Background: an optimization exercise with open tools, aiming at small area. Do not read the settings as production practice. In this exercise RTL edits were held to simulation tests only and were not proved equivalent to the original. Some runs may be left out. An edit can pass the tests and still lose a function that they never use. No activity file was given, so power comes from the tool's default toggle rates.

## design/flow/config.mk

```make
export PLATFORM = sky130hd
export DESIGN_NAME = accel
export DESIGN_NICKNAME = accel
export VERILOG_FILES = /design/flow/design.v
export SDC_FILE = /design/flow/constraint.sdc
export NUM_CORES = 4
export LEC_CHECK = 0
export CAP_MARGIN = 20
export CORE_MARGIN = 2
export CORE_UTILIZATION = 40
export SLEW_MARGIN = 20
```

## design/flow/constraint.sdc

```tcl
create_clock -name core_clock -period 32.0 [get_ports {clk}]
set_input_delay 6.4000 -clock core_clock [delete_from_list [all_inputs] [get_ports {clk}]]
set_output_delay 6.4000 -clock core_clock [all_outputs]
set_load 0.01 [all_outputs]
```

## design/flow/design.v

```verilog
module fa(
input a,input b,input ci, output s, output co
);
reg s_out,c_out;
always @(*)
begin
s_out=a^b^ci;
c_out=a&b|a&ci|b&ci;
end
assign s=s_out;
assign co=c_out;
endmodule
module add20bit_2sComp(
   input 		     [19:0]		A,
	input 		     [19:0]		B,
	input 		         		ci,
	output		     [19:0]		calculate_out
);
wire [19:0] s;
wire [19:0] co;
fa fa0(A[0],B[0],ci,s[0],co[0]);
fa fa1(A[1],B[1],co[0],s[1],co[1]);
fa fa2(A[2],B[2],co[1],s[2],co[2]);
fa fa3(A[3],B[3],co[2],s[3],co[3]);
fa fa4(A[4],B[4],co[3],s[4],co[4]);
fa fa5(A[5],B[5],co[4],s[5],co[5]);
fa fa6(A[6],B[6],co[5],s[6],co[6]);
fa fa7(A[7],B[7],co[6],s[7],co[7]);
fa fa8(A[8],B[8],co[7],s[8],co[8]);
fa fa9(A[9],B[9],co[8],s[9],co[9]);
fa fa10(A[10],B[10],co[9],s[10],co[10]);
fa fa11(A[11],B[11],co[10],s[11],co[11]);
fa fa12(A[12],B[12],co[11],s[12],co[12]);
fa fa13(A[13],B[13],co[12],s[13],co[13]);
fa fa14(A[14],B[14],co[13],s[14],co[14]);
fa fa15(A[15],B[15],co[14],s[15],co[15]);
fa fa16(A[16],B[16],co[15],s[16],co[16]);
fa fa17(A[17],B[17],co[16],s[17],co[17]);
fa fa18(A[18],B[18],co[17],s[18],co[18]);
fa fa19(A[19],B[19],co[18],s[19],co[19]);
assign calculate_out[19:0]=s;
endmodule 
module add_12plus1bit(
   input 		     [11:0]		A,
	input 		     [11:0]		B,
	input 		         		ci,
	output		     [12:0]		calculate_out
);
wire [11:0] s;
wire [11:0] co;
fa fa0(A[0],B[0],ci,s[0],co[0]);
fa fa1(A[1],B[1],co[0],s[1],co[1]);
fa fa2(A[2],B[2],co[1],s[2],co[2]);
fa fa3(A[3],B[3],co[2],s[3],co[3]);
fa fa4(A[4],B[4],co[3],s[4],co[4]);
fa fa5(A[5],B[5],co[4],s[5],co[5]);
fa fa6(A[6],B[6],co[5],s[6],co[6]);
fa fa7(A[7],B[7],co[6],s[7],co[7]);
fa fa8(A[8],B[8],co[7],s[8],co[8]);
fa fa9(A[9],B[9],co[8],s[9],co[9]);
fa fa10(A[10],B[10],co[9],s[10],co[10]);
fa fa11(A[11],B[11],co[10],s[11],co[11]);
assign calculate_out[12:0]={co[11],s};
endmodule 
module edge_detection ( 
input clock, 
input rst_n,
input input_signal, 
output reg rising_transition
);
reg n; 
wire rising_transition_c;
assign rising_transition_c = ~n & input_signal;
always @(posedge clock) begin 
if (!rst_n) begin
n                 <= 1'b0;
rising_transition <= 1'b0;
end
else begin
n                 <= input_signal; 
rising_transition <= rising_transition_c; 
end
end
endmodule
module resolution_count(
input reset_timer,
input clk,
input rst_n,
output res0point01_en
);
localparam RES_CYCLES = 25;
reg [4:0] count, count_c;
always @(reset_timer or count) begin
	if (reset_timer == 1'b1 || count == RES_CYCLES - 1) begin
		count_c = 5'd0;
	end
	else begin
		count_c = count + 5'd1;
	end
end
always @ (posedge clk) begin
	if (!rst_n)
		count <= 5'd0;
	else
		count <= count_c;
end
assign res0point01_en = (count == RES_CYCLES - 1);
endmodule
module ring_counter(
input clk,
input rst_n,
input ring_reset,
input ring_en,
output [9:0] mole_posit
);
reg r1, r2, r3, r4, r5, r6, r7, r8, r9, r10;
wire [9:0] content;
always @ (posedge clk) begin
	if (!rst_n) begin
		{r10, r9, r8, r7, r6, r5, r4, r3, r2, r1} <= 10'b0;
	end
	else begin
	if (ring_en == 1'b1) begin
		r1 <= r10;
		r2 <= r1;
		r3 <= r2;
		r4 <= r3;
		r5 <= r4;
		r6 <= r5;
		r7 <= r6;
		r8 <= r7;
		r9 <= r8;
		r10 <= r9;
	end
	if (ring_reset == 1'b1) begin
	   r1 <= 1'b1;
		r2 <= 1'b0;
		r3 <= 1'b0;
		r4 <= 1'b0;
		r5 <= 1'b0;
		r6 <= 1'b0;
		r7 <= 1'b0;
		r8 <= 1'b0;
		r9 <= 1'b0;
		r10 <= 1'b0;
	end
	end
end
assign content = {r10, r9, r8, r7, r6, r5, r4, r3, r2, r1};
assign mole_posit = content;
endmodule
module small_mem (
input clk,
input [9:0] data_in,
input write_enable,
input [1:0] addr_wr,
input [1:0] addr_rd,
output [9:0] data_out
);
reg [9:0]    mem [0:3];
always @(posedge clk) begin
  if (write_enable == 1'b1) begin 
   mem[addr_wr] <= data_in;
  end 
end
assign data_out = mem[addr_rd];
endmodule 
module timers (
input reset_timer,
input clk,
input rst_n,
input whack,
output [9:0] display_timer,
output reg [9:0] timer_stop,
output timer_0point2_edge,
output timer_1_edge,
output timer_3_edge,
output timer_9point99_edge
);
reg [9:0] count_c, count;
wire res0point01_en;
always @ (*) begin
   count_c = count + 10'd00_01;
	timer_stop = count;
	if (count == 10'd09_99 || whack == 1'b1) begin
		count_c = count;
	end	
end
always @ (posedge clk) begin
   if (!rst_n) begin
		count <= 10'd00_00;
	end
	else begin
   if (res0point01_en == 1'b1) begin
		count <= count_c;
	end
	if (reset_timer == 1'b1) begin
		count <= 10'd00_00;
	end
	end
end
wire timer_0point2, timer_1, timer_3, timer_9point99;
assign timer_0point2 = (count == 10'd00_20);
assign timer_1 = (count == 10'd01_00);
assign timer_3 = (count == 10'd03_00);
assign timer_9point99 = (count == 10'd09_99);
assign display_timer = count;
resolution_count my_res(.reset_timer(reset_timer),.clk(clk),.rst_n(rst_n),.res0point01_en(res0point01_en));
edge_detection edge1(.clock(clk),.rst_n(rst_n),.input_signal(timer_0point2),.rising_transition(timer_0point2_edge));
edge_detection edge2(.clock(clk),.rst_n(rst_n),.input_signal(timer_1),.rising_transition(timer_1_edge));
edge_detection edge3(.clock(clk),.rst_n(rst_n),.input_signal(timer_3),.rising_transition(timer_3_edge));
edge_detection edge4(.clock(clk),.rst_n(rst_n),.input_signal(timer_9point99),.rising_transition(timer_9point99_edge));
endmodule
module remapper(
input [15:0] in,
output reg [9:0] board_posit
);
reg [15:0] abs_in;
reg neg;
always @(*) begin
   board_posit = 10'b00_0000_0000;
	if (in[15] == 1'b1) begin 
		abs_in = (~in) + 16'b0000_0000_0000_0001;
		neg = 1'b1;
	end
	else begin
		abs_in = in;
		neg = 1'b0;
	end
	if (neg == 1'b1 && abs_in >= 16'd00_080) begin
		board_posit = 10'b00_0000_0001;
	end
	if (neg == 1'b1 && abs_in >= 16'd00_060 && abs_in < 16'd00_080) begin
		board_posit = 10'b00_0000_0010;
	end
	if (neg == 1'b1 && abs_in >= 16'd00_040 && abs_in < 16'd00_060) begin
		board_posit = 10'b00_0000_0100;
	end
	if (neg == 1'b1 && abs_in >= 16'd00_020 && abs_in < 16'd00_040) begin
		board_posit = 10'b00_0000_1000;
	end
	if (neg == 1'b1 && abs_in > 16'd00_000 && abs_in < 16'd00_020) begin
		board_posit = 10'b00_0001_0000;
	end
	if (neg == 1'b0 && abs_in >= 16'd00_000 && abs_in <= 16'd00_020) begin
		board_posit = 10'b00_0010_0000;
	end
	if (neg == 1'b0 && abs_in > 16'd00_020 && abs_in <= 16'd00_040) begin
		board_posit = 10'b00_0100_0000;
	end
	if (neg == 1'b0 && abs_in > 16'd00_040 && abs_in <= 16'd00_060) begin
		board_posit = 10'b00_1000_0000;
	end
	if (neg == 1'b0 && abs_in > 16'd00_060 && abs_in <= 16'd00_080) begin
		board_posit = 10'b01_0000_0000;
	end
	if (neg == 1'b0 && abs_in > 16'd00_080) begin
		board_posit = 10'b10_0000_0000;
	end
end
endmodule 
module control7(
input clk,
input rst_n,
input [1:0] KEY,
input [15:0] smooth_out,
output reg init,
output [9:0] LEDR,
output reg [3:0] FSM_state,  
output reg [3:0] game_number,  
output reg [9:0] BCD_in
);
reg [9:0] source1, source2, source3, source4;
reg [9:0] source1_q, source2_q, source3_q, source4_q;
reg [9:0] target_q;
wire [11:0] num1, num2, num3, num4;
reg [12:0] sum;
wire [12:0] calculate_out1, calculate_out2, calculate_out3;
wire [9:0] mole_posit;
reg ring_reset, ring_en;
reg reset_timer;
wire whack;
wire [9:0] time_of_game;
wire timer_0point2, timer_1, timer_3, timer_9point99;
wire [9:0] data_out;
reg [9:0] data_in;
reg [1:0] addr_rd, addr_wr;
reg write_enable;
wire [9:0] board_posit;
wire [9:0] display_timer;
wire reset, bang; 
wire reset_edge, bang_edge;
reg [9:0] LED;
assign reset = ~KEY[1];
assign bang = ~KEY[0];
assign LEDR = LED;
edge_detection my_edge1(.clock(clk),.rst_n(rst_n),.input_signal(reset),.rising_transition(reset_edge));
edge_detection my_edge2(.clock(clk),.rst_n(rst_n),.input_signal(bang),.rising_transition(bang_edge));
reg [3:0] state_c, state;
reg [1:0] count_c, count;  
reg [9:0] target;  
parameter start = 4'h0;
parameter mole = 4'h1;
parameter hammer = 4'h2;
parameter game_ends = 4'h3;
parameter A = 4'h4;
parameter B = 4'h5;
parameter C = 4'h6;
parameter D = 4'h7;
parameter E = 4'h8;
always @(*) begin
	state_c = state;
	count_c  = count;
	reset_timer = 1'b0;
	ring_reset = 1'b0;
	LED = 10'b00_0000_0000;
	init = 1'b0;
	ring_en = 1'b1;
	write_enable = 1'b0;
	game_number = {2'b00, count};
	FSM_state = state;
	target = target_q;
	addr_wr = count;
	addr_rd = count;
	data_in = time_of_game;
	source1 = source1_q;
	source2 = source2_q;
	source3 = source3_q;
	source4 = source4_q;
	BCD_in = display_timer;
	case (state)
		start: begin
			LED = 10'b00_0000_0000;
			init = 1'b1;
			FSM_state = start;
			game_number = count;
			BCD_in = display_timer;
			if (timer_3 == 1'b1) begin
				state_c = mole;
				reset_timer = 1'b1;
			end
		end
		mole: begin
		   ring_en = 1'b0;
			LED = mole_posit[9:0];
			target = mole_posit[9:0];
			FSM_state = mole;
			game_number = count;
			BCD_in = display_timer;
			if (timer_0point2 == 1'b1) begin
				state_c = hammer;
			end		
		end
		hammer: begin
			LED = board_posit;
			FSM_state = hammer;
			game_number = count;
			BCD_in = display_timer;
			if (timer_9point99 == 1'b1 || whack == 1'b1) begin
			   write_enable = 1'b1;
				addr_wr = count;
				data_in = time_of_game;
				state_c = game_ends;
				reset_timer = 1'b1;
			end
		end
		game_ends: begin
			LED = 10'b00_0000_0000;
			FSM_state = game_ends;
			game_number = count;
         addr_rd = count;
         BCD_in = data_out;
			if (timer_3 == 1'b1) begin
				count_c = count + 2'b01;
				reset_timer = 1'b1;
			   if (count == 2'b11) begin
					state_c = A;
				end
				else begin
					state_c = start;
			   end
			end
		end
		A: begin
		   addr_rd = 2'b00;
         game_number = A;
			BCD_in = data_out;
			source1 = data_out;
			FSM_state = A;
			if (timer_3 == 1'b1) begin
				state_c = B;
				reset_timer = 1'b1;
			end		 
		end
		B: begin
			addr_rd = 2'b01;
			game_number = B;
			BCD_in = data_out;
			source2 = data_out;
			FSM_state = B;
			if (timer_3 == 1'b1) begin
				state_c = C;
				reset_timer = 1'b1;
			end
		end
		C: begin
			addr_rd = 2'b10;
			game_number = C;
			BCD_in = data_out;
			source3 = data_out;
			FSM_state = C;
			if (timer_3 == 1'b1) begin
				state_c = D;
				reset_timer = 1'b1;
			end
		end
		D: begin
			addr_rd = 2'b11;
			game_number = D;
			BCD_in = data_out;
			source4 = data_out;
			FSM_state = D;
			if (timer_3 == 1'b1) begin
            state_c = E;
				reset_timer = 1'b1;
			end
		end
		E: begin
			game_number = E;
			BCD_in = sum[9:0];
			FSM_state = E;
			if (timer_3 == 1'b1) begin
				state_c = A;
				reset_timer = 1'b1;
			end		
		end
	endcase
	if (reset == 1'b1) begin
		state_c = start;
		count_c = 2'b00;
		reset_timer = 1'b1;
		ring_reset = 1'b1;
	end
end
assign whack = ((target == board_posit[9:0]) && (bang_edge == 1'b1) );
always @(posedge clk) begin
	if (!rst_n) begin
		state <= start;
		count <= 2'b00;
		target_q <= 10'd0;
		source1_q <= 10'd0;
		source2_q <= 10'd0;
		source3_q <= 10'd0;
		source4_q <= 10'd0;
	end
	else begin
		state <= state_c;
		count <= count_c;
		target_q <= target;
		source1_q <= source1;
		source2_q <= source2;
		source3_q <= source3;
		source4_q <= source4;
	end
end
assign num1 = {{2{1'b0}},source1};
assign num2 = {{2{1'b0}},source2};
assign num3 = {{2{1'b0}},source3};
assign num4 = {{2{1'b0}},source4};
add_12plus1bit my_add1(.A(num1), .B(num2), .ci(1'b0), .calculate_out(calculate_out1));
add_12plus1bit my_add2(.A(calculate_out1), .B(num3), .ci(1'b0), .calculate_out(calculate_out2));
add_12plus1bit my_add3(.A(calculate_out2), .B(num4), .ci(1'b0), .calculate_out(calculate_out3));
always @(*) begin
sum = calculate_out3;
sum = sum >> 2;
end
ring_counter my_ring (.clk(clk),.rst_n(rst_n),.ring_reset(ring_reset),.ring_en(ring_en),.mole_posit(mole_posit));
timers my_timers(.reset_timer(reset_timer),.clk(clk),.rst_n(rst_n),.whack(whack),
.display_timer(display_timer),.timer_stop(time_of_game),.timer_0point2_edge(timer_0point2),
.timer_1_edge(timer_1),.timer_3_edge(timer_3),.timer_9point99_edge(timer_9point99));
small_mem my_mem(.clk(clk),.data_in(data_in),.write_enable(write_enable),.addr_wr(addr_wr),.addr_rd(addr_rd),.data_out(data_out));
remapper my_remapper(.in(smooth_out),.board_posit(board_posit));
endmodule 
module bin2bcd
(
	input wire [9:0] bin,
	output wire [3:0] bcd2,bcd1,bcd0
);
reg [9:0] rem, ones;
reg [3:0] tens, honds;
always @ (*) begin
	if (bin >= 10'd0999)
		begin
		honds = 4'h9;
		rem = 10'd0099; 
		end
	else if (bin >= 10'd0900 && bin < 10'd0999)
	   begin
		honds = 4'h9;
		rem = bin - 10'd0900;
		end
	else if (bin >= 10'd0800 && bin < 10'd0900)
	   begin
		honds = 4'h8;
		rem = bin - 10'd0800;
		end
	else if (bin >= 10'd0700 && bin < 10'd0800)
	   begin
		honds = 4'h7;
		rem = bin - 10'd0700;
		end
	else if (bin >= 10'd0600 && bin < 10'd0700)
	   begin
		honds = 4'h6;
		rem = bin - 10'd0600;
		end
	else if (bin >= 10'd0500 && bin < 10'd0600)
	   begin
		honds = 4'h5;
		rem = bin - 10'd0500;
		end	
	else if (bin >= 10'd0400 && bin < 10'd0500)
	   begin
		honds = 4'h4;
		rem = bin - 10'd0400;
		end
	else if (bin >= 10'd0300 && bin < 10'd0400)
	   begin
		honds = 4'h3;
		rem = bin - 10'd0300;
		end
	else if (bin >= 10'd0200 && bin < 10'd0300)
	   begin
		honds = 4'h2;
		rem = bin - 10'd0200;
		end
	else if (bin >= 10'd0100 && bin < 10'd0200)
	   begin
		honds = 4'h1;
		rem = bin - 10'd0100;
		end
	else 
	   begin
		honds = 4'h0;
		rem = bin;
		end
	if (rem >= 10'd0090)
		begin
		tens = 4'h9;
		ones = rem - 10'd0090;
		end
	else if (rem >= 10'd0080 && rem < 10'd0090)
		begin
		tens = 4'h8;
		ones = rem - 10'd0080;
		end
	else if (rem >= 10'd0070 && rem < 10'd0080)
		begin
		tens = 4'h7;
		ones = rem - 10'd0070;
		end
	else if (rem >= 10'd0060 && rem < 10'd0070)
		begin
		tens = 4'h6;
		ones = rem - 10'd0060;
		end
	else if (rem >= 10'd0050 && rem < 10'd0060)
		begin
		tens = 4'h5;
		ones = rem - 10'd0050;
		end
	else if (rem >= 10'd0040 && rem < 10'd0050)
		begin
		tens = 4'h4;
		ones = rem - 10'd0040;
		end
	else if (rem >= 10'd0030 && rem < 10'd0040)
		begin
		tens = 4'h3;
		ones = rem - 10'd0030;
		end
	else if (rem >= 10'd0020 && rem < 10'd0030)
		begin
		tens = 4'h2;
		ones = rem - 10'd0020;
		end
	else if (rem >= 10'd0010 && rem < 10'd0020)
		begin
		tens = 4'h1;
		ones = rem - 10'd0010;
		end
	else 
		begin
		tens = 4'h0;
		ones = rem;
		end
end
assign bcd0 = ones [3:0];
assign bcd1 = tens;
assign bcd2 = honds;
endmodule 
module seg7(
	output		     [7:0]		HEX0,
	output		     [7:0]		HEX1,
	output		     [7:0]		HEX2,
	output		     [7:0]		HEX3,
	output		     [7:0]		HEX4,
	output		     [7:0]		HEX5,
	input            [9:0]     SW,
	input                      clk,
	input                      init,
	input            [3:0]     FSM_state,  
	input            [3:0]     game_number,  
   input 		     [11:0]		display
);
reg [47:0] out;   
always @(*) begin
	 out [31:24]= 8'b11111111; 
	 case (display [3:0])  
	 4'b0000: begin 
	 out [7:0] = 8'b11000000; 
	 end 
	 4'b0001: begin 
	 out [7:0] = 8'b11111001; 
	 end 
	 4'b0010: begin 
	 out [7:0] = 8'b10100100; 
	 end 
	 4'b0011: begin 
	 out [7:0] = 8'b10110000; 
	 end 
	 4'b0100: begin 
	 out [7:0] = 8'b10011001; 
	 end 
	 4'b0101: begin 
	 out [7:0]= 8'b10010010; 
	 end 
	 4'b0110: begin 
	 out [7:0]= 8'b10000010; 
	 end 
	 4'b0111: begin 
	 out [7:0]= 8'b11111000; 
	 end
	 4'b1000: begin 
	 out [7:0]= 8'b10000000; 
	 end 
	 4'b1001: begin 
	 out [7:0]= 8'b10010000; 
	 end 
	 4'b1010: begin 
	 out [7:0]= 8'b10001000; 
	 end 
	 4'b1011: begin 
	 out [7:0]= 8'b10000011; 
	 end
	 4'b1100: begin 
	 out [7:0]= 8'b11000110; 
	 end 
	 4'b1101: begin 
	 out [7:0]= 8'b10100001; 
	 end 
	 4'b1110: begin 
	 out [7:0]= 8'b10000110; 
	 end 
	 4'b1111: begin 
	 out [7:0]= 8'b10001110; 
	 end
	 default: begin 
	 out [7:0]= 8'b11111111; 
	 end 
	 endcase 
	 case (display [7:4])  
	 4'b0000: begin 
	 out [15:8]= 8'b11000000; 
	 end 
	 4'b0001: begin 
	 out [15:8]= 8'b11111001; 
	 end 
	 4'b0010: begin 
	 out [15:8]= 8'b10100100; 
	 end 
	 4'b0011: begin 
	 out [15:8]= 8'b10110000; 
	 end 
	 4'b0100: begin 
	 out [15:8]= 8'b10011001; 
	 end 
	 4'b0101: begin 
	 out [15:8]= 8'b10010010; 
	 end 
	 4'b0110: begin 
	 out [15:8]= 8'b10000010; 
	 end 
	 4'b0111: begin 
	 out [15:8]= 8'b11111000; 
	 end
	 4'b1000: begin 
	 out [15:8]= 8'b10000000; 
	 end 
	 4'b1001: begin 
	 out [15:8]= 8'b10010000; 
	 end 
	 4'b1010: begin 
	 out [15:8]= 8'b10001000; 
	 end 
	 4'b1011: begin 
	 out [15:8]= 8'b10000011; 
	 end
	 4'b1100: begin 
	 out [15:8]= 8'b11000110; 
	 end 
	 4'b1101: begin 
	 out [15:8]= 8'b10100001; 
	 end 
	 4'b1110: begin 
	 out [15:8]= 8'b10000110; 
	 end 
	 4'b1111: begin 
	 out [15:8]= 8'b10001110; 
	 end
	 default: begin 
	 out [15:8]= 8'b11111111; 
	 end 
	 endcase 
	 case (display [11:8])  
	 4'b0000: begin 
	 out [23:16]= 8'b01000000; 
	 end 
	 4'b0001: begin 
	 out [23:16]= 8'b01111001; 
	 end 
	 4'b0010: begin 
	 out [23:16]= 8'b00100100; 
	 end 
	 4'b0011: begin 
	 out [23:16]= 8'b00110000; 
	 end 
	 4'b0100: begin 
	 out [23:16]= 8'b00011001; 
	 end 
	 4'b0101: begin 
	 out [23:16]= 8'b00010010; 
	 end 
	 4'b0110: begin 
	 out [23:16]= 8'b00000010; 
	 end 
	 4'b0111: begin 
	 out [23:16]= 8'b01111000; 
	 end
	 4'b1000: begin 
	 out [23:16]= 8'b00000000; 
	 end 
	 4'b1001: begin 
	 out [23:16]= 8'b00010000; 
	 end 
	 4'b1010: begin 
	 out [23:16]= 8'b00001000; 
	 end 
	 4'b1011: begin 
	 out [23:16]= 8'b00000011; 
	 end
	 4'b1100: begin 
	 out [23:16]= 8'b01000110; 
	 end 
	 4'b1101: begin 
	 out [23:16]= 8'b00100001; 
	 end 
	 4'b1110: begin 
	 out [23:16]= 8'b00000110; 
	 end 
	 4'b1111: begin 
	 out [23:16]= 8'b00001110; 
	 end
	 default: begin 
	 out [23:16]= 8'b11111111; 
	 end 
	 endcase 
	 case (FSM_state)
	 4'h0: begin out[47:40] = 8'b1111_1001; end
	 4'h1: begin out[47:40] = 8'b1010_0100; end
	 4'h2: begin out[47:40] = 8'b1011_0000; end
	 4'h3: begin out[47:40] = 8'b1001_1001; end
	 4'h4: begin out[47:40] = 8'b1000_1000; end
	 4'h5: begin out[47:40] = 8'b1000_0011; end
	 4'h6: begin out[47:40] = 8'b1100_0110; end
	 4'h7: begin out[47:40] = 8'b1010_0001; end
	 4'h8: begin out[47:40] = 8'b1000_0110; end
	 default: begin out[47:40] = 8'b1111_1111; end
	 endcase
	 case (game_number)
	 4'h0: begin out[39:32] = 8'b1111_1001; end
	 4'h1: begin out[39:32] = 8'b1010_0100; end
	 4'h2: begin out[39:32] = 8'b1011_0000; end
	 4'h3: begin out[39:32] = 8'b1001_1001; end
	 4'h4: begin out[39:32] = 8'b1000_1000; end
	 4'h5: begin out[39:32] = 8'b1000_0011; end
	 4'h6: begin out[39:32] = 8'b1100_0110; end
	 4'h7: begin out[39:32] = 8'b1010_0001; end
	 4'h8: begin out[39:32] = 8'b1000_0110; end
	 default: begin out[39:32] = 8'b1111_1111; end
	 endcase
    if (init == 1'b1) begin 
	 out [7:0] = 8'b1011_1111;
	 out[15:8] = 8'b1011_1111;
	 out[23:16] = 8'b0011_1111;
	 out[31:24] = 8'b1111_1111; 
	 end 	 
	 if (SW[9] == 1'b1) begin
	 out[47:40] = 8'b1111_1111;
	 end
 end 
assign HEX0[7:0]=out[7:0];
assign HEX1[7:0]=out[15:8];
assign HEX2[7:0]=out[23:16];
assign HEX3[7:0]=out[31:24];
assign HEX5[7:0]= out[39:32];
assign HEX4[7:0]= out[47:40];
endmodule
module smooth_filter(
input clk,
input rst_n,
input reset,
input [15:0] in,
input [1:0] SW,
output [15:0] out
);
localparam FILTER_CYCLES = 50;
reg [5:0] count, count_c;
wire en;
always @(reset or count) begin
	if (reset == 1'b1 || count == FILTER_CYCLES - 1) begin
		count_c = 6'd0;
	end
	else begin
		count_c = count + 6'd1;
	end
end
assign en = (count == FILTER_CYCLES - 1);
reg [15:0] r1, r2, r3, r4, r5, r6, r7, r8, r9, r10, r11, r12, r13, r14, r15, r16;
always @ (posedge clk) begin
	if (!rst_n) begin
		count <= 6'd0;
		{r1, r2, r3, r4, r5, r6, r7, r8} <= 128'd0;
		{r9, r10, r11, r12, r13, r14, r15, r16} <= 128'd0;
	end
	else begin
	count <= count_c;
	if (en == 1'b1) begin
		r1 <= in;
		r2 <= r1;
		r3 <= r2;
		r4 <= r3;
		r5 <= r4;
		r6 <= r5;
		r7 <= r6;
		r8 <= r7;
		r9 <= r8;
		r10 <= r9;
		r11 <= r10;
		r12 <= r11;
		r13 <= r12;
		r14 <= r13;
		r15 <= r14;
		r16 <= r15;
	end
	end
end
reg [19:0] sum;
wire [19:0] num1, num2, num3, num4, num5, num6, num7, num8;
wire [19:0] num9, num10, num11, num12, num13, num14, num15, num16;
wire ci=1'b0;
wire [19:0] calculate_out1, calculate_out2, calculate_out3, calculate_out4,
            calculate_out5, calculate_out6, calculate_out7, calculate_out8,
				calculate_out9, calculate_out10, calculate_out11, calculate_out12,
				calculate_out13, calculate_out14, calculate_out15;
assign num1 = {{4{r1[15]}},r1};
assign num2 = {{4{r2[15]}},r2};
assign num3 = {{4{r3[15]}},r3};
assign num4 = {{4{r4[15]}},r4};
assign num5 = {{4{r5[15]}},r5};
assign num6 = {{4{r6[15]}},r6};
assign num7 = {{4{r7[15]}},r7};
assign num8 = {{4{r8[15]}},r8};
assign num9 = {{4{r9[15]}},r9};
assign num10 = {{4{r10[15]}},r10};
assign num11 = {{4{r11[15]}},r11};
assign num12 = {{4{r12[15]}},r12};
assign num13 = {{4{r13[15]}},r13};
assign num14 = {{4{r14[15]}},r14};
assign num15 = {{4{r15[15]}},r15};
assign num16 = {{4{r16[15]}},r16};
always @(*) begin
	sum = num1;
	case (SW[1:0]) 
	2'b00:begin 
		sum = num1;
	end
	2'b01:begin
		sum = calculate_out1;
		sum = sum >> 1; 
	end
	2'b10:begin
		sum = calculate_out3;
		sum = sum >> 2;  
	end
	2'b11:begin
		sum = calculate_out15;
		sum = sum >> 4;  
	end
	endcase 
end
assign out = sum[15:0];
add20bit_2sComp my_adder1 (.A(num1),.B(num2),.ci(ci),.calculate_out(calculate_out1));
add20bit_2sComp my_adder2 (.A(calculate_out1),.B(num3),.ci(ci),.calculate_out(calculate_out2));
add20bit_2sComp my_adder3(.A(calculate_out2),.B(num4),.ci(ci),.calculate_out(calculate_out3));
add20bit_2sComp my_adder4(.A(calculate_out3),.B(num5),.ci(ci),.calculate_out(calculate_out4));
add20bit_2sComp my_adder5 (.A(calculate_out4),.B(num6),.ci(ci),.calculate_out(calculate_out5));
add20bit_2sComp my_adder6(.A(calculate_out5),.B(num7),.ci(ci),.calculate_out(calculate_out6));
add20bit_2sComp my_adder7(.A(calculate_out6),.B(num8),.ci(ci),.calculate_out(calculate_out7));
add20bit_2sComp my_adder8 (.A(calculate_out7),.B(num9),.ci(ci),.calculate_out(calculate_out8));
add20bit_2sComp my_adder9(.A(calculate_out8),.B(num10),.ci(ci),.calculate_out(calculate_out9));
add20bit_2sComp my_adder10(.A(calculate_out9),.B(num11),.ci(ci),.calculate_out(calculate_out10));
add20bit_2sComp my_adder11(.A(calculate_out10),.B(num12),.ci(ci),.calculate_out(calculate_out11));
add20bit_2sComp my_adder12(.A(calculate_out11),.B(num13),.ci(ci),.calculate_out(calculate_out12));
add20bit_2sComp my_adder13(.A(calculate_out12),.B(num14),.ci(ci),.calculate_out(calculate_out13));
add20bit_2sComp my_adder14(.A(calculate_out13),.B(num15),.ci(ci),.calculate_out(calculate_out14));
add20bit_2sComp my_adder15(.A(calculate_out14),.B(num16),.ci(ci),.calculate_out(calculate_out15));
endmodule 
module spi_serdes(
        input                       rst_n,
        input                       reset_n,
        input                       spi_clk,
        input                       spi_clk_out,
        input       [15:0]          data_tx,
        input                       start,
        output                      done,
        output reg  [7:0]           data_rx,
        output                      SPI_SDI,
        input                       SPI_SDO,
        output                      SPI_CSN,
        output                      SPI_CLK
    );
localparam  IDLE = 0;  
localparam WRITE = 1;  
localparam  READ = 2;  
localparam STALL = 3;  
reg [1:0]  state;
reg [3:0]  count;
reg [15:0] data_tx_reg;
reg read;
wire spi_active;
assign spi_active = (state == READ || state == WRITE);
assign SPI_CSN = ~(spi_active || start);
assign SPI_CLK = spi_active ? spi_clk_out : 1'b1;
assign SPI_SDI = (state == WRITE) ? data_tx_reg[count] : 1'b1;
assign done    = (state == STALL);
always @(posedge spi_clk) begin
    if (rst_n == 1'b0) begin
        state       <= IDLE;
        count       <= 4'h0;
        data_tx_reg <= 16'h0;
        read        <= 1'b0;
        data_rx     <= 8'h0;
    end else if (reset_n == 1'b0) begin
        state <= IDLE;
    end else begin
        case (state)
            IDLE : begin
                count <= 4'hf;
                if (start) begin
                    read        <= data_tx[15];
                    data_tx_reg <= data_tx;
                    state       <= WRITE;
                end
            end
            WRITE : begin
                count <= count - 4'b0001;
                if (read && (count == 8)) begin
                    state <= READ;
                end else if (count == 0) begin
                    state <= STALL;
                end
            end
            READ : begin
                count <= count - 4'b0001;
                data_rx <= {data_rx[6:0],SPI_SDO};
                if (count == 0) begin
                    state <= STALL;
                end
            end
            STALL: state <= IDLE;
        endcase
    end
end
endmodule
module spi_control#(
        parameter SPI_CLK_FREQ  = 2_000_000,
        parameter UPDATE_FREQ   = 50
    )(
        input                   rst_n,
        input                   reset_n,
        input                   clk,
        input                   spi_clk,  
        input                   spi_clk_out,
        output                  data_update,
        output [15:0]           data_x,
        output [15:0]           data_y,
        output                  SPI_SDI,
        input                   SPI_SDO,
        output                  SPI_CSN,
        output                  SPI_CLK,
        input [1:0]             interrupt  
    );
localparam TIMECOUNT = SPI_CLK_FREQ / UPDATE_FREQ;
localparam SDI_WIDTH = 16;
localparam SDO_WIDTH = 8;
localparam WRITE_MODE      = 2'b00;
localparam READ_MODE       = 2'b10;
localparam INI_NUMBER      = 4'd11;
localparam   IDLE            = 0;
localparam   TRANSFER        = 1;
localparam   INTERACT        = 2;
localparam   BW_RATE         = 6'h2c;
localparam   POWER_CONTROL   = 6'h2d;
localparam   DATA_FORMAT     = 6'h31;
localparam   INT_ENABLE      = 6'h2E;
localparam   INT_MAP         = 6'h2F;
localparam   THRESH_ACT      = 6'h24;
localparam   THRESH_INACT    = 6'h25;
localparam   TIME_INACT      = 6'h26;
localparam   ACT_INACT_CTL   = 6'h27;
localparam   THRESH_FF       = 6'h28;
localparam   TIME_FF         = 6'h29;
localparam   INT_SOURCE      = 6'h30;  
localparam   X_LB            = 6'h32;  
localparam   X_HB            = 6'h33;  
localparam   Y_LB            = 6'h34;  
localparam   Y_HB            = 6'h35;  
localparam   Z_LB            = 6'h36;  
localparam   Z_HB            = 6'h37;  
reg  [3:0]              init_index;
reg  [SDI_WIDTH-3:0]    write_data;
reg  [SDI_WIDTH-1:0]    data_tx;
reg                     start;
wire                    done;
wire [SDO_WIDTH-1:0]    data_rx;
reg  [1:0]              spi_state;
reg data_update_internal;
reg [1:0] data_update_shift;
reg  [$clog2(TIMECOUNT)-1:0]   sample_count;  
wire sample;
reg [2:0] read_index;
reg [7:0] read_command;
localparam LAST_READ_COMMAND = 4;
reg [7:0] data_storage [3:0];
assign data_x = {data_storage[1], data_storage[0]};
assign data_y = {data_storage[3], data_storage[2]};
spi_serdes serdes (
        .rst_n          (rst_n),
        .reset_n        (reset_n),
        .spi_clk        (spi_clk),
        .spi_clk_out    (spi_clk_out),
        .data_tx        (data_tx),
        .start          (start),
        .done           (done),
        .data_rx        (data_rx),
        .SPI_SDI        (SPI_SDI),
        .SPI_SDO        (SPI_SDO),
        .SPI_CSN        (SPI_CSN),
        .SPI_CLK        (SPI_CLK)
    );
always @ (*) begin
    case (init_index)
        0       : write_data = {THRESH_ACT,     8'h20};
        1       : write_data = {THRESH_INACT,   8'h03};
        2       : write_data = {TIME_INACT,     8'h01};
        3       : write_data = {ACT_INACT_CTL,  8'h7f};
        4       : write_data = {THRESH_FF,      8'h09};
        5       : write_data = {TIME_FF,        8'h46};
        6       : write_data = {BW_RATE,        8'h09};
        7       : write_data = {INT_ENABLE,     8'h10};
        8       : write_data = {INT_MAP,        8'h10};
        9       : write_data = {DATA_FORMAT,    8'h00};
        default : write_data = {POWER_CONTROL,  8'h08};
    endcase
end
always @(*) begin
    case (read_index)
        0 : read_command = {READ_MODE, X_LB};
        1 : read_command = {READ_MODE, X_HB};
        2 : read_command = {READ_MODE, Y_LB};
        3 : read_command = {READ_MODE, Y_HB};
        default : read_command = {READ_MODE, INT_SOURCE};
    endcase
end
assign sample = (sample_count == TIMECOUNT - 1);
always @(posedge spi_clk) begin
    if (!rst_n || !reset_n) begin
        sample_count <= 0;
    end else begin
        if (sample) begin
            sample_count <= 0;
        end else begin
            sample_count <= sample_count + 1'b1;
        end
    end 
end
always@(posedge spi_clk) begin
    if(!rst_n) begin
        init_index              <= 4'b0;
        start                   <= 1'b0;
        spi_state               <= IDLE;
        read_index              <= 0;
        data_update_internal    <= 1'b0;
        data_tx                 <= 16'h0;
        data_storage[0]         <= 8'h0;
        data_storage[1]         <= 8'h0;
        data_storage[2]         <= 8'h0;
        data_storage[3]         <= 8'h0;
    end else if(!reset_n) begin
        init_index              <= 4'b0;
        start                   <= 1'b0;
        spi_state               <= IDLE;
        read_index              <= 0;
        data_update_internal    <= 1'b0;
    end else if(init_index < INI_NUMBER) begin
        case(spi_state)
            IDLE : begin
                data_tx   <= {WRITE_MODE, write_data};
                start     <= 1'b1;
                spi_state <= TRANSFER;
            end
            TRANSFER : begin
                if (done) begin
                    init_index  <= init_index + 4'b1;
                    start       <= 1'b0;
                    spi_state   <= IDLE;
                end
            end
        endcase
     end else begin
        case(spi_state)
            IDLE : begin
                data_update_internal    <= 1'b0;
                read_index              <= 0;
                start                   <= 1'b0;
                if (sample) begin
                    spi_state <= INTERACT;
                end
            end
            INTERACT : begin
                data_tx[15:8] <= read_command;
                if (read_index > 0) begin
                    data_storage[read_index - 1'b1] <= data_rx;
                end
                start <= 1'b1;
                spi_state <= TRANSFER;
            end
            TRANSFER : begin
                if (done) begin
                    start <= 1'b0;
                    if (read_index == LAST_READ_COMMAND) begin
                        data_update_internal <= 1'b1;
                        spi_state   <= IDLE;
                    end else begin
                        read_index  <= read_index + 1'b1;
                        spi_state   <= INTERACT;
                    end
                end
            end
            default: begin
                spi_state <= IDLE;
            end
        endcase
    end
end
always @(posedge clk) begin
    if (!rst_n)
        data_update_shift <= 2'b00;
    else
        data_update_shift <= {data_update_shift[0], data_update_internal};
end
assign data_update = data_update_shift == 2'b01;
endmodule
module accel (
   input                      clk,
   input                      rst_n,
   input                      spi_clk_out,
   output           [7:0]     HEX0,
   output           [7:0]     HEX1,
   output           [7:0]     HEX2,
   output           [7:0]     HEX3,
   output           [7:0]     HEX4,
   output           [7:0]     HEX5,
   input            [1:0]     KEY,
   output           [9:0]     LEDR,
   input            [9:0]     SW,
   output                     GSENSOR_CS_N,
   output                     GSENSOR_SCLK,
   output                     GSENSOR_SDI,
   input                      GSENSOR_SDO
   );
   localparam SPI_CLK_FREQ  = 200;   
   localparam UPDATE_FREQ   = 1;     
   wire reset_n;
   wire data_update;
   wire [15:0] data_x, data_y;
spi_control #(      
      .SPI_CLK_FREQ   (SPI_CLK_FREQ),
      .UPDATE_FREQ    (UPDATE_FREQ))
   spi_ctrl (       
      .rst_n      (rst_n),
      .reset_n    (reset_n),
      .clk        (clk),
      .spi_clk    (clk),
      .spi_clk_out(spi_clk_out),
      .data_update(data_update),
      .data_x     (data_x),
      .data_y     (data_y),
      .SPI_SDI    (GSENSOR_SDI),
      .SPI_SDO    (GSENSOR_SDO),
      .SPI_CSN    (GSENSOR_CS_N),
      .SPI_CLK    (GSENSOR_SCLK),
      .interrupt  (2'b00)
   );
assign reset_n = KEY[0];
wire [3:0] bcd2,bcd1,bcd0;
wire [15:0] smooth_out;
wire res = 1'b0;
wire init;
wire [9:0] BCD_in;
wire [3:0] FSM_state;  
wire [3:0] game_number;  
smooth_filter my_filter(.clk(clk),.rst_n(rst_n),.reset(res),.in(data_x[15:0]),.SW(SW[1:0]),.out(smooth_out));
bin2bcd my_bin2bcd (.bin(BCD_in),.bcd2(bcd2),.bcd1(bcd1),.bcd0(bcd0));
seg7 my_seg7 (.HEX0(HEX0),.HEX1(HEX1),.HEX2(HEX2),.HEX3(HEX3),.HEX4(HEX4),.HEX5(HEX5),.SW(SW),.clk(clk),.init(init),.FSM_state(FSM_state),.game_number(game_number),.display({bcd2,bcd1,bcd0}));
control7 my_control7(.clk(clk),.rst_n(rst_n),.KEY(KEY),.smooth_out(smooth_out),.init(init),.LEDR(LEDR),.FSM_state(FSM_state),.game_number(game_number),.BCD_in(BCD_in));
endmodule
```

## design/flow/run.sh

```bash
#!/bin/bash
# synth_recipe.tcl (not shown) runs the flow's synth.tcl, then flattens the netlist and writes it again
# the make line also repeats each setting of config.mk as NAME=value (left out here)
make -C /OpenROAD-flow-scripts/flow DESIGN_CONFIG=/design/flow/config.mk WORK_HOME=/design/flow/orfs CLKGATE_MAP_FILE= SYNTH_SCRIPT=/design/flow/synth_recipe.tcl finish
```

==> impl_metrics.yaml, run 1 <==
clocking:
  cts_tree: "done"
  cts.sinks: 476
  htree_levels: 2
  cts_made_buffers: 55
  clkLatencyLatePin_ns: 0.62
  cts_setup_buffers: 0
power:
  power_uw: 1267
  power_density_nw_per_um2: 38.10
  ir_drop_mv: 0.03833
floorplanning:
  fp-row-count: 100
cells_and_area:
  syn2layout_area_growth_pct: 9.992
  nets: 3658
  largest_reg_flops: 40
worst_setup_path:
  timing_worst_setup_path_type: "reg2out"
  cp.required_ns: 25.60
  cpMaxStageDelayCell: "o21ai_0"
  cp_max_fo: 15
  crit_arrival_ns: 21.09
  crit_top_cell: "fa_1"
  cp-end-kind: "output port"
  max_stage_delay_ns: 0.69
run:
  drv_cap: 0
place:
  dpl.hpwl_um: 47920
  dp_cells: 4147
detailed_routing:
  wl_met2_um: 32380
  routedWlPerCell_um: 16.09
  met1Wirelength_um: 31420
  remaining_drc_errors: 0
  ant_nets: 0
  routed_wl_um: 68400
  dr.first_iter.drc_count: 1515
grt:
  grt_max_degree: 241
  grt_pass1_vias: 22155
  grt_pass1_wl_um: 115700
sta:
  rsz0062_at_grt: "false"
  relSlewSlack: 0.2788
  timing.fmax_mhz: 36.38
  finalClockSkew_ns: 0.03861
  min_period_ns: 27.49
yosys:
  synth_cell_types: 110
  syn-cell-area_um2: 30240
outcome:
  status: "timing/DRC/antenna clean"
[run 1: worst max-delay path, delay by kind of cell (launching register included)]
kind                     cells  cell delay, ns
multiplexers                 1            0.68
XOR/XNOR                     5            1.47
AO/OA/AOI/OAI                3            1.01
buffers and inverters        4            1.00
AND/OR/NAND/NOR              1            0.20
adder cells (fa/ha/maj)     33           15.74
flip-flops                   1            0.37
[run 1: report_power, final]
| part | internal, uW | switching (uW) | leakage (uW) |
|---|---|---|---|
| Sequential | 606 | 2.46 | 0.00397 |
| Combinational | 7.80 | 18.7 | 0.00860 |
| Clock | 375 | 257 | 0.000889 |
[run 1: cells by family after synthesis]
group | after synthesis | share of synthesized area
other | 2 | 0.0002483
DFF | 476 | 0.3337
AOI/OAI and AO/OA | 691 | 0.1404
xor gates and xnor gates | 75 | 0.02358
buffers and inverters | 349 | 0.04721
adders and majority gates | 408 | 0.2424
and+or+nand+nor | 1175 | 0.1693
muxes | 103 | 0.04324
[run 1: stage by stage]
step	utilization	hold slack, ns	area, um2
after floorplan	-	0.3673	30280
after global placement	0.4204	0.3715	31400
after detailed placement	0.4204	0.3714	31400
after CTS	0.4449	0.3872	33230
after global routing	0.4453	0.3968	33260
final	0.4453	0.3792	33260
[run 1: routing by layer]
layer	vias to the layer above	GRT usage
met1	10749	0.2484
met5	-	0
li1	10965	-
met4	4	0.04425
met2	463	0.2945
met3	86	0.02594
[run 1: final cells by class]
class	count	area (um2)	area share
Timing Repair Buffer	76	743.2	0.02234
Tap cell	969	1212	0.03645
Clock inverter	20	207.7	0.006244
Inverter	162	615.6	0.01851
Multi-Input combinational cell	2465	18770	0.5643
Sequential cell	476	10090	0.3033
Clock buffer	82	1623	0.04879
[run 1: final timing paths]
| path | startpoint | end | slack, ns | cells past startpoint |
|---|---|---|---|---|
| worst min register to register | my_control7.my_timers.edge4.n | my_control7.my_timers.edge4.rising_transition | 0.38 | 1 |
| worst max-delay path | my_filter.r1[0] | LEDR[6] | 4.51 | 47 |
| worst max register to register | my_filter.r1[0] | my_control7.my_mem.mem[2][8] | 10.35 | 52 |
| worst min-delay path | my_control7.my_timers.edge4.n | my_control7.my_timers.edge4.rising_transition | 0.38 | 1 |
[run 1: cells in the final DEF (no fill, tap or decap), types with 17 or more instances in the layout]
cell type          n
a211oi_1          21
a21o_1            18
a21oi_1          373
a31oi_1           20
and2_1            38
and3_1            33
buf_4             18
clkbuf_1          17
clkbuf_16         59
clkdlybuf4s50_1   56
dfxtp_1          420
edfxtp_1          56
fa_1             297
ha_1             109
inv_1            158
mux2_2            21
mux2i_1           62
mux4_2            19
nand2_1          717
nand2b_1          18
nand3_1           49
nand4_1           24
nor2_1           179
nor3_1            26
o211ai_1          20
o21ai_0           73
xnor2_1           57
Fig. 1: run 1, placement by cell class
Bar = 100 um. Fill, decap, tap and diode cells in gray.
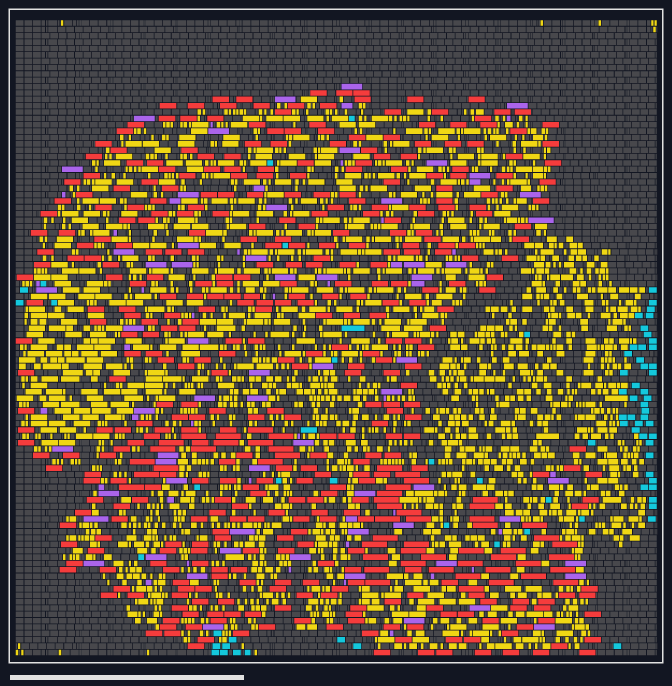
- red: sequential cells (cells 476)
- cyan: remaining buffers and delay cells (cells 76)
- yellow: combinational and other logic (cells 2627)
- purple: clock drivers and dummy loads (cells 102)

Fig. 2: run 1, congestion heat map
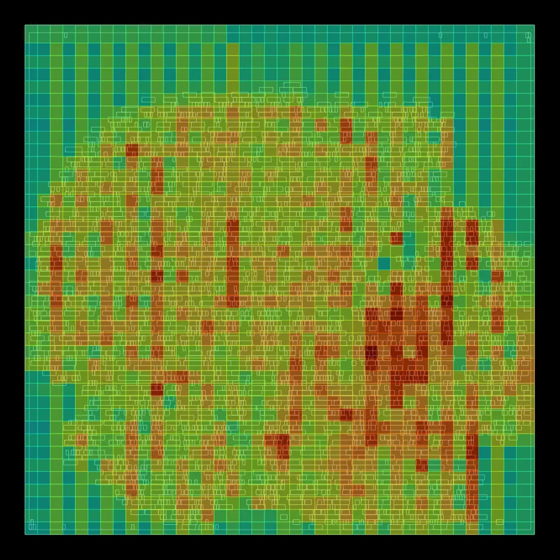
Total Routing Usage GR: 0.1790
met2 Track Usage GR: 0.2945

Fig. 3: run 1, metal layers overlaid
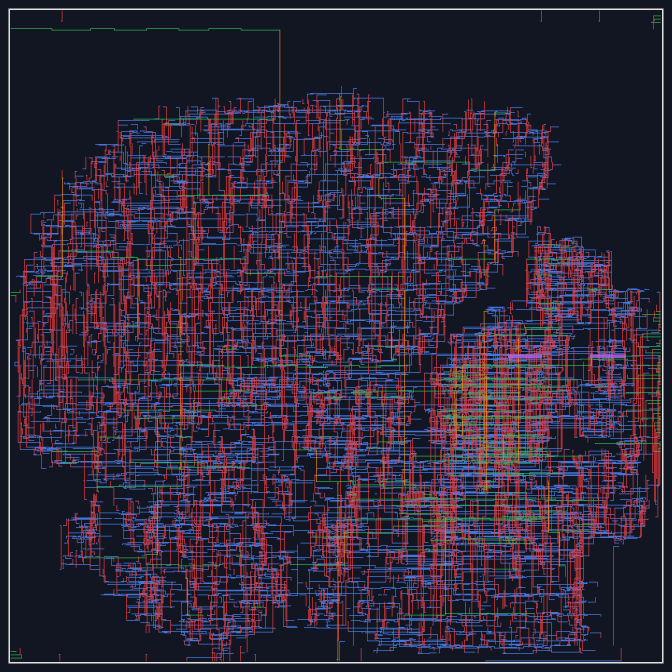
- orange: metal 4 (wire length 1190 um)
- green: metal 3 (wire length 3380 um)
- red: metal 2 (wire length 32.4 mm)
- purple: metal 5 (wire length 26.7 um)
- blue: metal 1 (wire length 31.4 mm)

Fig. 4: run 1, I/O nets highlighted
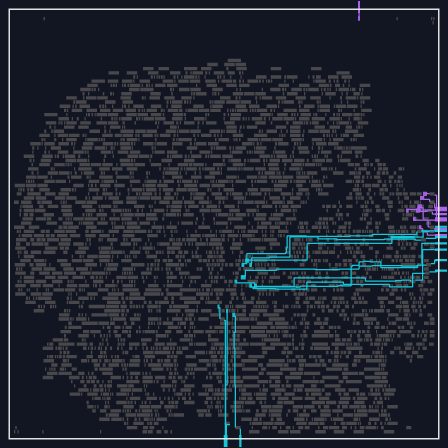
- cyan: `LEDR` (bits 10; direction output; end cells 10; buffers 10; wire 1260 um)
- purple: `HEX1` (bits 8; direction output; end cells 8; buffers 7; wire 104 um)
I/O pin cnt: 77
port bufs: 56

==> run 2: a larger rewrite; changed files in full <==
==> design/flow/design.v <==
module rca #(parameter W = 16) (
   input  [W-1:0] a,
   input  [W-1:0] b,
   input          ci,
   output [W-1:0] s,
   output         co
);
wire [W:0] c;
assign c[0] = ci;
genvar i;
generate
   for (i = 0; i < W; i = i + 1) begin : bit_
      assign s[i]   = a[i] ^ b[i] ^ c[i];
      assign c[i+1] = (a[i] & b[i]) | (a[i] & c[i]) | (b[i] & c[i]);
   end
endgenerate
assign co = c[W];
endmodule
module remapper (
   input      [15:0] in,
   output reg [3:0]  board_idx
);
wire signed [15:0] s = in;
always @(*) begin
   if (s <= -16'sd80)      board_idx = 4'd0;
   else if (s <= -16'sd60) board_idx = 4'd1;
   else if (s <= -16'sd40) board_idx = 4'd2;
   else if (s <= -16'sd20) board_idx = 4'd3;
   else if (s < 16'sd0)    board_idx = 4'd4;
   else if (s <= 16'sd20)  board_idx = 4'd5;
   else if (s <= 16'sd40)  board_idx = 4'd6;
   else if (s <= 16'sd60)  board_idx = 4'd7;
   else if (s <= 16'sd80)  board_idx = 4'd8;
   else                    board_idx = 4'd9;
end
endmodule
module control7 (
   input            clk,
   input            rst_n,
   input      [1:0] KEY,
   input      [3:0] board_idx,
   output           init,
   output     [9:0] LEDR,
   output     [3:0] FSM_state,
   output     [3:0] game_number,
   output reg [9:0] BCD_in
);
localparam START = 4'd0, MOLE = 4'd1, HAMMER = 4'd2, GAME_ENDS = 4'd3,
           A = 4'd4, B = 4'd5, C = 4'd6, D = 4'd7, E = 4'd8;
localparam RES_CYCLES = 25;
wire reset = ~KEY[1];
wire bang  = ~KEY[0];
reg [3:0] state, state_c;
reg [1:0] count, count_c;
reg       reset_timer, write_enable;
reg bang_n, bang_edge;
always @(posedge clk) begin
   if (!rst_n) begin
      bang_n    <= 1'b0;
      bang_edge <= 1'b0;
   end else begin
      bang_n    <= bang;
      bang_edge <= bang & ~bang_n;
   end
end
reg [3:0] ring;
always @(posedge clk) begin
   if (!rst_n)
      ring <= 4'd15;
   else if (reset)
      ring <= 4'd0;
   else if (state != MOLE && ring != 4'd15)
      ring <= (ring == 4'd9) ? 4'd0 : ring + 4'd1;
end
reg [3:0] target_q;
always @(posedge clk) begin
   if (!rst_n)
      target_q <= 4'd15;
   else if (state == MOLE)
      target_q <= ring;
end
wire [3:0] target = (state == MOLE) ? ring : target_q;
wire whack = bang_edge & ~(target[3] & target[2]) & (target == board_idx);
reg [4:0] res;
reg [9:0] tcount;
reg inc_q, t0p2, t3, t9p99;
wire tick   = (res == RES_CYCLES - 1);
wire frozen = (tcount == 10'd999) | whack;
always @(posedge clk) begin
   if (!rst_n) begin
      res    <= 5'd0;
      tcount <= 10'd0;
      inc_q  <= 1'b0;
      t0p2   <= 1'b0;
      t3     <= 1'b0;
      t9p99  <= 1'b0;
   end else begin
      res <= (reset_timer | tick) ? 5'd0 : res + 5'd1;
      if (reset_timer)
         tcount <= 10'd0;
      else if (tick & ~frozen)
         tcount <= tcount + 10'd1;
      inc_q <= tick & ~frozen & ~reset_timer;
      t0p2  <= inc_q & (tcount == 10'd20);
      t3    <= inc_q & (tcount == 10'd300);
      t9p99 <= inc_q & (tcount == 10'd999);
   end
end
always @(*) begin
   state_c = state;
   count_c = count;
   reset_timer = 1'b0;
   write_enable = 1'b0;
   case (state)
      START: if (t3) begin state_c = MOLE; reset_timer = 1'b1; end
      MOLE: if (t0p2) state_c = HAMMER;
      HAMMER: if (t9p99 | whack) begin
         write_enable = 1'b1;
         state_c = GAME_ENDS;
         reset_timer = 1'b1;
      end
      GAME_ENDS: if (t3) begin
         count_c = count + 2'd1;
         reset_timer = 1'b1;
         state_c = (count == 2'd3) ? A : START;
      end
      A, B, C, D: if (t3) begin state_c = state + 4'd1; reset_timer = 1'b1; end
      E: if (t3) begin state_c = A; reset_timer = 1'b1; end
      default: ;
   endcase
   if (reset) begin
      state_c = START;
      count_c = 2'd0;
      reset_timer = 1'b1;
   end
end
always @(posedge clk) begin
   if (!rst_n) begin
      state <= START;
      count <= 2'd0;
   end else begin
      state <= state_c;
      count <= count_c;
   end
end
reg [9:0] mem [0:3];
always @(posedge clk) begin
   if (write_enable)
      mem[count] <= tcount;
end
wire [1:0] addr_rd = (state == GAME_ENDS) ? count : state[1:0];
wire [9:0] data_out = mem[addr_rd];
wire [10:0] t01, t23;
wire [11:0] total;
rca #(10) add_01 (.a(mem[0]), .b(mem[1]), .ci(1'b0), .s(t01[9:0]), .co(t01[10]));
rca #(10) add_23 (.a(mem[2]), .b(mem[3]), .ci(1'b0), .s(t23[9:0]), .co(t23[10]));
rca #(11) add_all (.a(t01), .b(t23), .ci(1'b0), .s(total[10:0]), .co(total[11]));
always @(*) begin
   if (state == START || state == MOLE || state == HAMMER)
      BCD_in = tcount;
   else if (state == E)
      BCD_in = total[11:2];
   else
      BCD_in = data_out;
end
assign init = (state == START);
assign FSM_state = state;
assign game_number = (state >= A) ? state : {2'b00, count};
wire [3:0] led_idx = (state == MOLE) ? ring : board_idx;
wire led_on = (state == MOLE) | (state == HAMMER);
genvar g;
generate
   for (g = 0; g < 10; g = g + 1) begin : led
      assign LEDR[g] = led_on & (led_idx == g);
   end
endgenerate
endmodule
module bin2bcd (
   input  [9:0] bin,
   output [3:0] bcd2, bcd1, bcd0
);
wire [11:0] st [0:10];
assign st[0] = 12'd0;
genvar i;
generate
   for (i = 0; i < 10; i = i + 1) begin : stage
      wire [3:0] a0, a1, a2;
      add3 u0 (.d(st[i][3:0]),  .q(a0));
      add3 u1 (.d(st[i][7:4]),  .q(a1));
      add3 u2 (.d(st[i][11:8]), .q(a2));
      assign st[i+1] = {a2[2:0], a1, a0, bin[9-i]};
   end
endgenerate
assign bcd0 = st[10][3:0];
assign bcd1 = st[10][7:4];
assign bcd2 = st[10][11:8];
endmodule
module add3 (
   input  [3:0] d,
   output [3:0] q
);
assign q[3] = d[3] | (d[2] & d[0]) | (d[2] & d[1]);
assign q[2] = (d[3] & d[0]) | (d[2] & ~d[1] & ~d[0]);
assign q[1] = (d[3] & ~d[0]) | (~d[2] & d[1]) | (d[1] & d[0]);
assign q[0] = (d[3] & ~d[0]) | (~d[3] & ~d[2] & d[0]) | (d[2] & d[1] & ~d[0]);
endmodule
module seg7 (
   output [7:0]  HEX0,
   output [7:0]  HEX1,
   output [7:0]  HEX2,
   output [7:0]  HEX3,
   output [7:0]  HEX4,
   output [7:0]  HEX5,
   input         SW9,
   input         init,
   input  [3:0]  FSM_state,
   input  [3:0]  game_number,
   input  [11:0] display
);
wire [6:0] d0, d1, d2;
wire [7:0] s4, s5;
digit7 u_d0 (.d(display[3:0]),  .seg(d0));
digit7 u_d1 (.d(display[7:4]),  .seg(d1));
digit7 u_d2 (.d(display[11:8]), .seg(d2));
code8  u_s4 (.s(FSM_state),     .seg(s4));
code8  u_s5 (.s(game_number),   .seg(s5));
assign HEX0 = init ? 8'b1011_1111 : {1'b1, d0};
assign HEX1 = init ? 8'b1011_1111 : {1'b1, d1};
assign HEX2 = init ? 8'b0011_1111 : {1'b0, d2};
assign HEX3 = 8'b1111_1111;
assign HEX4 = SW9 ? 8'b1111_1111 : s4;
assign HEX5 = s5;
endmodule
module digit7 (
   input  [3:0] d,
   output [6:0] seg
);
assign seg = (d == 4'd0) ? 7'b1000000 :
             (d == 4'd1) ? 7'b1111001 :
             (d == 4'd2) ? 7'b0100100 :
             (d == 4'd3) ? 7'b0110000 :
             (d == 4'd4) ? 7'b0011001 :
             (d == 4'd5) ? 7'b0010010 :
             (d == 4'd6) ? 7'b0000010 :
             (d == 4'd7) ? 7'b1111000 :
             (d == 4'd8) ? 7'b0000000 : 7'b0010000;
endmodule
module code8 (
   input  [3:0] s,
   output [7:0] seg
);
assign seg = (s == 4'h0) ? 8'b1111_1001 :
             (s == 4'h1) ? 8'b1010_0100 :
             (s == 4'h2) ? 8'b1011_0000 :
             (s == 4'h3) ? 8'b1001_1001 :
             (s == 4'h4) ? 8'b1000_1000 :
             (s == 4'h5) ? 8'b1000_0011 :
             (s == 4'h6) ? 8'b1100_0110 :
             (s == 4'h7) ? 8'b1010_0001 :
             (s == 4'h8) ? 8'b1000_0110 : 8'b1111_1111;
endmodule
module smooth_filter (
   input         clk,
   input         rst_n,
   input  [15:0] in,
   input  [1:0]  SW,
   output [15:0] out
);
localparam FILTER_CYCLES = 50;
localparam RING = 196;
localparam [127:0] POS = {8'd188, 8'd176, 8'd164, 8'd152, 8'd149, 8'd140, 8'd137, 8'd128,
                          8'd125, 8'd113, 8'd101, 8'd89,  8'd77,  8'd65,  8'd16,  8'd4};
reg [5:0] count;
wire en = (count == FILTER_CYCLES - 1);
reg [15:0] r1, r2, r3, r4;
reg [RING-1:0] ring;
reg [4:0]  nsamp;            
reg [19:0] sum16;
wire [RING-1:0] moved = {ring[RING-2:0], ring[RING-1]};
reg  [RING-1:0] ring_next;
wire [15:0] h16;
integer j;
always @(*) begin
   ring_next = moved;
   for (j = 0; j < 16; j = j + 1)
      if (en) ring_next[POS[8*j +: 8]] = r4[j];
end
genvar b;
generate
   for (b = 0; b < 16; b = b + 1) begin : rd
      assign h16[b] = ring[(POS[8*b +: 8] + 599) % RING];
   end
endgenerate
always @(posedge clk) begin
   ring <= ring_next;
end
always @(posedge clk) begin
   if (en) begin
      r1 <= in;
      r2 <= r1;
      r3 <= r2;
      r4 <= r3;
   end
end
wire [15:0] oldest_n = ~(h16 & {16{nsamp[4]}});
always @(posedge clk) begin
   if (!rst_n) begin
      count <= 6'd0;
      nsamp <= 5'd0;
      sum16 <= 20'd0;
   end else begin
      count <= en ? 6'd0 : count + 6'd1;
      if (en) begin
         if (!nsamp[4]) nsamp <= nsamp + 5'd1;
         sum16 <= sum16_next;
      end
   end
end
wire [15:0] d_lo;
wire        d_co;
rca #(16) sub_d (.a(in), .b(oldest_n), .ci(1'b1), .s(d_lo), .co(d_co));
wire [16:0] d = {in[15] ^ oldest_n[15] ^ d_co, d_lo};
wire [19:0] sum16_next;
wire        unused_co16;
rca #(20) add_s (.a(sum16), .b({{3{d[16]}}, d}), .ci(1'b0), .s(sum16_next), .co(unused_co16));
wire [16:0] sum2, sum34;
wire [17:0] sum4;
wire        co2, co34, co4;
rca #(16) add_12 (.a(r1), .b(r2), .ci(1'b0), .s(sum2[15:0]), .co(co2));
assign sum2[16] = r1[15] ^ r2[15] ^ co2;
rca #(16) add_34 (.a(r3), .b(r4), .ci(1'b0), .s(sum34[15:0]), .co(co34));
assign sum34[16] = r3[15] ^ r4[15] ^ co34;
rca #(17) add_4 (.a(sum2), .b(sum34), .ci(1'b0), .s(sum4[16:0]), .co(co4));
assign sum4[17] = sum2[16] ^ sum34[16] ^ co4;
assign out = (SW == 2'd0) ? r1 :
             (SW == 2'd1) ? sum2[16:1] :
             (SW == 2'd2) ? sum4[17:2] : sum16[19:4];
endmodule
module spi_control (
   input             clk,
   input             rst_n,
   input             reset_n,
   input             spi_clk_out,
   output reg [15:0] data_x,
   output            SPI_SDI,
   input             SPI_SDO,
   output            SPI_CSN,
   output            SPI_CLK
);
reg [4:0] ph;
reg [3:0] idx;
reg [7:0] sample_count;
reg [7:0] data_rx;
wire rd_mode = (idx > 4'd10);
wire sample  = (sample_count == 8'd199);
wire bitph   = ph[4];
wire [3:0] k = ph[3:0];
wire rx_bit  = bitph & rd_mode & ~k[3];
wire [15:0] word =
   (idx == 4'd0)  ? {2'b00, 6'h24, 8'h20} :
   (idx == 4'd1)  ? {2'b00, 6'h25, 8'h03} :
   (idx == 4'd2)  ? {2'b00, 6'h26, 8'h01} :
   (idx == 4'd3)  ? {2'b00, 6'h27, 8'h7f} :
   (idx == 4'd4)  ? {2'b00, 6'h28, 8'h09} :
   (idx == 4'd5)  ? {2'b00, 6'h29, 8'h46} :
   (idx == 4'd6)  ? {2'b00, 6'h2c, 8'h09} :
   (idx == 4'd7)  ? {2'b00, 6'h2e, 8'h10} :
   (idx == 4'd8)  ? {2'b00, 6'h2f, 8'h10} :
   (idx == 4'd9)  ? {2'b00, 6'h31, 8'h00} :
   (idx == 4'd10) ? {2'b00, 6'h2d, 8'h08} :
   (idx == 4'd11) ? {2'b10, 6'h32, 8'h00} :
   (idx == 4'd12) ? {2'b10, 6'h33, 8'h00} :
   (idx == 4'd13) ? {2'b10, 6'h34, 8'h00} :
   (idx == 4'd14) ? {2'b10, 6'h35, 8'h00} :
                    {2'b10, 6'h30, 8'h00};
assign SPI_CSN = ~(bitph | ph[1]);
assign SPI_CLK = bitph ? spi_clk_out : 1'b1;
assign SPI_SDI = (bitph & ~rx_bit) ? word[k] : 1'b1;
always @(posedge clk) begin
   if (!rst_n || !reset_n)
      sample_count <= 8'd0;
   else if (sample)
      sample_count <= 8'd0;
   else
      sample_count <= sample_count + 8'd1;
end
always @(posedge clk) begin
   if (!rst_n || !reset_n) begin
      ph  <= 5'd0;
      idx <= 4'd0;
   end else if (bitph) begin
      ph <= (k == 4'd0) ? 5'd3 : ph - 5'd1;
   end else begin
      case (ph[1:0])
         2'd0: if (!rd_mode) ph <= 5'd2; else if (sample) ph <= 5'd1;
         2'd1: ph <= 5'd2;
         2'd2: ph <= 5'd31;
         2'd3: begin
            if (idx == 4'd10 || idx == 4'd15) ph <= 5'd0;
            else if (rd_mode) ph <= 5'd1;
            else ph <= 5'd0;
            idx <= (idx == 4'd15) ? 4'd11 : idx + 4'd1;
         end
      endcase
   end
end
always @(posedge clk) begin
   if (rx_bit)
      data_rx <= {data_rx[6:0], SPI_SDO};
end
always @(posedge clk) begin
   if (!rst_n)
      data_x <= 16'd0;
   else if (reset_n && ph == 5'd1 && idx == 4'd12)
      data_x[7:0] <= data_rx;
   else if (reset_n && ph == 5'd1 && idx == 4'd13)
      data_x[15:8] <= data_rx;
end
endmodule
module accel (
   input                      clk,
   input                      rst_n,
   input                      spi_clk_out,
   output           [7:0]     HEX0,
   output           [7:0]     HEX1,
   output           [7:0]     HEX2,
   output           [7:0]     HEX3,
   output           [7:0]     HEX4,
   output           [7:0]     HEX5,
   input            [1:0]     KEY,
   output           [9:0]     LEDR,
   input            [9:0]     SW,
   output                     GSENSOR_CS_N,
   output                     GSENSOR_SCLK,
   output                     GSENSOR_SDI,
   input                      GSENSOR_SDO
   );
wire [15:0] data_x;
wire [15:0] smooth_out;
wire [3:0]  board_idx;
wire        init;
wire [3:0]  FSM_state;
wire [3:0]  game_number;
wire [9:0]  BCD_in;
wire [3:0]  bcd2, bcd1, bcd0;
spi_control spi_ctrl (
   .clk        (clk),
   .rst_n      (rst_n),
   .reset_n    (KEY[0]),
   .spi_clk_out(spi_clk_out),
   .data_x     (data_x),
   .SPI_SDI    (GSENSOR_SDI),
   .SPI_SDO    (GSENSOR_SDO),
   .SPI_CSN    (GSENSOR_CS_N),
   .SPI_CLK    (GSENSOR_SCLK)
);
smooth_filter my_filter (.clk(clk), .rst_n(rst_n), .in(data_x), .SW(SW[1:0]), .out(smooth_out));
remapper my_remapper (.in(smooth_out), .board_idx(board_idx));
control7 my_control7 (.clk(clk), .rst_n(rst_n), .KEY(KEY), .board_idx(board_idx), .init(init),
   .LEDR(LEDR), .FSM_state(FSM_state), .game_number(game_number), .BCD_in(BCD_in));
bin2bcd my_bin2bcd (.bin(BCD_in), .bcd2(bcd2), .bcd1(bcd1), .bcd0(bcd0));
seg7 my_seg7 (.HEX0(HEX0), .HEX1(HEX1), .HEX2(HEX2), .HEX3(HEX3), .HEX4(HEX4), .HEX5(HEX5),
   .SW9(SW[9]), .init(init), .FSM_state(FSM_state), .game_number(game_number),
   .display({bcd2, bcd1, bcd0}));
endmodule
==> design/flow/config.mk <==
export PLATFORM = sky130hd
export DESIGN_NAME = accel
export DESIGN_NICKNAME = accel
export VERILOG_FILES = /design/flow/design.v
export SDC_FILE = /design/flow/constraint.sdc
export NUM_CORES = 4
export LEC_CHECK = 0
export ABC_AREA = 1
export CAP_MARGIN = 20
export CORE_MARGIN = 2
export CORE_UTILIZATION = 60
export CTS_BUF_LIST = sky130_fd_sc_hd__clkbuf_8
export CTS_CLUSTER_SIZE = 30
export SLEW_MARGIN = 20
==> impl_metrics.yaml, run 2 <==
power:
  power_frac_clock: 0.451
  seq_power_share: 0.521
  power_switching_uw: 224.1
  intPower_uw: 793.2
  p_comb_frac: 0.028
  p_leak_uw: 0.008626
  ir_drop_mv: 0.04746
  power_density_nw_per_um2: 49.00
cells_and_area:
  drive_above_1_share: 0.08943
  reg.largest.list: "my_filter.ring x196, my_control7.mem x40, my_filter.sum16 x20"
  layout_commonest_cell: "nand2_1"
  largest_reg_flops: 196
  syn2layout_area_growth_pct: 12.52
  most-common-layout-cells: "nand2_1 (338), inv_1 (322), dfxtp_1 (295), nor2_1 (186), o21ai_0 (138)"
floorplanning:
  fp-row-count: 64
  io_pins: 77
detailed_routing:
  routed_wl_um: 38430
  remaining_drc_errors: 0
  ant_nets: 0
  dr.first_iter.drc_count: 802
grt:
  grtUsageMet1: 0.3113
  gr-usage-met3: 0.04958
  grt_pass1_vias: 13132
  busiest_layer: "met2"
  grt_use_met2: 0.4163
  grt_max_degree: 73
worst_setup_path:
  cp-end-kind: "output port"
  cp_max_fo: 16
  r2r-start: "my_filter.r1[0]"
  timing_worst_setup_path_type: "in2out"
  max_stage_delay_ns: 0.75
  cpMaxStageDelayCell: "clkdlybuf4s50_1"
  cp.required_ns: 25.60
  path_buf_inv: 4
  crit_arrival_ns: 11.73
sta:
  min_period_ns: 18.13
  finalClockSkew_ns: 0.02949
  rsz0062_at_grt: "false"
  relSlewSlack: 0.2773
  timing.fmax_mhz: 55.14
yosys:
  syn-cell-area_um2: 18450
  synth_cell_types: 59
  synth-edff-count: 112
outcome:
  status: "timing/DRC/antenna clean"
clocking:
  cts_made_buffers: 66
  cts_tree: "done"
  cts_root_buf: "clkbuf_8"
  cts_setup_buffers: 0
  cts.sinks: 407
  htree_levels: 3
place:
  dpl.hpwl_um: 27540
-- run 2: cell types whose count changed in the layout (fill, tap and decap cells not counted), sizes merged, moves of 77 or more --
cell   change
dfxtp    -125
fa       -193
nand2    -344
inv      +170
ha        -77
a21oi    -288
-- run 2: worst reg2reg max path: cells and delay by family, from the launching register on --
family | cells | cell delay (ns)
fa+ha+maj | 17 | 6.70
simple gates | 9 | 2.10
compound gates | 3 | 0.94
buf+inv | 3 | 0.53
flops | 1 | 0.42
-- run 2: through the flow --
stage | cell area (um2) | total power, uW | hold WS (ns) | cells | utilization
4_1_cts | 20750 | 1030 | 0.3222 | 2543 | 0.6821
2_1_floorplan | 18490 | 561.8 | 0.3096 | 2005 | -
3_5_place_dp | 19370 | 569.4 | 0.3121 | 2421 | 0.6367
6_report | 20760 | 1017 | 0.3142 | 2543 | 0.6822
3_3_place_gp | 19370 | 569.1 | 0.3095 | 2421 | 0.6367
5_1_grt | 20760 | 1056 | 0.3276 | 2543 | 0.6822
-- run 2: worst paths after layout --
check / depth (start not counted) / slack (ns) / to
setup / recovery: 17 / 13.87 / LEDR[4]
hold reg to reg: 0 / 0.31 / my_filter.ring[97]
setup reg to reg: 32 / 20.94 / my_control7.mem[2][2]
hold / removal: 0 / 0.31 / my_filter.ring[97]
-- run 2: cell families (layout without fill, tap and decap cells) --
group                      Yosys count  after routing  synth area share
other                                2             13         0.0004070
and+or+nand+nor                    774            774            0.1853
AOI/OAI and AO/OA                  299            299           0.09209
DFF                                407            407            0.5024
xor gates and xnor gates            19             19          0.009019
adders and majority gates          136            136            0.1345
buffers and inverters              357            499           0.07629
-- run 2: power groups by stage --
stage / combinational [uW] / sequential [uW] / clock, uW
6_report: 28.5 / 530 / 458
5_1_grt: 32.2 / 530 / 493
4_1_cts: 28.0 / 530 / 472
3_5_place_dp: 27.9 / 541 / 0
3_3_place_gp: 27.7 / 541 / 0
2_1_floorplan: 21.0 / 541 / 0
-- run 2: area by class of cell --
cell class | instances | area (um2)
Multi-Input combinational cell | 1241 | 7820
Sequential cell | 407 | 9269
Clock buffer | 78 | 1074
Inverter | 313 | 1179
Timing Repair Buffer | 64 | 615.6
Clock inverter | 44 | 307.8
Tap cell | 396 | 495.5
Fill cell | 2447 | 9669
-- run 2: routing by layer --
| metal | share of wire | vias to the layer above |
|---|---|---|
| li1 | - | 6629 |
| met3 | 0.054 | 107 |
| met4 | 0.040 | 0 |
| met1 | 0.43 | 6246 |
| met2 | 0.48 | 348 |
| met5 | 0 | - |
Fig. 5: run 2, sequential cells colored by netlist name
Bar = 50 um.
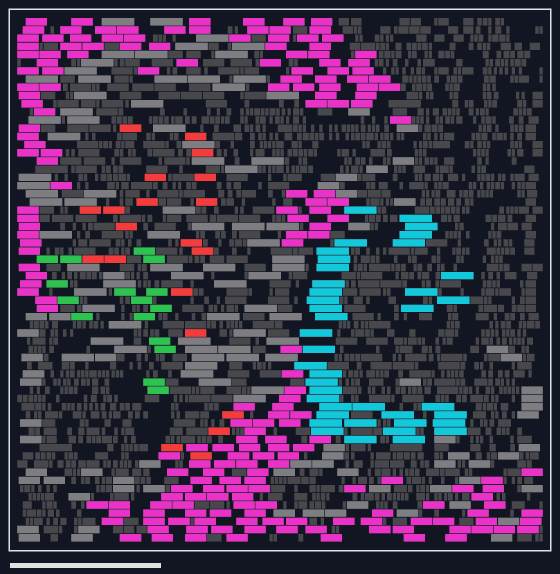
- red: `my_filter.sum16` (flops 20)
- magenta: `my_filter.ring` (flops 196; where spread over the die)
- green: `spi_ctrl.data_x` (flops 16; where left middle)
- cyan: `my_control7.mem` (flops 40)

Fig. 6: run 2, the clock network
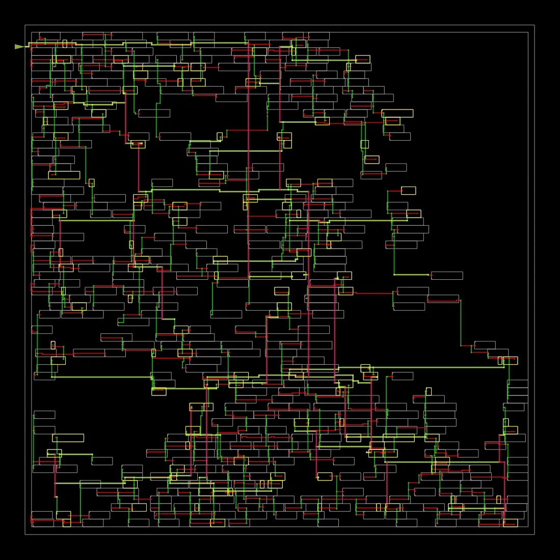
clock buffer count: 78
P_clk: 458 uW
later-pin clock latency in the skew report: 0.60 ns
FF+latch count: 407

## Run 3: what changed since run 2
--- a/design/flow/config.mk
+++ b/design/flow/config.mk
@@ -8,7 +8,5 @@
 export ABC_AREA = 1
 export CAP_MARGIN = 20
 export CORE_MARGIN = 2
-export CORE_UTILIZATION = 60
-export CTS_BUF_LIST = sky130_fd_sc_hd__clkbuf_8
-export CTS_CLUSTER_SIZE = 30
+export CORE_UTILIZATION = 40
 export SLEW_MARGIN = 20
==> impl_metrics.yaml, run 3 <==
outcome:
  status: "timing/DRC/antenna clean"
sta:
  min_period_ns: 17.75
  timing.fmax_mhz: 56.34
  relSlewSlack: 0.3060
  holdWs_ns: 0.3005
  rsz0062_at_grt: "false"
  finalClockSkew_ns: 0.02948
clocking:
  cts.sinks: 407
  htree_levels: 2
  cts_root_buf: "clkbuf_16"
  cts_made_buffers: 43
worst_setup_path:
  r2r-start: "my_filter.r1[0]"
  rr_worst_depth: 32
  cp_max_fo: 16
  cp.required_ns: 25.60
  crit_arrival_ns: 11.35
cells_and_area:
  layout_commonest_cell: "nand2_1"
  nets: 2221
  most-common-layout-cells: "nand2_1 (338), inv_1 (300), dfxtp_1 (295), nor2_1 (186), o21ai_0 (138)"
floorplanning:
  fp-row-count: 78
min_path:
  min_path_cells: 0
  worstHoldStart: "my_filter.ring[192]"
grt:
  grt_pass1_wl_um: 63470
  grt_pass1_vias: 12846
detailed_routing:
  remaining_drc_errors: 0
  ant_nets: 0
  routed_wl_um: 38280
run:
  drv_cap: 0
power:
  ir_drop_mv: 0.04377
  p_leak_uw: 0.008540
  power_density_nw_per_um2: 49.69
  seq_power_share: 0.507
  intPower_uw: 818.0
  power_switching_uw: 227.6
yosys:
  syn-cell-area_um2: 18450
  synth-edff-count: 112
  synth_cell_types: 59
place:
  dpl.hpwl_um: 27520
run 3: cell types whose count changed in the layout (fill, tap and decap cells not counted), moves of 2 or more:
cell / before / now
clkinv_1: 8 / 5
bufinv_16: 4 / 1
clkbuf_8: 78 / 5
clkbuf_16: 0 / 45
inv_4: 1 / 3
clkinv_4: 0 / 2
inv_1: 322 / 300
clkinvlp_4: 4 / 1
clkbuf_1: 0 / 9
clkinv_2: 7 / 9
run 3: power groups by stage:
stage                     registers (uW)  logic (uW)  clock network, uW
after floorplan                      541        21.0                  0
after global placement               541        27.1                  0
after detailed placement             541        27.6                  0
after CTS                            530        27.8                501
after global routing                 530        32.1                522
final                                530        28.0                487
run 3: through the flow:
stage | total power [uW] | cells | setup WS (ns) | cell area, um2
6_report | 1046 | 2704 | 14.25 | 21040
5_1_grt | 1085 | 2704 | 13.75 | 21040
4_1_cts | 1059 | 2704 | 14.38 | 21040
3_5_place_dp | 569.1 | 2624 | 14.39 | 19620
3_3_place_gp | 568.5 | 2623 | 14.39 | 19610
2_1_floorplan | 561.8 | 2005 | 16.67 | 18490
run 3: logic make-up (layout without fill, tap and decap cells):
logic type      count (synthesis)  after routing  share of synthesized area
flops                         407            407                     0.5024
fa+ha+maj                     136            136                     0.1345
compound gates                299            299                    0.09209
buf+inv                       357            456                    0.07629
simple gates                  774            774                     0.1853
xor+xnor                       19             19                   0.009019
other cells                     2             13                  0.0004070
run 3: final timing paths:
| kind | end |
|---|---|
| hold reg to reg | my_filter.ring[193] |
| setup reg to reg | my_control7.mem[0][3] |
| setup / recovery | LEDR[4] |
| hold / removal | my_filter.ring[193] |
run 3: critical path: stages:
cell and delay, ns:
clkdlybuf4s50_1 0.67, inv_1 0.29, nor2_2 0.59, inv_1 0.43, nand2_1 0.14, a22oi_1 0.07
o21ai_0 0.35, inv_1 0.27, nor3_1 0.30, nand3_1 0.14, o41ai_1 0.49, inv_1 0.17
nand3_1 0.12, nand2_1 0.10, inv_1 0.08, nand2_1 0.08, nor2_1 0.10, clkdlybuf4s50_1 0.55
run 3: cell type report:
class / instances / area (um2) / area share
timing repair buffer: 63 / 608.1 / 0.02890
sequential: 407 / 9269 / 0.4405
multi-input combinational: 1241 / 7820 / 0.3716
tap: 600 / 750.7 / 0.03568
clock buffer: 59 / 1229 / 0.05839
inverter: 313 / 1179 / 0.05601
clock inverter: 21 / 187.7 / 0.008919
run 3: metal layers:
metal	wire length, um	global-route usage	vias up	share of wire
met1	17930	0.2216	6238	0.47
li1	-	-	6574	-
met2	17560	0.2675	302	0.46
met3	1878	0.02869	62	0.049
met5	0	0	-	0
met4	909	0.04910	0	0.024
Fig. 7: run 3, congestion heat map
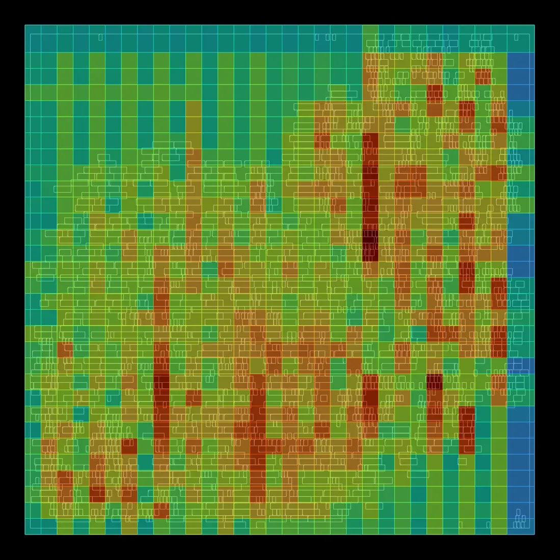
Routed WL per cell: 14.15 um
grt met3 use: 0.02869
Total Routing Usage GR: 0.1634
gr busiest metal: met2

Fig. 8: run 3, sequential cells colored by netlist name
Bar = 50 um.
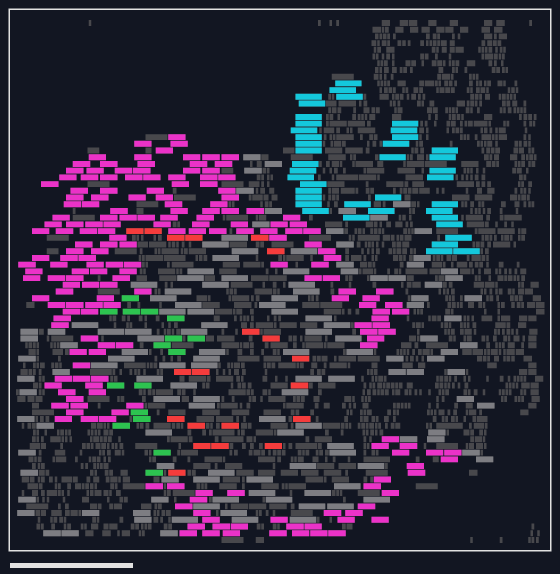
Seq. cell area: 9269 um2
Final Util: 0.4627
seq pwr: 530 uW
sequential share of cell area: 0.4405

## Run 4: what changed since run 3
==> design/flow/flow/run.sh (new file) <==
#!/bin/bash
# Standard layout with different clock tree options (no dummy loads, smaller
# clock buffers) and the smallest buffer on the ports.
set -euo pipefail
bash standard.sh "CTS_ARGS=-sink_clustering_enable -repair_clock_nets -dont_use_dummy_load -buf_list sky130_fd_sc_hd__clkbuf_8 -sink_clustering_size 20 -sink_clustering_max_diameter 60" "BUFFER_PORTS_ARGS=-buffer_cell sky130_fd_sc_hd__buf_1" finish > standard_flow.log 2>&1
==> design/flow/standard.sh (new file) <==
#!/bin/bash
# synth_recipe.tcl (not shown) runs the flow's synth.tcl, then flattens the netlist and writes it again
# the make line also repeats each setting of config.mk as NAME=value (left out here)
make -C /OpenROAD-flow-scripts/flow DESIGN_CONFIG=/design/flow/config.mk WORK_HOME=/design/flow/orfs CLKGATE_MAP_FILE= SYNTH_SCRIPT=/design/flow/synth_recipe.tcl "${@:-finish}"
--- a/design/flow/config.mk
+++ b/design/flow/config.mk
@@ -8,5 +8,5 @@
 export ABC_AREA = 1
 export CAP_MARGIN = 20
 export CORE_MARGIN = 2
-export CORE_UTILIZATION = 40
+export CORE_UTILIZATION = 60
 export SLEW_MARGIN = 20
removed: design/flow/run.sh
==> impl_metrics.yaml, run 4 <==
sta:
  relSlewSlack: 0.3066
  timing.fmax_mhz: 57.19
  setup_slack_ns: 14.52
worst_setup_path:
  cp.required_ns: 25.60
  crit_family: "simple AND/OR/NAND/NOR gates"
  crit_arrival_ns: 11.08
  crit_chain: "buf_1, inv_1, nor2_2, inv_1, nand2_1, o211ai_1, nand3_1, o21ai_0, nor3_1, nand4_1, o21ai_0, a21boi_1, nand2_1, o21ai_0, nand2_1, nor2_1, buf_1"
  cp.depth: 17
  max_stage_delay_ns: 0.62
  path_buf_inv: 4
detailed_routing:
  ant_nets: 0
yosys:
  syn-cell-area_um2: 18450
cells_and_area:
  drive_above_1_share: 0.06220
  layout_commonest_cell: "nand2_1"
  most-common-layout-cells: "nand2_1 (338), inv_1 (300), dfxtp_1 (295), nor2_1 (188), o21ai_0 (138)"
  reg.largest.list: "my_filter.ring x196, my_control7.mem x40, my_filter.sum16 x20"
  nets: 2212
clocking:
  cts_tree: "done"
  htree_levels: 1
place:
  dp_cells: 2423
  placed_area_um2: 19040
  port_buffers: 56
outcome:
  status: "timing/DRC/antenna clean"
run:
  drv_cap: 0
power:
  p_leak_uw: 0.007919
  power_density_nw_per_um2: 40.44
min_path:
  min_path_cells: 0
## run 4: power breakdown
group,switching (uW),total (uW),internal (uW),leakage (uW)
registers,2.37,530,527,0.00349
logic,19.3,27.2,7.91,0.00421
clock network,147,230,83.5,0.000216
## run 4: layout make-up
type | count | area share
Sequential cell | 407 | 0.4762
Tap cell | 396 | 0.02546
Clock buffer | 30 | 0.02122
Inverter | 313 | 0.06056
Timing Repair Buffer | 67 | 0.01498
Multi-Input combinational cell | 1241 | 0.4015
## run 4: logic make-up after synthesis
family                     synth area share
and+or+nand+nor                      0.1853
DFF                                  0.5024
buffers and inverters               0.07629
AOI/OAI and AO/OA                   0.09209
adders and majority gates            0.1345
xor gates and xnor gates           0.009019
other                             0.0004070
## run 4: final timing paths
kind	from	to	slack, ns
hold reg to reg	my_filter.ring[110]	my_filter.ring[111]	0.26
setup reg to reg	my_filter.r1[0]	my_control7.mem[1][5]	20.91
hold / removal	my_filter.ring[110]	my_filter.ring[111]	0.26
setup / recovery	SW[1]	LEDR[4]	14.52
## run 4: per-stage QoR
stage / power (uW) / hold slack (ns) / utilization
4_1_cts: 795.2 / 0.2440 / 0.6394
5_1_grt: 815.5 / 0.2640 / 0.6396
6_report: 787.1 / 0.2555 / 0.6396
3_5_place_dp: 568.3 / 0.3121 / 0.6258
3_3_place_gp: 567.8 / 0.3099 / 0.6256
2_1_floorplan: 561.8 / 0.3096 / -
## run 4: routing by layer
metal,part of all wire,GRT usage,vias to the layer above
met3,0.040,0.02785,85
met2,0.48,0.4095,252
li1,-,-,6507
met1,0.44,0.3049,6038
met5,0,0,-
met4,0.045,0.09543,0
Fig. 9: run 4, metal layers overlaid
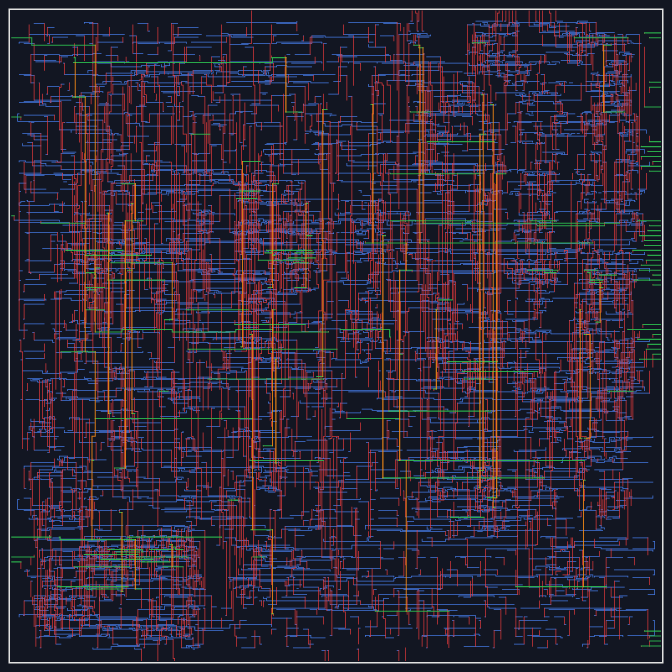
- red: metal 2 (wire length 17500 um)
- green: metal 3 (wire length 1460 um)
- orange: metal 4 (wire length 1650 um)
- blue: metal 1 (wire length 16200 um)

Fig. 10: run 4, sequential cells colored by netlist name
Bar = 50 um.
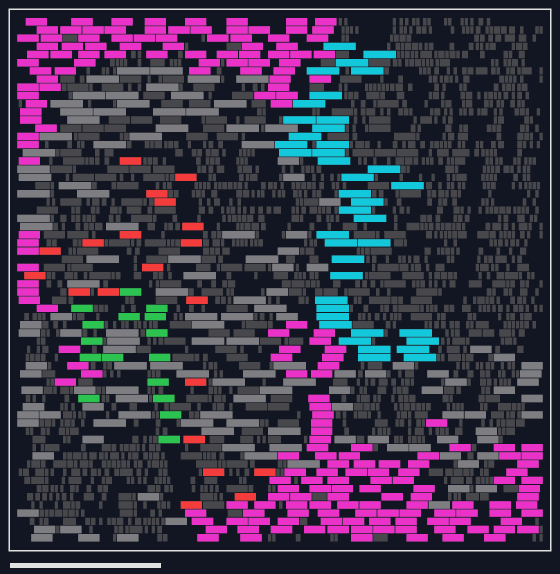
sequential share of cell area: 0.4762
Final Util: 0.6396

## Run 5: what changed since run 4
==> design/flow/flow/run.sh (replaced) <==
#!/bin/bash
# Standard layout with different clock tree options (no dummy loads, smaller
# clock buffers) and the smallest buffer on the ports.
set -euo pipefail
bash standard.sh "CTS_ARGS=-sink_clustering_enable -repair_clock_nets -dont_use_dummy_load -buf_list sky130_fd_sc_hd__clkbuf_16 -sink_clustering_size 30 -sink_clustering_max_diameter 100" "BUFFER_PORTS_ARGS=-buffer_cell sky130_fd_sc_hd__buf_1" finish > standard_flow.log 2>&1
==> impl_metrics.yaml, run 5 <==
place:
  port_buffers: 56
  dp_cells: 2423
  dpl.hpwl_um: 27710
worst_setup_path:
  timing_worst_setup_path_type: "in2out"
  reg2reg_to: "my_control7.mem[1][5]"
  cp.required_ns: 25.60
  rr_worst_depth: 36
  cp_max_fo: 16
  startpoint: "SW[1]"
  cp-end-kind: "output port"
power:
  intPower_uw: 637.0
  power_switching_uw: 167.0
  power_frac_clock: 0.307
  power_density_nw_per_um2: 41.23
  seq_power_share: 0.659
clocking:
  htree_levels: 1
  cts_root_buf: "clkbuf_16"
  clkLatencyLatePin_ns: 0.53
  cts_tree: "done"
cells_and_area:
  nets: 2200
  n_fill_cell: 2622
  largest_reg_flops: 196
  most-common-layout-cells: "nand2_1 (338), inv_1 (300), dfxtp_1 (295), nor2_1 (188), o21ai_0 (138)"
  reg.largest.list: "my_filter.ring x196, my_control7.mem x40, my_filter.sum16 x20"
  drive_above_1_share: 0.05670
yosys:
  synth_cell_types: 59
  syn-cell-area_um2: 18450
outcome:
  status: "timing/DRC/antenna clean"
sta:
  finalClockSkew_ns: 0.07459
  timing.fmax_mhz: 57.26
  rsz0062_at_grt: "false"
  relSlewSlack: 0.3020
floorplanning:
  fp-row-count: 64
  io_pins: 77
grt:
  grt_max_degree: 70
  grt_pass1_wl_um: 60720
detailed_routing:
  ant_nets: 0
  remaining_drc_errors: 0
  dr.first_iter.drc_count: 832
  dr.max_layer_used: "met4"
  routed-wl-met3_um: 1447
  wl_met2_um: 17590
min_path:
  min_path_cells: 0
[run 5: cell counts after synthesis]
Identical to the previous run, type by type.
[run 5: worst min-delay path by stage]
stage	start	to	slack (ns)
finish	my_filter.ring[109]	my_filter.ring[110]	0.31
global route	my_filter.ring[109]	my_filter.ring[110]	0.31
CTS	my_filter.ring[109]	my_filter.ring[110]	0.31
detailed placement	my_filter.ring[146]	my_filter.ring[147]	0.31
global placement	my_filter.ring[29]	my_filter.ring[30]	0.31
floorplan	my_filter.ring[195]	my_filter.ring[0]	0.31
[run 5: kinds of logic after synthesis]
kind of cell             share of synthesized area
other                                    0.0004070
adder cells (fa/ha/maj)                     0.1345
buffers and inverters                      0.07629
flip-flops                                  0.5024
AND/OR/NAND/NOR                             0.1853
AO/OA/AOI/OAI                              0.09209
XOR/XNOR                                  0.009019
[run 5: metrics by stage]
step                      power (uW)  area [um2]  setup WS (ns)
after floorplan                561.8       18490          16.67
after global placement         567.8       19040          14.66
after detailed placement       568.3       19040          14.69
after CTS                      811.8       19490          14.69
after global routing           831.7       19500          14.15
final                          804.0       19500          14.54
[run 5: area by class of cell]
type,count,area (um2),share of cell area
timing repair buffer,67,291.5,0.01495
inverter,313,1179,0.06044
multi-input combinational,1241,7815,0.4008
sequential,407,9269,0.4753
tap,396,495.5,0.02541
clock buffer,18,450.4,0.02310
[run 5: critical path, stage by stage]
cell and delay (ns):
buf_1 0.37, inv_1 0.33, nor2_2 0.63, inv_1 0.46, nand2_1 0.15, o211ai_1 0.09, nand3_1 0.08, o21ai_0 0.14
nor3_1 0.44, nand4_1 0.25, o21ai_0 0.19, a21boi_1 0.32, nand2_1 0.11, o21ai_0 0.43, nand2_1 0.32, nor2_1 0.18
buf_1 0.17
[run 5: per-layer routing]
metal / up-vias / GRT usage
met5: - / 0
met4: 0 / 0.09039
met3: 69 / 0.02743
met2: 237 / 0.4116
met1: 6020 / 0.3049
li1: 6492 / -
[run 5: power by group through the flow]
stage / Combinational [uW] / Sequential [uW] / Clock, uW
global route: 31.2 / 530 / 270
CTS: 27.2 / 530 / 255
detailed placement: 26.9 / 541 / 0
global placement: 26.4 / 541 / 0
finish: 27.4 / 530 / 247
floorplan: 21.0 / 541 / 0
Fig. 11: run 5, sequential cells colored by netlist name
Bar = 50 um.
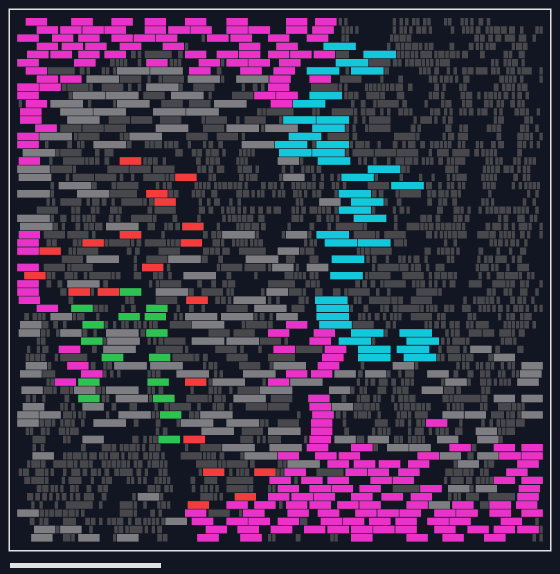
sequential share of cell area: 0.4753
Final Util: 0.6408

Fig. 12: run 5, metal layers overlaid
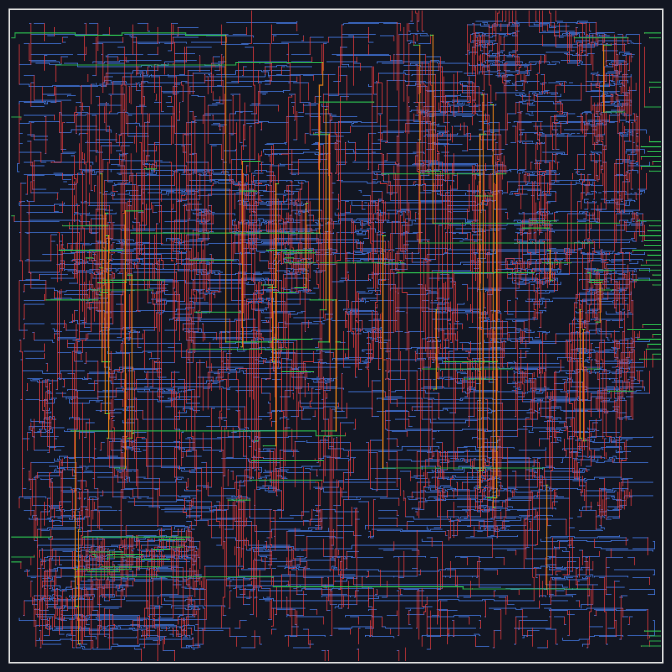
via count: 12.82k
Routed WL per cell: 15.07 um
Total Routing Usage GR: 0.2367
final WL: 36800 um

## Run 6: what changed since run 5
--- a/design/flow/design.v
+++ b/design/flow/design.v
@@ -16,23 +16,72 @@
 endgenerate
 assign co = c[W];
 endmodule
+module inc #(parameter W = 8) (
+   input  [W-1:0] a,
+   input          ci,
+   output [W-1:0] s
+);
+wire [W:0] c;
+assign c[0] = ci;
+genvar i;
+generate
+   for (i = 0; i < W; i = i + 1) begin : bit_
+      assign s[i]   = a[i] ^ c[i];
+      assign c[i+1] = a[i] & c[i];
+   end
+endgenerate
+endmodule
+module dec #(parameter W = 8) (
+   input  [W-1:0] a,
+   output [W-1:0] s
+);
+wire [W:0] b;
+assign b[0] = 1'b1;
+genvar i;
+generate
+   for (i = 0; i < W; i = i + 1) begin : bit_
+      assign s[i]   = a[i] ^ b[i];
+      assign b[i+1] = ~a[i] & b[i];
+   end
+endgenerate
+endmodule
 module remapper (
-   input      [15:0] in,
-   output reg [3:0]  board_idx
+   input  [15:0] in,
+   output [3:0]  board_idx
 );
-wire signed [15:0] s = in;
-always @(*) begin
-   if (s <= -16'sd80)      board_idx = 4'd0;
-   else if (s <= -16'sd60) board_idx = 4'd1;
-   else if (s <= -16'sd40) board_idx = 4'd2;
-   else if (s <= -16'sd20) board_idx = 4'd3;
-   else if (s < 16'sd0)    board_idx = 4'd4;
-   else if (s <= 16'sd20)  board_idx = 4'd5;
-   else if (s <= 16'sd40)  board_idx = 4'd6;
-   else if (s <= 16'sd60)  board_idx = 4'd7;
-   else if (s <= 16'sd80)  board_idx = 4'd8;
-   else                    board_idx = 4'd9;
-end
+wire neg = in[15];
+wire in_range = neg ? (&in[14:7]) : ~(|in[14:7]);
+wire [7:0] b = {~in[7], in[6:0]};           
+wire le_m80, le_m60, le_m40, le_m20, lt_0, le_20, le_40, le_60, le_80;
+le_const #(.W(8), .C(8'd48))  c0 (.a(b), .le(le_m80));    
+le_const #(.W(8), .C(8'd68))  c1 (.a(b), .le(le_m60));
+le_const #(.W(8), .C(8'd88))  c2 (.a(b), .le(le_m40));
+le_const #(.W(8), .C(8'd108)) c3 (.a(b), .le(le_m20));
+le_const #(.W(8), .C(8'd127)) c4 (.a(b), .le(lt_0));      
+le_const #(.W(8), .C(8'd148)) c5 (.a(b), .le(le_20));
+le_const #(.W(8), .C(8'd168)) c6 (.a(b), .le(le_40));
+le_const #(.W(8), .C(8'd188)) c7 (.a(b), .le(le_60));
+le_const #(.W(8), .C(8'd208)) c8 (.a(b), .le(le_80));
+wire [8:0] above = {~le_80, ~le_60, ~le_40, ~le_20, ~lt_0, ~le_m20, ~le_m40, ~le_m60, ~le_m80};
+wire [3:0] idx_in = above[8] ? 4'd9 : above[7] ? 4'd8 : above[6] ? 4'd7 : above[5] ? 4'd6 :
+                    above[4] ? 4'd5 : above[3] ? 4'd4 : above[2] ? 4'd3 : above[1] ? 4'd2 :
+                    above[0] ? 4'd1 : 4'd0;
+assign board_idx = in_range ? idx_in : (neg ? 4'd0 : 4'd9);
+endmodule
+module le_const #(parameter W = 8, parameter [W-1:0] C = 0) (
+   input  [W-1:0] a,
+   output         le
+);
+wire [W:0] r;
+assign r[0] = 1'b1;
+genvar i;
+generate
+   for (i = 0; i < W; i = i + 1) begin : bit_
+      if (C[i]) assign r[i+1] = ~a[i] | r[i];
+      else      assign r[i+1] = ~a[i] & r[i];
+   end
+endgenerate
+assign le = r[W];
 endmodule
 module control7 (
    input            clk,
@@ -51,6 +100,8 @@
 wire reset = ~KEY[1];
 wire bang  = ~KEY[0];
 reg [3:0] state, state_c;
+wire [3:0] state_inc;
+inc #(4) u_stinc (.a(state), .ci(1'b1), .s(state_inc));
 reg [1:0] count, count_c;
 reg       reset_timer, write_enable;
 reg bang_n, bang_edge;
@@ -64,13 +115,15 @@
    end
 end
 reg [3:0] ring;
+wire [3:0] ring_inc;
+inc #(4) u_rinc (.a(ring), .ci(1'b1), .s(ring_inc));
 always @(posedge clk) begin
    if (!rst_n)
       ring <= 4'd15;
    else if (reset)
       ring <= 4'd0;
    else if (state != MOLE && ring != 4'd15)
-      ring <= (ring == 4'd9) ? 4'd0 : ring + 4'd1;
+      ring <= (ring == 4'd9) ? 4'd0 : ring_inc;
 end
 reg [3:0] target_q;
 always @(posedge clk) begin
@@ -86,6 +139,10 @@
 reg inc_q, t0p2, t3, t9p99;
 wire tick   = (res == RES_CYCLES - 1);
 wire frozen = (tcount == 10'd999) | whack;
+wire [4:0] res_inc;
+wire [9:0] tcount_inc;
+inc #(5)  u_resinc (.a(res), .ci(1'b1), .s(res_inc));
+inc #(10) u_tinc (.a(tcount), .ci(tick & ~frozen), .s(tcount_inc));
 always @(posedge clk) begin
    if (!rst_n) begin
       res    <= 5'd0;
@@ -95,11 +152,8 @@
       t3     <= 1'b0;
       t9p99  <= 1'b0;
    end else begin
-      res <= (reset_timer | tick) ? 5'd0 : res + 5'd1;
-      if (reset_timer)
-         tcount <= 10'd0;
-      else if (tick & ~frozen)
-         tcount <= tcount + 10'd1;
+      res <= (reset_timer | tick) ? 5'd0 : res_inc;
+      tcount <= reset_timer ? 10'd0 : tcount_inc;
       inc_q <= tick & ~frozen & ~reset_timer;
       t0p2  <= inc_q & (tcount == 10'd20);
       t3    <= inc_q & (tcount == 10'd300);
@@ -120,11 +174,11 @@
          reset_timer = 1'b1;
       end
       GAME_ENDS: if (t3) begin
-         count_c = count + 2'd1;
+         count_c = {count[1] ^ count[0], ~count[0]};
          reset_timer = 1'b1;
          state_c = (count == 2'd3) ? A : START;
       end
-      A, B, C, D: if (t3) begin state_c = state + 4'd1; reset_timer = 1'b1; end
+      A, B, C, D: if (t3) begin state_c = state_inc; reset_timer = 1'b1; end
       E: if (t3) begin state_c = A; reset_timer = 1'b1; end
       default: ;
    endcase
@@ -165,7 +219,7 @@
 end
 assign init = (state == START);
 assign FSM_state = state;
-assign game_number = (state >= A) ? state : {2'b00, count};
+assign game_number = (state[3] | state[2]) ? state : {2'b00, count};
 wire [3:0] led_idx = (state == MOLE) ? ring : board_idx;
 wire led_on = (state == MOLE) | (state == HAMMER);
 genvar g;
@@ -272,10 +326,14 @@
                           8'd125, 8'd113, 8'd101, 8'd89,  8'd77,  8'd65,  8'd16,  8'd4};
 reg [5:0] count;
 wire en = (count == FILTER_CYCLES - 1);
+wire [5:0] count_inc;
+inc #(6) u_cinc (.a(count), .ci(1'b1), .s(count_inc));
 reg [15:0] r1, r2, r3, r4;
 reg [RING-1:0] ring;
 reg [4:0]  nsamp;            
 reg [19:0] sum16;
+wire [4:0] nsamp_inc;
+inc #(5) u_ninc (.a(nsamp), .ci(~nsamp[4]), .s(nsamp_inc));
 wire [RING-1:0] moved = {ring[RING-2:0], ring[RING-1]};
 reg  [RING-1:0] ring_next;
 wire [15:0] h16;
@@ -309,9 +367,9 @@
       nsamp <= 5'd0;
       sum16 <= 20'd0;
    end else begin
-      count <= en ? 6'd0 : count + 6'd1;
+      count <= en ? 6'd0 : count_inc;
       if (en) begin
-         if (!nsamp[4]) nsamp <= nsamp + 5'd1;
+         nsamp <= nsamp_inc;
          sum16 <= sum16_next;
       end
    end
@@ -351,10 +409,15 @@
 reg [3:0] idx;
 reg [7:0] sample_count;
 reg [7:0] data_rx;
-wire rd_mode = (idx > 4'd10);
+wire [7:0] sample_inc;
+wire [3:0] idx_inc, k_dec;
+inc #(8) u_sinc (.a(sample_count), .ci(1'b1), .s(sample_inc));
+inc #(4) u_iinc (.a(idx), .ci(1'b1), .s(idx_inc));
+wire rd_mode = idx[3] & (idx[2] | (idx[1] & idx[0]));    
 wire sample  = (sample_count == 8'd199);
 wire bitph   = ph[4];
 wire [3:0] k = ph[3:0];
+dec #(4) u_kdec (.a(k), .s(k_dec));
 wire rx_bit  = bitph & rd_mode & ~k[3];
 wire [15:0] word =
    (idx == 4'd0)  ? {2'b00, 6'h24, 8'h20} :
@@ -382,14 +445,14 @@
    else if (sample)
       sample_count <= 8'd0;
    else
-      sample_count <= sample_count + 8'd1;
+      sample_count <= sample_inc;
 end
 always @(posedge clk) begin
    if (!rst_n || !reset_n) begin
       ph  <= 5'd0;
       idx <= 4'd0;
    end else if (bitph) begin
-      ph <= (k == 4'd0) ? 5'd3 : ph - 5'd1;
+      ph <= (k == 4'd0) ? 5'd3 : {1'b1, k_dec};
    end else begin
       case (ph[1:0])
          2'd0: if (!rd_mode) ph <= 5'd2; else if (sample) ph <= 5'd1;
@@ -399,7 +462,7 @@
             if (idx == 4'd10 || idx == 4'd15) ph <= 5'd0;
             else if (rd_mode) ph <= 5'd1;
             else ph <= 5'd0;
-            idx <= (idx == 4'd15) ? 4'd11 : idx + 4'd1;
+            idx <= (idx == 4'd15) ? 4'd11 : idx_inc;
          end
       endcase
    end
==> design/flow/flow/run.sh (replaced) <==
#!/bin/bash
# 1. the standard synthesis.
# 2. Its combinational logic re-mapped for area by yosys/abc (flow/reopt.ys.in);
#    the flip-flops keep their cells and names.
# 3. the standard layout of that netlist, with no dummy loads in the clock
#    tree, clkbuf_16 clock buffers in larger clusters, and buf_1 port buffers.
# Each tool writes its full output to a log file here.
set -euo pipefail
HERE=$(pwd)
PLAT=$FLOW_HOME/platforms/$FLOW_PLATFORM
LIB=$PLAT/lib/sky130_fd_sc_hd__tt_025C_1v80.lib
RES=$HERE/orfs/results/$FLOW_PLATFORM/accel/base
YOSYS=$FLOW_HOME/../tools/install/yosys/bin/yosys
[[ -x $YOSYS ]] || YOSYS=yosys

bash standard.sh synth > 1_standard_synth.log 2>&1
cp "$RES/1_2_yosys.v" std_synth.v

python3 flow/genmap.py "$LIB" > cellmap.v 2> 2_genmap.log
DONTUSE=$(sed -n '/DONT_USE_CELLS +=/,/^#/p' "$PLAT/config.mk" | grep -oE 'sky130_fd_sc_hd__[A-Za-z0-9_]+' | sed 's/^/-dont_use /' | tr '\n' ' ')
sed -e "s#@LIB@#$LIB#g" -e "s#@PLAT@#$PLAT#g" -e "s#@TOP@#$FLOW_TOP#g" \
    -e "s#@ABC@#$HERE/flow/area.abc#g" -e "s#@DONTUSE@#$DONTUSE#g" flow/reopt.ys.in > reopt.ys
"$YOSYS" -s reopt.ys > 3_reopt_yosys.log 2>&1

bash standard.sh clean_synth > 4_clean_synth.log 2>&1
bash standard.sh SYNTH_NETLIST_FILES="$HERE/reopt.v" \
   "CTS_ARGS=-sink_clustering_enable -repair_clock_nets -dont_use_dummy_load -buf_list sky130_fd_sc_hd__clkbuf_16 -sink_clustering_size 25 -sink_clustering_max_diameter 80" \
   "BUFFER_PORTS_ARGS=-buffer_cell sky130_fd_sc_hd__buf_1" \
   finish > 5_standard_layout.log 2>&1
==> design/flow/flow/area.abc (new file) <==
strash; dc2; dch -f; amap; strash; dch -f; amap; topo
==> design/flow/flow/genmap.py (new file) <==
# Writes a yosys techmap file that turns every combinational cell of a liberty
# file into plain logic, from the liberty "function" attributes. Full and half
# adders get XOR forms so that extract_fa can find them again.
import re, sys

lib = open(sys.argv[1]).read()
starts = [(m.group(1), m.start())
          for m in re.finditer(r'\n\s*cell\s*\(\s*"?(\w+)"?\s*\)\s*\{', lib)]
out = []


def conv(f):
    f = f.replace('!', '~').replace('+', '|').replace('*', '&')
    f = re.sub(r'\b1\b', "1'b1", f)
    f = re.sub(r'\b0\b', "1'b0", f)
    return re.sub(r'(\w|\))\s+(?=[\w~(])', r'\1 & ', f)


for i, (name, st) in enumerate(starts):
    end = starts[i + 1][1] if i + 1 < len(starts) else len(lib)
    body = lib[st:end]
    if re.search(r'\b(ff|latch|statetable)\s*\(', body):
        continue
    pins = []
    for m in re.finditer(r'(?<!pg_)pin\s*\(\s*"?(\w+)"?\s*\)\s*\{', body):
        seg = body[m.end():m.end() + 4000]
        seg = seg.split('pin (')[0] if 'pin (' in seg else seg
        d = re.search(r'direction\s*:\s*"?(\w+)"?', seg)
        f = re.search(r'function\s*:\s*"([^"]*)"', seg)
        pins.append((m.group(1), d.group(1) if d else None, f.group(1) if f else None))
    ins = [p for p, d, f in pins if d == 'input']
    outs = [(p, f) for p, d, f in pins if d == 'output']
    if not outs or any(f is None for _, f in outs):
        continue
    short = name.replace('sky130_fd_sc_hd__', '')
    fn = dict(outs)
    if re.fullmatch(r'fa_\d+', short):
        fn = {'COUT': '(A&B)|(A&CIN)|(B&CIN)', 'SUM': 'A^B^CIN'}
    elif re.fullmatch(r'ha_\d+', short):
        fn = {'COUT': 'A&B', 'SUM': 'A^B'}
    else:
        fn = {p: conv(f) for p, f in outs}
    out.append(f"module {name} ({', '.join(ins + [p for p, _ in outs])});")
    out += [f"  input {p};" for p in ins]
    for p, _ in outs:
        out.append(f"  output {p};")
        out.append(f"  assign {p} = {fn[p]};")
    out.append("endmodule\n")
print("\n".join(out))
==> design/flow/flow/reopt.ys.in (new file) <==
# Re-map the combinational logic of the standard synthesis for area. The
# flip-flops (and every other cell with state) are left as they are, with
# their names.
read_liberty -lib @LIB@
read_verilog -noblackbox std_synth.v
hierarchy -top @TOP@
techmap -map cellmap.v
techmap
opt -purge
extract_fa -fa
techmap -map @PLAT@/cells_adders_hd.v
techmap
opt -fast -purge
abc -liberty @LIB@ -script @ABC@ @DONTUSE@
opt_clean -purge
hilomap -singleton -hicell sky130_fd_sc_hd__conb_1 HI -locell sky130_fd_sc_hd__conb_1 LO
insbuf -buf sky130_fd_sc_hd__buf_1 A X
opt_clean -purge
check
tee -o reopt_stat.txt stat -liberty @LIB@
write_verilog -noattr -nohex -nodec reopt.v
--- a/design/flow/config.mk
+++ b/design/flow/config.mk
@@ -8,5 +8,5 @@
 export ABC_AREA = 1
 export CAP_MARGIN = 20
 export CORE_MARGIN = 2
-export CORE_UTILIZATION = 60
+export CORE_UTILIZATION = 75
 export SLEW_MARGIN = 20
==> impl_metrics.yaml, run 6 <==
worst_setup_path:
  max_stage_delay_ns: 0.55
  cp_max_fo: 6
  cp.depth: 40
  crit_top_cell: "fa_1"
  timing_worst_setup_path_type: "reg2out"
clocking:
  htree_levels: 1
  cts_tree: "done"
  cts_root_buf: "clkbuf_16"
sta:
  timing.fmax_mhz: 54.43
  rsz0062_at_grt: "false"
  relSlewSlack: 0.2726
power:
  p_leak_uw: 0.005969
  ir_drop_mv: 0.05319
cells_and_area:
  reg.largest.list: "my_filter.ring x196, my_control7.mem x40, my_filter.sum16 x20"
  largest_reg_flops: 196
  layout_commonest_cell: "dfxtp_1"
  ff_latch_area_um2: 9269
grt:
  grt_max_degree: 71
  busiest_layer: "met2"
min_path:
  min_path_cells: 0
yosys:
  syn-cell-area_um2: 15930
detailed_routing:
  remaining_drc_errors: 0
  routed_wl_um: 37220
outcome:
  status: "timing/DRC/antenna clean"
run:
  drv_cap: 0
## run 6: metrics by stage
step           power (uW)  instance area, um2    util  hold slack (ns)
2_1_floorplan       552.6               15970       -           0.3096
3_3_place_gp        557.4               16570  0.7907           0.3099
3_5_place_dp        558.4               16570  0.7907           0.3121
4_1_cts             809.5               17070  0.8145           0.2844
5_1_grt             830.2               17080  0.8148           0.2868
6_report            809.7               17080  0.8148           0.2809
## run 6: report_power, final
part / leakage [uW] / switching [uW] / internal (uW)
Combinational: 0.00236 / 14.0 / 5.14
Clock: 0.000246 / 150 / 112
Sequential: 0.00336 / 1.58 / 527
Total: 0.00597 / 166 / 644
## run 6: final timing paths
kind	startpoint	endpoint	slack, ns
max	my_control7.mem[1][0]	HEX1[3]	13.63
min	my_filter.ring[158]	my_filter.ring[159]	0.28
max reg2reg	my_filter.r1[0]	my_control7.mem[1][1]	18.77
min reg2reg	my_filter.ring[158]	my_filter.ring[159]	0.28
## run 6: cell type report
class | instances | share of cell area
clock buffer | 20 | 0.02931
sequential | 407 | 0.5428
tap | 275 | 0.02015
multi-input combinational | 868 | 0.3566
timing repair buffer | 66 | 0.01671
inverter | 156 | 0.03437
## run 6: worst register-to-register path, delay by kind of cell, from the launching register on
family,cells,cell delay (ns)
fa+ha+maj,16,7.50
simple gates,9,2.20
compound gates,9,2.09
flops,1,0.49
buf+inv,3,0.48
## run 6: per-layer routing
metal | share of wire | wire, um
met5 | 0 | 0
met4 | 0.058 | 2163
met3 | 0.088 | 3289
met2 | 0.49 | 18200
met1 | 0.36 | 13570
Fig. 13: run 6, congestion heat map
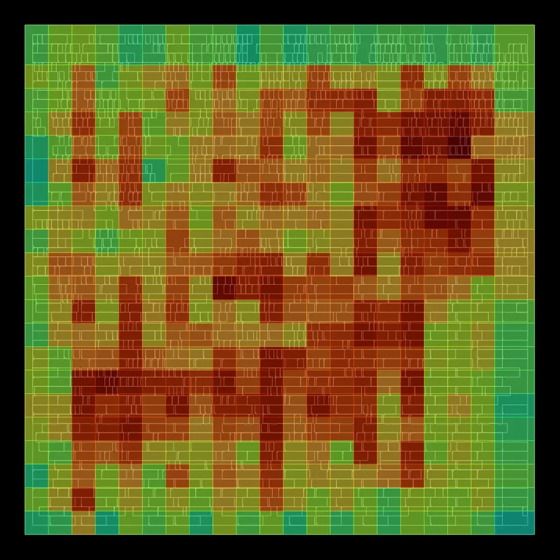
met2 Track Usage GR: 0.5814
Total Routing Usage GR: 0.3426
grt met3 use: 0.06677

Fig. 14: run 6, placement by cell class
Bar = 50 um. Fill, decap, tap and diode cells in gray.
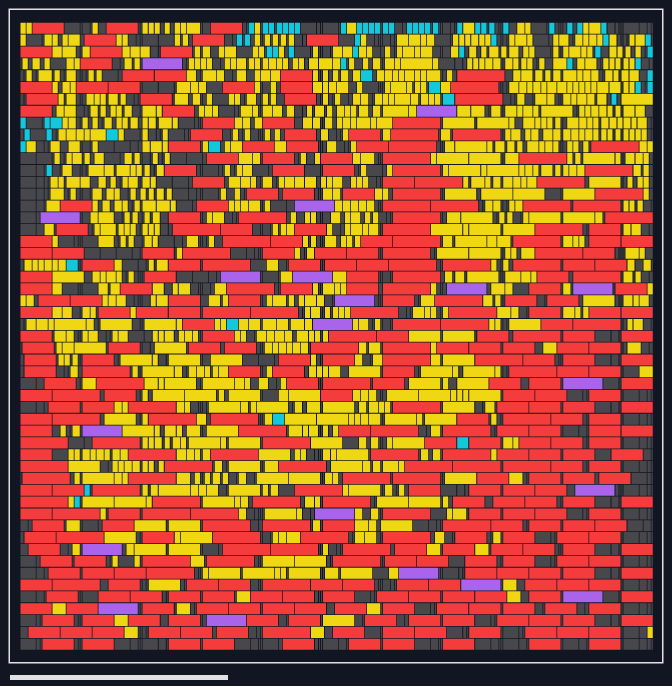
Final Util: 0.8148
cell area after layout: 17080 um2

## Run 7: what changed since run 6
--- a/design/flow/flow/run.sh
+++ b/design/flow/flow/run.sh
@@ -24,6 +24,6 @@
 
 bash standard.sh clean_synth > 4_clean_synth.log 2>&1
 bash standard.sh SYNTH_NETLIST_FILES="$HERE/reopt.v" \
-   "CTS_ARGS=-sink_clustering_enable -repair_clock_nets -dont_use_dummy_load -buf_list sky130_fd_sc_hd__clkbuf_16 -sink_clustering_size 25 -sink_clustering_max_diameter 80" \
+   "CTS_ARGS=-sink_clustering_enable -repair_clock_nets -dont_use_dummy_load -buf_list sky130_fd_sc_hd__clkbuf_16 -sink_clustering_size 30 -sink_clustering_max_diameter 100" \
    "BUFFER_PORTS_ARGS=-buffer_cell sky130_fd_sc_hd__buf_1" \
    finish > 5_standard_layout.log 2>&1
--- a/design/flow/config.mk
+++ b/design/flow/config.mk
@@ -8,5 +8,5 @@
 export ABC_AREA = 1
 export CAP_MARGIN = 20
 export CORE_MARGIN = 2
-export CORE_UTILIZATION = 75
+export CORE_UTILIZATION = 60
 export SLEW_MARGIN = 20
==> impl_metrics.yaml, run 7 <==
power:
  swShare: 0.1983
  p_comb_frac: 0.023
  p_leak_uw: 0.005927
  power_density_nw_per_um2: 45.86
  power_uw: 784.0
  intPower_uw: 628.5
  seq_power_share: 0.674
  ir_drop_mv: 0.07218
clocking:
  cts_setup_buffers: 0
  cts.sinks: 407
  cts_made_buffers: 17
  cts_tree: "done"
  htree_levels: 1
  cts_root_buf: "clkbuf_16"
cells_and_area:
  final_cell_count_no_fill: 1850
  n_fill_cell: 1998
  nets: 1636
  largest_reg_flops: 196
  ff_latch_area_um2: 9269
  syn2layout_area_growth_pct: 7.354
  layout_commonest_cell: "dfxtp_1"
  most-common-layout-cells: "dfxtp_1 (295), nor2_1 (207), clkinv_1 (155), edfxtp_1 (112), fa_1 (103)"
  drive_above_1_share: 0.02178
  reg.largest.list: "my_filter.ring x196, my_control7.mem x40, my_filter.sum16 x20"
  multiInputGateArea_um2: 6083
worst_setup_path:
  crit_arrival_ns: 11.44
  cp-end-kind: "output port"
  timing_worst_setup_path_type: "reg2out"
  cp.required_ns: 25.60
  cpMaxStageDelayCell: "o41ai_1"
  regToRegSetupSlack_ns: 19.21
  cp_max_fo: 4
  max_stage_delay_ns: 0.64
detailed_routing:
  routedWlPerCell_um: 16.27
  ant_nets: 0
  remaining_drc_errors: 0
  routed_wl_um: 30100
place:
  dpl.hpwl_um: 22050
  dp_cells: 1832
  place_ws_ns: 14.70
  port_buffers: 56
grt:
  grt_pass1_vias: 10275
  grt_pass1_wl_um: 50930
  grt.total_usage: 0.2217
floorplanning:
  io_pins: 77
  die-area_um2: 27860
  fp-row-count: 59
sta:
  min_period_ns: 17.84
  setup_slack_ns: 14.16
  relSlewSlack: 0.3230
  timing.fmax_mhz: 56.04
  finalClockSkew_ns: 0.03422
  rsz0062_at_grt: "false"
outcome:
  status: "timing/DRC/antenna clean"
yosys:
  syn-cell-area_um2: 15930
run:
  drv_cap: 0
[run 7: final cells by class]
cell class | instances | area share
Clock buffer | 17 | 0.02488
Inverter | 156 | 0.03432
Multi-Input combinational cell | 868 | 0.3558
Timing Repair Buffer | 67 | 0.01830
Sequential cell | 407 | 0.5422
Tap cell | 335 | 0.02452
[run 7: per-stage QoR]
stage / area, um2 / hold WS (ns) / util
6_report: 17100 / 0.3192 / 0.6561
3_5_place_dp: 16640 / 0.3121 / 0.6387
4_1_cts: 17070 / 0.3144 / 0.6550
2_1_floorplan: 15970 / 0.3096 / -
3_3_place_gp: 16640 / 0.3099 / 0.6387
5_1_grt: 17100 / 0.3326 / 0.6561
[run 7: critical path: cells and delay by family, from the launching register on]
family | cells | cell delay [ns]
adder cells (fa/ha/maj) | 16 | 7.38
AO/OA/AOI/OAI | 7 | 1.55
AND/OR/NAND/NOR | 7 | 1.12
flip-flops | 1 | 0.47
buffers and inverters | 4 | 0.43
[run 7: layer usage]
metal | GRT usage | routed length, um | share of wire | up-vias
li1 | - | - | - | 5150
met1 | 0.3222 | 14070 | 0.47 | 5056
met2 | 0.3652 | 14160 | 0.47 | 251
met3 | 0.02567 | 1400 | 0.047 | 35
met4 | 0.04498 | 471 | 0.016 | 0
met5 | 0 | 0 | 0 | -
[run 7: worst paths after layout]
kind / startpoint / end / cells after the start
worst min register to register: my_filter.ring[134] / my_filter.ring[135] / 0
worst max-delay path: my_filter.r1[0] / LEDR[7] / 34
worst max register to register: my_filter.r1[0] / my_control7.mem[2][1] / 37
worst min-delay path: my_filter.ring[134] / my_filter.ring[135] / 0
[run 7: power by group through the flow]
stage               Sequential (uW)  Combinational, uW  Clock [uW]
floorplan                       540               12.6           0
global placement                540               17.3           0
detailed placement              541               17.6           0
CTS                             529               17.7         246
global route                    529               20.3         264
finish                          529               17.9         237
Fig. 15: run 7, sequential cells colored by netlist name
Bar = 50 um.
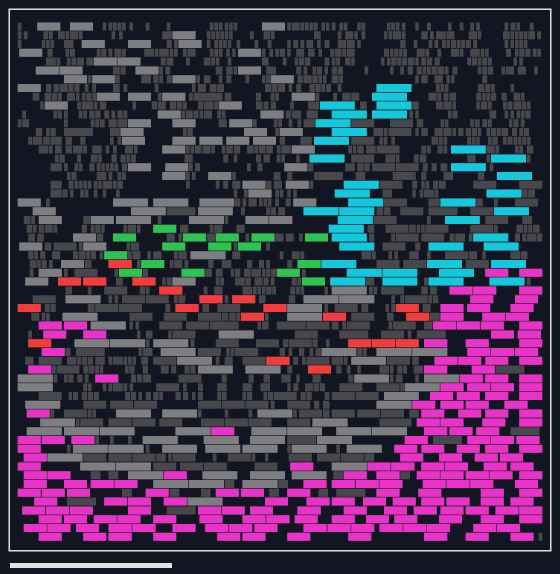
sequential share of cell area: 0.5422
seq pwr: 529 uW
Final Util: 0.6561

Fig. 16: run 7, placement by cell class
Bar = 50 um. Fill, decap, tap and diode cells in gray.
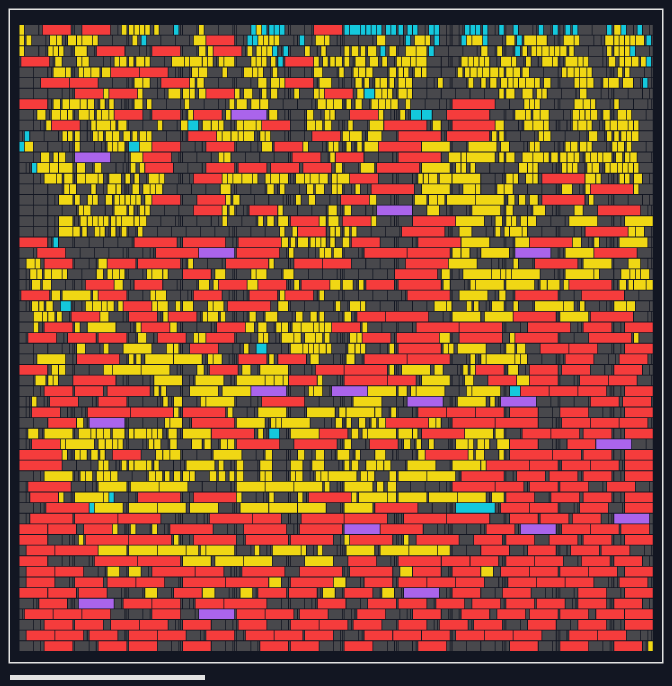
- yellow: combinational and other logic (cells 1024)
- red: sequential cells (cells 407)
- cyan: remaining buffers and delay cells (cells 67)
- purple: clock drivers (cells 17)

## Run 8: what changed since run 7
--- a/design/flow/flow/run.sh
+++ b/design/flow/flow/run.sh
@@ -2,8 +2,11 @@
 # 1. the standard synthesis.
 # 2. Its combinational logic re-mapped for area by yosys/abc (flow/reopt.ys.in);
 #    the flip-flops keep their cells and names.
-# 3. the standard layout of that netlist, with no dummy loads in the clock
-#    tree, clkbuf_16 clock buffers in larger clusters, and buf_1 port buffers.
+# 3. Full-adder polarities chosen to need fewer inverters (flow/fafix.py); the
+#    result is used only if a SAT proof shows it equivalent to step 2's.
+# 4. the standard layout of that netlist, with no dummy loads in the clock
+#    tree, clkbuf_16 clock buffers in clusters of up to 30 sinks, and buf_1
+#    port buffers.
 # Each tool writes its full output to a log file here.
 set -euo pipefail
 HERE=$(pwd)
@@ -22,8 +25,19 @@
     -e "s#@ABC@#$HERE/flow/area.abc#g" -e "s#@DONTUSE@#$DONTUSE#g" flow/reopt.ys.in > reopt.ys
 "$YOSYS" -s reopt.ys > 3_reopt_yosys.log 2>&1
 
-bash standard.sh clean_synth > 4_clean_synth.log 2>&1
-bash standard.sh SYNTH_NETLIST_FILES="$HERE/reopt.v" \
+NETLIST=$HERE/reopt.v
+if python3 flow/fafix.py reopt.v fafix.v > 4_fafix.log 2>&1 &&
+   python3 flow/cutflops.py reopt.v reopt_cut.v >> 4_fafix.log 2>&1 &&
+   python3 flow/cutflops.py fafix.v fafix_cut.v >> 4_fafix.log 2>&1 &&
+   sed -e "s#@TOP@#$FLOW_TOP#g" flow/eq.ys.in > eq.ys &&
+   "$YOSYS" -s eq.ys > 5_fafix_equiv_yosys.log 2>&1 &&
+   grep -q "SAT proof finished - no model found: SUCCESS" 5_fafix_equiv_yosys.log; then
+  NETLIST=$HERE/fafix.v
+fi
+echo "netlist for the layout: $NETLIST" > 6_netlist_choice.log
+
+bash standard.sh clean_synth > 7_clean_synth.log 2>&1
+bash standard.sh SYNTH_NETLIST_FILES="$NETLIST" \
    "CTS_ARGS=-sink_clustering_enable -repair_clock_nets -dont_use_dummy_load -buf_list sky130_fd_sc_hd__clkbuf_16 -sink_clustering_size 30 -sink_clustering_max_diameter 100" \
    "BUFFER_PORTS_ARGS=-buffer_cell sky130_fd_sc_hd__buf_1" \
-   finish > 5_standard_layout.log 2>&1
+   finish > 8_standard_layout.log 2>&1
==> design/flow/flow/cutflops.py (new file) <==
# Turn every flip-flop instance of a flat netlist into cut points: its Q becomes
# a module input and its data/enable pins module outputs, for a combinational
# equivalence check.
import re, sys
src = open(sys.argv[1]).read()
m = re.search(r'\bmodule\s+(\S+)\s*\((.*?)\);', src, re.S)
inst_re = re.compile(r'^\s*(sky130_fd_sc_hd__\w*df\w+)\s+(\S+)\s*\((.*?)\);', re.S | re.M)
pin_re = re.compile(r'\.(\w+)\(\s*(.*?)\s*\)\s*(?:,|$)', re.S)
newports = []; decl = []; assigns = []
k = 0
def repl(mm):
    global k
    pm = dict((p, n.strip()) for p, n in pin_re.findall(mm.group(3)))
    key = re.sub(r'[^A-Za-z0-9_]', '_', mm.group(2))
    for p, n in sorted(pm.items()):
        if p == 'CLK': continue
        port = f'ff_{key}_{p}'
        newports.append(port)
        if p in ('Q', 'Q_N'):
            decl.append(f'  input {port};'); assigns.append(f'  assign {n} = {port} ;')
        else:
            decl.append(f'  output {port};'); assigns.append(f'  assign {port} = {n} ;')
    return ''
body = inst_re.sub(repl, src[m.end():])
hdr = src[:m.start()] + f'module {m.group(1)}({m.group(2)}, ' + ', '.join(newports) + ');'
i = body.rindex('endmodule')
open(sys.argv[2], 'w').write(hdr + '\n' + '\n'.join(decl) + '\n' + body[:i] + '\n'.join(assigns) + '\n' + body[i:])
==> design/flow/flow/eq.ys.in (new file) <==
# Combinational equivalence of two netlists with the same flip-flops, which
# cutflops.py has turned into module ports.
read_verilog cellmap.v
read_verilog reopt_cut.v
rename @TOP@ gold
read_verilog fafix_cut.v
rename @TOP@ gate
flatten
techmap
opt -purge
miter -equiv -flatten -make_assert gold gate miter
sat -verify -prove-asserts -set-init-zero miter
==> design/flow/flow/fafix.py (new file) <==
# Choose the polarity of each full-adder cell so that the fewest inverters are
# needed, then rebuild the inverters. A full adder with all three inputs
# inverted gives both outputs inverted (sum and majority are self-dual).
# Reads and writes a flat yosys netlist of sky130 cells.
import re, sys, collections, random

src = open(sys.argv[1]).read()
m = re.search(r'\bmodule\s+(\S+)\s*\((.*?)\);', src, re.S)
head_end = m.end()
body_end = src.rindex('endmodule')
body = src[head_end:body_end]
inst_re = re.compile(r'^\s*(sky130_fd_sc_hd__\w+)\s+(\S+)\s*\((.*?)\);', re.S | re.M)
pin_re = re.compile(r'\.(\w+)\(\s*(.*?)\s*\)\s*(?:,|$)', re.S)
cells = {}
order = []
for mm in inst_re.finditer(body):
    cells[mm.group(2)] = [mm.group(1), dict((p, n.strip()) for p, n in pin_re.findall(mm.group(3)))]
    order.append(mm.group(2))
rest = inst_re.sub('', body)
special = set()
for a in re.findall(r'assign\s+(.*?);', rest, re.S):
    special.update(t for t in re.split(r'[=\s{},]+', a) if t)
ports = set(re.findall(r'\b(?:input|output)\s+(?:\[[^\]]*\]\s*)?(\w+)', rest))
def is_special(n):
    return n in special or n.split('[')[0].strip() in ports or n.split('[')[0].strip() in special

OUTP = {'X', 'Y', 'Q', 'Q_N', 'COUT', 'SUM', 'HI', 'LO'}
def is_inv(nm):
    t, pm = cells[nm]
    return re.fullmatch(r'sky130_fd_sc_hd__(clk)?inv_\d+', t) is not None and not is_special(pm['Y'])
def is_fa(nm): return cells[nm][0] == 'sky130_fd_sc_hd__fa_1'

drv = {}
for nm in order:
    for p, n in cells[nm][1].items():
        if p in OUTP: drv[n] = (nm, p)

def root(n):
    """(source net, parity): follow removable inverters back to their source."""
    par = 0
    while n in drv and is_inv(drv[n][0]):
        n = cells[drv[n][0]][1]['A']; par ^= 1
    return n, par

# consumers: every input pin of a non-inverter cell, and every special net
# driven through inverters.
cons = []   # (cell or None, pin, source net, parity)
for nm in order:
    if is_inv(nm): continue
    for p, n in cells[nm][1].items():
        if p in OUTP: continue
        r, par = root(n)
        cons.append((nm, p, r, par))
for n in list(drv):
    if is_special(n) and drv[n][0] in cells and is_inv(drv[n][0]):
        pass  # not removable by construction (is_inv false for special outputs)
fas = [nm for nm in order if is_fa(nm)]
fa_idx = {f: i for i, f in enumerate(fas)}
src_fa = {}
for f in fas:
    for p in ('COUT', 'SUM'):
        src_fa[cells[f][1][p]] = f

def cost(flip):
    need = set()
    for c, p, r, par in cons:
        q = par ^ (flip[fa_idx[c]] if c in fa_idx else 0) ^ (flip[fa_idx[src_fa[r]]] if r in src_fa else 0)
        if q: need.add(r)
    # special nets (ports) that are fa outputs directly
    for r, f in src_fa.items():
        if is_special(r) and flip[fa_idx[f]]: need.add(r)
    return len(need)

random.seed(1)
flip = [0] * len(fas)
best = cost(flip); start = best
cur = best
T = 1.0
for it in range(20000):
    i = random.randrange(len(fas))
    flip[i] ^= 1
    c = cost(flip)
    if c <= cur or random.random() < pow(2.718, (cur - c) / T):
        cur = c
        if c < best: best = c; bestflip = list(flip)
    else:
        flip[i] ^= 1
    T = max(0.05, T * 0.9995)
if best == start: bestflip = [0] * len(fas)
sys.stderr.write(f'fafix: inverted sources {start} -> {best}\n')
flip = bestflip

# rebuild: drop removable inverters, reconnect consumers, add one inverter per
# source that needs one.
removed = {nm for nm in order if is_inv(nm)}
inv_of = {}
k = [0]
new_wires = []
def get_inv(r):
    if r not in inv_of:
        k[0] += 1
        y = f'_fafix_{k[0]}_'
        new_wires.append(y)
        nm = f'_fafix_inv_{k[0]}_'
        cells[nm] = ['sky130_fd_sc_hd__clkinv_1', {'A': r, 'Y': y}]
        order.append(nm)
        inv_of[r] = y
    return inv_of[r]
for c, p, r, par in cons:
    q = par ^ (flip[fa_idx[c]] if c in fa_idx else 0) ^ (flip[fa_idx[src_fa[r]]] if r in src_fa else 0)
    cells[c][1][p] = get_inv(r) if q else r
# fa outputs that are special nets: keep the net's logical value
for r, f in list(src_fa.items()):
    if is_special(r) and flip[fa_idx[f]]:
        raise SystemExit('fa drives a port directly; not handled')
for nm in removed:
    del cells[nm]
# a flipped fa keeps its pin names; its output nets now carry the inverted
# value, which the consumers above already account for.
out = [src[:head_end], rest.rstrip() + '\n']
out += [f'  wire {w};\n' for w in new_wires]
for nm in order:
    if nm not in cells: continue
    t, pm = cells[nm]
    out.append(f'  {t} {nm} (\n' + ',\n'.join(f'    .{p}({n} )' for p, n in pm.items()) + '\n  );\n')
out.append(src[body_end:])
open(sys.argv[2], 'w').write(''.join(out))
n_inv = sum(1 for nm in cells if re.search(r'__(clk)?inv_', cells[nm][0]))
sys.stderr.write(f'fafix: {sum(flip)} adders flipped, {n_inv} inverters\n')
==> impl_metrics.yaml, run 8 <==
outcome:
  status: "timing/DRC/antenna clean"
worst_setup_path:
  crit_top_cell: "fa_1"
  r2r-start: "my_filter.r1[0]"
  cp_max_fo: 4
  cp-end-kind: "output port"
  timing_worst_setup_path_type: "reg2out"
  reg2reg_to: "my_control7.mem[2][2]"
  crit_arrival_ns: 11.38
  cp.required_ns: 25.60
  regToRegSetupSlack_ns: 19.24
  cpMaxStageDelayCell: "o41ai_1"
sta:
  finalClockSkew_ns: 0.02648
  timing.fmax_mhz: 56.25
  relSlewSlack: 0.3080
  min_period_ns: 17.78
  setup_slack_ns: 14.22
  holdWs_ns: 0.3254
  rsz0062_at_grt: "false"
cells_and_area:
  syn2layout_area_growth_pct: 7.207
  drive_above_1_share: 0.02135
  n_fill_cell: 2069
  ff_latch_area_um2: 9269
  layout_commonest_cell: "dfxtp_1"
  multiInputGateArea_um2: 6083
  reg.largest.list: "my_filter.ring x196, my_control7.mem x40, my_filter.sum16 x20"
  largest_reg_flops: 196
  most-common-layout-cells: "dfxtp_1 (295), nor2_1 (207), clkinv_1 (140), edfxtp_1 (112), fa_1 (103)"
place:
  placed_area_um2: 16590
  place_ws_ns: 14.71
  dpl.hpwl_um: 21600
clocking:
  cts.sinks: 407
  cts_tree: "done"
  cts_made_buffers: 17
  cts_root_buf: "clkbuf_16"
power:
  p_leak_uw: 0.005922
  power_density_nw_per_um2: 46.19
  ir_drop_mv: 0.07199
run:
  drv_cap: 0
grt:
  grt_pass1_wl_um: 50740
  busiest_layer: "met2"
floorplanning:
  die-area_um2: 27770
  io_pins: 77
detailed_routing:
  via_count: 10511
  dr.first_iter.drc_count: 746
yosys:
  syn-cell-area_um2: 15870
min_path:
  hold_end: "my_filter.ring[190]"
  min_path_cells: 0
  worstHoldStart: "my_filter.ring[189]"
[run 8: cell types whose count changed in the layout (fill, tap and decap cells not counted)]
cell,delta
buf_16,-1
clkinv_1,-15
[run 8: metrics by stage]
step                std cells    util
floorplan                1429       -
global placement         1817  0.6383
detailed placement       1817  0.6383
CTS                      1834  0.6547
global route             1834  0.6547
finish                   1834  0.6547
[run 8: layer usage]
| metal | wire length [um] | vias to the layer above | share of wire |
|---|---|---|---|
| li1 | - | 5117 | - |
| met1 | 13700 | 5099 | 0.46 |
| met2 | 14130 | 253 | 0.48 |
| met3 | 1299 | 42 | 0.044 |
| met4 | 527 | 0 | 0.018 |
| met5 | 0 | - | 0 |
[run 8: worst max path at each step]
stage / startpoint / endpoint / cells after the start
3_3_place_gp: my_filter.r1[0] / LEDR[6] / 32
2_1_floorplan: my_filter.r1[0] / LEDR[6] / 31
6_report: my_filter.r1[0] / LEDR[7] / 32
5_1_grt: my_filter.r1[0] / LEDR[6] / 32
4_1_cts: my_filter.r1[0] / LEDR[7] / 32
3_5_place_dp: my_filter.r1[0] / LEDR[7] / 32
[run 8: final cells by class]
cell class              instances  area share
inverters                     141     0.03118
multi-input cells             868      0.3576
repair buffers                 66     0.01677
well taps                     335     0.02464
flip-flops and latches        407      0.5448
clock buffers                  17     0.02501
[run 8: power by group]
part	leakage, uW	internal [uW]	total, uW	switching (uW)
Combinational	0.00235	5.13	17.9	12.7
Clock	0.000209	96.4	239	143
Sequential	0.00336	527	529	1.62
Total	0.00592	629	786	157
Fig. 17: run 8, placement by cell class
Bar = 50 um. Fill, decap, tap and diode cells in gray.
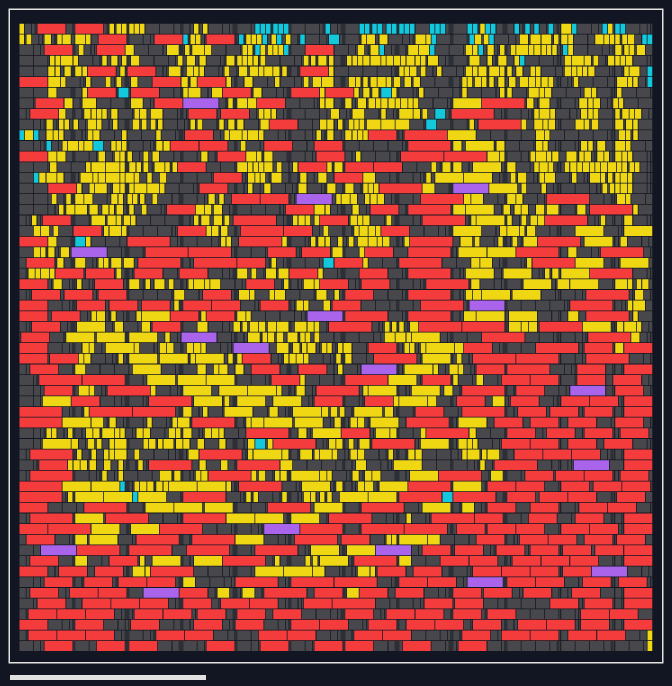
Core Box Area: 25980 um2
Final Util: 0.6547
cell area after layout: 17010 um2

Fig. 18: run 8, congestion heat map
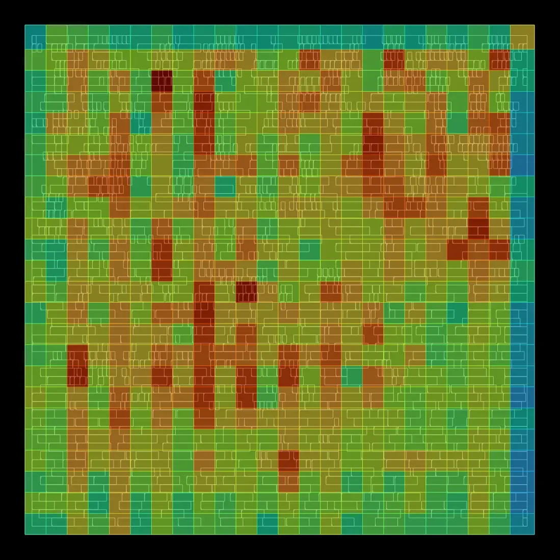
Routed WL per cell: 16.17 um
met1 Use GR: 0.3177
Total Routing Usage GR: 0.2205
met2 Track Usage GR: 0.3699
grt met3 use: 0.02258

## Run 9: what changed since run 8
==> design/flow/flow/run.sh (replaced) <==
#!/bin/bash
# 1. the standard synthesis.
# 2. Its combinational logic re-mapped for area by yosys/abc with four abc
#    scripts (flow/abc_*.abc), in parallel; the flip-flops keep their cells
#    and names. The smallest result that a SAT proof shows equivalent to the
#    standard synthesis is kept (else the standard synthesis itself).
# 3. Full-adder polarities chosen to need fewer inverters (flow/fafix.py),
#    kept only if a SAT proof shows it equivalent too.
# 4. the standard layout of that netlist, with no dummy loads in the clock
#    tree, clkbuf_16 clock buffers in clusters of up to 30 sinks, and buf_1
#    port buffers.
# Each tool writes its full output to a log file here.
set -euo pipefail
HERE=$(pwd)
PLAT=$FLOW_HOME/platforms/$FLOW_PLATFORM
LIB=$PLAT/lib/sky130_fd_sc_hd__tt_025C_1v80.lib
RES=$HERE/orfs/results/$FLOW_PLATFORM/accel/base
YOSYS=$FLOW_HOME/../tools/install/yosys/bin/yosys
[[ -x $YOSYS ]] || YOSYS=yosys

bash standard.sh synth > 1_standard_synth.log 2>&1
cp "$RES/1_2_yosys.v" std_synth.v

python3 flow/genmap.py "$LIB" > cellmap.v 2> 2_genmap.log
DONTUSE=$(sed -n '/DONT_USE_CELLS +=/,/^#/p' "$PLAT/config.mk" | grep -oE 'sky130_fd_sc_hd__[A-Za-z0-9_]+' | sed 's/^/-dont_use /' | tr '\n' ' ')

# equiv GOLD GATE LOG: SAT proof that two netlists are equivalent
equiv() {
  python3 flow/cutflops.py "$1" "${1%.v}_cut.v" >> "$3" 2>&1 &&
  python3 flow/cutflops.py "$2" "${2%.v}_cut.v" >> "$3" 2>&1 &&
  sed -e "s#@TOP@#$FLOW_TOP#g" -e "s#@GOLD@#${1%.v}_cut.v#g" -e "s#@GATE@#${2%.v}_cut.v#g" \
      flow/eq.ys.in > "${3%.log}.ys" &&
  timeout 600 "$YOSYS" -s "${3%.log}.ys" >> "$3" 2>&1 &&
  grep -q "SAT proof finished - no model found: SUCCESS" "$3"
}

for v in a b c d; do
  sed -e "s#@LIB@#$LIB#g" -e "s#@PLAT@#$PLAT#g" -e "s#@TOP@#$FLOW_TOP#g" \
      -e "s#@ABC@#$HERE/flow/abc_$v.abc#g" -e "s#@DONTUSE@#$DONTUSE#g" \
      -e "s#@NAME@#reopt_$v#g" flow/reopt.ys.in > reopt_$v.ys
  ( timeout 900 "$YOSYS" -s reopt_$v.ys > 3_reopt_${v}_yosys.log 2>&1 || true ) &
done
wait

NETLIST=$HERE/std_synth.v
for v in $(for v in a b c d; do
             a=$(grep -oE "Chip area for module .*: [0-9.]+" reopt_${v}_stat.txt 2>/dev/null | awk '{print $NF}')
             [[ -n "$a" && -s reopt_$v.v ]] && echo "$a $v"
           done | sort -g | awk '{print $2}'); do
  if equiv std_synth.v reopt_$v.v 4_equiv_reopt_$v.log; then
    NETLIST=$HERE/reopt_$v.v
    break
  fi
done
echo "after re-mapping: $NETLIST" > 5_netlist_choice.log

if python3 flow/fafix.py "$NETLIST" fafix.v > 6_fafix.log 2>&1 &&
   equiv "$NETLIST" fafix.v 7_equiv_fafix.log; then
  NETLIST=$HERE/fafix.v
fi
echo "for the layout: $NETLIST" >> 5_netlist_choice.log

bash standard.sh clean_synth > 8_clean_synth.log 2>&1
bash standard.sh SYNTH_NETLIST_FILES="$NETLIST" \
   "CTS_ARGS=-sink_clustering_enable -repair_clock_nets -dont_use_dummy_load -buf_list sky130_fd_sc_hd__clkbuf_16 -sink_clustering_size 34 -sink_clustering_max_diameter 80" \
   "BUFFER_PORTS_ARGS=-buffer_cell sky130_fd_sc_hd__buf_1" \
   finish > 9_standard_layout.log 2>&1
==> design/flow/flow/abc_a.abc (new file) <==
strash; dc2; dch -f; amap; strash; dch -f; amap; topo
==> design/flow/flow/abc_b.abc (new file) <==
strash; dc2; &get -n; &deepsyn -T 20; &put; dc2; dch -f; amap; topo
==> design/flow/flow/abc_c.abc (new file) <==
strash; dc2; &get -n; &deepsyn -T 20 -S 1; &put; dc2; dch -f; amap; topo
==> design/flow/flow/abc_d.abc (new file) <==
strash; dc2; &get -n; &deepsyn -T 20; &put; dc2; &get -n; &deepsyn -T 20 -S 5; &put; dc2; dch -f; amap; topo
==> design/flow/flow/eq.ys.in (replaced) <==
# Combinational equivalence of two netlists with the same flip-flops, which
# cutflops.py has turned into module ports.
read_verilog cellmap.v
read_verilog @GOLD@
rename @TOP@ gold
read_verilog @GATE@
rename @TOP@ gate
flatten
techmap
opt -purge
miter -equiv -flatten -make_assert gold gate miter
sat -verify -prove-asserts -set-init-zero miter
--- a/design/flow/flow/reopt.ys.in
+++ b/design/flow/flow/reopt.ys.in
@@ -17,5 +17,5 @@
 insbuf -buf sky130_fd_sc_hd__buf_1 A X
 opt_clean -purge
 check
-tee -o reopt_stat.txt stat -liberty @LIB@
-write_verilog -noattr -nohex -nodec reopt.v
+tee -o @NAME@_stat.txt stat -liberty @LIB@
+write_verilog -noattr -nohex -nodec @NAME@.v
removed: design/flow/flow/area.abc
==> impl_metrics.yaml, run 9 <==
power:
  power_density_nw_per_um2: 47.49
  ir_drop_mv: 0.05977
detailed_routing:
  via_count: 9789
  ant_nets: 0
  routed_wl_um: 29510
  remaining_drc_errors: 0
  routedWlPerCell_um: 17.15
grt:
  grt_pass1_vias: 9462
  grt_pass1_wl_um: 47600
  grt_max_degree: 75
  gr-usage-met3: 0.03114
  grt.total_usage: 0.2212
  grtUsageMet1: 0.3126
cells_and_area:
  n_fill_cell: 1944
  largest_reg_flops: 196
  syn2layout_area_growth_pct: 7.278
  drive_above_1_share: 0.02157
  nets: 1512
worst_setup_path:
  rr_worst_depth: 32
  reg2reg_to: "my_control7.mem[3][9]"
  endpoint: "LEDR[1]"
  crit_top_cell: "fa_1"
  cp_max_fo: 4
  crit_arrival_ns: 11.61
  cp-end-kind: "output port"
  regToRegSetupSlack_ns: 18.81
  cp.required_ns: 25.60
  r2r-start: "my_filter.r1[0]"
  cpMaxStageDelayCell: "or4_1"
clocking:
  clkLatencyLatePin_ns: 0.53
  htree_levels: 1
  cts_made_buffers: 17
  cts_root_buf: "clkbuf_16"
place:
  dpl.hpwl_um: 21370
  port_buffers: 56
sta:
  finalClockSkew_ns: 0.07195
  timing.fmax_mhz: 55.53
  relSlewSlack: 0.3402
  min_period_ns: 18.01
  rsz0062_at_grt: "false"
floorplanning:
  coreArea_um2: 25250
  fp-row-count: 58
  io_pins: 77
  die-area_um2: 27150
min_path:
  worstHoldStart: "my_filter.ring[17]"
run:
  drv_cap: 0
outcome:
  status: "timing/DRC/antenna clean"
yosys:
  syn-cell-area_um2: 15510
==> run 9: critical path, delay by kind of cell, from the launching register on <==
kind	cells	cell delay [ns]
flops	1	0.45
buf+inv	4	0.45
simple gates	6	1.35
compound gates	5	1.40
fa+ha+maj	16	7.45
==> run 9: routing by layer <==
metal	part of all wire	wire, um	vias up
met5	0	0	-
met1	0.47	13760	4769
met4	0.017	507	0
met2	0.47	13940	227
met3	0.044	1303	34
li1	-	-	4759
==> run 9: worst min-delay path by stage <==
stage	slack, ns	cells past startpoint	to
final	0.31	0	my_filter.ring[18]
after CTS	0.31	0	my_filter.ring[18]
after detailed placement	0.31	0	my_filter.ring[150]
after global placement	0.31	0	my_filter.ring[0]
after floorplan	0.31	0	my_filter.ring[0]
after global routing	0.32	0	my_filter.ring[18]
==> run 9: area by class of cell <==
class / count / area, um2 / share of cell area
Sequential cell: 407 / 9269 / 0.5572
Timing Repair Buffer: 64 / 271.5 / 0.01632
Inverter: 131 / 493.0 / 0.02964
Clock buffer: 17 / 425.4 / 0.02557
Multi-Input combinational cell: 772 / 5763 / 0.3464
Tap cell: 330 / 412.9 / 0.02482
==> run 9: power by group <==
part	leakage, uW	total [uW]	internal [uW]	switching [uW]
Clock	0.000209	239	96.4	142
Sequential	0.00340	531	528	2.24
Combinational	0.00220	20.8	6.08	14.7
Total	0.00581	790	631	159
==> run 9: stage by stage <==
step / area (um2) / power, uW / setup WS (ns) / std cells / hold WS, ns
final: 16630 / 789.9 / 13.99 / 1721 / 0.3109
after global routing: 16630 / 815.7 / 13.34 / 1721 / 0.3214
after global placement: 16190 / 562.0 / 14.61 / 1704 / 0.3095
after detailed placement: 16190 / 562.6 / 14.45 / 1704 / 0.3121
after CTS: 16620 / 797.1 / 13.89 / 1721 / 0.3138
after floorplan: 15550 / 556.1 / 15.32 / 1323 / 0.3096
Fig. 19: run 9, placement by cell class
Bar = 50 um. Fill, decap, tap and diode cells in gray.
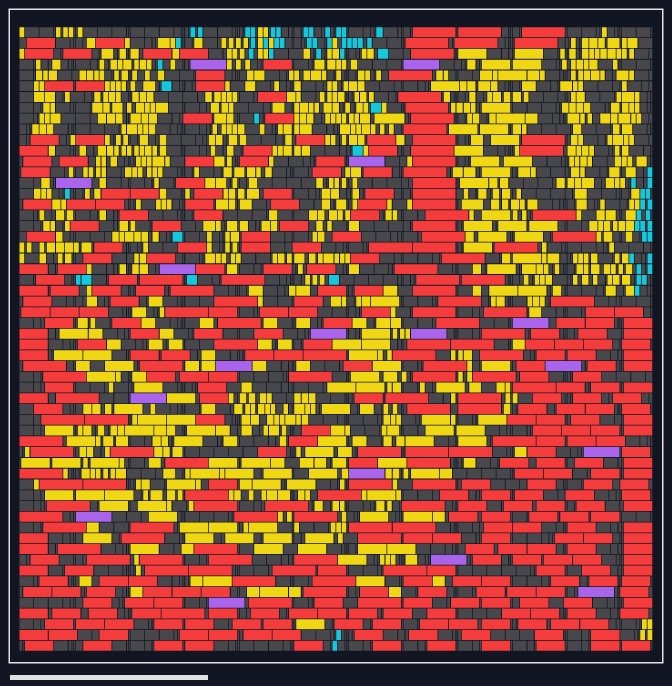
- red: sequential cells (cells 407)
- purple: clock drivers (cells 17)
- yellow: combinational and other logic (cells 903)
- cyan: remaining buffers and delay cells (cells 64)

Fig. 20: run 9, sequential cells colored by netlist name
Bar = 50 um.
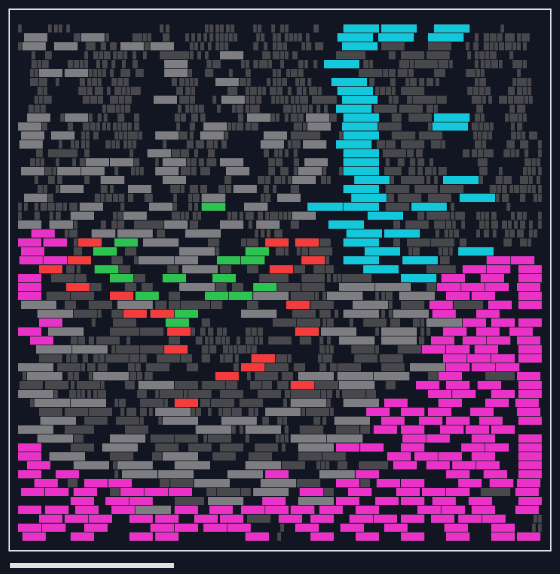
sequential share of cell area: 0.5572
seq pwr: 531 uW

## Run 10: what changed since run 9
--- a/design/flow/flow/run.sh
+++ b/design/flow/flow/run.sh
@@ -62,6 +62,6 @@
 
 bash standard.sh clean_synth > 8_clean_synth.log 2>&1
 bash standard.sh SYNTH_NETLIST_FILES="$NETLIST" \
-   "CTS_ARGS=-sink_clustering_enable -repair_clock_nets -dont_use_dummy_load -buf_list sky130_fd_sc_hd__clkbuf_16 -sink_clustering_size 34 -sink_clustering_max_diameter 80" \
+   "CTS_ARGS=-sink_clustering_enable -repair_clock_nets -dont_use_dummy_load -buf_list {sky130_fd_sc_hd__clkbuf_8 sky130_fd_sc_hd__clkbuf_16} -sink_clustering_size 30 -sink_clustering_max_diameter 100" \
    "BUFFER_PORTS_ARGS=-buffer_cell sky130_fd_sc_hd__buf_1" \
    finish > 9_standard_layout.log 2>&1
==> impl_metrics.yaml, run 10 <==
sta:
  setup_slack_ns: 13.99
  rsz0062_at_grt: "false"
  relSlewSlack: 0.3147
  timing.fmax_mhz: 55.53
place:
  dpl.hpwl_um: 21370
cells_and_area:
  syn2layout_area_growth_pct: 7.278
  nets: 1512
  largest_reg_flops: 196
  drive_above_1_share: 0.02157
clocking:
  cts_setup_buffers: 0
  cts_made_buffers: 17
  cts.sinks: 407
power:
  ir_drop_mv: 0.06155
  power_density_nw_per_um2: 47.45
  p_leak_uw: 0.005807
run:
  drv_cap: 0
floorplanning:
  die-area_um2: 27150
  fp-row-count: 58
  io_pins: 77
worst_setup_path:
  path_buf_inv: 4
  timing_worst_setup_path_type: "reg2out"
  crit_arrival_ns: 11.61
  cp.required_ns: 25.60
  rr_worst_depth: 32
  crit_family: "adder cells"
  max_stage_delay_ns: 0.57
  cp.depth: 31
grt:
  grt.total_usage: 0.2206
outcome:
  status: "timing/DRC/antenna clean"
yosys:
  syn-cell-area_um2: 15510
detailed_routing:
  routedWlPerCell_um: 17.01
  via_count: 9816
  remaining_drc_errors: 0
  dr.first_iter.drc_count: 820
## run 10: cell counts in the layout (fill, tap and decap cells not counted)
No cell type changed its count.
## run 10: path summary, 6_finish.rpt
| check | from | end | slack, ns |
|---|---|---|---|
| max | my_filter.r1[0] | LEDR[1] | 13.99 |
| min | my_filter.ring[0] | my_filter.ring[1] | 0.30 |
| max reg2reg | my_filter.r1[0] | my_control7.mem[3][6] | 18.72 |
| min reg2reg | my_filter.ring[0] | my_filter.ring[1] | 0.30 |
## run 10: layout make-up
cell class / instances / area (um2)
Timing Repair Buffer: 64 / 271.5
Inverter: 131 / 493.0
Sequential cell: 407 / 9269
Clock buffer: 17 / 425.4
Fill cell: 1942 / 8620
Tap cell: 330 / 412.9
Multi-Input combinational cell: 772 / 5763
## run 10: report_power, final
group | leakage [uW] | switching, uW | internal, uW
Clock | 0.000209 | 142 | 96.4
Combinational | 0.00220 | 14.7 | 6.08
Sequential | 0.00340 | 2.24 | 528
## run 10: metal layers
layer | vias up | part of all wire | GRT usage
met1 | 4807 | 0.47 | 0.3134
met4 | 0 | 0.016 | 0.04466
met3 | 30 | 0.042 | 0.02863
met5 | - | 0 | 0
met2 | 220 | 0.47 | 0.3692
li1 | 4759 | - | -
## run 10: metrics by stage
stage / utilization / total power [uW] / std cells
finish: 0.6587 / 789.4 / 1721
global route: 0.6587 / 816.5 / 1721
CTS: 0.6580 / 796.7 / 1721
detailed placement: 0.6412 / 562.6 / 1704
global placement: 0.6412 / 562.0 / 1704
floorplan: - / 556.1 / 1323
Fig. 21: run 10, the clock network
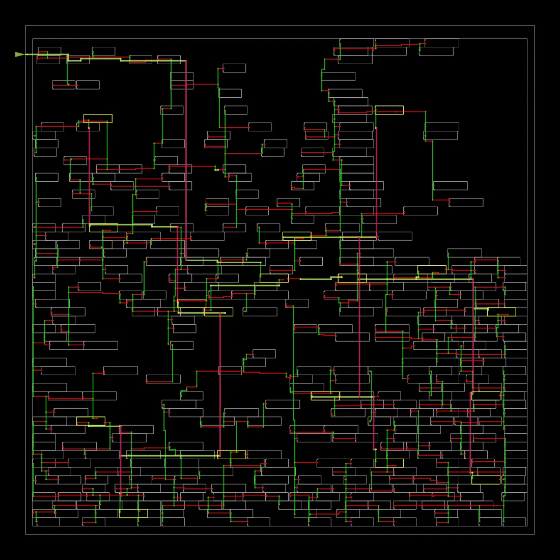
P_clk: 238 uW
later-pin clock latency in the skew report: 0.52 ns
Worst Clk Skew: 0.04390 ns

Fig. 22: run 10, metal layers overlaid
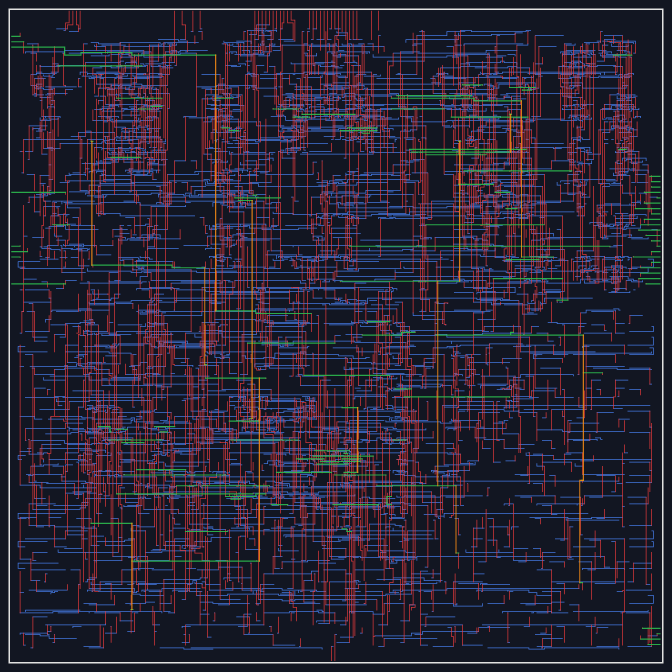
- orange: metal 4 (wire length 476 um)
- red: metal 2 (wire length 13900 um)
- blue: metal 1 (wire length 13700 um)
- green: metal 3 (wire length 1240 um)

## Run 11: what changed since run 10
--- a/design/flow/flow/run.sh
+++ b/design/flow/flow/run.sh
@@ -62,6 +62,6 @@
 
 bash standard.sh clean_synth > 8_clean_synth.log 2>&1
 bash standard.sh SYNTH_NETLIST_FILES="$NETLIST" \
-   "CTS_ARGS=-sink_clustering_enable -repair_clock_nets -dont_use_dummy_load -buf_list {sky130_fd_sc_hd__clkbuf_8 sky130_fd_sc_hd__clkbuf_16} -sink_clustering_size 30 -sink_clustering_max_diameter 100" \
+   "CTS_ARGS=-sink_clustering_enable -repair_clock_nets -dont_use_dummy_load -buf_list sky130_fd_sc_hd__clkbuf_16 -sink_clustering_size 30 -sink_clustering_max_diameter 100" \
    "BUFFER_PORTS_ARGS=-buffer_cell sky130_fd_sc_hd__buf_1" \
    finish > 9_standard_layout.log 2>&1
==> impl_metrics.yaml, run 11 <==
run:
  drv_cap: 0
clocking:
  cts_made_buffers: 17
  cts_setup_buffers: 0
  clkLatencyLatePin_ns: 0.52
grt:
  grt_pass1_wl_um: 47490
  grt_pass1_vias: 9413
place:
  dpl.hpwl_um: 21370
  port_buffers: 56
  dp_cells: 1704
cells_and_area:
  most-common-layout-cells: "dfxtp_1 (295), nor2_1 (173), clkinv_1 (130), edfxtp_1 (112), fa_1 (103)"
  utilization: 0.6587
  final_cell_count_no_fill: 1721
  syn2layout_area_growth_pct: 7.278
  layout_commonest_cell: "dfxtp_1"
  largest_reg_flops: 196
  nets: 1512
  drive_above_1_share: 0.02157
detailed_routing:
  remaining_drc_errors: 0
  ant_nets: 0
  dr.first_iter.drc_count: 820
  routedWlPerCell_um: 17.01
worst_setup_path:
  path_buf_inv: 4
  timing_worst_setup_path_type: "reg2out"
  crit_family: "adder cells"
  crit_top_cell: "fa_1"
  cp-end-kind: "output port"
  crit_arrival_ns: 11.61
  regToRegSetupSlack_ns: 18.72
  rr_worst_depth: 32
  reg2reg_to: "my_control7.mem[3][6]"
  cp_max_fo: 4
  cpMaxStageDelayCell: "or4_1"
power:
  intPower_uw: 630.7
  ir_drop_mv: 0.06155
  power_switching_uw: 158.7
  p_comb_frac: 0.026
  seq_power_share: 0.672
  swShare: 0.2010
sta:
  rsz0062_at_grt: "false"
  timing.fmax_mhz: 55.53
  holdWs_ns: 0.3049
  finalClockSkew_ns: 0.04390
  min_period_ns: 18.01
  relSlewSlack: 0.3147
min_path:
  hold_end: "my_filter.ring[1]"
  min_path_cells: 0
floorplanning:
  fp-row-count: 58
  io_pins: 77
  coreArea_um2: 25250
yosys:
  syn-cell-area_um2: 15510
outcome:
  status: "timing/DRC/antenna clean"
## run 11: power groups by stage
stage / clock network, uW / logic [uW] / registers [uW]
5_1_grt: 262 / 23.4 / 531
2_1_floorplan: 0 / 14.5 / 542
4_1_cts: 246 / 20.4 / 530
3_3_place_gp: 0 / 19.8 / 542
3_5_place_dp: 0 / 20.4 / 542
6_report: 238 / 20.8 / 530
## run 11: worst max path at each step
stage / end / startpoint / cells after the start
3_5_place_dp: LEDR[1] / my_filter.r1[0] / 31
2_1_floorplan: LEDR[1] / my_filter.r1[0] / 30
4_1_cts: LEDR[1] / my_filter.r1[0] / 31
3_3_place_gp: LEDR[5] / my_filter.r1[0] / 31
5_1_grt: LEDR[5] / my_filter.r1[0] / 31
6_report: LEDR[1] / my_filter.r1[0] / 31
## run 11: worst register-to-register path, delay by kind of cell (launching register included)
family,cells,cell delay (ns)
fa+ha+maj,16,7.48
buf+inv,2,0.18
compound gates,6,2.32
xor+xnor,1,0.18
flops,1,0.45
simple gates,7,2.30
## run 11: per-layer routing
| metal | part of all wire | vias up | global-route usage | wire (um) |
|---|---|---|---|---|
| li1 | - | 4759 | - | - |
| met1 | 0.47 | 4807 | 0.3134 | 13670 |
| met2 | 0.47 | 220 | 0.3692 | 13890 |
| met3 | 0.042 | 30 | 0.02863 | 1239 |
| met4 | 0.016 | 0 | 0.04466 | 476 |
| met5 | 0 | - | 0 | 0 |
## run 11: per-stage QoR
| stage | instance area, um2 | total power, uW | setup slack [ns] |
|---|---|---|---|
| detailed placement | 16190 | 562.6 | 14.45 |
| finish | 16630 | 789.4 | 13.99 |
| global placement | 16190 | 562.0 | 14.61 |
| floorplan | 15550 | 556.1 | 15.32 |
| CTS | 16620 | 796.7 | 13.87 |
| global route | 16630 | 816.5 | 13.31 |
## run 11: cell type report
type	instances	area (um2)	share of cell area
flip-flops and latches	407	9269	0.5572
repair buffers	64	271.5	0.01632
multi-input cells	772	5763	0.3464
clock buffers	17	425.4	0.02557
inverters	131	493.0	0.02964
well taps	330	412.9	0.02482
Fig. 23: run 11, M3 wires
Bar = 50 um.
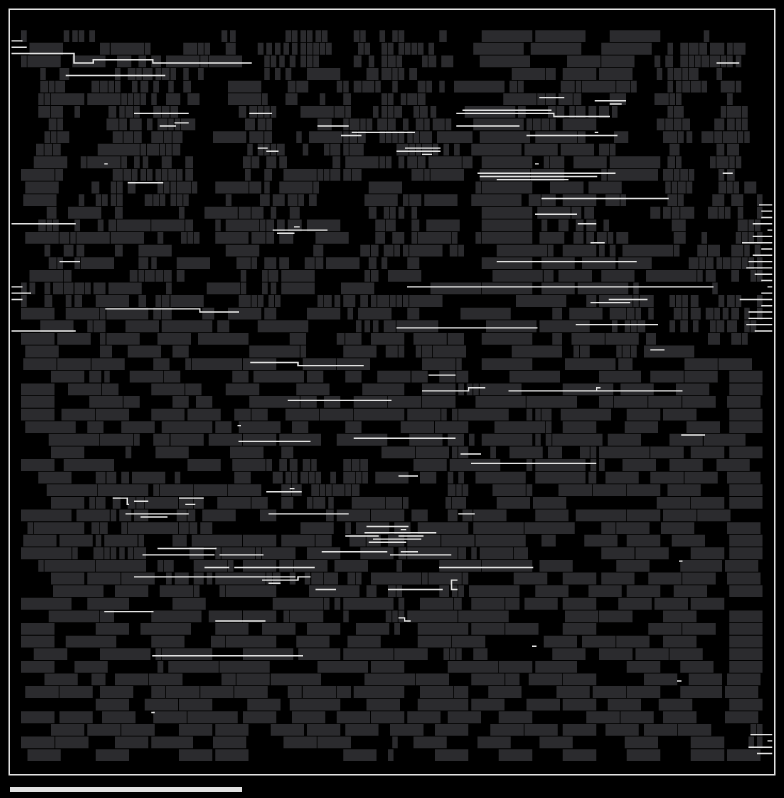
- longest straight run: 65.8 um
- main direction: horizontal
grt met3 use: 0.02863
via count: 9816
final WL: 29280 um

Fig. 24: run 11, congestion heat map
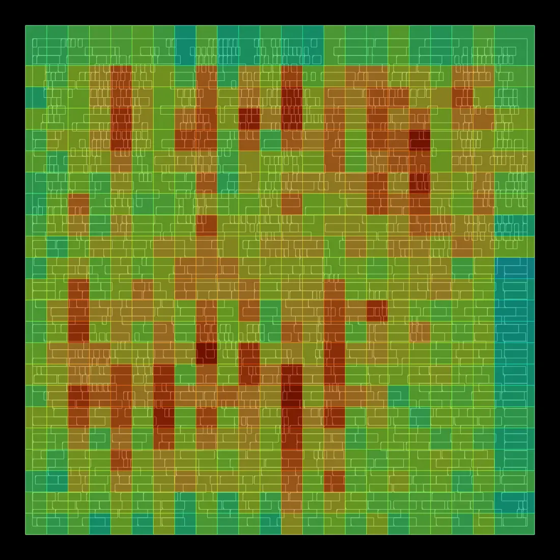
Total Routing Usage GR: 0.2206
met1 Use GR: 0.3134

## Run 12: what changed since run 11
--- a/design/flow/flow/run.sh
+++ b/design/flow/flow/run.sh
@@ -1,7 +1,7 @@
 #!/bin/bash
 # 1. the standard synthesis.
-# 2. Its combinational logic re-mapped for area by yosys/abc with four abc
-#    scripts (flow/abc_*.abc), in parallel; the flip-flops keep their cells
+# 2. Its combinational logic re-mapped for area by yosys/abc with eight abc
+#    scripts (flow/abc_*.abc), four at a time; the flip-flops keep their cells
 #    and names. The smallest result that a SAT proof shows equivalent to the
 #    standard synthesis is kept (else the standard synthesis itself).
 # 3. Full-adder polarities chosen to need fewer inverters (flow/fafix.py),
@@ -34,16 +34,20 @@
   grep -q "SAT proof finished - no model found: SUCCESS" "$3"
 }
 
-for v in a b c d; do
+VARIANTS="a b c d L0 L6 L8 L9"
+run_variant() {
   sed -e "s#@LIB@#$LIB#g" -e "s#@PLAT@#$PLAT#g" -e "s#@TOP@#$FLOW_TOP#g" \
-      -e "s#@ABC@#$HERE/flow/abc_$v.abc#g" -e "s#@DONTUSE@#$DONTUSE#g" \
-      -e "s#@NAME@#reopt_$v#g" flow/reopt.ys.in > reopt_$v.ys
-  ( timeout 900 "$YOSYS" -s reopt_$v.ys > 3_reopt_${v}_yosys.log 2>&1 || true ) &
-done
+      -e "s#@ABC@#$HERE/flow/abc_$1.abc#g" -e "s#@DONTUSE@#$DONTUSE#g" \
+      -e "s#@NAME@#reopt_$1#g" flow/reopt.ys.in > reopt_$1.ys
+  timeout 900 "$YOSYS" -s reopt_$1.ys > 3_reopt_$1_yosys.log 2>&1 || true
+}
+for v in a b c d; do run_variant $v & done
+wait
+for v in L0 L6 L8 L9; do run_variant $v & done
 wait
 
 NETLIST=$HERE/std_synth.v
-for v in $(for v in a b c d; do
+for v in $(for v in $VARIANTS; do
              a=$(grep -oE "Chip area for module .*: [0-9.]+" reopt_${v}_stat.txt 2>/dev/null | awk '{print $NF}')
              [[ -n "$a" && -s reopt_$v.v ]] && echo "$a $v"
            done | sort -g | awk '{print $2}'); do
==> design/flow/flow/abc_L0.abc (new file) <==
strash; dc2; &get -n; &deepsyn -T 60 -S 0; &put; dc2; &get -n; &deepsyn -T 60 -S 20; &put; dc2; dch -f; amap; topo
==> design/flow/flow/abc_L6.abc (new file) <==
strash; dc2; &get -n; &deepsyn -T 60 -S 6; &put; dc2; &get -n; &deepsyn -T 60 -S 26; &put; dc2; dch -f; amap; topo
==> design/flow/flow/abc_L8.abc (new file) <==
strash; dc2; &get -n; &deepsyn -T 60 -S 8; &put; dc2; &get -n; &deepsyn -T 60 -S 28; &put; dc2; dch -f; amap; topo
==> design/flow/flow/abc_L9.abc (new file) <==
strash; dc2; &get -n; &deepsyn -T 60 -S 9; &put; dc2; &get -n; &deepsyn -T 60 -S 29; &put; dc2; dch -f; amap; topo
==> impl_metrics.yaml, run 12 <==
outcome:
  status: "timing/DRC/antenna clean"
min_path:
  hold_end: "my_filter.ring[183]"
  min_path_cells: 0
worst_setup_path:
  cp_max_fo: 4
  path_buf_inv: 4
  rr_worst_depth: 34
  cp-end-kind: "output port"
place:
  dpl.hpwl_um: 21250
  port_buffers: 56
grt:
  grt_max_degree: 58
cells_and_area:
  syn2layout_area_growth_pct: 7.267
  largest_reg_flops: 196
  multiInputGateArea_um2: 5709
  utilization: 0.6560
  most-common-layout-cells: "dfxtp_1 (295), nor2_1 (176), clkinv_1 (124), edfxtp_1 (112), fa_1 (103)"
  final_cell_count_no_fill: 1709
  ff_latch_area_um2: 9269
  nets: 1500
power:
  ir_drop_mv: 0.06381
  seq_power_share: 0.673
  power_density_nw_per_um2: 47.41
  power_switching_uw: 156.9
sta:
  min_period_ns: 17.81
  timing.fmax_mhz: 56.15
clocking:
  cts_tree: "done"
  cts_root_buf: "clkbuf_16"
floorplanning:
  fp-row-count: 58
run 12: cell type report:
class,instances,area share
repair buffers,65,0.01684
multi-input cells,765,0.3446
clock buffers,17,0.02568
flip-flops and latches,407,0.5595
inverters,125,0.02840
well taps,330,0.02492
run 12: worst max path at each step:
stage | start | end | slack, ns | cells past startpoint
after global routing | my_filter.r1[0] | LEDR[9] | 13.50 | 34
final | my_filter.r1[0] | LEDR[1] | 14.19 | 34
after CTS | my_filter.r1[0] | LEDR[1] | 14.14 | 34
after global placement | my_filter.r1[0] | LEDR[5] | 14.87 | 34
after detailed placement | my_filter.r1[0] | LEDR[1] | 14.74 | 34
after floorplan | my_filter.r1[0] | LEDR[1] | 15.70 | 33
run 12: layer usage:
| metal | GRT usage | vias up |
|---|---|---|
| met4 | 0.04071 | 0 |
| met5 | 0 | - |
| li1 | - | 4734 |
| met3 | 0.02762 | 39 |
| met2 | 0.3545 | 302 |
| met1 | 0.3343 | 4804 |
run 12: stage by stage:
| stage | worst slack (ns) | cell area [um2] | power (uW) |
|---|---|---|---|
| 6_report | 14.19 | 16570 | 785.4 |
| 3_5_place_dp | 14.74 | 16140 | 557.3 |
| 3_3_place_gp | 14.87 | 16140 | 557.0 |
| 5_1_grt | 13.50 | 16570 | 810.6 |
| 2_1_floorplan | 15.70 | 15480 | 551.9 |
| 4_1_cts | 14.14 | 16560 | 792.9 |
run 12: power groups by stage:
stage | clock network (uW) | registers [uW] | logic [uW]
2_1_floorplan | 0 | 540 | 11.9
3_3_place_gp | 0 | 540 | 16.7
3_5_place_dp | 0 | 540 | 16.9
4_1_cts | 247 | 529 | 17.0
5_1_grt | 262 | 529 | 19.4
6_report | 240 | 529 | 17.3
Fig. 25: run 12, placement by cell class
Bar = 50 um. Fill, decap, tap and diode cells in gray.
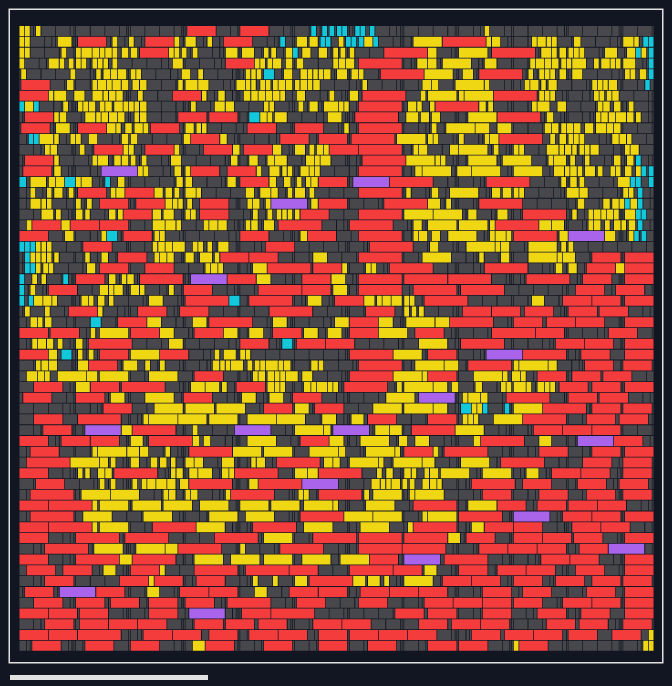
- yellow: combinational and other logic (cells 890)
- red: sequential cells (cells 407)
- cyan: remaining buffers and delay cells (cells 65)
- purple: clock drivers (cells 17)

Fig. 26: run 12, M3 wires
Bar = 50 um.
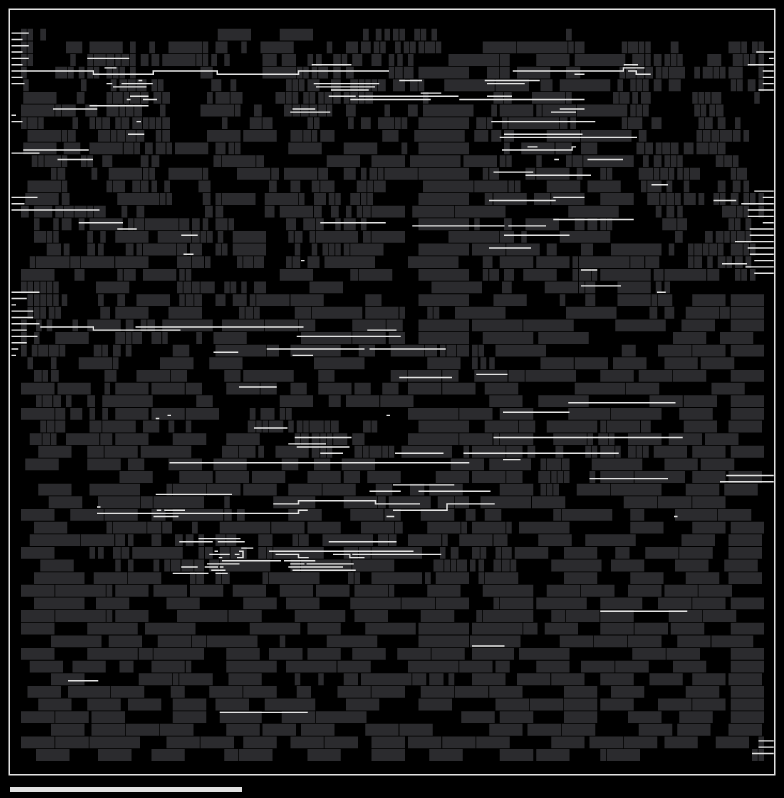
- nets with wire on the layer: 142
- main direction: horizontal


==> gallery <==
Metal layers overlaid.
Plate I
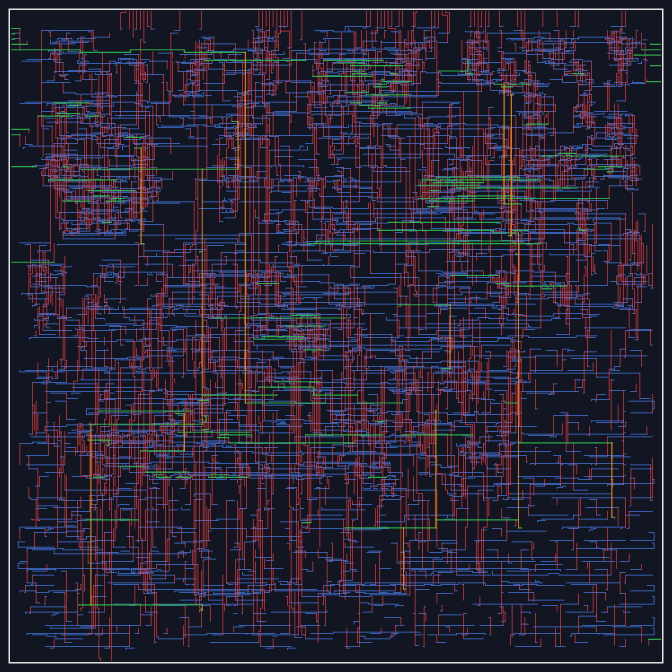
Plate II
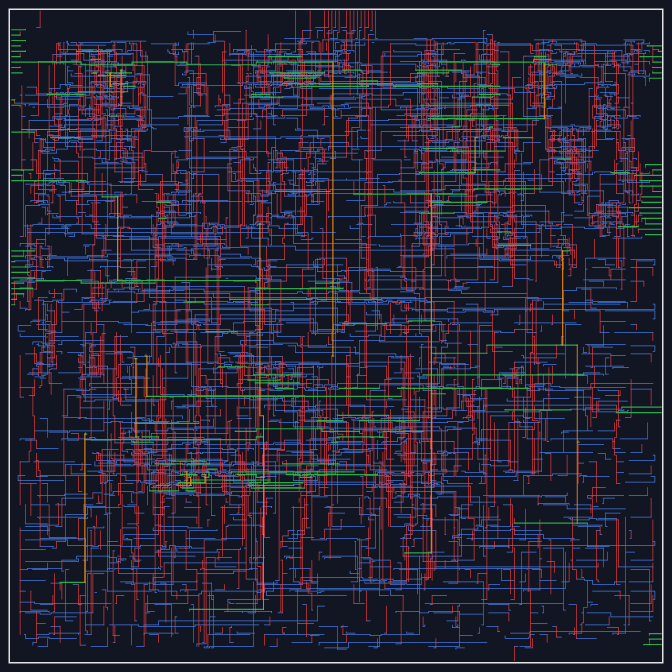
Plate III
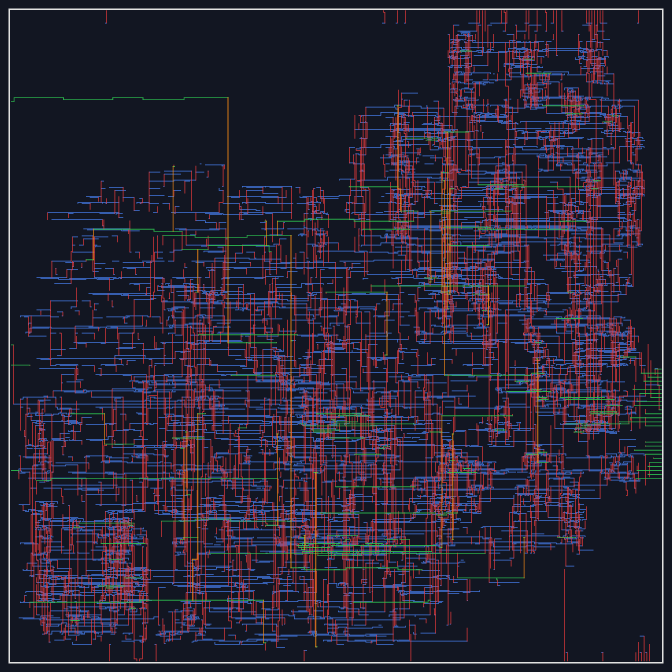
Plate IV
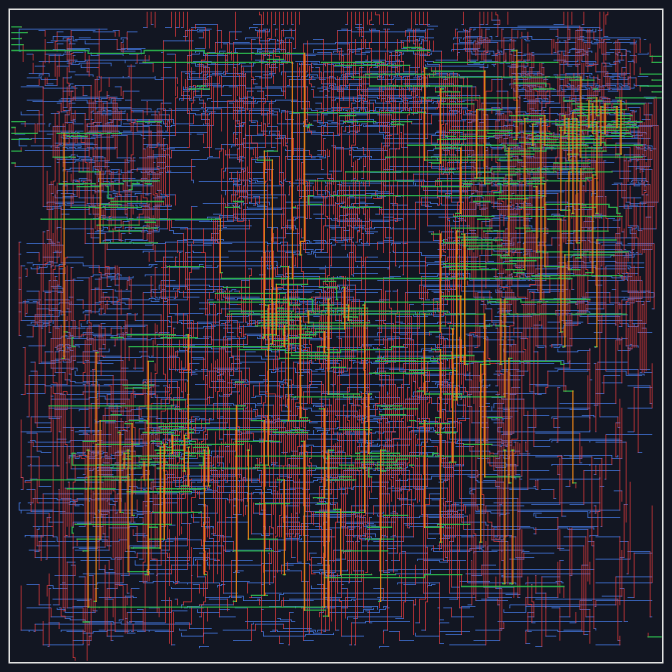
Plate V
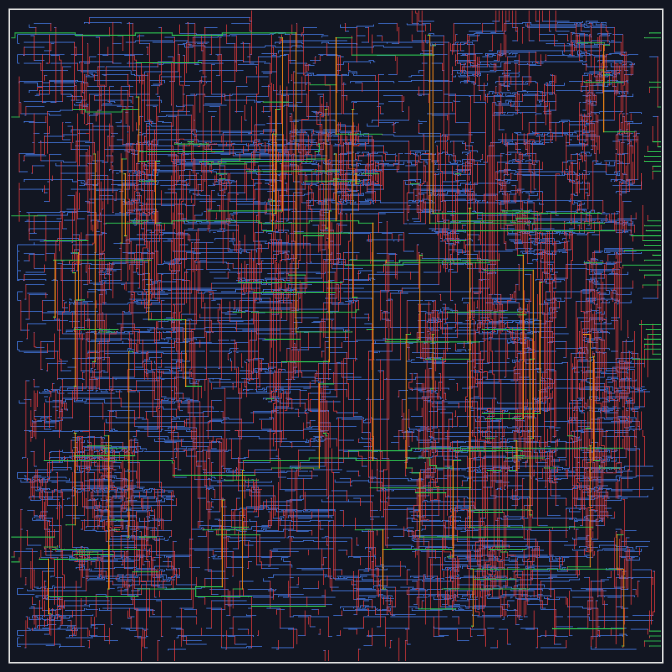
Plate I is run 7.
Plate V is run 2.
Plate III is run 3.
Plate IV is run 6.
Plate II is run 12.


==> layout pictures side by side <==
Sequential cells colored by netlist name.
Bar = 50 um.
image #1
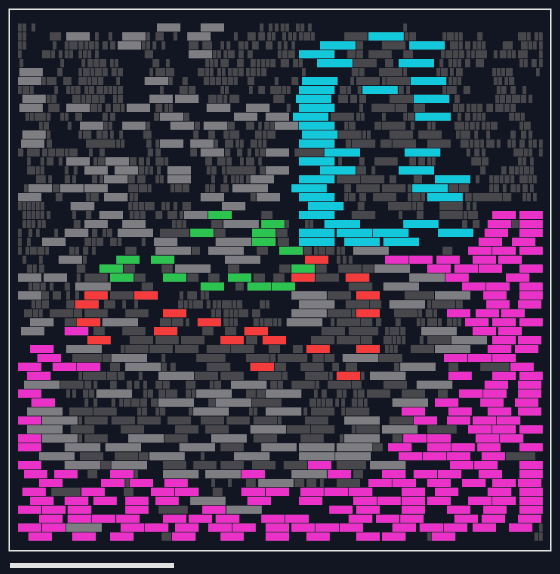
image #2
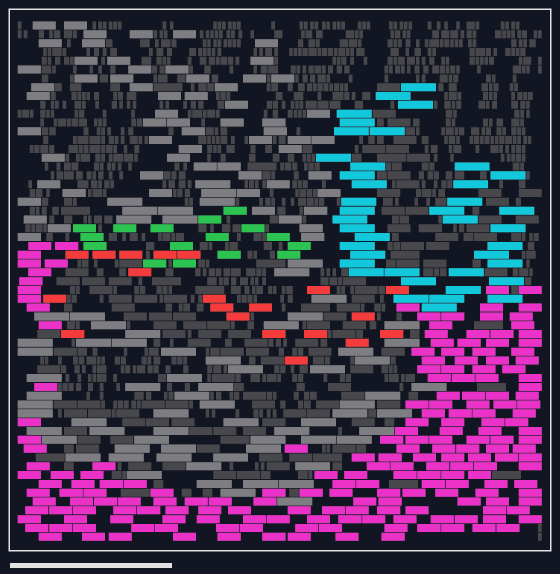
Run 12 is image #1.
Run 8 is image #2.

Key to image #1:
- red: `my_filter.sum16` (flops 20)
- cyan: `my_control7.mem` (flops 40)
- green: `spi_ctrl.data_x` (flops 16)
- magenta: `my_filter.ring` (flops 196)
- not colored: 135

## afterwards: timing with drivers on the ports
No port has a modelled driver above. Below, the same layouts with a new extraction and two added sets of constraints. Step 1 sets driving cells, clkbuf_16 on the clock port and buf_2 on the other inputs (assumed; they add their load-dependent delay and slew). Step 2 moves the port delays by t, midway between the first and last clock arrival at a register: inputs arrive t later, outputs are due t later. That takes back most of the time a late clock gives input paths. Three values: ideal, step 1, step 2; two values: the first two.
run	shift t [ns]	slack for setup (ns)	worst register clock-pin slew, ns	worst data-port slew with drivers (ns)
run 1	0.663	4.510 / 4.448 / 5.112	0.06 / 0.06	0.05
run 2	0.631	13.866 / 13.832 / 13.832	0.06 / 0.06	0.04
run 3	0.609	14.250 / 14.151 / 14.151	0.06 / 0.06	0.10
run 4	0.631	14.516 / 14.484 / 14.484	0.12 / 0.12	0.04
run 5	0.548	14.536 / 14.503 / 14.503	0.11 / 0.11	0.04
run 6	0.555	13.627 / 13.581 / 14.136	0.10 / 0.10	0.05
run 7	0.554	14.157 / 14.103 / 14.658	0.11 / 0.11	0.05
run 8	0.553	14.221 / 14.172 / 14.725	0.12 / 0.12	0.05
run 9	0.545	13.990 / 13.941 / 14.486	0.12 / 0.12	0.04
run 10	0.547	13.991 / 13.942 / 14.489	0.11 / 0.11	0.04
run 11	0.547	13.991 / 13.942 / 14.489	0.11 / 0.11	0.04
run 12	0.558	14.190 / 14.137 / 14.695	0.11 / 0.11	0.06
After both steps every run listed still meets setup and hold. The setup slack of run 3, which loses most, moves by -0.099 ns with the drivers and by -0.099 ns with both steps.
